From an optimization exercise on the open Yosys and OpenROAD flow, aimed at small area; shortcuts taken in it are not production practice.
Only simulation tests tie the RTL to the original design; equivalence was not proved.
Some runs may be left out. An edit can pass the tests and still lose a function that they never use.
No activity file was given, so power comes from the tool's default toggle rates.

==> flow/run.sh <==
#!/bin/bash
# The standard layout (standard.sh: the standard flow's own ORFS run with the standard
# synthesis), with the port buffers made of the smallest buffer cell
# (sky130_fd_sc_hd__buf_1) instead of ORFS's default choice. Every input and
# output port still gets its own buffer. ORFS writes each step's log under
# orfs/logs; standard.log holds make's own output.
set -euo pipefail
export BUFFER_PORTS_ARGS="-buffer_cell sky130_fd_sc_hd__buf_1"
bash standard.sh > standard.log 2>&1
==> constraint.sdc <==
create_clock -name core_clock -period 7.5 [get_ports {clk}]
set_input_delay 1.5000 -clock core_clock [delete_from_list [all_inputs] [get_ports {clk}]]
set_output_delay 1.5000 -clock core_clock [all_outputs]
set_load 0.01 [all_outputs]
==> standard.sh <==
#!/bin/bash
# synth_recipe.tcl (not shown) runs the flow's synth.tcl, then flattens the netlist and writes it again
# the make line also repeats each setting of config.mk as NAME=value (left out here)
make -C /OpenROAD-flow-scripts/flow DESIGN_CONFIG=/design/flow/config.mk WORK_HOME=/design/flow/orfs CLKGATE_MAP_FILE= SYNTH_SCRIPT=/design/flow/synth_recipe.tcl "${@:-finish}"
==> design.v <==
`timescale 1ns / 1ps
module xctrl (
              input [31:0]  ra,
              input [31:0]  opnd,
              input [1:0]   inv,       
              input         cin,
              input [1:0]   ld,
              input [1:0]   op_and,
              input [1:0]   op_xor,
              input [1:0]   sum_sel,
              input [1:0]   op_shft,
              input         op_shftn,
              input         arith,
              output [31:0] ra_nx,
              output [2:0]  rc_nx
              );
   wire c32, c31, sum31;
   wire [1:0] shl, shr;
   c_and2 u_shl0 (.a(op_shft[0]), .b(opnd[31]), .y(shl[0]));
   c_and2 u_shl1 (.a(op_shft[1]), .b(opnd[31]), .y(shl[1]));
   c_nor2 u_shr0 (.a(op_shftn), .b(opnd[31]), .y(shr[0]));
   c_nor2 u_shr1 (.a(op_shftn), .b(opnd[31]), .y(shr[1]));
   wire b0;
   wire b1;
   wire b2;
   wire b3;
   wire b4;
   wire b5;
   wire b6;
   wire b7;
   wire b8;
   wire b9;
   wire b10;
   wire b11;
   wire b12;
   wire b13;
   wire b14;
   wire b15;
   wire b16;
   wire b17;
   wire b18;
   wire b19;
   wire b20;
   wire b21;
   wire b22;
   wire b23;
   wire b24;
   wire b25;
   wire b26;
   wire b27;
   wire b28;
   wire b29;
   wire b30;
   wire b31;
   wire p0;
   wire g0;
   wire p1;
   wire g1;
   wire p2;
   wire g2;
   wire p3;
   wire g3;
   wire p4;
   wire g4;
   wire p5;
   wire g5;
   wire p6;
   wire g6;
   wire p7;
   wire g7;
   wire p8;
   wire g8;
   wire p9;
   wire g9;
   wire p10;
   wire g10;
   wire p11;
   wire g11;
   wire p12;
   wire g12;
   wire p13;
   wire g13;
   wire p14;
   wire g14;
   wire p15;
   wire g15;
   wire p16;
   wire g16;
   wire p17;
   wire g17;
   wire p18;
   wire g18;
   wire p19;
   wire g19;
   wire p20;
   wire g20;
   wire p21;
   wire g21;
   wire p22;
   wire g22;
   wire p23;
   wire g23;
   wire p24;
   wire g24;
   wire p25;
   wire g25;
   wire p26;
   wire g26;
   wire p27;
   wire g27;
   wire p28;
   wire g28;
   wire p29;
   wire g29;
   wire p30;
   wire g30;
   wire p31;
   wire g31;
   wire n64;
   wire n66;
   wire n68;
   wire n70;
   wire n72;
   wire n74;
   wire n76;
   wire n78;
   wire n80;
   wire n82;
   wire n84;
   wire n86;
   wire n88;
   wire n90;
   wire n92;
   wire n94;
   wire n96;
   wire n98;
   wire n100;
   wire n102;
   wire n104;
   wire n106;
   wire n108;
   wire n110;
   wire n112;
   wire n114;
   wire n116;
   wire n118;
   wire n120;
   wire n122;
   wire n124;
   wire n126;
   wire n128;
   wire n130;
   wire n132;
   wire n134;
   wire n136;
   wire n138;
   wire n140;
   wire n142;
   wire n144;
   wire n146;
   wire n148;
   wire n150;
   wire n152;
   wire n154;
   wire n156;
   wire n158;
   wire n160;
   wire n162;
   wire n164;
   wire n166;
   wire n168;
   wire n170;
   wire n172;
   wire n174;
   wire n176;
   wire n178;
   wire n180;
   wire n182;
   wire n184;
   wire n186;
   wire n188;
   wire n190;
   wire n192;
   wire n194;
   wire n196;
   wire n198;
   wire n200;
   wire n202;
   wire n204;
   wire n206;
   wire n208;
   wire n210;
   wire n212;
   wire n214;
   wire n216;
   wire n218;
   wire n220;
   wire n222;
   wire n224;
   wire n226;
   wire n228;
   wire n230;
   wire n232;
   wire n234;
   wire n236;
   wire n238;
   wire n240;
   wire n242;
   wire n244;
   wire n246;
   wire n248;
   wire n250;
   wire n252;
   wire n254;
   wire n256;
   wire n258;
   wire n260;
   wire n262;
   wire n264;
   wire n266;
   wire n268;
   wire n270;
   wire n272;
   wire n274;
   wire n276;
   wire n278;
   wire n280;
   wire n282;
   wire n284;
   wire n286;
   wire s0;
   wire s1;
   wire s2;
   wire s3;
   wire s4;
   wire s5;
   wire s6;
   wire s7;
   wire s8;
   wire s9;
   wire s10;
   wire s11;
   wire s12;
   wire s13;
   wire s14;
   wire s15;
   wire s16;
   wire s17;
   wire s18;
   wire s19;
   wire s20;
   wire s21;
   wire s22;
   wire s23;
   wire s24;
   wire s25;
   wire s26;
   wire s27;
   wire s28;
   wire s29;
   wire s30;
   wire s31;
   wire n320;
   wire n322;
   wire n325;
   wire n327;
   wire n330;
   wire n332;
   wire n335;
   wire n337;
   wire n340;
   wire n342;
   wire n345;
   wire n347;
   wire n350;
   wire n352;
   wire n355;
   wire n357;
   wire n360;
   wire n362;
   wire n365;
   wire n367;
   wire n370;
   wire n372;
   wire n375;
   wire n377;
   wire n380;
   wire n382;
   wire n385;
   wire n387;
   wire n390;
   wire n392;
   wire n395;
   wire n397;
   wire n400;
   wire n402;
   wire n405;
   wire n407;
   wire n410;
   wire n412;
   wire n415;
   wire n417;
   wire n420;
   wire n422;
   wire n425;
   wire n427;
   wire n430;
   wire n432;
   wire n435;
   wire n437;
   wire n440;
   wire n442;
   wire n445;
   wire n447;
   wire n450;
   wire n452;
   wire n455;
   wire n457;
   wire n460;
   wire n462;
   wire n465;
   wire n467;
   wire n470;
   wire n472;
   wire n475;
   wire n477;
   c_xor2 u0 (.a(opnd[0]), .b(inv[0]), .y(b0));
   c_xor2 u1 (.a(opnd[1]), .b(inv[0]), .y(b1));
   c_xor2 u2 (.a(opnd[2]), .b(inv[0]), .y(b2));
   c_xor2 u3 (.a(opnd[3]), .b(inv[0]), .y(b3));
   c_xor2 u4 (.a(opnd[4]), .b(inv[0]), .y(b4));
   c_xor2 u5 (.a(opnd[5]), .b(inv[0]), .y(b5));
   c_xor2 u6 (.a(opnd[6]), .b(inv[0]), .y(b6));
   c_xor2 u7 (.a(opnd[7]), .b(inv[0]), .y(b7));
   c_xor2 u8 (.a(opnd[8]), .b(inv[0]), .y(b8));
   c_xor2 u9 (.a(opnd[9]), .b(inv[0]), .y(b9));
   c_xor2 u10 (.a(opnd[10]), .b(inv[0]), .y(b10));
   c_xor2 u11 (.a(opnd[11]), .b(inv[0]), .y(b11));
   c_xor2 u12 (.a(opnd[12]), .b(inv[0]), .y(b12));
   c_xor2 u13 (.a(opnd[13]), .b(inv[0]), .y(b13));
   c_xor2 u14 (.a(opnd[14]), .b(inv[0]), .y(b14));
   c_xor2 u15 (.a(opnd[15]), .b(inv[0]), .y(b15));
   c_xor2 u16 (.a(opnd[16]), .b(inv[1]), .y(b16));
   c_xor2 u17 (.a(opnd[17]), .b(inv[1]), .y(b17));
   c_xor2 u18 (.a(opnd[18]), .b(inv[1]), .y(b18));
   c_xor2 u19 (.a(opnd[19]), .b(inv[1]), .y(b19));
   c_xor2 u20 (.a(opnd[20]), .b(inv[1]), .y(b20));
   c_xor2 u21 (.a(opnd[21]), .b(inv[1]), .y(b21));
   c_xor2 u22 (.a(opnd[22]), .b(inv[1]), .y(b22));
   c_xor2 u23 (.a(opnd[23]), .b(inv[1]), .y(b23));
   c_xor2 u24 (.a(opnd[24]), .b(inv[1]), .y(b24));
   c_xor2 u25 (.a(opnd[25]), .b(inv[1]), .y(b25));
   c_xor2 u26 (.a(opnd[26]), .b(inv[1]), .y(b26));
   c_xor2 u27 (.a(opnd[27]), .b(inv[1]), .y(b27));
   c_xor2 u28 (.a(opnd[28]), .b(inv[1]), .y(b28));
   c_xor2 u29 (.a(opnd[29]), .b(inv[1]), .y(b29));
   c_xor2 u30 (.a(opnd[30]), .b(inv[1]), .y(b30));
   c_xor2 u31 (.a(opnd[31]), .b(inv[1]), .y(b31));
   c_ha u32 (.a(ra[0]), .b(b0), .s(p0), .co(g0));
   c_ha u33 (.a(ra[1]), .b(b1), .s(p1), .co(g1));
   c_ha u34 (.a(ra[2]), .b(b2), .s(p2), .co(g2));
   c_ha u35 (.a(ra[3]), .b(b3), .s(p3), .co(g3));
   c_ha u36 (.a(ra[4]), .b(b4), .s(p4), .co(g4));
   c_ha u37 (.a(ra[5]), .b(b5), .s(p5), .co(g5));
   c_ha u38 (.a(ra[6]), .b(b6), .s(p6), .co(g6));
   c_ha u39 (.a(ra[7]), .b(b7), .s(p7), .co(g7));
   c_ha u40 (.a(ra[8]), .b(b8), .s(p8), .co(g8));
   c_ha u41 (.a(ra[9]), .b(b9), .s(p9), .co(g9));
   c_ha u42 (.a(ra[10]), .b(b10), .s(p10), .co(g10));
   c_ha u43 (.a(ra[11]), .b(b11), .s(p11), .co(g11));
   c_ha u44 (.a(ra[12]), .b(b12), .s(p12), .co(g12));
   c_ha u45 (.a(ra[13]), .b(b13), .s(p13), .co(g13));
   c_ha u46 (.a(ra[14]), .b(b14), .s(p14), .co(g14));
   c_ha u47 (.a(ra[15]), .b(b15), .s(p15), .co(g15));
   c_ha u48 (.a(ra[16]), .b(b16), .s(p16), .co(g16));
   c_ha u49 (.a(ra[17]), .b(b17), .s(p17), .co(g17));
   c_ha u50 (.a(ra[18]), .b(b18), .s(p18), .co(g18));
   c_ha u51 (.a(ra[19]), .b(b19), .s(p19), .co(g19));
   c_ha u52 (.a(ra[20]), .b(b20), .s(p20), .co(g20));
   c_ha u53 (.a(ra[21]), .b(b21), .s(p21), .co(g21));
   c_ha u54 (.a(ra[22]), .b(b22), .s(p22), .co(g22));
   c_ha u55 (.a(ra[23]), .b(b23), .s(p23), .co(g23));
   c_ha u56 (.a(ra[24]), .b(b24), .s(p24), .co(g24));
   c_ha u57 (.a(ra[25]), .b(b25), .s(p25), .co(g25));
   c_ha u58 (.a(ra[26]), .b(b26), .s(p26), .co(g26));
   c_ha u59 (.a(ra[27]), .b(b27), .s(p27), .co(g27));
   c_ha u60 (.a(ra[28]), .b(b28), .s(p28), .co(g28));
   c_ha u61 (.a(ra[29]), .b(b29), .s(p29), .co(g29));
   c_ha u62 (.a(ra[30]), .b(b30), .s(p30), .co(g30));
   c_ha u63 (.a(ra[31]), .b(b31), .s(p31), .co(g31));
   c_ao21 u65 (.a1(p1), .a2(g0), .b(g1), .y(n64));
   c_and2 u67 (.a(p1), .b(p0), .y(n66));
   c_ao21 u69 (.a1(p2), .a2(n64), .b(g2), .y(n68));
   c_and3 u71 (.a(p2), .b(p1), .c(p0), .y(n70));
   c_ao21 u73 (.a1(p3), .a2(g2), .b(g3), .y(n72));
   c_and2 u75 (.a(p3), .b(p2), .y(n74));
   c_ao21 u77 (.a1(n74), .a2(n64), .b(n72), .y(n76));
   c_and2 u79 (.a(n74), .b(n66), .y(n78));
   c_ao21 u81 (.a1(p5), .a2(g4), .b(g5), .y(n80));
   c_and2 u83 (.a(p5), .b(p4), .y(n82));
   c_ao21 u85 (.a1(p6), .a2(n80), .b(g6), .y(n84));
   c_and3 u87 (.a(p6), .b(p5), .c(p4), .y(n86));
   c_ao21 u89 (.a1(p7), .a2(g6), .b(g7), .y(n88));
   c_and2 u91 (.a(p7), .b(p6), .y(n90));
   c_ao21 u93 (.a1(n90), .a2(n80), .b(n88), .y(n92));
   c_and2 u95 (.a(n90), .b(n82), .y(n94));
   c_ao21 u97 (.a1(p9), .a2(g8), .b(g9), .y(n96));
   c_and2 u99 (.a(p9), .b(p8), .y(n98));
   c_ao21 u101 (.a1(p10), .a2(n96), .b(g10), .y(n100));
   c_and3 u103 (.a(p10), .b(p9), .c(p8), .y(n102));
   c_ao21 u105 (.a1(p11), .a2(g10), .b(g11), .y(n104));
   c_and2 u107 (.a(p11), .b(p10), .y(n106));
   c_ao21 u109 (.a1(n106), .a2(n96), .b(n104), .y(n108));
   c_and2 u111 (.a(n106), .b(n98), .y(n110));
   c_ao21 u113 (.a1(p13), .a2(g12), .b(g13), .y(n112));
   c_and2 u115 (.a(p13), .b(p12), .y(n114));
   c_ao21 u117 (.a1(p14), .a2(n112), .b(g14), .y(n116));
   c_and3 u119 (.a(p14), .b(p13), .c(p12), .y(n118));
   c_ao21 u121 (.a1(p15), .a2(g14), .b(g15), .y(n120));
   c_and2 u123 (.a(p15), .b(p14), .y(n122));
   c_ao21 u125 (.a1(n122), .a2(n112), .b(n120), .y(n124));
   c_and2 u127 (.a(n122), .b(n114), .y(n126));
   c_ao21 u129 (.a1(p17), .a2(g16), .b(g17), .y(n128));
   c_and2 u131 (.a(p17), .b(p16), .y(n130));
   c_ao21 u133 (.a1(p18), .a2(n128), .b(g18), .y(n132));
   c_and3 u135 (.a(p18), .b(p17), .c(p16), .y(n134));
   c_ao21 u137 (.a1(p19), .a2(g18), .b(g19), .y(n136));
   c_and2 u139 (.a(p19), .b(p18), .y(n138));
   c_ao21 u141 (.a1(n138), .a2(n128), .b(n136), .y(n140));
   c_and2 u143 (.a(n138), .b(n130), .y(n142));
   c_ao21 u145 (.a1(p21), .a2(g20), .b(g21), .y(n144));
   c_and2 u147 (.a(p21), .b(p20), .y(n146));
   c_ao21 u149 (.a1(p22), .a2(n144), .b(g22), .y(n148));
   c_and3 u151 (.a(p22), .b(p21), .c(p20), .y(n150));
   c_ao21 u153 (.a1(p23), .a2(g22), .b(g23), .y(n152));
   c_and2 u155 (.a(p23), .b(p22), .y(n154));
   c_ao21 u157 (.a1(n154), .a2(n144), .b(n152), .y(n156));
   c_and2 u159 (.a(n154), .b(n146), .y(n158));
   c_ao21 u161 (.a1(p25), .a2(g24), .b(g25), .y(n160));
   c_and2 u163 (.a(p25), .b(p24), .y(n162));
   c_ao21 u165 (.a1(p26), .a2(n160), .b(g26), .y(n164));
   c_and3 u167 (.a(p26), .b(p25), .c(p24), .y(n166));
   c_ao21 u169 (.a1(p27), .a2(g26), .b(g27), .y(n168));
   c_and2 u171 (.a(p27), .b(p26), .y(n170));
   c_ao21 u173 (.a1(n170), .a2(n160), .b(n168), .y(n172));
   c_and2 u175 (.a(n170), .b(n162), .y(n174));
   c_ao21 u177 (.a1(p29), .a2(g28), .b(g29), .y(n176));
   c_and2 u179 (.a(p29), .b(p28), .y(n178));
   c_ao21 u181 (.a1(p30), .a2(n176), .b(g30), .y(n180));
   c_and3 u183 (.a(p30), .b(p29), .c(p28), .y(n182));
   c_ao21 u185 (.a1(p31), .a2(g30), .b(g31), .y(n184));
   c_and2 u187 (.a(p31), .b(p30), .y(n186));
   c_ao21 u189 (.a1(n186), .a2(n176), .b(n184), .y(n188));
   c_and2 u191 (.a(n186), .b(n178), .y(n190));
   c_ao21 u193 (.a1(n94), .a2(n76), .b(n92), .y(n192));
   c_and2 u195 (.a(n94), .b(n78), .y(n194));
   c_ao21 u197 (.a1(n110), .a2(n192), .b(n108), .y(n196));
   c_and3 u199 (.a(n110), .b(n94), .c(n78), .y(n198));
   c_ao21 u201 (.a1(n126), .a2(n108), .b(n124), .y(n200));
   c_and2 u203 (.a(n126), .b(n110), .y(n202));
   c_ao21 u205 (.a1(n202), .a2(n192), .b(n200), .y(n204));
   c_and2 u207 (.a(n202), .b(n194), .y(n206));
   c_ao21 u209 (.a1(n78), .a2(cin), .b(n76), .y(n208));
   c_ao21 u211 (.a1(n194), .a2(cin), .b(n192), .y(n210));
   c_ao21 u213 (.a1(n198), .a2(cin), .b(n196), .y(n212));
   c_ao21 u215 (.a1(n206), .a2(cin), .b(n204), .y(n214));
   c_ao21 u217 (.a1(n158), .a2(n140), .b(n156), .y(n216));
   c_and2 u219 (.a(n158), .b(n142), .y(n218));
   c_ao21 u221 (.a1(n174), .a2(n216), .b(n172), .y(n220));
   c_and3 u223 (.a(n174), .b(n158), .c(n142), .y(n222));
   c_ao21 u225 (.a1(n190), .a2(n172), .b(n188), .y(n224));
   c_and2 u227 (.a(n190), .b(n174), .y(n226));
   c_ao21 u229 (.a1(n226), .a2(n216), .b(n224), .y(n228));
   c_and2 u231 (.a(n226), .b(n218), .y(n230));
   c_ao21 u233 (.a1(n142), .a2(n214), .b(n140), .y(n232));
   c_ao21 u235 (.a1(n218), .a2(n214), .b(n216), .y(n234));
   c_ao21 u237 (.a1(n222), .a2(n214), .b(n220), .y(n236));
   c_ao21 u239 (.a1(n230), .a2(n214), .b(n228), .y(n238));
   assign c32 = n238;
   c_ao21 u241 (.a1(p0), .a2(cin), .b(g0), .y(n240));
   c_ao21 u243 (.a1(n66), .a2(cin), .b(n64), .y(n242));
   c_ao21 u245 (.a1(n70), .a2(cin), .b(n68), .y(n244));
   c_ao21 u247 (.a1(p4), .a2(n208), .b(g4), .y(n246));
   c_ao21 u249 (.a1(n82), .a2(n208), .b(n80), .y(n248));
   c_ao21 u251 (.a1(n86), .a2(n208), .b(n84), .y(n250));
   c_ao21 u253 (.a1(p8), .a2(n210), .b(g8), .y(n252));
   c_ao21 u255 (.a1(n98), .a2(n210), .b(n96), .y(n254));
   c_ao21 u257 (.a1(n102), .a2(n210), .b(n100), .y(n256));
   c_ao21 u259 (.a1(p12), .a2(n212), .b(g12), .y(n258));
   c_ao21 u261 (.a1(n114), .a2(n212), .b(n112), .y(n260));
   c_ao21 u263 (.a1(n118), .a2(n212), .b(n116), .y(n262));
   c_ao21 u265 (.a1(p16), .a2(n214), .b(g16), .y(n264));
   c_ao21 u267 (.a1(n130), .a2(n214), .b(n128), .y(n266));
   c_ao21 u269 (.a1(n134), .a2(n214), .b(n132), .y(n268));
   c_ao21 u271 (.a1(p20), .a2(n232), .b(g20), .y(n270));
   c_ao21 u273 (.a1(n146), .a2(n232), .b(n144), .y(n272));
   c_ao21 u275 (.a1(n150), .a2(n232), .b(n148), .y(n274));
   c_ao21 u277 (.a1(p24), .a2(n234), .b(g24), .y(n276));
   c_ao21 u279 (.a1(n162), .a2(n234), .b(n160), .y(n278));
   c_ao21 u281 (.a1(n166), .a2(n234), .b(n164), .y(n280));
   c_ao21 u283 (.a1(p28), .a2(n236), .b(g28), .y(n282));
   c_ao21 u285 (.a1(n178), .a2(n236), .b(n176), .y(n284));
   c_ao21 u287 (.a1(n182), .a2(n236), .b(n180), .y(n286));
   assign c31 = n286;
   c_xor2 u288 (.a(p0), .b(cin), .y(s0));
   c_xor2 u289 (.a(p1), .b(n240), .y(s1));
   c_xor2 u290 (.a(p2), .b(n242), .y(s2));
   c_xor2 u291 (.a(p3), .b(n244), .y(s3));
   c_xor2 u292 (.a(p4), .b(n208), .y(s4));
   c_xor2 u293 (.a(p5), .b(n246), .y(s5));
   c_xor2 u294 (.a(p6), .b(n248), .y(s6));
   c_xor2 u295 (.a(p7), .b(n250), .y(s7));
   c_xor2 u296 (.a(p8), .b(n210), .y(s8));
   c_xor2 u297 (.a(p9), .b(n252), .y(s9));
   c_xor2 u298 (.a(p10), .b(n254), .y(s10));
   c_xor2 u299 (.a(p11), .b(n256), .y(s11));
   c_xor2 u300 (.a(p12), .b(n212), .y(s12));
   c_xor2 u301 (.a(p13), .b(n258), .y(s13));
   c_xor2 u302 (.a(p14), .b(n260), .y(s14));
   c_xor2 u303 (.a(p15), .b(n262), .y(s15));
   c_xor2 u304 (.a(p16), .b(n214), .y(s16));
   c_xor2 u305 (.a(p17), .b(n264), .y(s17));
   c_xor2 u306 (.a(p18), .b(n266), .y(s18));
   c_xor2 u307 (.a(p19), .b(n268), .y(s19));
   c_xor2 u308 (.a(p20), .b(n232), .y(s20));
   c_xor2 u309 (.a(p21), .b(n270), .y(s21));
   c_xor2 u310 (.a(p22), .b(n272), .y(s22));
   c_xor2 u311 (.a(p23), .b(n274), .y(s23));
   c_xor2 u312 (.a(p24), .b(n234), .y(s24));
   c_xor2 u313 (.a(p25), .b(n276), .y(s25));
   c_xor2 u314 (.a(p26), .b(n278), .y(s26));
   c_xor2 u315 (.a(p27), .b(n280), .y(s27));
   c_xor2 u316 (.a(p28), .b(n236), .y(s28));
   c_xor2 u317 (.a(p29), .b(n282), .y(s29));
   c_xor2 u318 (.a(p30), .b(n284), .y(s30));
   c_xor2 u319 (.a(p31), .b(n286), .y(s31));
   c_aoi222 u321 (.a1(opnd[0]), .a2(ld[0]), .b1(g0), .b2(op_and[0]), .c1(p0), .c2(op_xor[0]), .y(n320));
   c_aoi222 u323 (.a1(ra[1]), .a2(shr[0]), .b1(s0), .b2(sum_sel[0]), .c1(ra[0]), .c2(1'b0), .y(n322));
   c_nand2 u324 (.a(n320), .b(n322), .y(ra_nx[0]));
   c_aoi222 u326 (.a1(opnd[1]), .a2(ld[0]), .b1(g1), .b2(op_and[0]), .c1(p1), .c2(op_xor[0]), .y(n325));
   c_aoi222 u328 (.a1(ra[0]), .a2(shl[0]), .b1(ra[2]), .b2(shr[0]), .c1(s1), .c2(sum_sel[0]), .y(n327));
   c_nand2 u329 (.a(n325), .b(n327), .y(ra_nx[1]));
   c_aoi222 u331 (.a1(opnd[2]), .a2(ld[0]), .b1(g2), .b2(op_and[0]), .c1(p2), .c2(op_xor[0]), .y(n330));
   c_aoi222 u333 (.a1(ra[1]), .a2(shl[0]), .b1(ra[3]), .b2(shr[0]), .c1(s2), .c2(sum_sel[0]), .y(n332));
   c_nand2 u334 (.a(n330), .b(n332), .y(ra_nx[2]));
   c_aoi222 u336 (.a1(opnd[3]), .a2(ld[0]), .b1(g3), .b2(op_and[0]), .c1(p3), .c2(op_xor[0]), .y(n335));
   c_aoi222 u338 (.a1(ra[2]), .a2(shl[0]), .b1(ra[4]), .b2(shr[0]), .c1(s3), .c2(sum_sel[0]), .y(n337));
   c_nand2 u339 (.a(n335), .b(n337), .y(ra_nx[3]));
   c_aoi222 u341 (.a1(opnd[4]), .a2(ld[0]), .b1(g4), .b2(op_and[0]), .c1(p4), .c2(op_xor[0]), .y(n340));
   c_aoi222 u343 (.a1(ra[3]), .a2(shl[0]), .b1(ra[5]), .b2(shr[0]), .c1(s4), .c2(sum_sel[0]), .y(n342));
   c_nand2 u344 (.a(n340), .b(n342), .y(ra_nx[4]));
   c_aoi222 u346 (.a1(opnd[5]), .a2(ld[0]), .b1(g5), .b2(op_and[0]), .c1(p5), .c2(op_xor[0]), .y(n345));
   c_aoi222 u348 (.a1(ra[4]), .a2(shl[0]), .b1(ra[6]), .b2(shr[0]), .c1(s5), .c2(sum_sel[0]), .y(n347));
   c_nand2 u349 (.a(n345), .b(n347), .y(ra_nx[5]));
   c_aoi222 u351 (.a1(opnd[6]), .a2(ld[0]), .b1(g6), .b2(op_and[0]), .c1(p6), .c2(op_xor[0]), .y(n350));
   c_aoi222 u353 (.a1(ra[5]), .a2(shl[0]), .b1(ra[7]), .b2(shr[0]), .c1(s6), .c2(sum_sel[0]), .y(n352));
   c_nand2 u354 (.a(n350), .b(n352), .y(ra_nx[6]));
   c_aoi222 u356 (.a1(opnd[7]), .a2(ld[0]), .b1(g7), .b2(op_and[0]), .c1(p7), .c2(op_xor[0]), .y(n355));
   c_aoi222 u358 (.a1(ra[6]), .a2(shl[0]), .b1(ra[8]), .b2(shr[0]), .c1(s7), .c2(sum_sel[0]), .y(n357));
   c_nand2 u359 (.a(n355), .b(n357), .y(ra_nx[7]));
   c_aoi222 u361 (.a1(opnd[8]), .a2(ld[0]), .b1(g8), .b2(op_and[0]), .c1(p8), .c2(op_xor[0]), .y(n360));
   c_aoi222 u363 (.a1(ra[7]), .a2(shl[0]), .b1(ra[9]), .b2(shr[0]), .c1(s8), .c2(sum_sel[0]), .y(n362));
   c_nand2 u364 (.a(n360), .b(n362), .y(ra_nx[8]));
   c_aoi222 u366 (.a1(opnd[9]), .a2(ld[0]), .b1(g9), .b2(op_and[0]), .c1(p9), .c2(op_xor[0]), .y(n365));
   c_aoi222 u368 (.a1(ra[8]), .a2(shl[0]), .b1(ra[10]), .b2(shr[0]), .c1(s9), .c2(sum_sel[0]), .y(n367));
   c_nand2 u369 (.a(n365), .b(n367), .y(ra_nx[9]));
   c_aoi222 u371 (.a1(opnd[10]), .a2(ld[0]), .b1(g10), .b2(op_and[0]), .c1(p10), .c2(op_xor[0]), .y(n370));
   c_aoi222 u373 (.a1(ra[9]), .a2(shl[0]), .b1(ra[11]), .b2(shr[0]), .c1(s10), .c2(sum_sel[0]), .y(n372));
   c_nand2 u374 (.a(n370), .b(n372), .y(ra_nx[10]));
   c_aoi222 u376 (.a1(opnd[11]), .a2(ld[0]), .b1(g11), .b2(op_and[0]), .c1(p11), .c2(op_xor[0]), .y(n375));
   c_aoi222 u378 (.a1(ra[10]), .a2(shl[0]), .b1(ra[12]), .b2(shr[0]), .c1(s11), .c2(sum_sel[0]), .y(n377));
   c_nand2 u379 (.a(n375), .b(n377), .y(ra_nx[11]));
   c_aoi222 u381 (.a1(opnd[12]), .a2(ld[0]), .b1(g12), .b2(op_and[0]), .c1(p12), .c2(op_xor[0]), .y(n380));
   c_aoi222 u383 (.a1(ra[11]), .a2(shl[0]), .b1(ra[13]), .b2(shr[0]), .c1(s12), .c2(sum_sel[0]), .y(n382));
   c_nand2 u384 (.a(n380), .b(n382), .y(ra_nx[12]));
   c_aoi222 u386 (.a1(opnd[13]), .a2(ld[0]), .b1(g13), .b2(op_and[0]), .c1(p13), .c2(op_xor[0]), .y(n385));
   c_aoi222 u388 (.a1(ra[12]), .a2(shl[0]), .b1(ra[14]), .b2(shr[0]), .c1(s13), .c2(sum_sel[0]), .y(n387));
   c_nand2 u389 (.a(n385), .b(n387), .y(ra_nx[13]));
   c_aoi222 u391 (.a1(opnd[14]), .a2(ld[0]), .b1(g14), .b2(op_and[0]), .c1(p14), .c2(op_xor[0]), .y(n390));
   c_aoi222 u393 (.a1(ra[13]), .a2(shl[0]), .b1(ra[15]), .b2(shr[0]), .c1(s14), .c2(sum_sel[0]), .y(n392));
   c_nand2 u394 (.a(n390), .b(n392), .y(ra_nx[14]));
   c_aoi222 u396 (.a1(opnd[15]), .a2(ld[0]), .b1(g15), .b2(op_and[0]), .c1(p15), .c2(op_xor[0]), .y(n395));
   c_aoi222 u398 (.a1(ra[14]), .a2(shl[0]), .b1(ra[16]), .b2(shr[0]), .c1(s15), .c2(sum_sel[0]), .y(n397));
   c_nand2 u399 (.a(n395), .b(n397), .y(ra_nx[15]));
   c_aoi222 u401 (.a1(opnd[16]), .a2(ld[1]), .b1(g16), .b2(op_and[1]), .c1(p16), .c2(op_xor[1]), .y(n400));
   c_aoi222 u403 (.a1(ra[15]), .a2(shl[1]), .b1(ra[17]), .b2(shr[1]), .c1(s16), .c2(sum_sel[1]), .y(n402));
   c_nand2 u404 (.a(n400), .b(n402), .y(ra_nx[16]));
   c_aoi222 u406 (.a1(opnd[17]), .a2(ld[1]), .b1(g17), .b2(op_and[1]), .c1(p17), .c2(op_xor[1]), .y(n405));
   c_aoi222 u408 (.a1(ra[16]), .a2(shl[1]), .b1(ra[18]), .b2(shr[1]), .c1(s17), .c2(sum_sel[1]), .y(n407));
   c_nand2 u409 (.a(n405), .b(n407), .y(ra_nx[17]));
   c_aoi222 u411 (.a1(opnd[18]), .a2(ld[1]), .b1(g18), .b2(op_and[1]), .c1(p18), .c2(op_xor[1]), .y(n410));
   c_aoi222 u413 (.a1(ra[17]), .a2(shl[1]), .b1(ra[19]), .b2(shr[1]), .c1(s18), .c2(sum_sel[1]), .y(n412));
   c_nand2 u414 (.a(n410), .b(n412), .y(ra_nx[18]));
   c_aoi222 u416 (.a1(opnd[19]), .a2(ld[1]), .b1(g19), .b2(op_and[1]), .c1(p19), .c2(op_xor[1]), .y(n415));
   c_aoi222 u418 (.a1(ra[18]), .a2(shl[1]), .b1(ra[20]), .b2(shr[1]), .c1(s19), .c2(sum_sel[1]), .y(n417));
   c_nand2 u419 (.a(n415), .b(n417), .y(ra_nx[19]));
   c_aoi222 u421 (.a1(opnd[20]), .a2(ld[1]), .b1(g20), .b2(op_and[1]), .c1(p20), .c2(op_xor[1]), .y(n420));
   c_aoi222 u423 (.a1(ra[19]), .a2(shl[1]), .b1(ra[21]), .b2(shr[1]), .c1(s20), .c2(sum_sel[1]), .y(n422));
   c_nand2 u424 (.a(n420), .b(n422), .y(ra_nx[20]));
   c_aoi222 u426 (.a1(opnd[21]), .a2(ld[1]), .b1(g21), .b2(op_and[1]), .c1(p21), .c2(op_xor[1]), .y(n425));
   c_aoi222 u428 (.a1(ra[20]), .a2(shl[1]), .b1(ra[22]), .b2(shr[1]), .c1(s21), .c2(sum_sel[1]), .y(n427));
   c_nand2 u429 (.a(n425), .b(n427), .y(ra_nx[21]));
   c_aoi222 u431 (.a1(opnd[22]), .a2(ld[1]), .b1(g22), .b2(op_and[1]), .c1(p22), .c2(op_xor[1]), .y(n430));
   c_aoi222 u433 (.a1(ra[21]), .a2(shl[1]), .b1(ra[23]), .b2(shr[1]), .c1(s22), .c2(sum_sel[1]), .y(n432));
   c_nand2 u434 (.a(n430), .b(n432), .y(ra_nx[22]));
   c_aoi222 u436 (.a1(opnd[23]), .a2(ld[1]), .b1(g23), .b2(op_and[1]), .c1(p23), .c2(op_xor[1]), .y(n435));
   c_aoi222 u438 (.a1(ra[22]), .a2(shl[1]), .b1(ra[24]), .b2(shr[1]), .c1(s23), .c2(sum_sel[1]), .y(n437));
   c_nand2 u439 (.a(n435), .b(n437), .y(ra_nx[23]));
   c_aoi222 u441 (.a1(opnd[24]), .a2(ld[1]), .b1(g24), .b2(op_and[1]), .c1(p24), .c2(op_xor[1]), .y(n440));
   c_aoi222 u443 (.a1(ra[23]), .a2(shl[1]), .b1(ra[25]), .b2(shr[1]), .c1(s24), .c2(sum_sel[1]), .y(n442));
   c_nand2 u444 (.a(n440), .b(n442), .y(ra_nx[24]));
   c_aoi222 u446 (.a1(opnd[25]), .a2(ld[1]), .b1(g25), .b2(op_and[1]), .c1(p25), .c2(op_xor[1]), .y(n445));
   c_aoi222 u448 (.a1(ra[24]), .a2(shl[1]), .b1(ra[26]), .b2(shr[1]), .c1(s25), .c2(sum_sel[1]), .y(n447));
   c_nand2 u449 (.a(n445), .b(n447), .y(ra_nx[25]));
   c_aoi222 u451 (.a1(opnd[26]), .a2(ld[1]), .b1(g26), .b2(op_and[1]), .c1(p26), .c2(op_xor[1]), .y(n450));
   c_aoi222 u453 (.a1(ra[25]), .a2(shl[1]), .b1(ra[27]), .b2(shr[1]), .c1(s26), .c2(sum_sel[1]), .y(n452));
   c_nand2 u454 (.a(n450), .b(n452), .y(ra_nx[26]));
   c_aoi222 u456 (.a1(opnd[27]), .a2(ld[1]), .b1(g27), .b2(op_and[1]), .c1(p27), .c2(op_xor[1]), .y(n455));
   c_aoi222 u458 (.a1(ra[26]), .a2(shl[1]), .b1(ra[28]), .b2(shr[1]), .c1(s27), .c2(sum_sel[1]), .y(n457));
   c_nand2 u459 (.a(n455), .b(n457), .y(ra_nx[27]));
   c_aoi222 u461 (.a1(opnd[28]), .a2(ld[1]), .b1(g28), .b2(op_and[1]), .c1(p28), .c2(op_xor[1]), .y(n460));
   c_aoi222 u463 (.a1(ra[27]), .a2(shl[1]), .b1(ra[29]), .b2(shr[1]), .c1(s28), .c2(sum_sel[1]), .y(n462));
   c_nand2 u464 (.a(n460), .b(n462), .y(ra_nx[28]));
   c_aoi222 u466 (.a1(opnd[29]), .a2(ld[1]), .b1(g29), .b2(op_and[1]), .c1(p29), .c2(op_xor[1]), .y(n465));
   c_aoi222 u468 (.a1(ra[28]), .a2(shl[1]), .b1(ra[30]), .b2(shr[1]), .c1(s29), .c2(sum_sel[1]), .y(n467));
   c_nand2 u469 (.a(n465), .b(n467), .y(ra_nx[29]));
   c_aoi222 u471 (.a1(opnd[30]), .a2(ld[1]), .b1(g30), .b2(op_and[1]), .c1(p30), .c2(op_xor[1]), .y(n470));
   c_aoi222 u473 (.a1(ra[29]), .a2(shl[1]), .b1(ra[31]), .b2(shr[1]), .c1(s30), .c2(sum_sel[1]), .y(n472));
   c_nand2 u474 (.a(n470), .b(n472), .y(ra_nx[30]));
   c_aoi222 u476 (.a1(opnd[31]), .a2(ld[1]), .b1(g31), .b2(op_and[1]), .c1(p31), .c2(op_xor[1]), .y(n475));
   c_aoi222 u478 (.a1(ra[30]), .a2(shl[1]), .b1(ra[31]), .b2(shr[1]), .c1(s31), .c2(sum_sel[1]), .y(n477));
   c_nand2 u479 (.a(n475), .b(n477), .y(ra_nx[31]));
   assign sum31 = s31;
   xflags flags (.ra31(ra[31]), .ra30(ra[30]), .opnd(opnd), .cin(cin),
                 .c32(c32), .c31(c31), .sum31(sum31), .p31(p31), .g31(g31),
                 .arith(arith), .shl(shl[1]), .shr(shr[1]), .op_and(op_and[1]),
                 .rc_nx(rc_nx));
endmodule
module xflags (
               input        ra31,
               input        ra30,
               input [31:0] opnd,
               input        cin,
               input        c32,
               input        c31,
               input        sum31,
               input        p31,
               input        g31,
               input        arith,
               input        shl,
               input        shr,
               input        op_and,
               output [2:0] rc_nx
               );
   wire nz31 = |opnd[30:0];
   wire nz32 = nz31 | opnd[31];
   wire cf   = c32 & ~(cin & ~nz32);
   wire cv   = c31 & ~(cin & ~nz31);
   assign rc_nx = arith ? {sum31, cf ^ cv, cf} :
                  shl ? {ra30, ra31 ^ ra30, ra31} :
                  shr ? {ra31, 2'b00} :
                  op_and ? {g31, 2'b00} :
                  {p31, 2'b00};
endmodule
`timescale 1ns / 1ps
module xregf (
              input [41:0]  sel,   
              input [511:0] rf,
              input [31:0]  rb,
              input [2:0]   rc,
              input [31:0]  dmem,
              input [27:0]  instr,
              input [15:0]  ra,
              output [31:0] q
              );
   wire n0;
   wire n2;
   wire n4;
   wire n6;
   wire n8;
   wire n10;
   wire n12;
   wire n14;
   wire n16;
   wire n19;
   wire n21;
   wire n23;
   wire n25;
   wire n27;
   wire n29;
   wire n31;
   wire n33;
   wire n35;
   wire n38;
   wire n40;
   wire n42;
   wire n44;
   wire n46;
   wire n48;
   wire n50;
   wire n52;
   wire n54;
   wire n57;
   wire n59;
   wire n61;
   wire n63;
   wire n65;
   wire n67;
   wire n69;
   wire n71;
   wire n73;
   wire n76;
   wire n78;
   wire n80;
   wire n82;
   wire n84;
   wire n86;
   wire n88;
   wire n90;
   wire n92;
   wire n95;
   wire n97;
   wire n99;
   wire n101;
   wire n103;
   wire n105;
   wire n107;
   wire n109;
   wire n111;
   wire n114;
   wire n116;
   wire n118;
   wire n120;
   wire n122;
   wire n124;
   wire n126;
   wire n128;
   wire n130;
   wire n133;
   wire n135;
   wire n137;
   wire n139;
   wire n141;
   wire n143;
   wire n145;
   wire n147;
   wire n149;
   wire n152;
   wire n154;
   wire n156;
   wire n158;
   wire n160;
   wire n162;
   wire n164;
   wire n166;
   wire n168;
   wire n171;
   wire n173;
   wire n175;
   wire n177;
   wire n179;
   wire n181;
   wire n183;
   wire n185;
   wire n187;
   wire n190;
   wire n192;
   wire n194;
   wire n196;
   wire n198;
   wire n200;
   wire n202;
   wire n204;
   wire n206;
   wire n209;
   wire n211;
   wire n213;
   wire n215;
   wire n217;
   wire n219;
   wire n221;
   wire n223;
   wire n225;
   wire n228;
   wire n230;
   wire n232;
   wire n234;
   wire n236;
   wire n238;
   wire n240;
   wire n242;
   wire n244;
   wire n247;
   wire n249;
   wire n251;
   wire n253;
   wire n255;
   wire n257;
   wire n259;
   wire n261;
   wire n263;
   wire n266;
   wire n268;
   wire n270;
   wire n272;
   wire n274;
   wire n276;
   wire n278;
   wire n280;
   wire n282;
   wire n285;
   wire n287;
   wire n289;
   wire n291;
   wire n293;
   wire n295;
   wire n297;
   wire n299;
   wire n301;
   wire n304;
   wire n306;
   wire n308;
   wire n310;
   wire n312;
   wire n314;
   wire n316;
   wire n318;
   wire n320;
   wire n323;
   wire n325;
   wire n327;
   wire n329;
   wire n331;
   wire n333;
   wire n335;
   wire n337;
   wire n339;
   wire n342;
   wire n344;
   wire n346;
   wire n348;
   wire n350;
   wire n352;
   wire n354;
   wire n356;
   wire n358;
   wire n361;
   wire n363;
   wire n365;
   wire n367;
   wire n369;
   wire n371;
   wire n373;
   wire n375;
   wire n377;
   wire n380;
   wire n382;
   wire n384;
   wire n386;
   wire n388;
   wire n390;
   wire n392;
   wire n394;
   wire n396;
   wire n399;
   wire n401;
   wire n403;
   wire n405;
   wire n407;
   wire n409;
   wire n411;
   wire n413;
   wire n415;
   wire n418;
   wire n420;
   wire n422;
   wire n424;
   wire n426;
   wire n428;
   wire n430;
   wire n432;
   wire n434;
   wire n437;
   wire n439;
   wire n441;
   wire n443;
   wire n445;
   wire n447;
   wire n449;
   wire n451;
   wire n453;
   wire n456;
   wire n458;
   wire n460;
   wire n462;
   wire n464;
   wire n466;
   wire n468;
   wire n470;
   wire n472;
   wire n475;
   wire n477;
   wire n479;
   wire n481;
   wire n483;
   wire n485;
   wire n487;
   wire n489;
   wire n491;
   wire n494;
   wire n496;
   wire n498;
   wire n500;
   wire n502;
   wire n504;
   wire n506;
   wire n508;
   wire n510;
   wire n513;
   wire n515;
   wire n517;
   wire n519;
   wire n521;
   wire n523;
   wire n525;
   wire n527;
   wire n529;
   wire n532;
   wire n534;
   wire n536;
   wire n538;
   wire n540;
   wire n542;
   wire n544;
   wire n546;
   wire n548;
   wire n551;
   wire n553;
   wire n555;
   wire n557;
   wire n559;
   wire n561;
   wire n563;
   wire n565;
   wire n567;
   wire n570;
   wire n572;
   wire n574;
   wire n576;
   wire n578;
   wire n580;
   wire n582;
   wire n584;
   wire n586;
   wire n589;
   wire n591;
   wire n593;
   wire n595;
   wire n597;
   wire n599;
   wire n601;
   wire n603;
   wire n605;
   c_aoi222 u1 (.a1(rf[0]), .a2(sel[0]), .b1(rf[32]), .b2(sel[1]), .c1(rf[64]), .c2(sel[2]), .y(n0));
   c_aoi222 u3 (.a1(rf[96]), .a2(sel[3]), .b1(rf[128]), .b2(sel[4]), .c1(rf[160]), .c2(sel[5]), .y(n2));
   c_aoi222 u5 (.a1(rf[192]), .a2(sel[6]), .b1(rf[224]), .b2(sel[7]), .c1(rf[256]), .c2(sel[8]), .y(n4));
   c_aoi222 u7 (.a1(rf[288]), .a2(sel[9]), .b1(rf[320]), .b2(sel[10]), .c1(rf[352]), .c2(sel[11]), .y(n6));
   c_aoi222 u9 (.a1(rf[384]), .a2(sel[12]), .b1(rf[416]), .b2(sel[13]), .c1(rf[448]), .c2(sel[14]), .y(n8));
   c_aoi222 u11 (.a1(rf[480]), .a2(sel[15]), .b1(rb[0]), .b2(sel[16]), .c1(dmem[0]), .c2(sel[18]), .y(n10));
   c_aoi222 u13 (.a1(instr[0]), .a2(sel[19]), .b1(ra[0]), .b2(sel[20]), .c1(rc[0]), .c2(sel[17]), .y(n12));
   c_nand4 u15 (.a(n0), .b(n2), .c(n4), .d(n6), .y(n14));
   c_nand3 u17 (.a(n8), .b(n10), .c(n12), .y(n16));
   c_or2 u18 (.a(n14), .b(n16), .y(q[0]));
   c_aoi222 u20 (.a1(rf[1]), .a2(sel[0]), .b1(rf[33]), .b2(sel[1]), .c1(rf[65]), .c2(sel[2]), .y(n19));
   c_aoi222 u22 (.a1(rf[97]), .a2(sel[3]), .b1(rf[129]), .b2(sel[4]), .c1(rf[161]), .c2(sel[5]), .y(n21));
   c_aoi222 u24 (.a1(rf[193]), .a2(sel[6]), .b1(rf[225]), .b2(sel[7]), .c1(rf[257]), .c2(sel[8]), .y(n23));
   c_aoi222 u26 (.a1(rf[289]), .a2(sel[9]), .b1(rf[321]), .b2(sel[10]), .c1(rf[353]), .c2(sel[11]), .y(n25));
   c_aoi222 u28 (.a1(rf[385]), .a2(sel[12]), .b1(rf[417]), .b2(sel[13]), .c1(rf[449]), .c2(sel[14]), .y(n27));
   c_aoi222 u30 (.a1(rf[481]), .a2(sel[15]), .b1(rb[1]), .b2(sel[16]), .c1(dmem[1]), .c2(sel[18]), .y(n29));
   c_aoi222 u32 (.a1(instr[1]), .a2(sel[19]), .b1(ra[1]), .b2(sel[20]), .c1(rc[1]), .c2(sel[17]), .y(n31));
   c_nand4 u34 (.a(n19), .b(n21), .c(n23), .d(n25), .y(n33));
   c_nand3 u36 (.a(n27), .b(n29), .c(n31), .y(n35));
   c_or2 u37 (.a(n33), .b(n35), .y(q[1]));
   c_aoi222 u39 (.a1(rf[2]), .a2(sel[0]), .b1(rf[34]), .b2(sel[1]), .c1(rf[66]), .c2(sel[2]), .y(n38));
   c_aoi222 u41 (.a1(rf[98]), .a2(sel[3]), .b1(rf[130]), .b2(sel[4]), .c1(rf[162]), .c2(sel[5]), .y(n40));
   c_aoi222 u43 (.a1(rf[194]), .a2(sel[6]), .b1(rf[226]), .b2(sel[7]), .c1(rf[258]), .c2(sel[8]), .y(n42));
   c_aoi222 u45 (.a1(rf[290]), .a2(sel[9]), .b1(rf[322]), .b2(sel[10]), .c1(rf[354]), .c2(sel[11]), .y(n44));
   c_aoi222 u47 (.a1(rf[386]), .a2(sel[12]), .b1(rf[418]), .b2(sel[13]), .c1(rf[450]), .c2(sel[14]), .y(n46));
   c_aoi222 u49 (.a1(rf[482]), .a2(sel[15]), .b1(rb[2]), .b2(sel[16]), .c1(dmem[2]), .c2(sel[18]), .y(n48));
   c_aoi222 u51 (.a1(instr[2]), .a2(sel[19]), .b1(ra[2]), .b2(sel[20]), .c1(rc[2]), .c2(sel[17]), .y(n50));
   c_nand4 u53 (.a(n38), .b(n40), .c(n42), .d(n44), .y(n52));
   c_nand3 u55 (.a(n46), .b(n48), .c(n50), .y(n54));
   c_or2 u56 (.a(n52), .b(n54), .y(q[2]));
   c_aoi222 u58 (.a1(rf[3]), .a2(sel[0]), .b1(rf[35]), .b2(sel[1]), .c1(rf[67]), .c2(sel[2]), .y(n57));
   c_aoi222 u60 (.a1(rf[99]), .a2(sel[3]), .b1(rf[131]), .b2(sel[4]), .c1(rf[163]), .c2(sel[5]), .y(n59));
   c_aoi222 u62 (.a1(rf[195]), .a2(sel[6]), .b1(rf[227]), .b2(sel[7]), .c1(rf[259]), .c2(sel[8]), .y(n61));
   c_aoi222 u64 (.a1(rf[291]), .a2(sel[9]), .b1(rf[323]), .b2(sel[10]), .c1(rf[355]), .c2(sel[11]), .y(n63));
   c_aoi222 u66 (.a1(rf[387]), .a2(sel[12]), .b1(rf[419]), .b2(sel[13]), .c1(rf[451]), .c2(sel[14]), .y(n65));
   c_aoi222 u68 (.a1(rf[483]), .a2(sel[15]), .b1(rb[3]), .b2(sel[16]), .c1(dmem[3]), .c2(sel[18]), .y(n67));
   c_ao22 u70 (.a1(instr[3]), .a2(sel[19]), .b1(ra[3]), .b2(sel[20]), .y(n69));
   c_nand4 u72 (.a(n57), .b(n59), .c(n61), .d(n63), .y(n71));
   c_nand2 u74 (.a(n65), .b(n67), .y(n73));
   c_or3 u75 (.a(n71), .b(n73), .c(n69), .y(q[3]));
   c_aoi222 u77 (.a1(rf[4]), .a2(sel[0]), .b1(rf[36]), .b2(sel[1]), .c1(rf[68]), .c2(sel[2]), .y(n76));
   c_aoi222 u79 (.a1(rf[100]), .a2(sel[3]), .b1(rf[132]), .b2(sel[4]), .c1(rf[164]), .c2(sel[5]), .y(n78));
   c_aoi222 u81 (.a1(rf[196]), .a2(sel[6]), .b1(rf[228]), .b2(sel[7]), .c1(rf[260]), .c2(sel[8]), .y(n80));
   c_aoi222 u83 (.a1(rf[292]), .a2(sel[9]), .b1(rf[324]), .b2(sel[10]), .c1(rf[356]), .c2(sel[11]), .y(n82));
   c_aoi222 u85 (.a1(rf[388]), .a2(sel[12]), .b1(rf[420]), .b2(sel[13]), .c1(rf[452]), .c2(sel[14]), .y(n84));
   c_aoi222 u87 (.a1(rf[484]), .a2(sel[15]), .b1(rb[4]), .b2(sel[16]), .c1(dmem[4]), .c2(sel[18]), .y(n86));
   c_ao22 u89 (.a1(instr[4]), .a2(sel[19]), .b1(ra[4]), .b2(sel[20]), .y(n88));
   c_nand4 u91 (.a(n76), .b(n78), .c(n80), .d(n82), .y(n90));
   c_nand2 u93 (.a(n84), .b(n86), .y(n92));
   c_or3 u94 (.a(n90), .b(n92), .c(n88), .y(q[4]));
   c_aoi222 u96 (.a1(rf[5]), .a2(sel[0]), .b1(rf[37]), .b2(sel[1]), .c1(rf[69]), .c2(sel[2]), .y(n95));
   c_aoi222 u98 (.a1(rf[101]), .a2(sel[3]), .b1(rf[133]), .b2(sel[4]), .c1(rf[165]), .c2(sel[5]), .y(n97));
   c_aoi222 u100 (.a1(rf[197]), .a2(sel[6]), .b1(rf[229]), .b2(sel[7]), .c1(rf[261]), .c2(sel[8]), .y(n99));
   c_aoi222 u102 (.a1(rf[293]), .a2(sel[9]), .b1(rf[325]), .b2(sel[10]), .c1(rf[357]), .c2(sel[11]), .y(n101));
   c_aoi222 u104 (.a1(rf[389]), .a2(sel[12]), .b1(rf[421]), .b2(sel[13]), .c1(rf[453]), .c2(sel[14]), .y(n103));
   c_aoi222 u106 (.a1(rf[485]), .a2(sel[15]), .b1(rb[5]), .b2(sel[16]), .c1(dmem[5]), .c2(sel[18]), .y(n105));
   c_ao22 u108 (.a1(instr[5]), .a2(sel[19]), .b1(ra[5]), .b2(sel[20]), .y(n107));
   c_nand4 u110 (.a(n95), .b(n97), .c(n99), .d(n101), .y(n109));
   c_nand2 u112 (.a(n103), .b(n105), .y(n111));
   c_or3 u113 (.a(n109), .b(n111), .c(n107), .y(q[5]));
   c_aoi222 u115 (.a1(rf[6]), .a2(sel[0]), .b1(rf[38]), .b2(sel[1]), .c1(rf[70]), .c2(sel[2]), .y(n114));
   c_aoi222 u117 (.a1(rf[102]), .a2(sel[3]), .b1(rf[134]), .b2(sel[4]), .c1(rf[166]), .c2(sel[5]), .y(n116));
   c_aoi222 u119 (.a1(rf[198]), .a2(sel[6]), .b1(rf[230]), .b2(sel[7]), .c1(rf[262]), .c2(sel[8]), .y(n118));
   c_aoi222 u121 (.a1(rf[294]), .a2(sel[9]), .b1(rf[326]), .b2(sel[10]), .c1(rf[358]), .c2(sel[11]), .y(n120));
   c_aoi222 u123 (.a1(rf[390]), .a2(sel[12]), .b1(rf[422]), .b2(sel[13]), .c1(rf[454]), .c2(sel[14]), .y(n122));
   c_aoi222 u125 (.a1(rf[486]), .a2(sel[15]), .b1(rb[6]), .b2(sel[16]), .c1(dmem[6]), .c2(sel[18]), .y(n124));
   c_ao22 u127 (.a1(instr[6]), .a2(sel[19]), .b1(ra[6]), .b2(sel[20]), .y(n126));
   c_nand4 u129 (.a(n114), .b(n116), .c(n118), .d(n120), .y(n128));
   c_nand2 u131 (.a(n122), .b(n124), .y(n130));
   c_or3 u132 (.a(n128), .b(n130), .c(n126), .y(q[6]));
   c_aoi222 u134 (.a1(rf[7]), .a2(sel[0]), .b1(rf[39]), .b2(sel[1]), .c1(rf[71]), .c2(sel[2]), .y(n133));
   c_aoi222 u136 (.a1(rf[103]), .a2(sel[3]), .b1(rf[135]), .b2(sel[4]), .c1(rf[167]), .c2(sel[5]), .y(n135));
   c_aoi222 u138 (.a1(rf[199]), .a2(sel[6]), .b1(rf[231]), .b2(sel[7]), .c1(rf[263]), .c2(sel[8]), .y(n137));
   c_aoi222 u140 (.a1(rf[295]), .a2(sel[9]), .b1(rf[327]), .b2(sel[10]), .c1(rf[359]), .c2(sel[11]), .y(n139));
   c_aoi222 u142 (.a1(rf[391]), .a2(sel[12]), .b1(rf[423]), .b2(sel[13]), .c1(rf[455]), .c2(sel[14]), .y(n141));
   c_aoi222 u144 (.a1(rf[487]), .a2(sel[15]), .b1(rb[7]), .b2(sel[16]), .c1(dmem[7]), .c2(sel[18]), .y(n143));
   c_ao22 u146 (.a1(instr[7]), .a2(sel[19]), .b1(ra[7]), .b2(sel[20]), .y(n145));
   c_nand4 u148 (.a(n133), .b(n135), .c(n137), .d(n139), .y(n147));
   c_nand2 u150 (.a(n141), .b(n143), .y(n149));
   c_or3 u151 (.a(n147), .b(n149), .c(n145), .y(q[7]));
   c_aoi222 u153 (.a1(rf[8]), .a2(sel[0]), .b1(rf[40]), .b2(sel[1]), .c1(rf[72]), .c2(sel[2]), .y(n152));
   c_aoi222 u155 (.a1(rf[104]), .a2(sel[3]), .b1(rf[136]), .b2(sel[4]), .c1(rf[168]), .c2(sel[5]), .y(n154));
   c_aoi222 u157 (.a1(rf[200]), .a2(sel[6]), .b1(rf[232]), .b2(sel[7]), .c1(rf[264]), .c2(sel[8]), .y(n156));
   c_aoi222 u159 (.a1(rf[296]), .a2(sel[9]), .b1(rf[328]), .b2(sel[10]), .c1(rf[360]), .c2(sel[11]), .y(n158));
   c_aoi222 u161 (.a1(rf[392]), .a2(sel[12]), .b1(rf[424]), .b2(sel[13]), .c1(rf[456]), .c2(sel[14]), .y(n160));
   c_aoi222 u163 (.a1(rf[488]), .a2(sel[15]), .b1(rb[8]), .b2(sel[16]), .c1(dmem[8]), .c2(sel[18]), .y(n162));
   c_ao22 u165 (.a1(instr[8]), .a2(sel[19]), .b1(ra[8]), .b2(sel[20]), .y(n164));
   c_nand4 u167 (.a(n152), .b(n154), .c(n156), .d(n158), .y(n166));
   c_nand2 u169 (.a(n160), .b(n162), .y(n168));
   c_or3 u170 (.a(n166), .b(n168), .c(n164), .y(q[8]));
   c_aoi222 u172 (.a1(rf[9]), .a2(sel[0]), .b1(rf[41]), .b2(sel[1]), .c1(rf[73]), .c2(sel[2]), .y(n171));
   c_aoi222 u174 (.a1(rf[105]), .a2(sel[3]), .b1(rf[137]), .b2(sel[4]), .c1(rf[169]), .c2(sel[5]), .y(n173));
   c_aoi222 u176 (.a1(rf[201]), .a2(sel[6]), .b1(rf[233]), .b2(sel[7]), .c1(rf[265]), .c2(sel[8]), .y(n175));
   c_aoi222 u178 (.a1(rf[297]), .a2(sel[9]), .b1(rf[329]), .b2(sel[10]), .c1(rf[361]), .c2(sel[11]), .y(n177));
   c_aoi222 u180 (.a1(rf[393]), .a2(sel[12]), .b1(rf[425]), .b2(sel[13]), .c1(rf[457]), .c2(sel[14]), .y(n179));
   c_aoi222 u182 (.a1(rf[489]), .a2(sel[15]), .b1(rb[9]), .b2(sel[16]), .c1(dmem[9]), .c2(sel[18]), .y(n181));
   c_ao22 u184 (.a1(instr[9]), .a2(sel[19]), .b1(ra[9]), .b2(sel[20]), .y(n183));
   c_nand4 u186 (.a(n171), .b(n173), .c(n175), .d(n177), .y(n185));
   c_nand2 u188 (.a(n179), .b(n181), .y(n187));
   c_or3 u189 (.a(n185), .b(n187), .c(n183), .y(q[9]));
   c_aoi222 u191 (.a1(rf[10]), .a2(sel[0]), .b1(rf[42]), .b2(sel[1]), .c1(rf[74]), .c2(sel[2]), .y(n190));
   c_aoi222 u193 (.a1(rf[106]), .a2(sel[3]), .b1(rf[138]), .b2(sel[4]), .c1(rf[170]), .c2(sel[5]), .y(n192));
   c_aoi222 u195 (.a1(rf[202]), .a2(sel[6]), .b1(rf[234]), .b2(sel[7]), .c1(rf[266]), .c2(sel[8]), .y(n194));
   c_aoi222 u197 (.a1(rf[298]), .a2(sel[9]), .b1(rf[330]), .b2(sel[10]), .c1(rf[362]), .c2(sel[11]), .y(n196));
   c_aoi222 u199 (.a1(rf[394]), .a2(sel[12]), .b1(rf[426]), .b2(sel[13]), .c1(rf[458]), .c2(sel[14]), .y(n198));
   c_aoi222 u201 (.a1(rf[490]), .a2(sel[15]), .b1(rb[10]), .b2(sel[16]), .c1(dmem[10]), .c2(sel[18]), .y(n200));
   c_ao22 u203 (.a1(instr[10]), .a2(sel[19]), .b1(ra[10]), .b2(sel[20]), .y(n202));
   c_nand4 u205 (.a(n190), .b(n192), .c(n194), .d(n196), .y(n204));
   c_nand2 u207 (.a(n198), .b(n200), .y(n206));
   c_or3 u208 (.a(n204), .b(n206), .c(n202), .y(q[10]));
   c_aoi222 u210 (.a1(rf[11]), .a2(sel[0]), .b1(rf[43]), .b2(sel[1]), .c1(rf[75]), .c2(sel[2]), .y(n209));
   c_aoi222 u212 (.a1(rf[107]), .a2(sel[3]), .b1(rf[139]), .b2(sel[4]), .c1(rf[171]), .c2(sel[5]), .y(n211));
   c_aoi222 u214 (.a1(rf[203]), .a2(sel[6]), .b1(rf[235]), .b2(sel[7]), .c1(rf[267]), .c2(sel[8]), .y(n213));
   c_aoi222 u216 (.a1(rf[299]), .a2(sel[9]), .b1(rf[331]), .b2(sel[10]), .c1(rf[363]), .c2(sel[11]), .y(n215));
   c_aoi222 u218 (.a1(rf[395]), .a2(sel[12]), .b1(rf[427]), .b2(sel[13]), .c1(rf[459]), .c2(sel[14]), .y(n217));
   c_aoi222 u220 (.a1(rf[491]), .a2(sel[15]), .b1(rb[11]), .b2(sel[16]), .c1(dmem[11]), .c2(sel[18]), .y(n219));
   c_ao22 u222 (.a1(instr[11]), .a2(sel[19]), .b1(ra[11]), .b2(sel[20]), .y(n221));
   c_nand4 u224 (.a(n209), .b(n211), .c(n213), .d(n215), .y(n223));
   c_nand2 u226 (.a(n217), .b(n219), .y(n225));
   c_or3 u227 (.a(n223), .b(n225), .c(n221), .y(q[11]));
   c_aoi222 u229 (.a1(rf[12]), .a2(sel[0]), .b1(rf[44]), .b2(sel[1]), .c1(rf[76]), .c2(sel[2]), .y(n228));
   c_aoi222 u231 (.a1(rf[108]), .a2(sel[3]), .b1(rf[140]), .b2(sel[4]), .c1(rf[172]), .c2(sel[5]), .y(n230));
   c_aoi222 u233 (.a1(rf[204]), .a2(sel[6]), .b1(rf[236]), .b2(sel[7]), .c1(rf[268]), .c2(sel[8]), .y(n232));
   c_aoi222 u235 (.a1(rf[300]), .a2(sel[9]), .b1(rf[332]), .b2(sel[10]), .c1(rf[364]), .c2(sel[11]), .y(n234));
   c_aoi222 u237 (.a1(rf[396]), .a2(sel[12]), .b1(rf[428]), .b2(sel[13]), .c1(rf[460]), .c2(sel[14]), .y(n236));
   c_aoi222 u239 (.a1(rf[492]), .a2(sel[15]), .b1(rb[12]), .b2(sel[16]), .c1(dmem[12]), .c2(sel[18]), .y(n238));
   c_ao22 u241 (.a1(instr[12]), .a2(sel[19]), .b1(ra[12]), .b2(sel[20]), .y(n240));
   c_nand4 u243 (.a(n228), .b(n230), .c(n232), .d(n234), .y(n242));
   c_nand2 u245 (.a(n236), .b(n238), .y(n244));
   c_or3 u246 (.a(n242), .b(n244), .c(n240), .y(q[12]));
   c_aoi222 u248 (.a1(rf[13]), .a2(sel[0]), .b1(rf[45]), .b2(sel[1]), .c1(rf[77]), .c2(sel[2]), .y(n247));
   c_aoi222 u250 (.a1(rf[109]), .a2(sel[3]), .b1(rf[141]), .b2(sel[4]), .c1(rf[173]), .c2(sel[5]), .y(n249));
   c_aoi222 u252 (.a1(rf[205]), .a2(sel[6]), .b1(rf[237]), .b2(sel[7]), .c1(rf[269]), .c2(sel[8]), .y(n251));
   c_aoi222 u254 (.a1(rf[301]), .a2(sel[9]), .b1(rf[333]), .b2(sel[10]), .c1(rf[365]), .c2(sel[11]), .y(n253));
   c_aoi222 u256 (.a1(rf[397]), .a2(sel[12]), .b1(rf[429]), .b2(sel[13]), .c1(rf[461]), .c2(sel[14]), .y(n255));
   c_aoi222 u258 (.a1(rf[493]), .a2(sel[15]), .b1(rb[13]), .b2(sel[16]), .c1(dmem[13]), .c2(sel[18]), .y(n257));
   c_ao22 u260 (.a1(instr[13]), .a2(sel[19]), .b1(ra[13]), .b2(sel[20]), .y(n259));
   c_nand4 u262 (.a(n247), .b(n249), .c(n251), .d(n253), .y(n261));
   c_nand2 u264 (.a(n255), .b(n257), .y(n263));
   c_or3 u265 (.a(n261), .b(n263), .c(n259), .y(q[13]));
   c_aoi222 u267 (.a1(rf[14]), .a2(sel[0]), .b1(rf[46]), .b2(sel[1]), .c1(rf[78]), .c2(sel[2]), .y(n266));
   c_aoi222 u269 (.a1(rf[110]), .a2(sel[3]), .b1(rf[142]), .b2(sel[4]), .c1(rf[174]), .c2(sel[5]), .y(n268));
   c_aoi222 u271 (.a1(rf[206]), .a2(sel[6]), .b1(rf[238]), .b2(sel[7]), .c1(rf[270]), .c2(sel[8]), .y(n270));
   c_aoi222 u273 (.a1(rf[302]), .a2(sel[9]), .b1(rf[334]), .b2(sel[10]), .c1(rf[366]), .c2(sel[11]), .y(n272));
   c_aoi222 u275 (.a1(rf[398]), .a2(sel[12]), .b1(rf[430]), .b2(sel[13]), .c1(rf[462]), .c2(sel[14]), .y(n274));
   c_aoi222 u277 (.a1(rf[494]), .a2(sel[15]), .b1(rb[14]), .b2(sel[16]), .c1(dmem[14]), .c2(sel[18]), .y(n276));
   c_ao22 u279 (.a1(instr[14]), .a2(sel[19]), .b1(ra[14]), .b2(sel[20]), .y(n278));
   c_nand4 u281 (.a(n266), .b(n268), .c(n270), .d(n272), .y(n280));
   c_nand2 u283 (.a(n274), .b(n276), .y(n282));
   c_or3 u284 (.a(n280), .b(n282), .c(n278), .y(q[14]));
   c_aoi222 u286 (.a1(rf[15]), .a2(sel[0]), .b1(rf[47]), .b2(sel[1]), .c1(rf[79]), .c2(sel[2]), .y(n285));
   c_aoi222 u288 (.a1(rf[111]), .a2(sel[3]), .b1(rf[143]), .b2(sel[4]), .c1(rf[175]), .c2(sel[5]), .y(n287));
   c_aoi222 u290 (.a1(rf[207]), .a2(sel[6]), .b1(rf[239]), .b2(sel[7]), .c1(rf[271]), .c2(sel[8]), .y(n289));
   c_aoi222 u292 (.a1(rf[303]), .a2(sel[9]), .b1(rf[335]), .b2(sel[10]), .c1(rf[367]), .c2(sel[11]), .y(n291));
   c_aoi222 u294 (.a1(rf[399]), .a2(sel[12]), .b1(rf[431]), .b2(sel[13]), .c1(rf[463]), .c2(sel[14]), .y(n293));
   c_aoi222 u296 (.a1(rf[495]), .a2(sel[15]), .b1(rb[15]), .b2(sel[16]), .c1(dmem[15]), .c2(sel[18]), .y(n295));
   c_ao22 u298 (.a1(instr[15]), .a2(sel[19]), .b1(ra[15]), .b2(sel[20]), .y(n297));
   c_nand4 u300 (.a(n285), .b(n287), .c(n289), .d(n291), .y(n299));
   c_nand2 u302 (.a(n293), .b(n295), .y(n301));
   c_or3 u303 (.a(n299), .b(n301), .c(n297), .y(q[15]));
   c_aoi222 u305 (.a1(rf[16]), .a2(sel[21]), .b1(rf[48]), .b2(sel[22]), .c1(rf[80]), .c2(sel[23]), .y(n304));
   c_aoi222 u307 (.a1(rf[112]), .a2(sel[24]), .b1(rf[144]), .b2(sel[25]), .c1(rf[176]), .c2(sel[26]), .y(n306));
   c_aoi222 u309 (.a1(rf[208]), .a2(sel[27]), .b1(rf[240]), .b2(sel[28]), .c1(rf[272]), .c2(sel[29]), .y(n308));
   c_aoi222 u311 (.a1(rf[304]), .a2(sel[30]), .b1(rf[336]), .b2(sel[31]), .c1(rf[368]), .c2(sel[32]), .y(n310));
   c_aoi222 u313 (.a1(rf[400]), .a2(sel[33]), .b1(rf[432]), .b2(sel[34]), .c1(rf[464]), .c2(sel[35]), .y(n312));
   c_aoi222 u315 (.a1(rf[496]), .a2(sel[36]), .b1(rb[16]), .b2(sel[37]), .c1(dmem[16]), .c2(sel[39]), .y(n314));
   c_ao22 u317 (.a1(instr[16]), .a2(sel[40]), .b1(instr[0]), .b2(sel[41]), .y(n316));
   c_nand4 u319 (.a(n304), .b(n306), .c(n308), .d(n310), .y(n318));
   c_nand2 u321 (.a(n312), .b(n314), .y(n320));
   c_or3 u322 (.a(n318), .b(n320), .c(n316), .y(q[16]));
   c_aoi222 u324 (.a1(rf[17]), .a2(sel[21]), .b1(rf[49]), .b2(sel[22]), .c1(rf[81]), .c2(sel[23]), .y(n323));
   c_aoi222 u326 (.a1(rf[113]), .a2(sel[24]), .b1(rf[145]), .b2(sel[25]), .c1(rf[177]), .c2(sel[26]), .y(n325));
   c_aoi222 u328 (.a1(rf[209]), .a2(sel[27]), .b1(rf[241]), .b2(sel[28]), .c1(rf[273]), .c2(sel[29]), .y(n327));
   c_aoi222 u330 (.a1(rf[305]), .a2(sel[30]), .b1(rf[337]), .b2(sel[31]), .c1(rf[369]), .c2(sel[32]), .y(n329));
   c_aoi222 u332 (.a1(rf[401]), .a2(sel[33]), .b1(rf[433]), .b2(sel[34]), .c1(rf[465]), .c2(sel[35]), .y(n331));
   c_aoi222 u334 (.a1(rf[497]), .a2(sel[36]), .b1(rb[17]), .b2(sel[37]), .c1(dmem[17]), .c2(sel[39]), .y(n333));
   c_ao22 u336 (.a1(instr[17]), .a2(sel[40]), .b1(instr[1]), .b2(sel[41]), .y(n335));
   c_nand4 u338 (.a(n323), .b(n325), .c(n327), .d(n329), .y(n337));
   c_nand2 u340 (.a(n331), .b(n333), .y(n339));
   c_or3 u341 (.a(n337), .b(n339), .c(n335), .y(q[17]));
   c_aoi222 u343 (.a1(rf[18]), .a2(sel[21]), .b1(rf[50]), .b2(sel[22]), .c1(rf[82]), .c2(sel[23]), .y(n342));
   c_aoi222 u345 (.a1(rf[114]), .a2(sel[24]), .b1(rf[146]), .b2(sel[25]), .c1(rf[178]), .c2(sel[26]), .y(n344));
   c_aoi222 u347 (.a1(rf[210]), .a2(sel[27]), .b1(rf[242]), .b2(sel[28]), .c1(rf[274]), .c2(sel[29]), .y(n346));
   c_aoi222 u349 (.a1(rf[306]), .a2(sel[30]), .b1(rf[338]), .b2(sel[31]), .c1(rf[370]), .c2(sel[32]), .y(n348));
   c_aoi222 u351 (.a1(rf[402]), .a2(sel[33]), .b1(rf[434]), .b2(sel[34]), .c1(rf[466]), .c2(sel[35]), .y(n350));
   c_aoi222 u353 (.a1(rf[498]), .a2(sel[36]), .b1(rb[18]), .b2(sel[37]), .c1(dmem[18]), .c2(sel[39]), .y(n352));
   c_ao22 u355 (.a1(instr[18]), .a2(sel[40]), .b1(instr[2]), .b2(sel[41]), .y(n354));
   c_nand4 u357 (.a(n342), .b(n344), .c(n346), .d(n348), .y(n356));
   c_nand2 u359 (.a(n350), .b(n352), .y(n358));
   c_or3 u360 (.a(n356), .b(n358), .c(n354), .y(q[18]));
   c_aoi222 u362 (.a1(rf[19]), .a2(sel[21]), .b1(rf[51]), .b2(sel[22]), .c1(rf[83]), .c2(sel[23]), .y(n361));
   c_aoi222 u364 (.a1(rf[115]), .a2(sel[24]), .b1(rf[147]), .b2(sel[25]), .c1(rf[179]), .c2(sel[26]), .y(n363));
   c_aoi222 u366 (.a1(rf[211]), .a2(sel[27]), .b1(rf[243]), .b2(sel[28]), .c1(rf[275]), .c2(sel[29]), .y(n365));
   c_aoi222 u368 (.a1(rf[307]), .a2(sel[30]), .b1(rf[339]), .b2(sel[31]), .c1(rf[371]), .c2(sel[32]), .y(n367));
   c_aoi222 u370 (.a1(rf[403]), .a2(sel[33]), .b1(rf[435]), .b2(sel[34]), .c1(rf[467]), .c2(sel[35]), .y(n369));
   c_aoi222 u372 (.a1(rf[499]), .a2(sel[36]), .b1(rb[19]), .b2(sel[37]), .c1(dmem[19]), .c2(sel[39]), .y(n371));
   c_ao22 u374 (.a1(instr[19]), .a2(sel[40]), .b1(instr[3]), .b2(sel[41]), .y(n373));
   c_nand4 u376 (.a(n361), .b(n363), .c(n365), .d(n367), .y(n375));
   c_nand2 u378 (.a(n369), .b(n371), .y(n377));
   c_or3 u379 (.a(n375), .b(n377), .c(n373), .y(q[19]));
   c_aoi222 u381 (.a1(rf[20]), .a2(sel[21]), .b1(rf[52]), .b2(sel[22]), .c1(rf[84]), .c2(sel[23]), .y(n380));
   c_aoi222 u383 (.a1(rf[116]), .a2(sel[24]), .b1(rf[148]), .b2(sel[25]), .c1(rf[180]), .c2(sel[26]), .y(n382));
   c_aoi222 u385 (.a1(rf[212]), .a2(sel[27]), .b1(rf[244]), .b2(sel[28]), .c1(rf[276]), .c2(sel[29]), .y(n384));
   c_aoi222 u387 (.a1(rf[308]), .a2(sel[30]), .b1(rf[340]), .b2(sel[31]), .c1(rf[372]), .c2(sel[32]), .y(n386));
   c_aoi222 u389 (.a1(rf[404]), .a2(sel[33]), .b1(rf[436]), .b2(sel[34]), .c1(rf[468]), .c2(sel[35]), .y(n388));
   c_aoi222 u391 (.a1(rf[500]), .a2(sel[36]), .b1(rb[20]), .b2(sel[37]), .c1(dmem[20]), .c2(sel[39]), .y(n390));
   c_ao22 u393 (.a1(instr[20]), .a2(sel[40]), .b1(instr[4]), .b2(sel[41]), .y(n392));
   c_nand4 u395 (.a(n380), .b(n382), .c(n384), .d(n386), .y(n394));
   c_nand2 u397 (.a(n388), .b(n390), .y(n396));
   c_or3 u398 (.a(n394), .b(n396), .c(n392), .y(q[20]));
   c_aoi222 u400 (.a1(rf[21]), .a2(sel[21]), .b1(rf[53]), .b2(sel[22]), .c1(rf[85]), .c2(sel[23]), .y(n399));
   c_aoi222 u402 (.a1(rf[117]), .a2(sel[24]), .b1(rf[149]), .b2(sel[25]), .c1(rf[181]), .c2(sel[26]), .y(n401));
   c_aoi222 u404 (.a1(rf[213]), .a2(sel[27]), .b1(rf[245]), .b2(sel[28]), .c1(rf[277]), .c2(sel[29]), .y(n403));
   c_aoi222 u406 (.a1(rf[309]), .a2(sel[30]), .b1(rf[341]), .b2(sel[31]), .c1(rf[373]), .c2(sel[32]), .y(n405));
   c_aoi222 u408 (.a1(rf[405]), .a2(sel[33]), .b1(rf[437]), .b2(sel[34]), .c1(rf[469]), .c2(sel[35]), .y(n407));
   c_aoi222 u410 (.a1(rf[501]), .a2(sel[36]), .b1(rb[21]), .b2(sel[37]), .c1(dmem[21]), .c2(sel[39]), .y(n409));
   c_ao22 u412 (.a1(instr[21]), .a2(sel[40]), .b1(instr[5]), .b2(sel[41]), .y(n411));
   c_nand4 u414 (.a(n399), .b(n401), .c(n403), .d(n405), .y(n413));
   c_nand2 u416 (.a(n407), .b(n409), .y(n415));
   c_or3 u417 (.a(n413), .b(n415), .c(n411), .y(q[21]));
   c_aoi222 u419 (.a1(rf[22]), .a2(sel[21]), .b1(rf[54]), .b2(sel[22]), .c1(rf[86]), .c2(sel[23]), .y(n418));
   c_aoi222 u421 (.a1(rf[118]), .a2(sel[24]), .b1(rf[150]), .b2(sel[25]), .c1(rf[182]), .c2(sel[26]), .y(n420));
   c_aoi222 u423 (.a1(rf[214]), .a2(sel[27]), .b1(rf[246]), .b2(sel[28]), .c1(rf[278]), .c2(sel[29]), .y(n422));
   c_aoi222 u425 (.a1(rf[310]), .a2(sel[30]), .b1(rf[342]), .b2(sel[31]), .c1(rf[374]), .c2(sel[32]), .y(n424));
   c_aoi222 u427 (.a1(rf[406]), .a2(sel[33]), .b1(rf[438]), .b2(sel[34]), .c1(rf[470]), .c2(sel[35]), .y(n426));
   c_aoi222 u429 (.a1(rf[502]), .a2(sel[36]), .b1(rb[22]), .b2(sel[37]), .c1(dmem[22]), .c2(sel[39]), .y(n428));
   c_ao22 u431 (.a1(instr[22]), .a2(sel[40]), .b1(instr[6]), .b2(sel[41]), .y(n430));
   c_nand4 u433 (.a(n418), .b(n420), .c(n422), .d(n424), .y(n432));
   c_nand2 u435 (.a(n426), .b(n428), .y(n434));
   c_or3 u436 (.a(n432), .b(n434), .c(n430), .y(q[22]));
   c_aoi222 u438 (.a1(rf[23]), .a2(sel[21]), .b1(rf[55]), .b2(sel[22]), .c1(rf[87]), .c2(sel[23]), .y(n437));
   c_aoi222 u440 (.a1(rf[119]), .a2(sel[24]), .b1(rf[151]), .b2(sel[25]), .c1(rf[183]), .c2(sel[26]), .y(n439));
   c_aoi222 u442 (.a1(rf[215]), .a2(sel[27]), .b1(rf[247]), .b2(sel[28]), .c1(rf[279]), .c2(sel[29]), .y(n441));
   c_aoi222 u444 (.a1(rf[311]), .a2(sel[30]), .b1(rf[343]), .b2(sel[31]), .c1(rf[375]), .c2(sel[32]), .y(n443));
   c_aoi222 u446 (.a1(rf[407]), .a2(sel[33]), .b1(rf[439]), .b2(sel[34]), .c1(rf[471]), .c2(sel[35]), .y(n445));
   c_aoi222 u448 (.a1(rf[503]), .a2(sel[36]), .b1(rb[23]), .b2(sel[37]), .c1(dmem[23]), .c2(sel[39]), .y(n447));
   c_ao22 u450 (.a1(instr[23]), .a2(sel[40]), .b1(instr[7]), .b2(sel[41]), .y(n449));
   c_nand4 u452 (.a(n437), .b(n439), .c(n441), .d(n443), .y(n451));
   c_nand2 u454 (.a(n445), .b(n447), .y(n453));
   c_or3 u455 (.a(n451), .b(n453), .c(n449), .y(q[23]));
   c_aoi222 u457 (.a1(rf[24]), .a2(sel[21]), .b1(rf[56]), .b2(sel[22]), .c1(rf[88]), .c2(sel[23]), .y(n456));
   c_aoi222 u459 (.a1(rf[120]), .a2(sel[24]), .b1(rf[152]), .b2(sel[25]), .c1(rf[184]), .c2(sel[26]), .y(n458));
   c_aoi222 u461 (.a1(rf[216]), .a2(sel[27]), .b1(rf[248]), .b2(sel[28]), .c1(rf[280]), .c2(sel[29]), .y(n460));
   c_aoi222 u463 (.a1(rf[312]), .a2(sel[30]), .b1(rf[344]), .b2(sel[31]), .c1(rf[376]), .c2(sel[32]), .y(n462));
   c_aoi222 u465 (.a1(rf[408]), .a2(sel[33]), .b1(rf[440]), .b2(sel[34]), .c1(rf[472]), .c2(sel[35]), .y(n464));
   c_aoi222 u467 (.a1(rf[504]), .a2(sel[36]), .b1(rb[24]), .b2(sel[37]), .c1(dmem[24]), .c2(sel[39]), .y(n466));
   c_ao22 u469 (.a1(instr[24]), .a2(sel[40]), .b1(instr[8]), .b2(sel[41]), .y(n468));
   c_nand4 u471 (.a(n456), .b(n458), .c(n460), .d(n462), .y(n470));
   c_nand2 u473 (.a(n464), .b(n466), .y(n472));
   c_or3 u474 (.a(n470), .b(n472), .c(n468), .y(q[24]));
   c_aoi222 u476 (.a1(rf[25]), .a2(sel[21]), .b1(rf[57]), .b2(sel[22]), .c1(rf[89]), .c2(sel[23]), .y(n475));
   c_aoi222 u478 (.a1(rf[121]), .a2(sel[24]), .b1(rf[153]), .b2(sel[25]), .c1(rf[185]), .c2(sel[26]), .y(n477));
   c_aoi222 u480 (.a1(rf[217]), .a2(sel[27]), .b1(rf[249]), .b2(sel[28]), .c1(rf[281]), .c2(sel[29]), .y(n479));
   c_aoi222 u482 (.a1(rf[313]), .a2(sel[30]), .b1(rf[345]), .b2(sel[31]), .c1(rf[377]), .c2(sel[32]), .y(n481));
   c_aoi222 u484 (.a1(rf[409]), .a2(sel[33]), .b1(rf[441]), .b2(sel[34]), .c1(rf[473]), .c2(sel[35]), .y(n483));
   c_aoi222 u486 (.a1(rf[505]), .a2(sel[36]), .b1(rb[25]), .b2(sel[37]), .c1(dmem[25]), .c2(sel[39]), .y(n485));
   c_ao22 u488 (.a1(instr[25]), .a2(sel[40]), .b1(instr[9]), .b2(sel[41]), .y(n487));
   c_nand4 u490 (.a(n475), .b(n477), .c(n479), .d(n481), .y(n489));
   c_nand2 u492 (.a(n483), .b(n485), .y(n491));
   c_or3 u493 (.a(n489), .b(n491), .c(n487), .y(q[25]));
   c_aoi222 u495 (.a1(rf[26]), .a2(sel[21]), .b1(rf[58]), .b2(sel[22]), .c1(rf[90]), .c2(sel[23]), .y(n494));
   c_aoi222 u497 (.a1(rf[122]), .a2(sel[24]), .b1(rf[154]), .b2(sel[25]), .c1(rf[186]), .c2(sel[26]), .y(n496));
   c_aoi222 u499 (.a1(rf[218]), .a2(sel[27]), .b1(rf[250]), .b2(sel[28]), .c1(rf[282]), .c2(sel[29]), .y(n498));
   c_aoi222 u501 (.a1(rf[314]), .a2(sel[30]), .b1(rf[346]), .b2(sel[31]), .c1(rf[378]), .c2(sel[32]), .y(n500));
   c_aoi222 u503 (.a1(rf[410]), .a2(sel[33]), .b1(rf[442]), .b2(sel[34]), .c1(rf[474]), .c2(sel[35]), .y(n502));
   c_aoi222 u505 (.a1(rf[506]), .a2(sel[36]), .b1(rb[26]), .b2(sel[37]), .c1(dmem[26]), .c2(sel[39]), .y(n504));
   c_ao22 u507 (.a1(instr[26]), .a2(sel[40]), .b1(instr[10]), .b2(sel[41]), .y(n506));
   c_nand4 u509 (.a(n494), .b(n496), .c(n498), .d(n500), .y(n508));
   c_nand2 u511 (.a(n502), .b(n504), .y(n510));
   c_or3 u512 (.a(n508), .b(n510), .c(n506), .y(q[26]));
   c_aoi222 u514 (.a1(rf[27]), .a2(sel[21]), .b1(rf[59]), .b2(sel[22]), .c1(rf[91]), .c2(sel[23]), .y(n513));
   c_aoi222 u516 (.a1(rf[123]), .a2(sel[24]), .b1(rf[155]), .b2(sel[25]), .c1(rf[187]), .c2(sel[26]), .y(n515));
   c_aoi222 u518 (.a1(rf[219]), .a2(sel[27]), .b1(rf[251]), .b2(sel[28]), .c1(rf[283]), .c2(sel[29]), .y(n517));
   c_aoi222 u520 (.a1(rf[315]), .a2(sel[30]), .b1(rf[347]), .b2(sel[31]), .c1(rf[379]), .c2(sel[32]), .y(n519));
   c_aoi222 u522 (.a1(rf[411]), .a2(sel[33]), .b1(rf[443]), .b2(sel[34]), .c1(rf[475]), .c2(sel[35]), .y(n521));
   c_aoi222 u524 (.a1(rf[507]), .a2(sel[36]), .b1(rb[27]), .b2(sel[37]), .c1(dmem[27]), .c2(sel[39]), .y(n523));
   c_ao22 u526 (.a1(instr[27]), .a2(sel[40]), .b1(instr[11]), .b2(sel[41]), .y(n525));
   c_nand4 u528 (.a(n513), .b(n515), .c(n517), .d(n519), .y(n527));
   c_nand2 u530 (.a(n521), .b(n523), .y(n529));
   c_or3 u531 (.a(n527), .b(n529), .c(n525), .y(q[27]));
   c_aoi222 u533 (.a1(rf[28]), .a2(sel[21]), .b1(rf[60]), .b2(sel[22]), .c1(rf[92]), .c2(sel[23]), .y(n532));
   c_aoi222 u535 (.a1(rf[124]), .a2(sel[24]), .b1(rf[156]), .b2(sel[25]), .c1(rf[188]), .c2(sel[26]), .y(n534));
   c_aoi222 u537 (.a1(rf[220]), .a2(sel[27]), .b1(rf[252]), .b2(sel[28]), .c1(rf[284]), .c2(sel[29]), .y(n536));
   c_aoi222 u539 (.a1(rf[316]), .a2(sel[30]), .b1(rf[348]), .b2(sel[31]), .c1(rf[380]), .c2(sel[32]), .y(n538));
   c_aoi222 u541 (.a1(rf[412]), .a2(sel[33]), .b1(rf[444]), .b2(sel[34]), .c1(rf[476]), .c2(sel[35]), .y(n540));
   c_aoi222 u543 (.a1(rf[508]), .a2(sel[36]), .b1(rb[28]), .b2(sel[37]), .c1(dmem[28]), .c2(sel[39]), .y(n542));
   c_ao22 u545 (.a1(instr[27]), .a2(sel[40]), .b1(instr[12]), .b2(sel[41]), .y(n544));
   c_nand4 u547 (.a(n532), .b(n534), .c(n536), .d(n538), .y(n546));
   c_nand2 u549 (.a(n540), .b(n542), .y(n548));
   c_or3 u550 (.a(n546), .b(n548), .c(n544), .y(q[28]));
   c_aoi222 u552 (.a1(rf[29]), .a2(sel[21]), .b1(rf[61]), .b2(sel[22]), .c1(rf[93]), .c2(sel[23]), .y(n551));
   c_aoi222 u554 (.a1(rf[125]), .a2(sel[24]), .b1(rf[157]), .b2(sel[25]), .c1(rf[189]), .c2(sel[26]), .y(n553));
   c_aoi222 u556 (.a1(rf[221]), .a2(sel[27]), .b1(rf[253]), .b2(sel[28]), .c1(rf[285]), .c2(sel[29]), .y(n555));
   c_aoi222 u558 (.a1(rf[317]), .a2(sel[30]), .b1(rf[349]), .b2(sel[31]), .c1(rf[381]), .c2(sel[32]), .y(n557));
   c_aoi222 u560 (.a1(rf[413]), .a2(sel[33]), .b1(rf[445]), .b2(sel[34]), .c1(rf[477]), .c2(sel[35]), .y(n559));
   c_aoi222 u562 (.a1(rf[509]), .a2(sel[36]), .b1(rb[29]), .b2(sel[37]), .c1(dmem[29]), .c2(sel[39]), .y(n561));
   c_ao22 u564 (.a1(instr[27]), .a2(sel[40]), .b1(instr[13]), .b2(sel[41]), .y(n563));
   c_nand4 u566 (.a(n551), .b(n553), .c(n555), .d(n557), .y(n565));
   c_nand2 u568 (.a(n559), .b(n561), .y(n567));
   c_or3 u569 (.a(n565), .b(n567), .c(n563), .y(q[29]));
   c_aoi222 u571 (.a1(rf[30]), .a2(sel[21]), .b1(rf[62]), .b2(sel[22]), .c1(rf[94]), .c2(sel[23]), .y(n570));
   c_aoi222 u573 (.a1(rf[126]), .a2(sel[24]), .b1(rf[158]), .b2(sel[25]), .c1(rf[190]), .c2(sel[26]), .y(n572));
   c_aoi222 u575 (.a1(rf[222]), .a2(sel[27]), .b1(rf[254]), .b2(sel[28]), .c1(rf[286]), .c2(sel[29]), .y(n574));
   c_aoi222 u577 (.a1(rf[318]), .a2(sel[30]), .b1(rf[350]), .b2(sel[31]), .c1(rf[382]), .c2(sel[32]), .y(n576));
   c_aoi222 u579 (.a1(rf[414]), .a2(sel[33]), .b1(rf[446]), .b2(sel[34]), .c1(rf[478]), .c2(sel[35]), .y(n578));
   c_aoi222 u581 (.a1(rf[510]), .a2(sel[36]), .b1(rb[30]), .b2(sel[37]), .c1(dmem[30]), .c2(sel[39]), .y(n580));
   c_ao22 u583 (.a1(instr[27]), .a2(sel[40]), .b1(instr[14]), .b2(sel[41]), .y(n582));
   c_nand4 u585 (.a(n570), .b(n572), .c(n574), .d(n576), .y(n584));
   c_nand2 u587 (.a(n578), .b(n580), .y(n586));
   c_or3 u588 (.a(n584), .b(n586), .c(n582), .y(q[30]));
   c_aoi222 u590 (.a1(rf[31]), .a2(sel[21]), .b1(rf[63]), .b2(sel[22]), .c1(rf[95]), .c2(sel[23]), .y(n589));
   c_aoi222 u592 (.a1(rf[127]), .a2(sel[24]), .b1(rf[159]), .b2(sel[25]), .c1(rf[191]), .c2(sel[26]), .y(n591));
   c_aoi222 u594 (.a1(rf[223]), .a2(sel[27]), .b1(rf[255]), .b2(sel[28]), .c1(rf[287]), .c2(sel[29]), .y(n593));
   c_aoi222 u596 (.a1(rf[319]), .a2(sel[30]), .b1(rf[351]), .b2(sel[31]), .c1(rf[383]), .c2(sel[32]), .y(n595));
   c_aoi222 u598 (.a1(rf[415]), .a2(sel[33]), .b1(rf[447]), .b2(sel[34]), .c1(rf[479]), .c2(sel[35]), .y(n597));
   c_aoi222 u600 (.a1(rf[511]), .a2(sel[36]), .b1(rb[31]), .b2(sel[37]), .c1(dmem[31]), .c2(sel[39]), .y(n599));
   c_ao22 u602 (.a1(instr[27]), .a2(sel[40]), .b1(instr[15]), .b2(sel[41]), .y(n601));
   c_nand4 u604 (.a(n589), .b(n591), .c(n593), .d(n595), .y(n603));
   c_nand2 u606 (.a(n597), .b(n599), .y(n605));
   c_or3 u607 (.a(n603), .b(n605), .c(n601), .y(q[31]));
endmodule
`timescale 1ns / 1ps
module c_aoi222 (input a1, a2, b1, b2, c1, c2, output y);
   assign y = ~((a1 & a2) | (b1 & b2) | (c1 & c2));
endmodule
module c_ao22 (input a1, a2, b1, b2, output y);
   assign y = (a1 & a2) | (b1 & b2);
endmodule
module c_ao21 (input a1, a2, b, output y);
   assign y = (a1 & a2) | b;
endmodule
module c_nand2 (input a, b, output y);
   assign y = ~(a & b);
endmodule
module c_nand3 (input a, b, c, output y);
   assign y = ~(a & b & c);
endmodule
module c_nand4 (input a, b, c, d, output y);
   assign y = ~(a & b & c & d);
endmodule
module c_and2 (input a, b, output y);
   assign y = a & b;
endmodule
module c_and3 (input a, b, c, output y);
   assign y = a & b & c;
endmodule
module c_or2 (input a, b, output y);
   assign y = a | b;
endmodule
module c_nor2 (input a, b, output y);
   assign y = ~(a | b);
endmodule
module c_or3 (input a, b, c, output y);
   assign y = a | b | c;
endmodule
module c_xor2 (input a, b, output y);
   assign y = a ^ b;
endmodule
module c_ha (input a, input b, output s, output co);
   assign s = a ^ b;
   assign co = a & b;
endmodule
`timescale 1ns / 1ps
module xaddr_decoder (
                      input [31:0]  instr,
                      input [9:0]   ra,
                      input [9:0]   rb,
                      output [41:0] opnd_sel,   
                      output [31:0] rf_wsel,    
                      output [31:0] rf_wseln,
                      output        rb_we,
                      output        led_sel,
                      output        dmem_en,
                      output        dmem_we,
                      output        trap,
                      output [8:0]  daddr,
                      output [1:0]  alu_inv,    
                      output        alu_cin,    
                      output [1:0]  alu_ld,     
                      output [1:0]  alu_and,
                      output [1:0]  alu_xor,
                      output [1:0]  alu_sum,    
                      output [1:0]  alu_shft,
                      output        alu_shftn,
                      output        alu_arith,
                      output        alu_ops     
                      );
   wire [3:0]  op = instr[31:28];
   wire [15:0] opd;
   genvar      k, c;
   generate
      for (k = 0; k < 16; k = k + 1) begin : g_opd
         assign opd[k] = (op == k);
      end
   endgenerate
   wire arith_ops = opd[0] | opd[1] | opd[2];
   wire alu_all   = arith_ops | opd[3] | opd[4] | opd[5];
   wire load_ops  = opd[6] | opd[7] | opd[8] | opd[10];
   wire store_ops = opd[9] | opd[11];
   wire mem_ops   = opd[1] | opd[2] | opd[4] | opd[5] | opd[8] | opd[10];
   wire acc_ops   = store_ops | mem_ops;
   wire use_opnd  = alu_all | load_ops;
   wire branch_ops = op[3] & op[2];
   wire src_b = opd[10] | opd[11];
   wire src_a = opd[7];
   wire src_i = ~src_b & ~src_a;
   wire [9:0] ai = instr[9:0];
   wire i_rb = (ai == 10'd528);
   wire i_rc = (ai == 10'd529);
   wire b_rb = (rb == 10'd528);
   wire b_rc = (rb == 10'd529);
   wire a_rb = (ra == 10'd528);
   wire a_rc = (ra == 10'd529);
   wire is_rb = (src_i & i_rb) | (src_b & b_rb) | (src_a & a_rb);
   wire is_rc = (src_i & i_rc) | (src_b & b_rc) | (src_a & a_rc);
   wire in_ram = src_b ? ~rb[9] : ~ai[9];
   wire in_rf  = src_b ? (rb[9:4] == 6'b100000) : (ai[9:4] == 6'b100000);
   wire in_led = src_b ? (rb == 10'd602) : (ai == 10'd602);
   assign daddr = src_b ? rb[8:0] : ai[8:0];
   wire [15:0] rf_dec;
   generate
      for (k = 0; k < 16; k = k + 1) begin : g_dec
         assign rf_dec[k] = (daddr[3:0] == k);
      end
   endgenerate
   wire rf_rd = mem_ops & in_rf;
   wire rf_wr = store_ops & in_rf;
   wire [20:0] sa, sb;
   assign sa[15:0] = rf_dec;
   assign sb[15:0] = {16{rf_rd}};
   assign sa[16] = use_opnd;                      assign sb[16] = is_rb;
   assign sa[17] = use_opnd;                      assign sb[17] = is_rc;
   assign sa[18] = mem_ops;                       assign sb[18] = in_ram;
   assign sa[19] = opd[0] | opd[3] | opd[6];      assign sb[19] = ~i_rb & ~i_rc;
   assign sa[20] = opd[7];                        assign sb[20] = ~a_rb & ~a_rc;
   wire ld_a  = opd[6] | opd[7];
   wire ld_b  = opd[8] | opd[10];
   wire lo3   = ~op[3] & op[2];                    
   wire sum_a = load_ops;
   wire sum_b = opd[3] | opd[4] | opd[5];
   generate
      for (c = 0; c < 2; c = c + 1) begin : g_copy
         for (k = 0; k < 21; k = k + 1) begin : g_sel
            c_and2 u_sel (.a(sa[k]), .b(sb[k]), .y(opnd_sel[21*c+k]));
         end
         for (k = 0; k < 16; k = k + 1) begin : g_w
            c_and2 u_w (.a(rf_dec[k]), .b(rf_wr), .y(rf_wsel[16*c+k]));
            c_nand2 u_wn (.a(rf_dec[k]), .b(rf_wr), .y(rf_wseln[16*c+k]));
         end
         c_or2 u_inv (.a(opd[2]), .b(branch_ops), .y(alu_inv[c]));
         c_or2 u_ld (.a(ld_a), .b(ld_b), .y(alu_ld[c]));
         c_and2 u_and (.a(lo3), .b(~op[1] & ~op[0]), .y(alu_and[c]));
         c_and2 u_xor (.a(lo3), .b(~op[1] & op[0]), .y(alu_xor[c]));
         c_nor2 u_sum (.a(sum_a), .b(sum_b), .y(alu_sum[c]));
         c_and2 u_shft (.a(~op[3] & ~op[2]), .b(op[1] & op[0]), .y(alu_shft[c]));
      end
   endgenerate
   assign alu_shftn = ~opd[3];
   assign rb_we   = store_ops & is_rb;
   assign led_sel = acc_ops & in_led;
   assign dmem_en = acc_ops & in_ram;
   assign dmem_we = store_ops;
   assign trap    = acc_ops & ~in_ram & ~in_rf & ~in_led & ~is_rb & ~is_rc;
   assign alu_cin   = opd[2];
   assign alu_arith = arith_ops;
   assign alu_ops   = alu_all;
endmodule
`timescale 1ns / 1ps
module picoversat (
             input                 clk,
             input                 rst,
             output                trap,
             output                led,
             output [10-2:0]  imem_addr,
             input [32-1:0]  imem_rdata,
             output                dmem_en,
             output                dmem_we,
             output [10-2:0]  dmem_addr,
             output [32-1:0]  dmem_wdata,
             input [32-1:0]   dmem_rdata
             );
   reg [8:0]   pc;
   reg [31:0]  ra;
   reg [31:0]  rb;
   reg [2:0]   rc;         
   reg         led_q;
   reg [511:0] rf;         
   wire [31:0] instr = imem_rdata;
   wire [3:0]  op = instr[31:28];
   wire [41:0] opnd_sel;
   wire [31:0] rf_wsel, rf_wseln;
   wire        rb_we, led_sel;
   wire [1:0]  alu_inv, alu_ld, alu_and, alu_xor, alu_sum, alu_shft;
   wire        alu_cin, alu_shftn, alu_arith, alu_ops;
   xaddr_decoder dec (
                      .instr(instr),
                      .ra(ra[9:0]),
                      .rb(rb[9:0]),
                      .opnd_sel(opnd_sel),
                      .rf_wsel(rf_wsel),
                      .rf_wseln(rf_wseln),
                      .rb_we(rb_we),
                      .led_sel(led_sel),
                      .dmem_en(dmem_en),
                      .dmem_we(dmem_we),
                      .trap(trap),
                      .daddr(dmem_addr),
                      .alu_inv(alu_inv),
                      .alu_cin(alu_cin),
                      .alu_ld(alu_ld),
                      .alu_and(alu_and),
                      .alu_xor(alu_xor),
                      .alu_sum(alu_sum),
                      .alu_shft(alu_shft),
                      .alu_shftn(alu_shftn),
                      .alu_arith(alu_arith),
                      .alu_ops(alu_ops)
                      );
   genvar       gi, gj;
   wire [31:0] opnd;
   xregf opmux (
                .sel(opnd_sel),
                .rf(rf),
                .rb(rb),
                .rc(rc),
                .dmem(dmem_rdata),
                .instr(instr[27:0]),
                .ra(ra[15:0]),
                .q(opnd)
                );
   wire [31:0] ra_nx;
   wire [2:0]  rc_nx;
   xctrl alu (
              .ra(ra),
              .opnd(opnd),
              .inv(alu_inv),
              .cin(alu_cin),
              .ld(alu_ld),
              .op_and(alu_and),
              .op_xor(alu_xor),
              .sum_sel(alu_sum),
              .op_shft(alu_shft),
              .op_shftn(alu_shftn),
              .arith(alu_arith),
              .ra_nx(ra_nx),
              .rc_nx(rc_nx)
              );
   wire        ra_z = ~|ra;
   wire        taken = op[3] & op[2] & (op[1] ^ ra_z);
   wire [8:0]  target = op[0] ? rb[8:0] : instr[8:0];
   wire [511:0] rf_d;
   wire [31:0]  rb_d;
   wire [2:0]   rc_d;
   wire         led_d;
   generate
      for (gj = 0; gj < 16; gj = gj + 1) begin : g_rfw
         for (gi = 0; gi < 32; gi = gi + 1) begin : g_b
            c_ao22 u (.a1(ra[gi]), .a2(rf_wsel[16*(gi/16)+gj]), .b1(rf[32*gj+gi]), .b2(rf_wseln[16*(gi/16)+gj]),
                      .y(rf_d[32*gj+gi]));
         end
      end
      for (gi = 0; gi < 32; gi = gi + 1) begin : g_rbw
         c_ao22 u (.a1(ra[gi]), .a2(rb_we), .b1(rb[gi]), .b2(~rb_we), .y(rb_d[gi]));
      end
      for (gi = 0; gi < 3; gi = gi + 1) begin : g_rcw
         c_ao22 u (.a1(rc_nx[gi]), .a2(alu_ops), .b1(rc[gi]), .b2(~alu_ops), .y(rc_d[gi]));
      end
   endgenerate
   c_ao22 u_ledw (.a1(ra[0]), .a2(led_sel), .b1(led_q), .b2(~led_sel), .y(led_d));
   always @(posedge clk, posedge rst)
     if (rst) begin
        pc <= 9'd0;
        ra <= 32'd0;
        rb <= 32'd0;
        rc <= 3'd0;
        led_q <= 1'b0;
     end else begin
        pc <= taken ? target : pc + 9'd1;
        ra <= ra_nx;
        rb <= rb_d;
        rc <= rc_d;
        led_q <= led_d;
     end
   always @(posedge clk)
     rf <= rf_d;
   assign imem_addr = pc;
   assign dmem_wdata = ra;
   assign led = led_q;
endmodule
==> config.mk <==
export PLATFORM = sky130hd
export DESIGN_NAME = picoversat
export DESIGN_NICKNAME = picoversat
export VERILOG_FILES = /design/flow/design.v
export SDC_FILE = /design/flow/constraint.sdc
export NUM_CORES = 4
export LEC_CHECK = 0
export CAP_MARGIN = 5
export CORE_MARGIN = 2
export CORE_UTILIZATION = 55
export CTS_CLUSTER_DIAMETER = 100
export CTS_CLUSTER_SIZE = 20
export GPL_TIMING_DRIVEN = 0
export PLACE_DENSITY = 0.65
export SETUP_SLACK_MARGIN = 0.15
export SLEW_MARGIN = 5
export SYNTH_HIERARCHICAL = 1
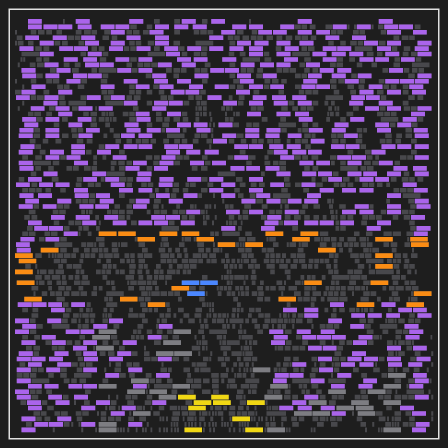
Run 1: where the registers sit
Purple is rf, placed flops 512, where widely spread. Orange is ra, placed flops 32, where a band across the middle. Blue is rc, placed flops 3. Yellow is pc, placed flops 9, where south.
Another 33 sequential cells are not colored.
register area: 12180 µm²
final core occ: 61.22%
Seq/total area: 45.97%
P_seq: 0.00417 W

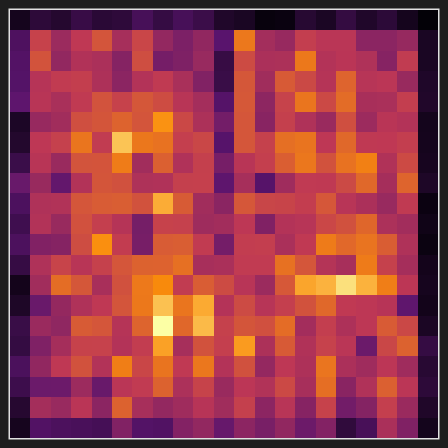
Run 1: routed metal per tile
The die is cut into 21 by 21 equal tiles; black is low, pale yellow is high, scaled to the fullest tile. Values are wire area over tile area, all layers added.
43% of the tiles are over half the peak. The fullest tile reaches 0.70. 0.20% of the tiles are nearly empty. The mean over all tiles is 0.31.
wire length per cell: 30.31 µm
via count of the routed design: 21340
global-route usage over all layers: 36.58%
Detailed Route WL: 85910 µm

==> metrics.yaml, run 1 <==
global_route:
  grt_pass1_wl_um: 126400
  overflow: 0
  grt_max_degree: 43
  first_global_vias: 19490
sta:
  clock_skew_ns: 0.03921
  worst_slew_pin_slew_ns: 1.342
  rsz0062_at_grt: "no"
  fin_crit_ns: 7.116
  fin_ws_ns: 0.3840
  hold_ws_ns: 0.4781
  finalSetupViolCount: 0
  relSlewSlack_pct: 10.52
  slew_violations: 0
  fmax_mhz: 140.5
  fin_crit_sh_pct: 94.88
  hold_viol: 0
layout:
  final_cells: 2834
  drive_above_1_share_pct: 3.605
  multi_input_area_um2: 12000
  layout.nets: 2335
  area_growth_pct: 9.457
  fillCellCount: 3595
  mostFrequentLayoutCell: "a22o_1"
clock_network:
  postCtsHoldBufs: 0
  cts_buffers: 35
  h-tree-depth: 2
  cts.reportedPaths.clkPinSlew_ns: 0.11
  cts_resized: 0
  clkLatencyLatePin_ns: 0.60
  root_buffer: "clkbuf_16"
  clk_path_buf_depth: 3
  cts_tree: "yes"
  cts_sinks: 589
  post_cts_buffers: 0
critical_path:
  worstSetupEndpoint: "rc[1]"
  crit_chain: "buf_1 -> nand3b_4 -> buf_2 -> nor3_1 -> o21bai_4 -> nor2_4 -> and2_1 -> a222oi_1 -> nand4_1 -> or3_1 -> xor2_1 -> ha_1 -> and2_1 -> and2_1 -> and2_1 -> a21o_1 -> a21o_1 -> a21o_1 -> a21o_1 -> xor2_1 -> a2bb2oi_1 -> o22ai_1 -> a22o_1"
  crit_required_ns: 8.00
  max_stage_delay_ns: 0.75
  crit_path_top_delay_cell: "a222oi_1"
  crit-reg2reg-capture: "rc[1]"
  worstSetupPathType: "in -> reg"
  path_delay_family: "compound AO/OA/AOI/OAI gates"
  rrSetupSlack_ns: 1.24
  cp-start-kind: "primary input"
  crit_buf_inv: 2
  cp_max_fo: 16
  crit_cells: 23
  end_kind: "flop"
  crit-reg2reg-launch: "ra[9]"
  critPathArrivalTime_ns: 7.61
  timing.critical_path.from: "imem_rdata[30]"
placed_design:
  io_buffers: 119
  place.gp.congestion: 0.9482
job:
  max_cap_viol_count: 0
hold_path:
  hold_class: "reg -> reg"
  min_to: "rf[231]"
  min_from: "rf[231]"
  hold_depth: 1
logic_synthesis:
  synth.avg_cell_area_um2: 11.66
  synth_nets: 2174
  yosysWarningCount: 7
  synth_cells: 2075
  syn_area_um2: 24200
pwr:
  vdd_drop_max_mv: 0.3036
  p_total_w: 0.007555
status:
  outcome: "timing/DRC/antenna clean"
routing:
  drtIter0Drc: 3602
  dr.pass1.iters: 12
  via_per_inst: 7.530
  drtAntennaViolNets: 0
  drcViolationCount: 0
floorplanning:
  dieArea_um2: 45690
  io-pin-count: 120
  initial_utilization_pct: 55.93
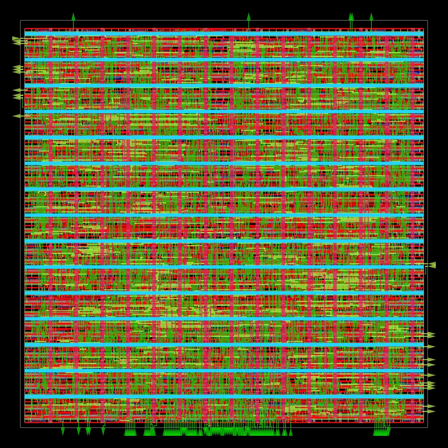
Run 1: final layout
chip width: 213.8 µm
Die Span Y: 213.8 µm
num rows: 76

-- run 1: flip-flops by register name, summed over array words and instances, names as in the netlist --
name and flops:
rc 3, pc 9, rf 512, led_q 1, ra 32, rb 32
-- run 1: where the power goes --
group          switching (W)  internal, W  total, W
Clock                0.00107     0.000886   0.00196
Combinational       0.000776     0.000649   0.00142
Sequential          0.000925      0.00325   0.00417
-- run 1: final cells by class --
| cell class | count | share of cell area (%) |
|---|---|---|
| clock buffers | 45 | 3.529 |
| multi-input cells | 1468 | 45.30 |
| well taps | 585 | 2.763 |
| diodes | 2 | 0.01889 |
| flip-flops and latches | 589 | 45.97 |
| inverters | 11 | 0.1653 |
| plain buffers | 8 | 0.1795 |
| repair buffers | 123 | 1.923 |
| clock inverters | 3 | 0.1559 |
-- run 1: through the flow --
step	instance area, µm²	utilization [%]
CTS	26430	61.09
floorplan	24200	-
finish	26490	61.22
global route	26490	61.21
detailed placement	25460	58.84
global placement	25380	58.66
-- run 1: metal layers --
metal	share of wire [%]	global-route usage, %	wire, µm
met1	42	52.51	35890
met2	46	56.29	39220
met3	8.8	4.994	7563
met4	3.8	13.55	3230
met5	0	0	0
==> run 1 -> run 2 <==
--- a/config.mk
+++ b/config.mk
@@ -9,6 +9,6 @@
 export CORE_MARGIN = 2
 export CORE_UTILIZATION = 55
-export CTS_CLUSTER_DIAMETER = 100
-export CTS_CLUSTER_SIZE = 20
+export CTS_CLUSTER_DIAMETER = 80
+export CTS_CLUSTER_SIZE = 25
 export GPL_TIMING_DRIVEN = 0
 export PLACE_DENSITY = 0.65
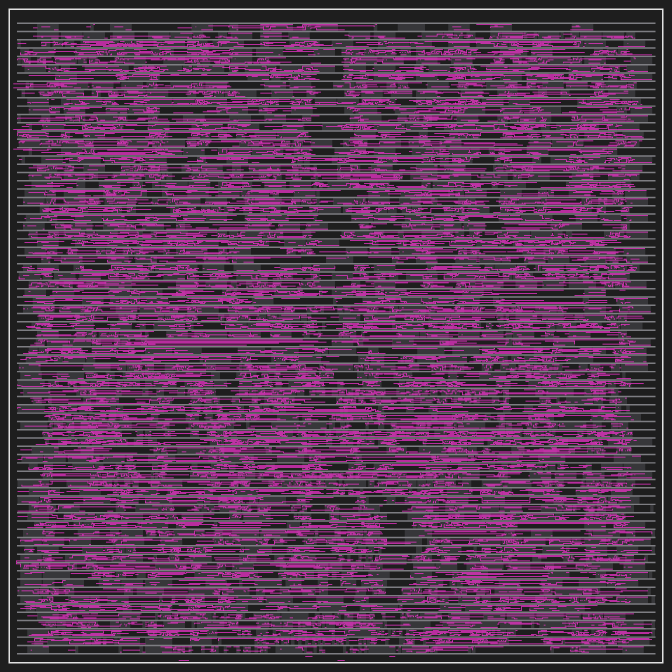
Run 2: metal 1
Supply wires on this layer in gray. Cells faint in the background.
The layer holds 42% of the routed length. 2251 nets have wire on it. The wires run mostly horizontal.
Detailed Route WL: 85720 µm
via count of the routed design: 21350

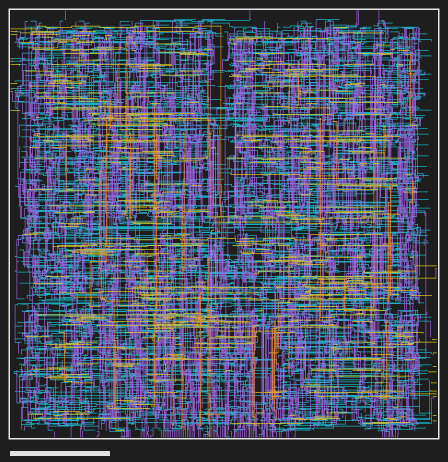
Run 2: wiring by layer
The bar under the picture is 50 µm long.
Cyan is metal 1, wire length 35.7 mm. Orange is metal 4, wire length 3050 µm. Yellow is metal 3, wire length 7930 µm. Purple is metal 2, wire length 39.1 mm.
global-route usage over all layers: 36.54%
wire length per cell: 30.25 µm

==> metrics.yaml, run 2 <==
layout:
  seq_area_um2: 12180  # unchanged
  top_register: "rf"
  seq_cells: 589  # unchanged
  multi_input_area_share_pct: 45.21  # -0.087 points
  layout.nets: 2333  # -0.086%
  mostFrequentLayoutCell: "a22o_1"
  drive_above_1_share_pct: 3.872  # +0.27 points
  seq_area_share_pct: 45.87  # -0.098 points
  area_growth_pct: 9.689
  multi_input_cells: 1468  # unchanged
  clk_share_pct: 3.912  # +0.23 points
  n_all_buffers: 130  # -0.76%
  multi_input_area_um2: 12000  # about the same
  num-nonclk-inverters: 11  # unchanged
  fin_area_um2: 26540  # +0.21%
sta:
  clock_skew_ns: 0.03306  # -0.006150 ns
  slew_violations: 0  # unchanged
  finalSetupViolCount: 0  # unchanged
  hold_ws_ns: 0.4813  # +0.003206 ns
  relSlewSlack_pct: 7.043  # -3.5 points
  fin_crit_ns: 7.181  # +0.06548 ns
  hold_viol: 0  # unchanged
placed_design:
  io_buffers: 119  # unchanged
  place.gp.congestion: 0.9482  # unchanged
  post_dp_cell_area_um2: 25460  # unchanged
job:
  max_cap_viol_count: 0  # unchanged
floorplanning:
  die_h_um: 213.8  # unchanged
  initial_utilization_pct: 55.93  # unchanged
  n_tap_cell: 585  # unchanged
  die_x_um: 213.8  # unchanged
  rows: 76  # unchanged
clock_network:
  cts_sinks: 589  # unchanged
  clk_path_buf_depth: 3  # unchanged
  cts.reportedPaths.clkPinSlew_ns: 0.09  # -0.02 ns
  root_buffer: "clkbuf_16"
  post_cts_buffers: 0  # unchanged
  cts_resized: 0  # unchanged
  clkLatencyLatePin_ns: 0.59  # about the same
  h-tree-depth: 2  # unchanged
  cts_tree: "yes"
  cts_buffers: 34  # -2.9%
hold_path:
  hold_depth: 1  # unchanged
global_route:
  grt_max_degree: 43  # unchanged
  met2_usage_pct: 56.17  # -0.12 points
  met3_usage_pct: 5.243  # +0.25 points
  first_global_vias: 19530  # +0.17%
  grt_use_met1_pct: 52.35  # -0.16 points
  grt_most_used_layer: "met2"
routing:
  wl_met2_um: 39080  # -0.35%
  route.met3.wl_um: 7925  # +4.8%
  topRoutingLayerUsed: "met4"
  wl_met1_um: 35660  # -0.64%
critical_path:
  end_kind: "flop"
  crit_path_top_delay_cell: "a222oi_1"
  crit_cells: 22  # -4.3%
  crit_required_ns: 7.95  # -0.05 ns
  path_delay_family: "compound AO/OA/AOI/OAI gates"
logic_synthesis:
  yosysWarningCount: 7  # unchanged
  synth_nets: 2174  # unchanged
  synth_cells: 2075  # unchanged
status:
  outcome: "timing/DRC/antenna clean"
pwr:
  vdd_drop_max_mv: 0.3028  # -0.28%
-- run 2: through the flow --
| stage | util, % | total power (W) | setup TNS (ns) | cells |
|---|---|---|---|---|
| global route | 61.34 | 0.007912 | 0 | 2833 |
| CTS | 61.24 | 0.007583 | 0 | 2831 |
| detailed placement | 58.84 | 0.005597 | -2.534 | 2782 |
| floorplan | - | 0.004816 | 0 | 2075 |
| global placement | 58.66 | 0.005551 | -21.42 | 2779 |
| finish | 61.35 | 0.007624 | 0 | 2834 |
-- run 2: worst paths after layout --
| check | end | slack, ns | from |
|---|---|---|---|
| min reg2reg | rf[331] | 0.48 | rf[331] |
| max in group asynchronous | rc[0] | 5.88 | rst |
| max | rc[1] | 0.32 | imem_rdata[31] |
| max reg2reg | rc[1] | 1.18 | rb[8] |
| min | rf[331] | 0.48 | rf[331] |
| min in group asynchronous | rb[31] | 0.97 | rst |
-- run 2: report_power, final --
group	total, W	switching (W)	internal (W)
registers	0.00417	0.000923	0.00325
logic	0.00143	0.000780	0.000648
clock network	0.00203	0.00113	0.000902
total	0.00762	0.00283	0.00480
==> run 2 -> run 3 <==
--- a/config.mk
+++ b/config.mk
@@ -6,12 +6,12 @@
 export NUM_CORES = 4
 export LEC_CHECK = 0
-export CAP_MARGIN = 5
+export CAP_MARGIN = 10
 export CORE_MARGIN = 2
-export CORE_UTILIZATION = 55
+export CORE_UTILIZATION = 65
 export CTS_CLUSTER_DIAMETER = 80
 export CTS_CLUSTER_SIZE = 25
 export GPL_TIMING_DRIVEN = 0
-export PLACE_DENSITY = 0.65
+export PLACE_DENSITY = 0.75
 export SETUP_SLACK_MARGIN = 0.15
-export SLEW_MARGIN = 5
+export SLEW_MARGIN = 10
 export SYNTH_HIERARCHICAL = 1
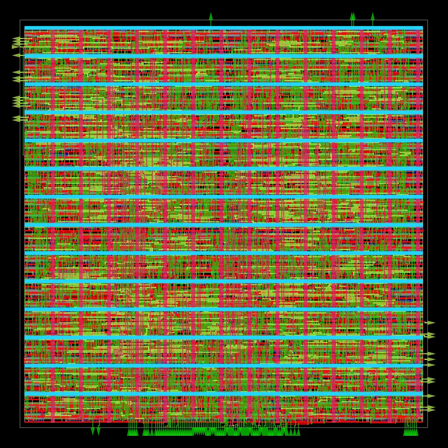
Run 3: final layout
Detailed Route WL: 83020 µm
finished layout cell area: 26300 µm²
num rows: 70
Final Non-Filler Cells: 2714
chip width: 197.0 µm

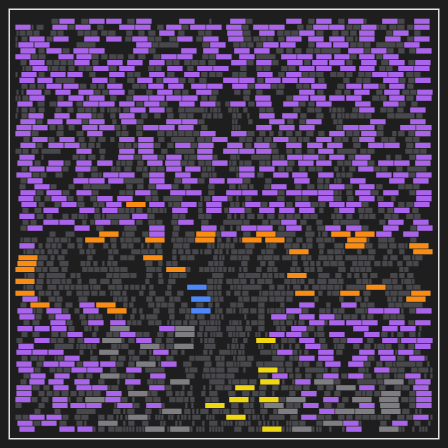
Run 3: where the registers sit
Yellow is pc, placed flops 9, where south. Orange is ra, placed flops 32, where a band across the middle. Purple is rf, placed flops 512, where widely spread. Blue is rc, placed flops 3.
Seq/total area: 46.30%
P_seq: 0.00416 W

==> metrics.yaml, run 3 <==
global_route:
  first_global_vias: 20310  # +4.0%
  overflow: 0
  grtUsageTotal_pct: 41.49  # +4.9 points
  grt_pass1_wl_um: 125200
  grt_max_degree: 45  # +4.7%
  antenna_found_initial: 2
sta:
  finalSetupViolCount: 0  # unchanged
  slew_violations: 0  # unchanged
  relSlewSlack_pct: 11.74  # +4.7 points
  setup_tns_ns: 0  # unchanged
  clock_skew_ns: 0.02858  # -0.004478 ns
  fmax_mhz: 139.1
  fin_crit_sh_pct: 95.84
  worst_slew_pin_slew_ns: 1.319
  hold_viol: 0  # unchanged
  fin_crit_ns: 7.188  # +0.006709 ns
  rsz0062_at_grt: "no"
layout:
  drive_above_1_share_pct: 3.654  # -0.22 points
  reg.largest.list: "rf (512), ra (32), rb (32)"
  layout.nets: 2328  # -0.21%
  largest_reg_flops: 512
  area_growth_pct: 8.681
  top_register: "rf"
  final_cell_mix: "a22o_1, dfxtp_1, a222oi_1, buf_1, and2_1"
  mostFrequentLayoutCell: "a22o_1"
  final_util_pct: 71.84  # +10 points
hold_path:
  min_from: "rf[426]"
  hold_class: "reg -> reg"
  min_to: "rf[426]"
  hold_depth: 1  # unchanged
clock_network:
  clkLatencyLatePin_ns: 0.64  # +0.05 ns
  cts_tree: "yes"
  h-tree-depth: 1  # -1
  postCtsHoldBufs: 0
  cts.reportedPaths.clkPinSlew_ns: 0.09  # about the same
  clk_path_buf_depth: 3  # unchanged
  root_buffer: "clkbuf_16"
  cts_sinks: 589  # unchanged
  cts_buffers: 30  # -12%
floorplanning:
  io-pin-count: 120
  core_um2: 36610
  initial_utilization_pct: 66.10  # +10 points
  dieArea_um2: 38790
critical_path:
  crit-reg2reg-capture: "rc[1]"
  crit_buf_inv: 2
  cp-start-kind: "primary input"
  critPathArrivalTime_ns: 7.71
  rrSetupSlack_ns: 0.92  # -0.26 ns
  worstSetupEndpoint: "rc[1]"
  crit_chain: "buf_1 -> nand3b_4 -> buf_6 -> mux2_4 -> nand2_1 -> nor2_1 -> and2_1 -> a222oi_1 -> nand4_1 -> or3_1 -> xor2_1 -> ha_1 -> and2_1 -> and2_1 -> and2_1 -> and2_1 -> a21o_1 -> a21o_1 -> a21o_1 -> xor2_1 -> a2bb2oi_1 -> o22ai_1 -> a22o_1"
  critPathMostFrequentCell: "and2_1"
  worstSetupPathType: "in -> reg"
  crit_cells: 23  # +4.5%
  crit-reg2reg-launch: "rb[7]"
  crit_required_ns: 8.02  # +0.07 ns
  path_delay_family: "simple AND/OR/NAND/NOR gates"
  timing.critical_path.from: "imem_rdata[30]"
  max_stage_delay_ns: 0.75
  end_kind: "flop"
  cp_max_fo: 16
  reg2reg_depth: 21
  crit_path_top_delay_cell: "a222oi_1"
pwr:
  p_sw_w: 0.002760  # -2.4%
  vdd_drop_max_mv: 0.4080  # +35%
  p_sw_share_pct: 36.78  # -0.30 points
  p_clk_w: 0.00192  # -5%
  powerDensity_nw_per_um2: 285.3
  intPower_w: 0.004743  # -1.1%
  clkPwrFrac_pct: 25.5  # -1.1 points
  combinationalPowerShare_pct: 19.1  # +0.4 points
  seqPwrFrac_pct: 55.4  # +0.7 points
  power_leakage_nw: 10.82
  maxPowerGroup: "sequential cells"
  pg_comb_w: 0.00143  # about the same
placed_design:
  place.gp.congestion: 0.9874  # +4.1%
  dpl.cell_count: 2665  # -4.2%
  io_buffers: 119  # unchanged
  dp_hpwl_um: 51910
routing:
  drtIter0Drc: 3390
  dr.pass1.iters: 14
  drtAntennaViolNets: 0
  via_per_inst: 8.036
  wl_per_cell_um: 30.59  # +1.1%
  vias: 21810  # +2.1%
  drcViolationCount: 0
logic_synthesis:
  synth_nets: 2174  # unchanged
  syn_area_um2: 24200
  synth.avg_cell_area_um2: 11.66
  synth_cells: 2075  # unchanged
  yosysWarningCount: 7  # unchanged
status:
  outcome: "timing/DRC/antenna clean"
job:
  max_cap_viol_count: 0  # unchanged
## run 3: area by class of cell
class                   instances  area (µm²)
well taps                     468       585.6
fillers                      2680       10310
repair buffers                122       494.2
multi-input cells            1467       11990
diodes                          2       5.005
plain buffers                   8       46.29
clock buffers                  37       797.0
clock inverters                10       165.2
flip-flops and latches        589       12180
inverters                      11       43.79
## run 3: through the flow
stage	power (W)	hold slack, ns	instance area, µm²	worst slack, ns
after floorplan	0.004816	0.4421	24200	1.438
after global placement	0.005501	0.4549	25230	-1.013
after detailed placement	0.005572	0.4539	25300	-0.2856
after CTS	0.007435	0.4820	26270	0.3363
after global routing	0.007766	0.4914	26300	0.1479
final	0.007503	0.4854	26300	0.3119
## run 3: metal layers
layer  vias to the layer above  global-route usage (%)  wire, µm
met3                       282                   7.101      9453
li1                       9152                       -         -
met4                         0                   21.72      5385
met5                         -                       0         0
met2                      1619                   62.60     36400
met1                     10760                   57.39     31780
## run 3: timing repair
item,in CTS,in global routing
endpoints found under the hold margin,0,0
gates resized for setup,0,6
setup endpoints to repair,0,12
setup buffers,0,0
==> run 4: too many edits to list; what changed since run 3 <==
design.v: 1552 -> 1491 lines; modules unchanged: 17
  xctrl: edited, 637 -> 573 lines
  c_and4: new, 3 lines
==> module c_and4 as of run 4 <==
module c_and4 (input a, b, c, d, output y);
   assign y = a & b & c & d;
endmodule
==> config.mk (replaced) <==
export PLATFORM = sky130hd
export DESIGN_NAME = picoversat
export DESIGN_NICKNAME = picoversat
export VERILOG_FILES = /design/flow/design.v
export SDC_FILE = /design/flow/constraint.sdc
export NUM_CORES = 4
export LEC_CHECK = 0
export CAP_MARGIN = 5
export CORE_MARGIN = 2
export CORE_UTILIZATION = 55
export CTS_CLUSTER_DIAMETER = 100
export CTS_CLUSTER_SIZE = 20
export GPL_TIMING_DRIVEN = 0
export PLACE_DENSITY = 0.65
export SETUP_SLACK_MARGIN = 0.15
export SLEW_MARGIN = 5
export SYNTH_HIERARCHICAL = 1
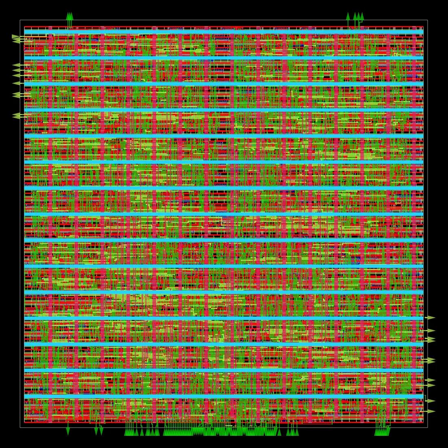
Run 4: final layout
Boundary Pins: 120
Die ar.: 45340 µm²

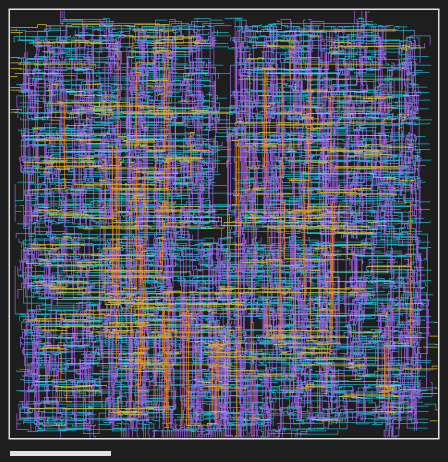
Run 4: wiring by layer
The bar under the picture is 50 µm long.
Cyan is metal 1, wire length 35.2 mm. Yellow is metal 3, wire length 7880 µm. Purple is metal 2, wire length 38.5 mm. Orange is metal 4, wire length 4040 µm.
Detailed Route WL: 85570 µm
via count of the routed design: 21310

==> metrics.yaml, run 4 <==
layout:
  seq_area_um2: 12180  # unchanged
  reg.largest.list: "rf (512), ra (32), rb (32)"
  layout.nets: 2305  # -0.99%
  largest_cell_class: "sequential cells"
  seq_cells: 589  # unchanged
  bufAreaShareNonClock_pct: 2.184  # +0.13 points
  clk_share_pct: 3.703  # +0.044 points
  mostFrequentLayoutCell: "a22o_1"
  fin_area_um2: 26360  # +0.21%
  final_cell_mix: "a22o_1, dfxtp_1, a222oi_1, buf_1, nand2_1"
  multi_input_area_um2: 11840  # -1.2%
  drive_above_1_share_pct: 4.874  # +1.2 points
  num-nonclk-inverters: 11  # unchanged
  fillCellCount: 3596  # +34%
  nClkBuffers: 46  # +24%
  multi_input_cells: 1436  # -2.1%
  multi_input_area_share_pct: 44.93  # -0.64 points
  largest_reg_flops: 512  # unchanged
  top_register: "rf"
  seq_area_share_pct: 46.20  # -0.099 points
  final_util_pct: 61.19  # -11 points
  insertedDiodeCount: 4  # +2
  n_all_buffers: 133  # +2.3%
  area_growth_pct: 9.776
critical_path:
  reg2reg_depth: 24  # +14%
  cp-start-kind: "primary input"
  critPathArrivalTime_ns: 7.78  # +0.07 ns
  max_stage_delay_ns: 0.66  # -0.09 ns
  crit_path_top_delay_cell: "a222oi_1"
  crit_buf_inv: 2  # unchanged
  path_delay_family: "compound AO/OA/AOI/OAI gates"
  crit-reg2reg-launch: "ra[9]"
  rrSetupSlack_ns: 0.77  # -0.15 ns
  worstSetupEndpoint: "rc[1]"
  critPathMostFrequentCell: "a21o_1"
  crit_cells: 26  # +13%
  worstSetupPathType: "in -> reg"
  end_kind: "flop"
  timing.critical_path.from: "imem_rdata[30]"
  crit_required_ns: 7.99  # -0.03 ns
  cp_max_fo: 16  # unchanged
  crit-reg2reg-capture: "rc[1]"
routing:
  dr.pass1.iters: 13  # -1
  drtIter0Drc: 3517  # +3.7%
  drcViolationCount: 0  # unchanged
  drtAntennaViolNets: 0  # unchanged
  via_per_inst: 7.598  # -5.5%
  wl_per_cell_um: 30.51  # -0.27%
floorplanning:
  core_um2: 43080  # +18%
  die_x_um: 212.9  # +8.1%
  initial_utilization_pct: 55.74  # -10 points
  die_h_um: 212.9
  n_tap_cell: 585  # +25%
  rows: 76  # +8.6%
global_route:
  grt_max_degree: 50  # +11%
  first_global_vias: 19520  # -3.9%
  grt_pass1_wl_um: 126100  # +0.66%
  grtUsageTotal_pct: 36.59  # -4.9 points
  met2_usage_pct: 55.97  # -6.6 points
  grt_use_met1_pct: 51.62  # -5.8 points
  antenna_found_initial: 4  # +2
  grt_most_used_layer: "met2"
  overflow: 0  # unchanged
  met3_usage_pct: 4.957  # -2.1 points
pwr:
  power_leakage_nw: 10.71  # -0.96%
  clkPwrFrac_pct: 26.2  # +0.7 points
  vdd_drop_max_mv: 0.3167  # -22%
  combinationalPowerShare_pct: 17.7  # -1.4 points
  p_sw_w: 0.002709  # -1.8%
  powerDensity_nw_per_um2: 282.9  # -0.83%
  p_sw_share_pct: 36.33  # -0.46 points
  intPower_w: 0.004748  # about the same
  seqPwrFrac_pct: 56.1  # +0.7 points
clock_network:
  cts.reportedPaths.clkPinSlew_ns: 0.11  # +0.02 ns
  cts_tree: "yes"
  cts_buffers: 35  # +17%
  root_buffer: "clkbuf_16"
  postCtsHoldBufs: 0  # unchanged
  cts_sinks: 589  # unchanged
  h-tree-depth: 2  # +1
  clkLatencyLatePin_ns: 0.59  # -0.05 ns
  clk_path_buf_depth: 3  # unchanged
placed_design:
  post_dp_cell_area_um2: 25270  # -0.14%
  place.gp.congestion: 0.9368  # -5.1%
  dp_hpwl_um: 52940  # +2.0%
  dp_slack_ns: -0.7483  # -0.4627 ns
  io_buffers: 119  # unchanged
sta:
  rsz0062_at_grt: "no"
  slew_violations: 0  # unchanged
  finalSetupViolCount: 0  # unchanged
  fin_crit_ns: 7.289  # +0.1007 ns
  fmax_mhz: 137.2  # -1.4%
  fin_ws_ns: 0.2112  # -0.1007 ns
  hold_ws_ns: 0.4792  # -0.006223 ns
  relSlewSlack_pct: 7.162  # -4.6 points
  fin_crit_sh_pct: 97.18  # +1.3 points
  worst_slew_pin_slew_ns: 1.387  # +0.06840 ns
  hold_viol: 0  # unchanged
  clock_skew_ns: 0.03677  # +0.008188 ns
status:
  outcome: "timing/DRC/antenna clean"
logic_synthesis:
  synth.avg_cell_area_um2: 11.75  # +0.77%
  yosysWarningCount: 7  # unchanged
  synth_nets: 2142  # -1.5%
  syn_area_um2: 24010  # -0.79%
  synth_cells: 2043  # -1.5%
hold_path:
  min_to: "rf[97]"
  hold_class: "reg -> reg"
  min_from: "rf[97]"
  hold_depth: 1  # unchanged
job:
  max_cap_viol_count: 0  # unchanged
## run 4: routing by layer
layer  vias to the layer above  share of wire (%)
met5                         -                  0
met4                         0                4.7
met3                       215                9.2
met2                      1337                 45
met1                     10690                 41
li1                       9072                  -
## run 4: per-stage QoR
step / TNS [ns] / cells / power [W]
after floorplan: 0 / 2043 / 0.004738
after global placement: -62.35 / 2747 / 0.005465
after detailed placement: -7.006 / 2750 / 0.005510
after CTS: 0 / 2800 / 0.007423
after global routing: 0 / 2805 / 0.007719
final: 0 / 2805 / 0.007456
## run 4: power by group through the flow
stage | combinational [W] | sequential (W) | clock, W
2_1_floorplan | 0.000936 | 0.00380 | 0
3_3_place_gp | 0.00126 | 0.00421 | 0
3_5_place_dp | 0.00128 | 0.00423 | 0
4_1_cts | 0.00129 | 0.00415 | 0.00198
5_1_grt | 0.00144 | 0.00419 | 0.00208
6_report | 0.00132 | 0.00418 | 0.00196
## run 4: timing repair
item | 4_1_cts | 5_1_grt
pin swaps | 5 | 4
setup buffers | 2 | 0
resized for setup | 10 | 27
endpoints found under the setup margin | 8 | 8
gates cloned | 1 | 0
==> run 4 -> run 5 <==
--- a/config.mk
+++ b/config.mk
@@ -9,6 +9,7 @@
 export CORE_MARGIN = 2
 export CORE_UTILIZATION = 55
-export CTS_CLUSTER_DIAMETER = 100
-export CTS_CLUSTER_SIZE = 20
+export CTS_BUF_LIST = sky130_fd_sc_hd__clkbuf_8
+export CTS_CLUSTER_DIAMETER = 80
+export CTS_CLUSTER_SIZE = 16
 export GPL_TIMING_DRIVEN = 0
 export PLACE_DENSITY = 0.65
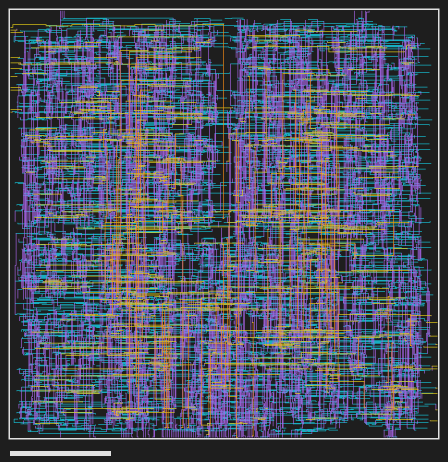
Run 5: wiring by layer
The bar under the picture is 50 µm long.
Yellow is metal 3, wire length 8270 µm. Cyan is metal 1, wire length 34.9 mm. Orange is metal 4, wire length 3870 µm. Purple is metal 2, wire length 38.6 mm.
Detailed Route WL: 85620 µm
global-route usage over all layers: 36.52%
via count of the routed design: 21310
wire length per cell: 30.40 µm

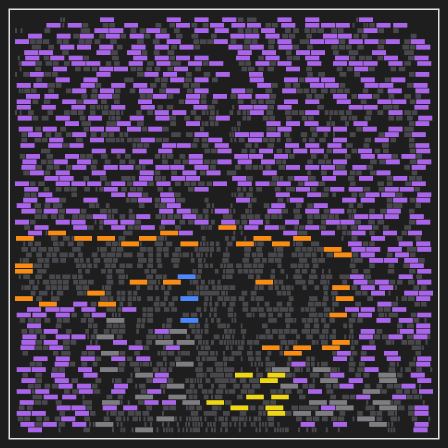
Run 5: where the registers sit
Yellow is pc, placed flops 9, where south. Orange is ra, placed flops 32. Purple is rf, placed flops 512, where widely spread. Blue is rc, placed flops 3.
P_seq: 0.00419 W
final core occ: 60.49%

==> metrics.yaml, run 5 <==
status:
  outcome: "timing/DRC/antenna clean"
pwr:
  powerDensity_nw_per_um2: 272.4  # -3.7%
  p_sw_w: 0.002697  # -0.43%
  seqPwrFrac_pct: 59.0  # +2.9 points
  intPower_w: 0.004401  # -7.3%
  p_clk_w: 0.00160  # -18%
  clkPwrFrac_pct: 22.5  # -3.7 points
  power_leakage_nw: 10.62  # -0.87%
  p_sw_share_pct: 38.00  # +1.7 points
  p_total_w: 0.007098  # -4.8%
  pg_comb_w: 0.00131  # about the same
  maxPowerGroup: "sequential cells"
  vdd_drop_max_mv: 0.3330  # +5.2%
clock_network:
  cts_sinks: 589  # unchanged
  cts_buffers: 43  # +23%
  clkLatencyLatePin_ns: 0.67  # +0.08 ns
  root_buffer: "clkbuf_8"
  cts_tree: "yes"
  cts.reportedPaths.clkPinSlew_ns: 0.11  # about the same
  clk_path_buf_depth: 3  # unchanged
  h-tree-depth: 2  # unchanged
logic_synthesis:
  syn_area_um2: 24010  # unchanged
  synth_nets: 2142  # unchanged
  synth_cells: 2043  # unchanged
  yosysWarningCount: 7  # unchanged
  synth.avg_cell_area_um2: 11.75  # unchanged
placed_design:
  dp_hpwl_um: 52940  # unchanged
  io_buffers: 119  # unchanged
  place.gp.congestion: 0.9368  # unchanged
  dpl.cell_count: 2750  # unchanged
  dp_slack_ns: -0.7483  # unchanged
sta:
  finalSetupViolCount: 0  # unchanged
  slew_violations: 0  # unchanged
  setup_tns_ns: 0  # unchanged
  fin_ws_ns: 0.2506  # +0.03948 ns
  fmax_mhz: 137.9  # +0.54%
  hold_ws_ns: 0.4833  # +0.004173 ns
  fin_crit_sh_pct: 96.66  # -0.53 points
  rsz0062_at_grt: "no"
  worst_slew_pin_slew_ns: 1.393  # +0.005571 ns
  fin_crit_ns: 7.249  # -0.03948 ns
  clock_skew_ns: 0.02667  # -0.01010 ns
  hold_viol: 0  # unchanged
  relSlewSlack_pct: 6.790  # -0.37 points
layout:
  seq_cells: 589  # unchanged
  largest_cell_class: "sequential cells"
  bufAreaShareNonClock_pct: 2.190  # +0.0060 points
  n_all_buffers: 132  # -0.75%
  final_cells: 2816  # +0.39%
  nClkBuffers: 45  # -2.2%
  insertedDiodeCount: 4  # unchanged
  final_cell_mix: "a22o_1, dfxtp_1, a222oi_1, buf_1, nand2_1"
  largest_reg_flops: 512  # unchanged
  clk_share_pct: 2.646  # -1.1 points
  top_register: "rf"
  reg.largest.list: "rf (512), ra (32), rb (32)"
  drive_above_1_share_pct: 4.715  # -0.16 points
  layout.nets: 2312  # +0.30%
  seq_area_share_pct: 46.73  # +0.53 points
  multi_input_area_share_pct: 45.42  # +0.48 points
  fillCellCount: 3653  # +1.6%
  mostFrequentLayoutCell: "a22o_1"
  multi_input_cells: 1436  # unchanged
  multi_input_area_um2: 11830  # about the same
  num-nonclk-inverters: 11  # unchanged
  area_growth_pct: 8.526
  seq_area_um2: 12180  # unchanged
hold_path:
  hold_depth: 1  # unchanged
  min_to: "rf[411]"
  min_from: "rf[411]"
  hold_class: "reg -> reg"
critical_path:
  max_stage_delay_ns: 0.63  # -0.03 ns
  crit_path_top_delay_cell: "a222oi_1"
  reg2reg_depth: 24  # unchanged
  critPathMostFrequentCell: "a21o_1"
  worstSetupPathType: "in -> reg"
  critPathArrivalTime_ns: 7.81  # +0.03 ns
  cp_max_fo: 16  # unchanged
  crit-reg2reg-launch: "ra[9]"
  crit_buf_inv: 2  # unchanged
  rrSetupSlack_ns: 0.77  # about the same
  crit_required_ns: 8.06  # +0.07 ns
  crit-reg2reg-capture: "rc[1]"
  path_delay_family: "compound AO/OA/AOI/OAI gates"
  cp-start-kind: "primary input"
  end_kind: "flop"
routing:
  drtIter0Drc: 3598  # +2.3%
  wl_met1_um: 34910  # -0.78%
  route.met3.wl_um: 8269  # +5.0%
  drcViolationCount: 0  # unchanged
  dr.pass1.iters: 17  # +4
  wl_met2_um: 38570  # +0.27%
  via_per_inst: 7.567  # -0.41%
  drtAntennaViolNets: 0  # unchanged
  topRoutingLayerUsed: "met4"
global_route:
  grt_most_used_layer: "met2"
  overflow: 0  # unchanged
  antenna_found_initial: 4  # unchanged
  grt_max_degree: 50  # unchanged
  grt_pass1_wl_um: 125900  # -0.15%
  met3_usage_pct: 5.354  # +0.40 points
  first_global_vias: 19510  # -0.067%
  grt_use_met1_pct: 51.59  # about the same
  met2_usage_pct: 55.76  # -0.21 points
floorplanning:
  n_tap_cell: 585  # unchanged
  core_um2: 43080  # unchanged
  die_h_um: 212.9  # unchanged
  initial_utilization_pct: 55.74  # unchanged
  dieArea_um2: 45340  # unchanged
  die_x_um: 212.9  # unchanged
  rows: 76  # unchanged
job:
  max_cap_viol_count: 0  # unchanged
-- run 5: worst reg2reg max path, delay by kind of cell, from the launching register on --
| kind | cells | cell delay, ns |
|---|---|---|
| AOI/OAI and AO/OA | 15 | 2.86 |
| xor gates and xnor gates | 2 | 0.31 |
| adders and majority gates | 1 | 0.31 |
| DFF | 1 | 1.17 |
| and+or+nand+nor | 6 | 1.96 |
-- run 5: repair_timing --
action,in CTS,in global routing
pin swaps,2,4
gates resized for setup,8,18
setup endpoints to repair,5,8
cloned,0,1
hold buffers,0,0
setup buffers,0,1
-- run 5: how the worst max path moves through the flow --
stage / from / to / slack, ns / cells past startpoint
3_5_place_dp: imem_rdata[30] / rc[1] / -0.75 / 26
3_3_place_gp: imem_rdata[30] / rc[1] / -1.57 / 26
6_report: imem_rdata[30] / rc[1] / 0.25 / 26
5_1_grt: imem_rdata[30] / rc[1] / 0.18 / 26
4_1_cts: imem_rdata[30] / rc[1] / 0.19 / 26
2_1_floorplan: imem_rdata[30] / rc[1] / 1.04 / 25
-- run 5: stage by stage --
stage	cell area [µm²]	utilization (%)
finish	26060	60.49
global route	26060	60.49
CTS	25980	60.31
detailed placement	25270	58.66
global placement	25190	58.47
floorplan	24010	-
==> run 5 -> run 6 <==
--- a/config.mk
+++ b/config.mk
@@ -10,6 +10,6 @@
 export CORE_UTILIZATION = 55
 export CTS_BUF_LIST = sky130_fd_sc_hd__clkbuf_8
-export CTS_CLUSTER_DIAMETER = 80
-export CTS_CLUSTER_SIZE = 16
+export CTS_CLUSTER_DIAMETER = 70
+export CTS_CLUSTER_SIZE = 14
 export GPL_TIMING_DRIVEN = 0
 export PLACE_DENSITY = 0.65
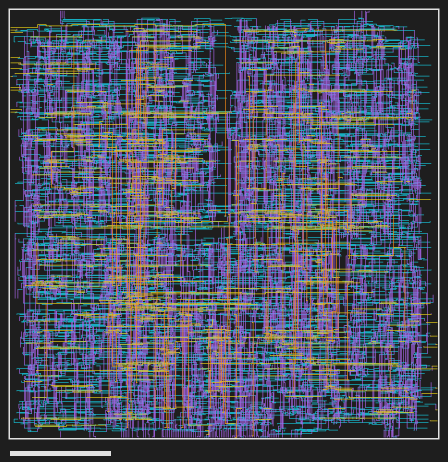
Run 6: wiring by layer
The bar under the picture is 50 µm long.
Cyan is metal 1, wire length 35.3 mm. Yellow is metal 3, wire length 7890 µm. Orange is metal 4, wire length 3950 µm. Purple is metal 2, wire length 38.5 mm.
wire length per cell: 30.34 µm
via count of the routed design: 21350
global-route usage over all layers: 36.60%
Detailed Route WL: 85680 µm

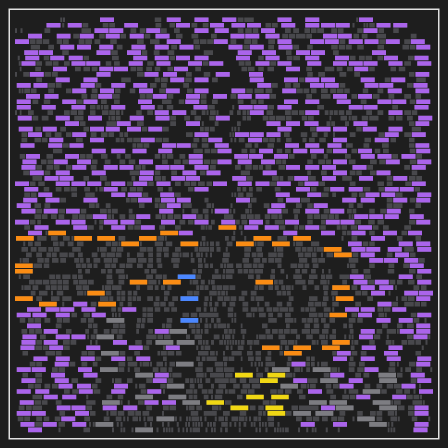
Run 6: where the registers sit
Purple is rf, placed flops 512, where widely spread. Blue is rc, placed flops 3. Orange is ra, placed flops 32. Yellow is pc, placed flops 9, where south.
final core occ: 60.71%
Seq/total area: 46.56%

==> metrics.yaml, run 6 <==
clock_network:
  clkLatencyLatePin_ns: 0.68  # about the same
  root_buffer: "clkbuf_8"
  cts_buffers: 49  # +14%
  cts_sinks: 589  # unchanged
  cts.reportedPaths.clkPinSlew_ns: 0.08  # -0.03 ns
  clk_path_buf_depth: 3  # unchanged
  postCtsHoldBufs: 0  # unchanged
  cts_tree: "yes"
  h-tree-depth: 2  # unchanged
pwr:
  powerDensity_nw_per_um2: 274.8  # +0.86%
  seqPwrFrac_pct: 58.2  # -0.8 points
  pg_seq_w: 0.00419  # about the same
  power_leakage_nw: 10.67  # +0.50%
  p_clk_w: 0.00168  # +5%
  clkPwrFrac_pct: 23.4  # +0.9 points
  p_sw_share_pct: 37.79  # -0.20 points
  p_total_w: 0.007185  # +1.2%
  pg_comb_w: 0.00132  # about the same
  intPower_w: 0.004470  # +1.6%
  p_sw_w: 0.002715  # +0.68%
sta:
  fin_crit_ns: 7.284  # +0.03460 ns
  fmax_mhz: 137.3  # -0.47%
  rsz0062_at_grt: "no"
  clock_skew_ns: 0.02687  # +0.0002031 ns
  worst_slew_pin_slew_ns: 1.306  # -0.08723 ns
  finalSetupViolCount: 0  # unchanged
  relSlewSlack_pct: 12.63  # +5.8 points
  fin_ws_ns: 0.2160  # -0.03460 ns
  hold_viol: 0  # unchanged
  fin_crit_sh_pct: 97.12  # +0.46 points
  slew_violations: 0  # unchanged
layout:
  largest_reg_flops: 512  # unchanged
  final_cell_mix: "a22o_1, dfxtp_1, a222oi_1, buf_1, nand2_1"
  mostFrequentLayoutCell: "a22o_1"
  area_growth_pct: 8.922
  drive_above_1_share_pct: 5.190  # +0.48 points
  top_register: "rf"
  layout.nets: 2318  # +0.26%
  reg.largest.list: "rf (512), ra (32), rb (32)"
critical_path:
  timing.critical_path.from: "imem_rdata[30]"
  crit_cells: 26  # unchanged
  cp-start-kind: "primary input"
  cp_max_fo: 16  # unchanged
  crit_required_ns: 8.05  # about the same
  worstSetupEndpoint: "rc[1]"
  crit_buf_inv: 3  # +1
  max_stage_delay_ns: 0.70  # +0.07 ns
  crit-reg2reg-capture: "rc[1]"
  end_kind: "flop"
  crit-reg2reg-launch: "ra[9]"
  critPathArrivalTime_ns: 7.83  # +0.02 ns
  worstSetupPathType: "in -> reg"
  crit_path_top_delay_cell: "and2_1"
  path_delay_family: "compound AO/OA/AOI/OAI gates"
  rrSetupSlack_ns: 0.75  # -0.02 ns
floorplanning:
  dieArea_um2: 45340  # unchanged
  die_h_um: 212.9  # unchanged
  die_x_um: 212.9  # unchanged
  rows: 76  # unchanged
  core_um2: 43080  # unchanged
  initial_utilization_pct: 55.74  # unchanged
routing:
  dr.pass1.iters: 14  # -3
  drtIter0Drc: 3624  # +0.72%
  drtAntennaViolNets: 0  # unchanged
  wl_met1_um: 35290  # +1.1%
  route.met3.wl_um: 7892  # -4.6%
  wl_met2_um: 38540  # about the same
  topRoutingLayerUsed: "met4"
  drcViolationCount: 0  # unchanged
  via_per_inst: 7.560  # about the same
hold_path:
  min_to: "rf[411]"
  min_from: "rf[411]"
  hold_depth: 1  # unchanged
  hold_class: "reg -> reg"
global_route:
  grt_max_degree: 50  # unchanged
  grt_use_met1_pct: 51.46  # -0.13 points
  grt_most_used_layer: "met2"
  met3_usage_pct: 5.295  # -0.059 points
  antenna_found_initial: 4  # unchanged
  grt_pass1_wl_um: 126100  # +0.22%
  met2_usage_pct: 56.32  # +0.56 points
  overflow: 0  # unchanged
  first_global_vias: 19660  # +0.77%
placed_design:
  io_buffers: 119  # unchanged
  dp_hpwl_um: 52940  # unchanged
  dp_slack_ns: -0.7483  # unchanged
  place.gp.congestion: 0.9368  # unchanged
logic_synthesis:
  syn_area_um2: 24010  # unchanged
  yosysWarningCount: 7  # unchanged
  synth_nets: 2142  # unchanged
  synth.avg_cell_area_um2: 11.75  # unchanged
  synth_cells: 2043  # unchanged
status:
  outcome: "timing/DRC/antenna clean"
job:
  max_cap_viol_count: 0  # unchanged
run 6: cell types whose count changed in the layout (fill, tap and decap cells not counted), sizes merged:
cell / before / now
inv: 23 / 24
clkbuf: 52 / 58
clkinvlp: 1 / 2
run 6: per-stage QoR:
stage | util, % | TNS (ns) | area [µm²] | std cells | hold slack (ns)
2_1_floorplan | - | 0 | 24010 | 2043 | 0.4421
6_report | 60.71 | 0 | 26150 | 2824 | 0.4814
3_3_place_gp | 58.47 | -62.35 | 25190 | 2747 | 0.4552
5_1_grt | 60.71 | 0 | 26150 | 2824 | 0.4911
4_1_cts | 60.51 | 0 | 26070 | 2817 | 0.4821
3_5_place_dp | 58.66 | -7.006 | 25270 | 2750 | 0.4550
run 6: layout make-up:
type | instances | area [µm²]
multi-input combinational | 1436 | 11840
antenna | 4 | 10.01
clock inverter | 16 | 81.33
buffer | 8 | 50.05
clock buffer | 51 | 701.9
inverter | 11 | 43.79
tap | 585 | 732.0
timing repair buffer | 124 | 520.5
fill | 3643 | 16930
sequential | 589 | 12180
run 6: what timing repair did:
action / 4_1_cts / 5_1_grt
setup buffers: 0 / 1
cloned: 0 / 1
endpoints found under the setup margin: 5 / 9
gates resized for setup: 7 / 23
pin swaps: 2 / 6
==> run 6 -> run 7 <==
==> config.mk (replaced) <==
export PLATFORM = sky130hd
export DESIGN_NAME = picoversat
export DESIGN_NICKNAME = picoversat
export VERILOG_FILES = /design/flow/design.v
export SDC_FILE = /design/flow/constraint.sdc
export NUM_CORES = 4
export LEC_CHECK = 0
export CAP_MARGIN = 10
export CORE_MARGIN = 2
export CORE_UTILIZATION = 65
export CTS_CLUSTER_DIAMETER = 60
export CTS_CLUSTER_SIZE = 30
export GPL_TIMING_DRIVEN = 0
export PLACE_DENSITY = 0.75
export SETUP_SLACK_MARGIN = 0.15
export SLEW_MARGIN = 10
export SYNTH_HIERARCHICAL = 1
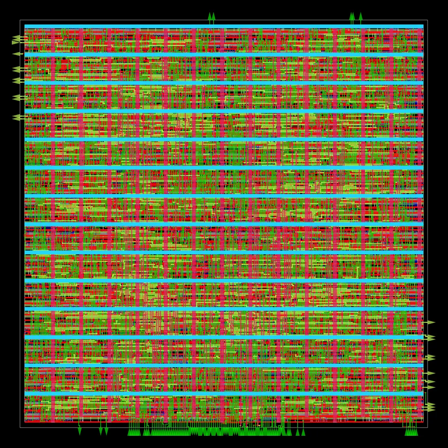
Run 7: final layout
finished layout cell area: 26670 µm²
Die Span Y: 196.2 µm
final core occ: 73.02%
Die ar.: 38490 µm²

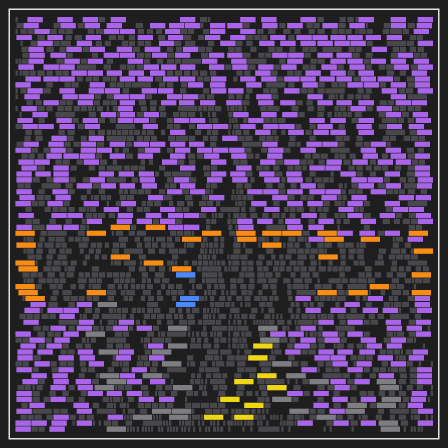
Run 7: where the registers sit
Orange is ra, placed flops 32, where a band across the middle. Yellow is pc, placed flops 9, where south. Blue is rc, placed flops 3. Purple is rf, placed flops 512, where widely spread.
Another 33 sequential cells are not colored.
Seq/total area: 45.66%
P_seq: 0.00416 W

==> metrics.yaml, run 7 <==
status:
  outcome: "timing/DRC/antenna clean"
layout:
  final_cells: 2715  # -3.9%
  area_growth_pct: 11.08
  top_register: "rf"
  mostFrequentLayoutCell: "a22o_1"
  largest_reg_flops: 512  # unchanged
  final_cell_mix: "a22o_1, dfxtp_1, a222oi_1, buf_1, nand2_1"
  fillCellCount: 2631  # -28%
  reg.largest.list: "rf (512), ra (32), rb (32)"
  layout.nets: 2311  # -0.30%
  drive_above_1_share_pct: 5.843  # +0.65 points
placed_design:
  post_dp_cell_area_um2: 25120  # -0.58%
  dpl.cell_count: 2633  # -4.3%
  io_buffers: 119  # unchanged
  dp_hpwl_um: 51130  # -3.4%
  dp_slack_ns: -0.6687  # +0.07960 ns
  place.gp.congestion: 0.9487  # +1.3%
clock_network:
  cts_sinks: 589  # unchanged
  cts.reportedPaths.clkPinSlew_ns: 0.09  # about the same
  root_buffer: "clkbuf_16"
  clkLatencyLatePin_ns: 0.61  # -0.07 ns
  h-tree-depth: 2  # unchanged
  cts_tree: "yes"
  clk_path_buf_depth: 3  # unchanged
  postCtsHoldBufs: 0  # unchanged
  cts_buffers: 38  # -22%
sta:
  fin_ws_ns: 0.2352  # +0.01916 ns
  fin_crit_sh_pct: 96.86  # -0.26 points
  worst_slew_pin_slew_ns: 1.315  # +0.009321 ns
  hold_viol: 0  # unchanged
  finalSetupViolCount: 0  # unchanged
  setup_tns_ns: 0  # unchanged
  fmax_mhz: 137.7  # +0.26%
  clock_skew_ns: 0.03264  # +0.005768 ns
  fin_crit_ns: 7.265  # -0.01916 ns
  slew_violations: 0  # unchanged
  hold_ws_ns: 0.4805  # -0.0008290 ns
  rsz0062_at_grt: "no"
  relSlewSlack_pct: 12.33  # -0.30 points
routing:
  drtIter0Drc: 3361  # -7.3%
  wl_met1_um: 31830  # -9.8%
  route.met3.wl_um: 9241  # +17%
  drtAntennaViolNets: 0  # unchanged
  wl_per_cell_um: 30.46  # +0.41%
  drcViolationCount: 0  # unchanged
  vias: 21640  # +1.4%
  topRoutingLayerUsed: "met4"
  dr.pass1.iters: 14  # unchanged
  drt_wl_total_um: 82700  # -3.5%
  via_per_inst: 7.971  # +5.4%
  wl_met2_um: 36870  # -4.3%
global_route:
  met2_usage_pct: 64.02  # +7.7 points
  grt_max_degree: 47  # -6.0%
  grt_pass1_wl_um: 124400  # -1.4%
  overflow: 0  # unchanged
  antenna_found_initial: 3  # -1
  grtUsageTotal_pct: 41.74  # +5.1 points
  first_global_vias: 19960  # +1.6%
  grt_most_used_layer: "met2"
  grt_use_met1_pct: 57.32  # +5.9 points
  met3_usage_pct: 7.942  # +2.6 points
job:
  max_cap_viol_count: 0  # unchanged
hold_path:
  hold_class: "reg -> reg"
  min_to: "rf[400]"
  min_from: "rf[400]"
  hold_depth: 1  # unchanged
logic_synthesis:
  synth.avg_cell_area_um2: 11.75  # unchanged
  synth_cells: 2043  # unchanged
  yosysWarningCount: 7  # unchanged
  synth_nets: 2142  # unchanged
  syn_area_um2: 24010  # unchanged
pwr:
  pg_comb_w: 0.00133  # about the same
  seqPwrFrac_pct: 52.7  # -5.5 points
  p_total_w: 0.007891  # +9.8%
  powerDensity_nw_per_um2: 295.9  # +7.7%
  power_leakage_nw: 10.93  # +2.4%
  vdd_drop_max_mv: 0.3557
  p_sw_share_pct: 36.89  # -0.90 points
  combinationalPowerShare_pct: 16.9
  p_clk_w: 0.00240  # +43%
  p_sw_w: 0.002911  # +7.2%
  clkPwrFrac_pct: 30.4  # +7.0 points
  intPower_w: 0.004980  # +11%
  maxPowerGroup: "sequential cells"
floorplanning:
  die_x_um: 196.2  # -7.9%
  core_um2: 36520  # -15%
  initial_utilization_pct: 65.74  # +10 points
  io-pin-count: 120
  rows: 70  # -7.9%
critical_path:
  critPathArrivalTime_ns: 7.74  # -0.09 ns
  end_kind: "flop"
  cp_max_fo: 16  # unchanged
  cp-start-kind: "primary input"
  crit-reg2reg-launch: "ra[9]"
  worstSetupPathType: "in -> reg"
  timing.critical_path.from: "imem_rdata[30]"
  worstSetupEndpoint: "rc[1]"
  reg2reg_depth: 24
  crit_required_ns: 7.97  # -0.08 ns
  crit-reg2reg-capture: "rc[1]"
  rrSetupSlack_ns: 0.69  # -0.06 ns
-- run 7: layout make-up --
type / instances / area, µm² / share of cell area [%]
diodes: 5 / 12.51 / 0.04691
plain buffers: 8 / 48.80 / 0.1830
clock buffers: 45 / 1082 / 4.058
clock inverters: 25 / 326.6 / 1.224
inverters: 11 / 43.79 / 0.1642
multi-input cells: 1436 / 11840 / 44.41
flip-flops and latches: 589 / 12180 / 45.66
well taps: 468 / 585.6 / 2.196
repair buffers: 128 / 550.5 / 2.064
-- run 7: timing repair --
action,CTS,global route
setup endpoints to repair,5,9
gates cloned,0,1
gates resized for setup,7,22
pin swaps,2,8
buffers inserted,0,6
-- run 7: worst max-delay path, cell delays in order --
cell and delay [ns]:
clkbuf_2 0.15, nand3b_4 0.21, buf_6 0.17, mux2_4 0.25, nand2b_1 0.21, nor2_1 0.17
and2_1 0.43, a222oi_1 0.62, nand4_1 0.30, or3_1 0.53, xor2_1 0.18, ha_1 0.38
a21o_1 0.20, a21o_1 0.15, a21o_1 0.15, a21o_1 0.18, a21o_1 0.17, a21o_1 0.29
a21o_1 0.23, a21o_1 0.18, a21o_1 0.18, a21o_1 0.19, xor2_1 0.15, a2bb2oi_1 0.18
o22ai_1 0.11, a22o_1 0.24
==> run 7 -> run 8 <==
--- a/config.mk
+++ b/config.mk
@@ -9,6 +9,6 @@
 export CORE_MARGIN = 2
 export CORE_UTILIZATION = 65
-export CTS_CLUSTER_DIAMETER = 60
-export CTS_CLUSTER_SIZE = 30
+export CTS_CLUSTER_DIAMETER = 80
+export CTS_CLUSTER_SIZE = 25
 export GPL_TIMING_DRIVEN = 0
 export PLACE_DENSITY = 0.75
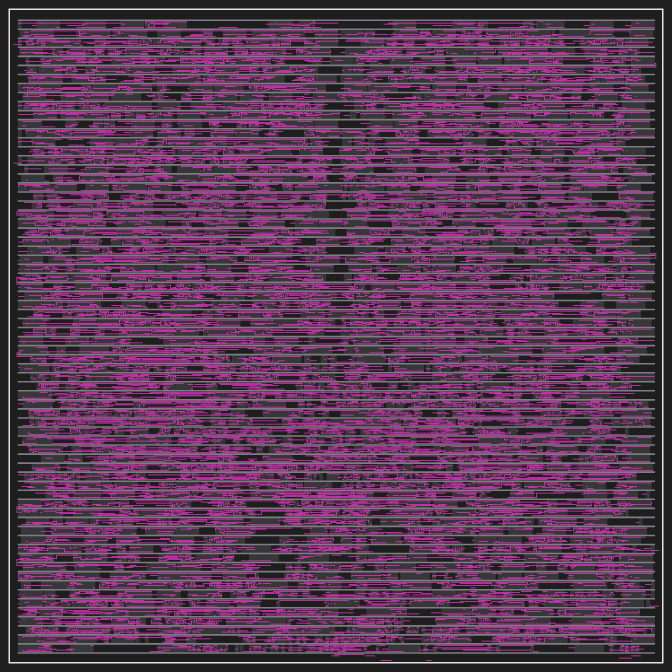
Run 8: metal 1
Supply wires on this layer in gray. Cells faint in the background.
The wires run mostly horizontal. The layer carries 31.8 mm of wire. The layer holds 39% of the routed length. The longest straight run is 68.5 µm.
M1 GR Usage: 57.31%
Detailed Route WL: 82090 µm
via count of the routed design: 21520

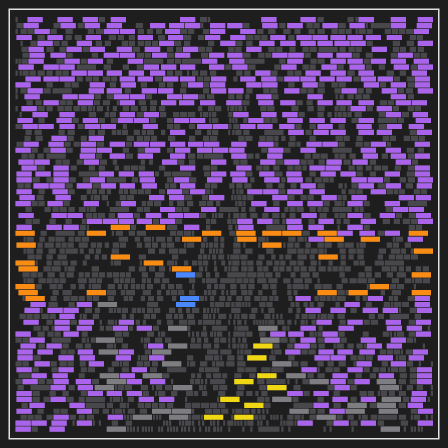
Run 8: where the registers sit
Yellow is pc, placed flops 9, where south. Blue is rc, placed flops 3. Orange is ra, placed flops 32, where a band across the middle. Purple is rf, placed flops 512, where widely spread.
Another 33 sequential cells are not colored.
final core occ: 71.71%
Seq/total area: 46.49%

==> metrics.yaml, run 8 <==
routing:
  drcViolationCount: 0  # unchanged
  wl_met2_um: 36560  # -0.82%
  wl_met1_um: 31760  # -0.21%
  route.met3.wl_um: 8779  # -5.0%
  drtAntennaViolNets: 0  # unchanged
  dr.pass1.iters: 12  # -2
  topRoutingLayerUsed: "met4"
  wl_per_cell_um: 30.52  # +0.18%
  via_per_inst: 8.000  # +0.37%
  drtIter0Drc: 3357  # -0.12%
placed_design:
  place.gp.congestion: 0.9487  # unchanged
  post_dp_cell_area_um2: 25120  # unchanged
  dp_slack_ns: -0.6687  # unchanged
  io_buffers: 119  # unchanged
  dpl.cell_count: 2633  # unchanged
  dp_hpwl_um: 51130  # unchanged
layout:
  fillCellCount: 2692  # +2.3%
  drive_above_1_share_pct: 4.554  # -1.3 points
  layout.nets: 2303  # -0.35%
  final_cell_mix: "a22o_1, dfxtp_1, a222oi_1, buf_1, nand2_1"
  final_cells: 2690  # -0.92%
  reg.largest.list: "rf (512), ra (32), rb (32)"
  mostFrequentLayoutCell: "a22o_1"
  multi_input_area_um2: 11840  # unchanged
  fin_area_um2: 26190  # -1.8%
  top_register: "rf"
  seq_area_um2: 12180  # unchanged
  area_growth_pct: 9.089
  largest_reg_flops: 512  # unchanged
sta:
  fin_crit_ns: 7.274  # +0.009577 ns
  fin_crit_sh_pct: 96.99  # +0.13 points
  fmax_mhz: 137.5  # -0.13%
  rsz0062_at_grt: "no"
  relSlewSlack_pct: 14.51  # +2.2 points
  worst_slew_pin_slew_ns: 1.282  # -0.03281 ns
  setup_tns_ns: 0  # unchanged
  hold_viol: 0  # unchanged
  finalSetupViolCount: 0  # unchanged
  slew_violations: 0  # unchanged
  fin_ws_ns: 0.2256  # -0.009577 ns
  hold_ws_ns: 0.4814  # +0.0008880 ns
  clock_skew_ns: 0.03692  # +0.004280 ns
global_route:
  met3_usage_pct: 6.103  # -1.8 points
  antenna_found_initial: 3  # unchanged
  grt_most_used_layer: "met2"
  grtUsageTotal_pct: 41.14  # -0.60 points
  overflow: 0  # unchanged
  met2_usage_pct: 63.00  # -1.0 points
  grt_max_degree: 47  # unchanged
  first_global_vias: 19920  # -0.20%
  grt_pass1_wl_um: 123400  # -0.84%
pwr:
  maxPowerGroup: "sequential cells"
  p_total_w: 0.007359  # -6.7%
  vdd_drop_max_mv: 0.3434  # -3.5%
  clkPwrFrac_pct: 25.4  # -5.0 points
  intPower_w: 0.004657  # -6.5%
  p_clk_w: 0.00187  # -22%
  p_sw_share_pct: 36.71  # -0.18 points
  powerDensity_nw_per_um2: 281.0  # -5.0%
  pg_seq_w: 0.00416  # about the same
  p_sw_w: 0.002701  # -7.2%
  combinationalPowerShare_pct: 18.1  # +1.2 points
  power_leakage_nw: 10.69  # -2.2%
  seqPwrFrac_pct: 56.5  # +3.8 points
  pg_comb_w: 0.00133  # about the same
critical_path:
  cp_max_fo: 16  # unchanged
  critPathMostFrequentCell: "a21o_1"
  cp-start-kind: "primary input"
  critPathArrivalTime_ns: 7.78  # +0.04 ns
  crit_path_top_delay_cell: "a222oi_1"
  worstSetupPathType: "in -> reg"
  crit_required_ns: 8.01  # +0.04 ns
  max_stage_delay_ns: 0.60  # -0.02 ns
  crit_buf_inv: 2  # unchanged
  end_kind: "flop"
  path_delay_family: "compound AO/OA/AOI/OAI gates"
floorplanning:
  rows: 70  # unchanged
  core_um2: 36520  # unchanged
  die_h_um: 196.2  # unchanged
  initial_utilization_pct: 65.74  # unchanged
  io-pin-count: 120  # unchanged
  die_x_um: 196.2  # unchanged
  dieArea_um2: 38490  # unchanged
clock_network:
  cts_sinks: 589  # unchanged
  cts.reportedPaths.clkPinSlew_ns: 0.10  # about the same
  clk_path_buf_depth: 3  # unchanged
  h-tree-depth: 1  # -1
  root_buffer: "clkbuf_16"
  cts_buffers: 30  # -21%
  cts_tree: "yes"
  clkLatencyLatePin_ns: 0.62  # about the same
logic_synthesis:
  synth_cells: 2043  # unchanged
  synth.avg_cell_area_um2: 11.75  # unchanged
  yosysWarningCount: 7  # unchanged
  syn_area_um2: 24010  # unchanged
  synth_nets: 2142  # unchanged
hold_path:
  hold_class: "reg -> reg"
status:
  outcome: "timing/DRC/antenna clean"
job:
  max_cap_viol_count: 0  # unchanged
## run 8: changes by cell type in the layout (fill, tap and decap cells not counted), sizes merged
cell      previous run  this run
clkbuf              53        44
diode                5         4
buf                128       130
clkinvlp             2         1
inv                 28        14
clkinv               6         4
## run 8: final timing paths
| kind | start | endpoint | slack (ns) | cells past startpoint |
|---|---|---|---|---|
| worst max-delay path | imem_rdata[31] | rc[1] | 0.23 | 26 |
| worst min-delay path | rf[197] | rf[197] | 0.48 | 1 |
| worst max register to register | ra[9] | rc[1] | 0.74 | 24 |
| worst min register to register | rf[197] | rf[197] | 0.48 | 1 |
| max in group asynchronous | rst | ra[9] | 5.97 | 3 |
| min in group asynchronous | rst | pc[3] | 0.90 | 2 |
## run 8: what timing repair did
action / in CTS / in global routing
hold buffers: 0 / 0
setup endpoints to repair: 5 / 7
gates resized for setup: 7 / 22
cloned: 0 / 1
buffers inserted: 0 / 6
pin swaps: 2 / 9
## run 8: layout make-up
class                      instances  area share [%]
clock buffer                      38           3.182
antenna                            4         0.03822
multi-input combinational       1436           45.22
sequential                       589           46.49
timing repair buffer             128           2.092
clock inverter                     8          0.3869
inverter                          11          0.1672
buffer                             8          0.1863
tap                              468           2.236

-- re-timing with driven ports --
The results above use ideal ports. As a check the final layouts listed here were re-extracted and re-timed, cells and wires unchanged.
Step 1 assumes that a clkbuf_16 drives the clock port and a buf_2 every other input.
Step 2 also shifts input and output timing later by t, the mid clock arrival at the registers, as if the neighbouring blocks saw the same clock.
a / b / c = ideal ports / drivers / drivers and shift; a / b = the first two.
run | t, ns | setup WS [ns] | cell pins on the clock port's net
run 1 | 0.635 | 0.384 / 0.420 / -0.215 | 1
run 2 | 0.633 | 0.319 / 0.348 / -0.286 | 1
run 3 | 0.680 | 0.312 / 0.348 / -0.332 | 1
run 4 | 0.635 | 0.211 / 0.248 / -0.387 | 1
run 5 | 0.712 | 0.251 / 0.277 / -0.435 | 1
run 6 | 0.714 | 0.216 / 0.244 / -0.471 | 1
run 7 | 0.647 | 0.235 / 0.271 / -0.376 | 1
run 8 | 0.665 | 0.226 / 0.253 / -0.412 | 1
Met with ideal ports but missed after step 2: setup timing in every run listed. For run 6, which loses most, drivers alone change the setup slack by +0.028 ns; drivers and shift together by -0.687 ns.
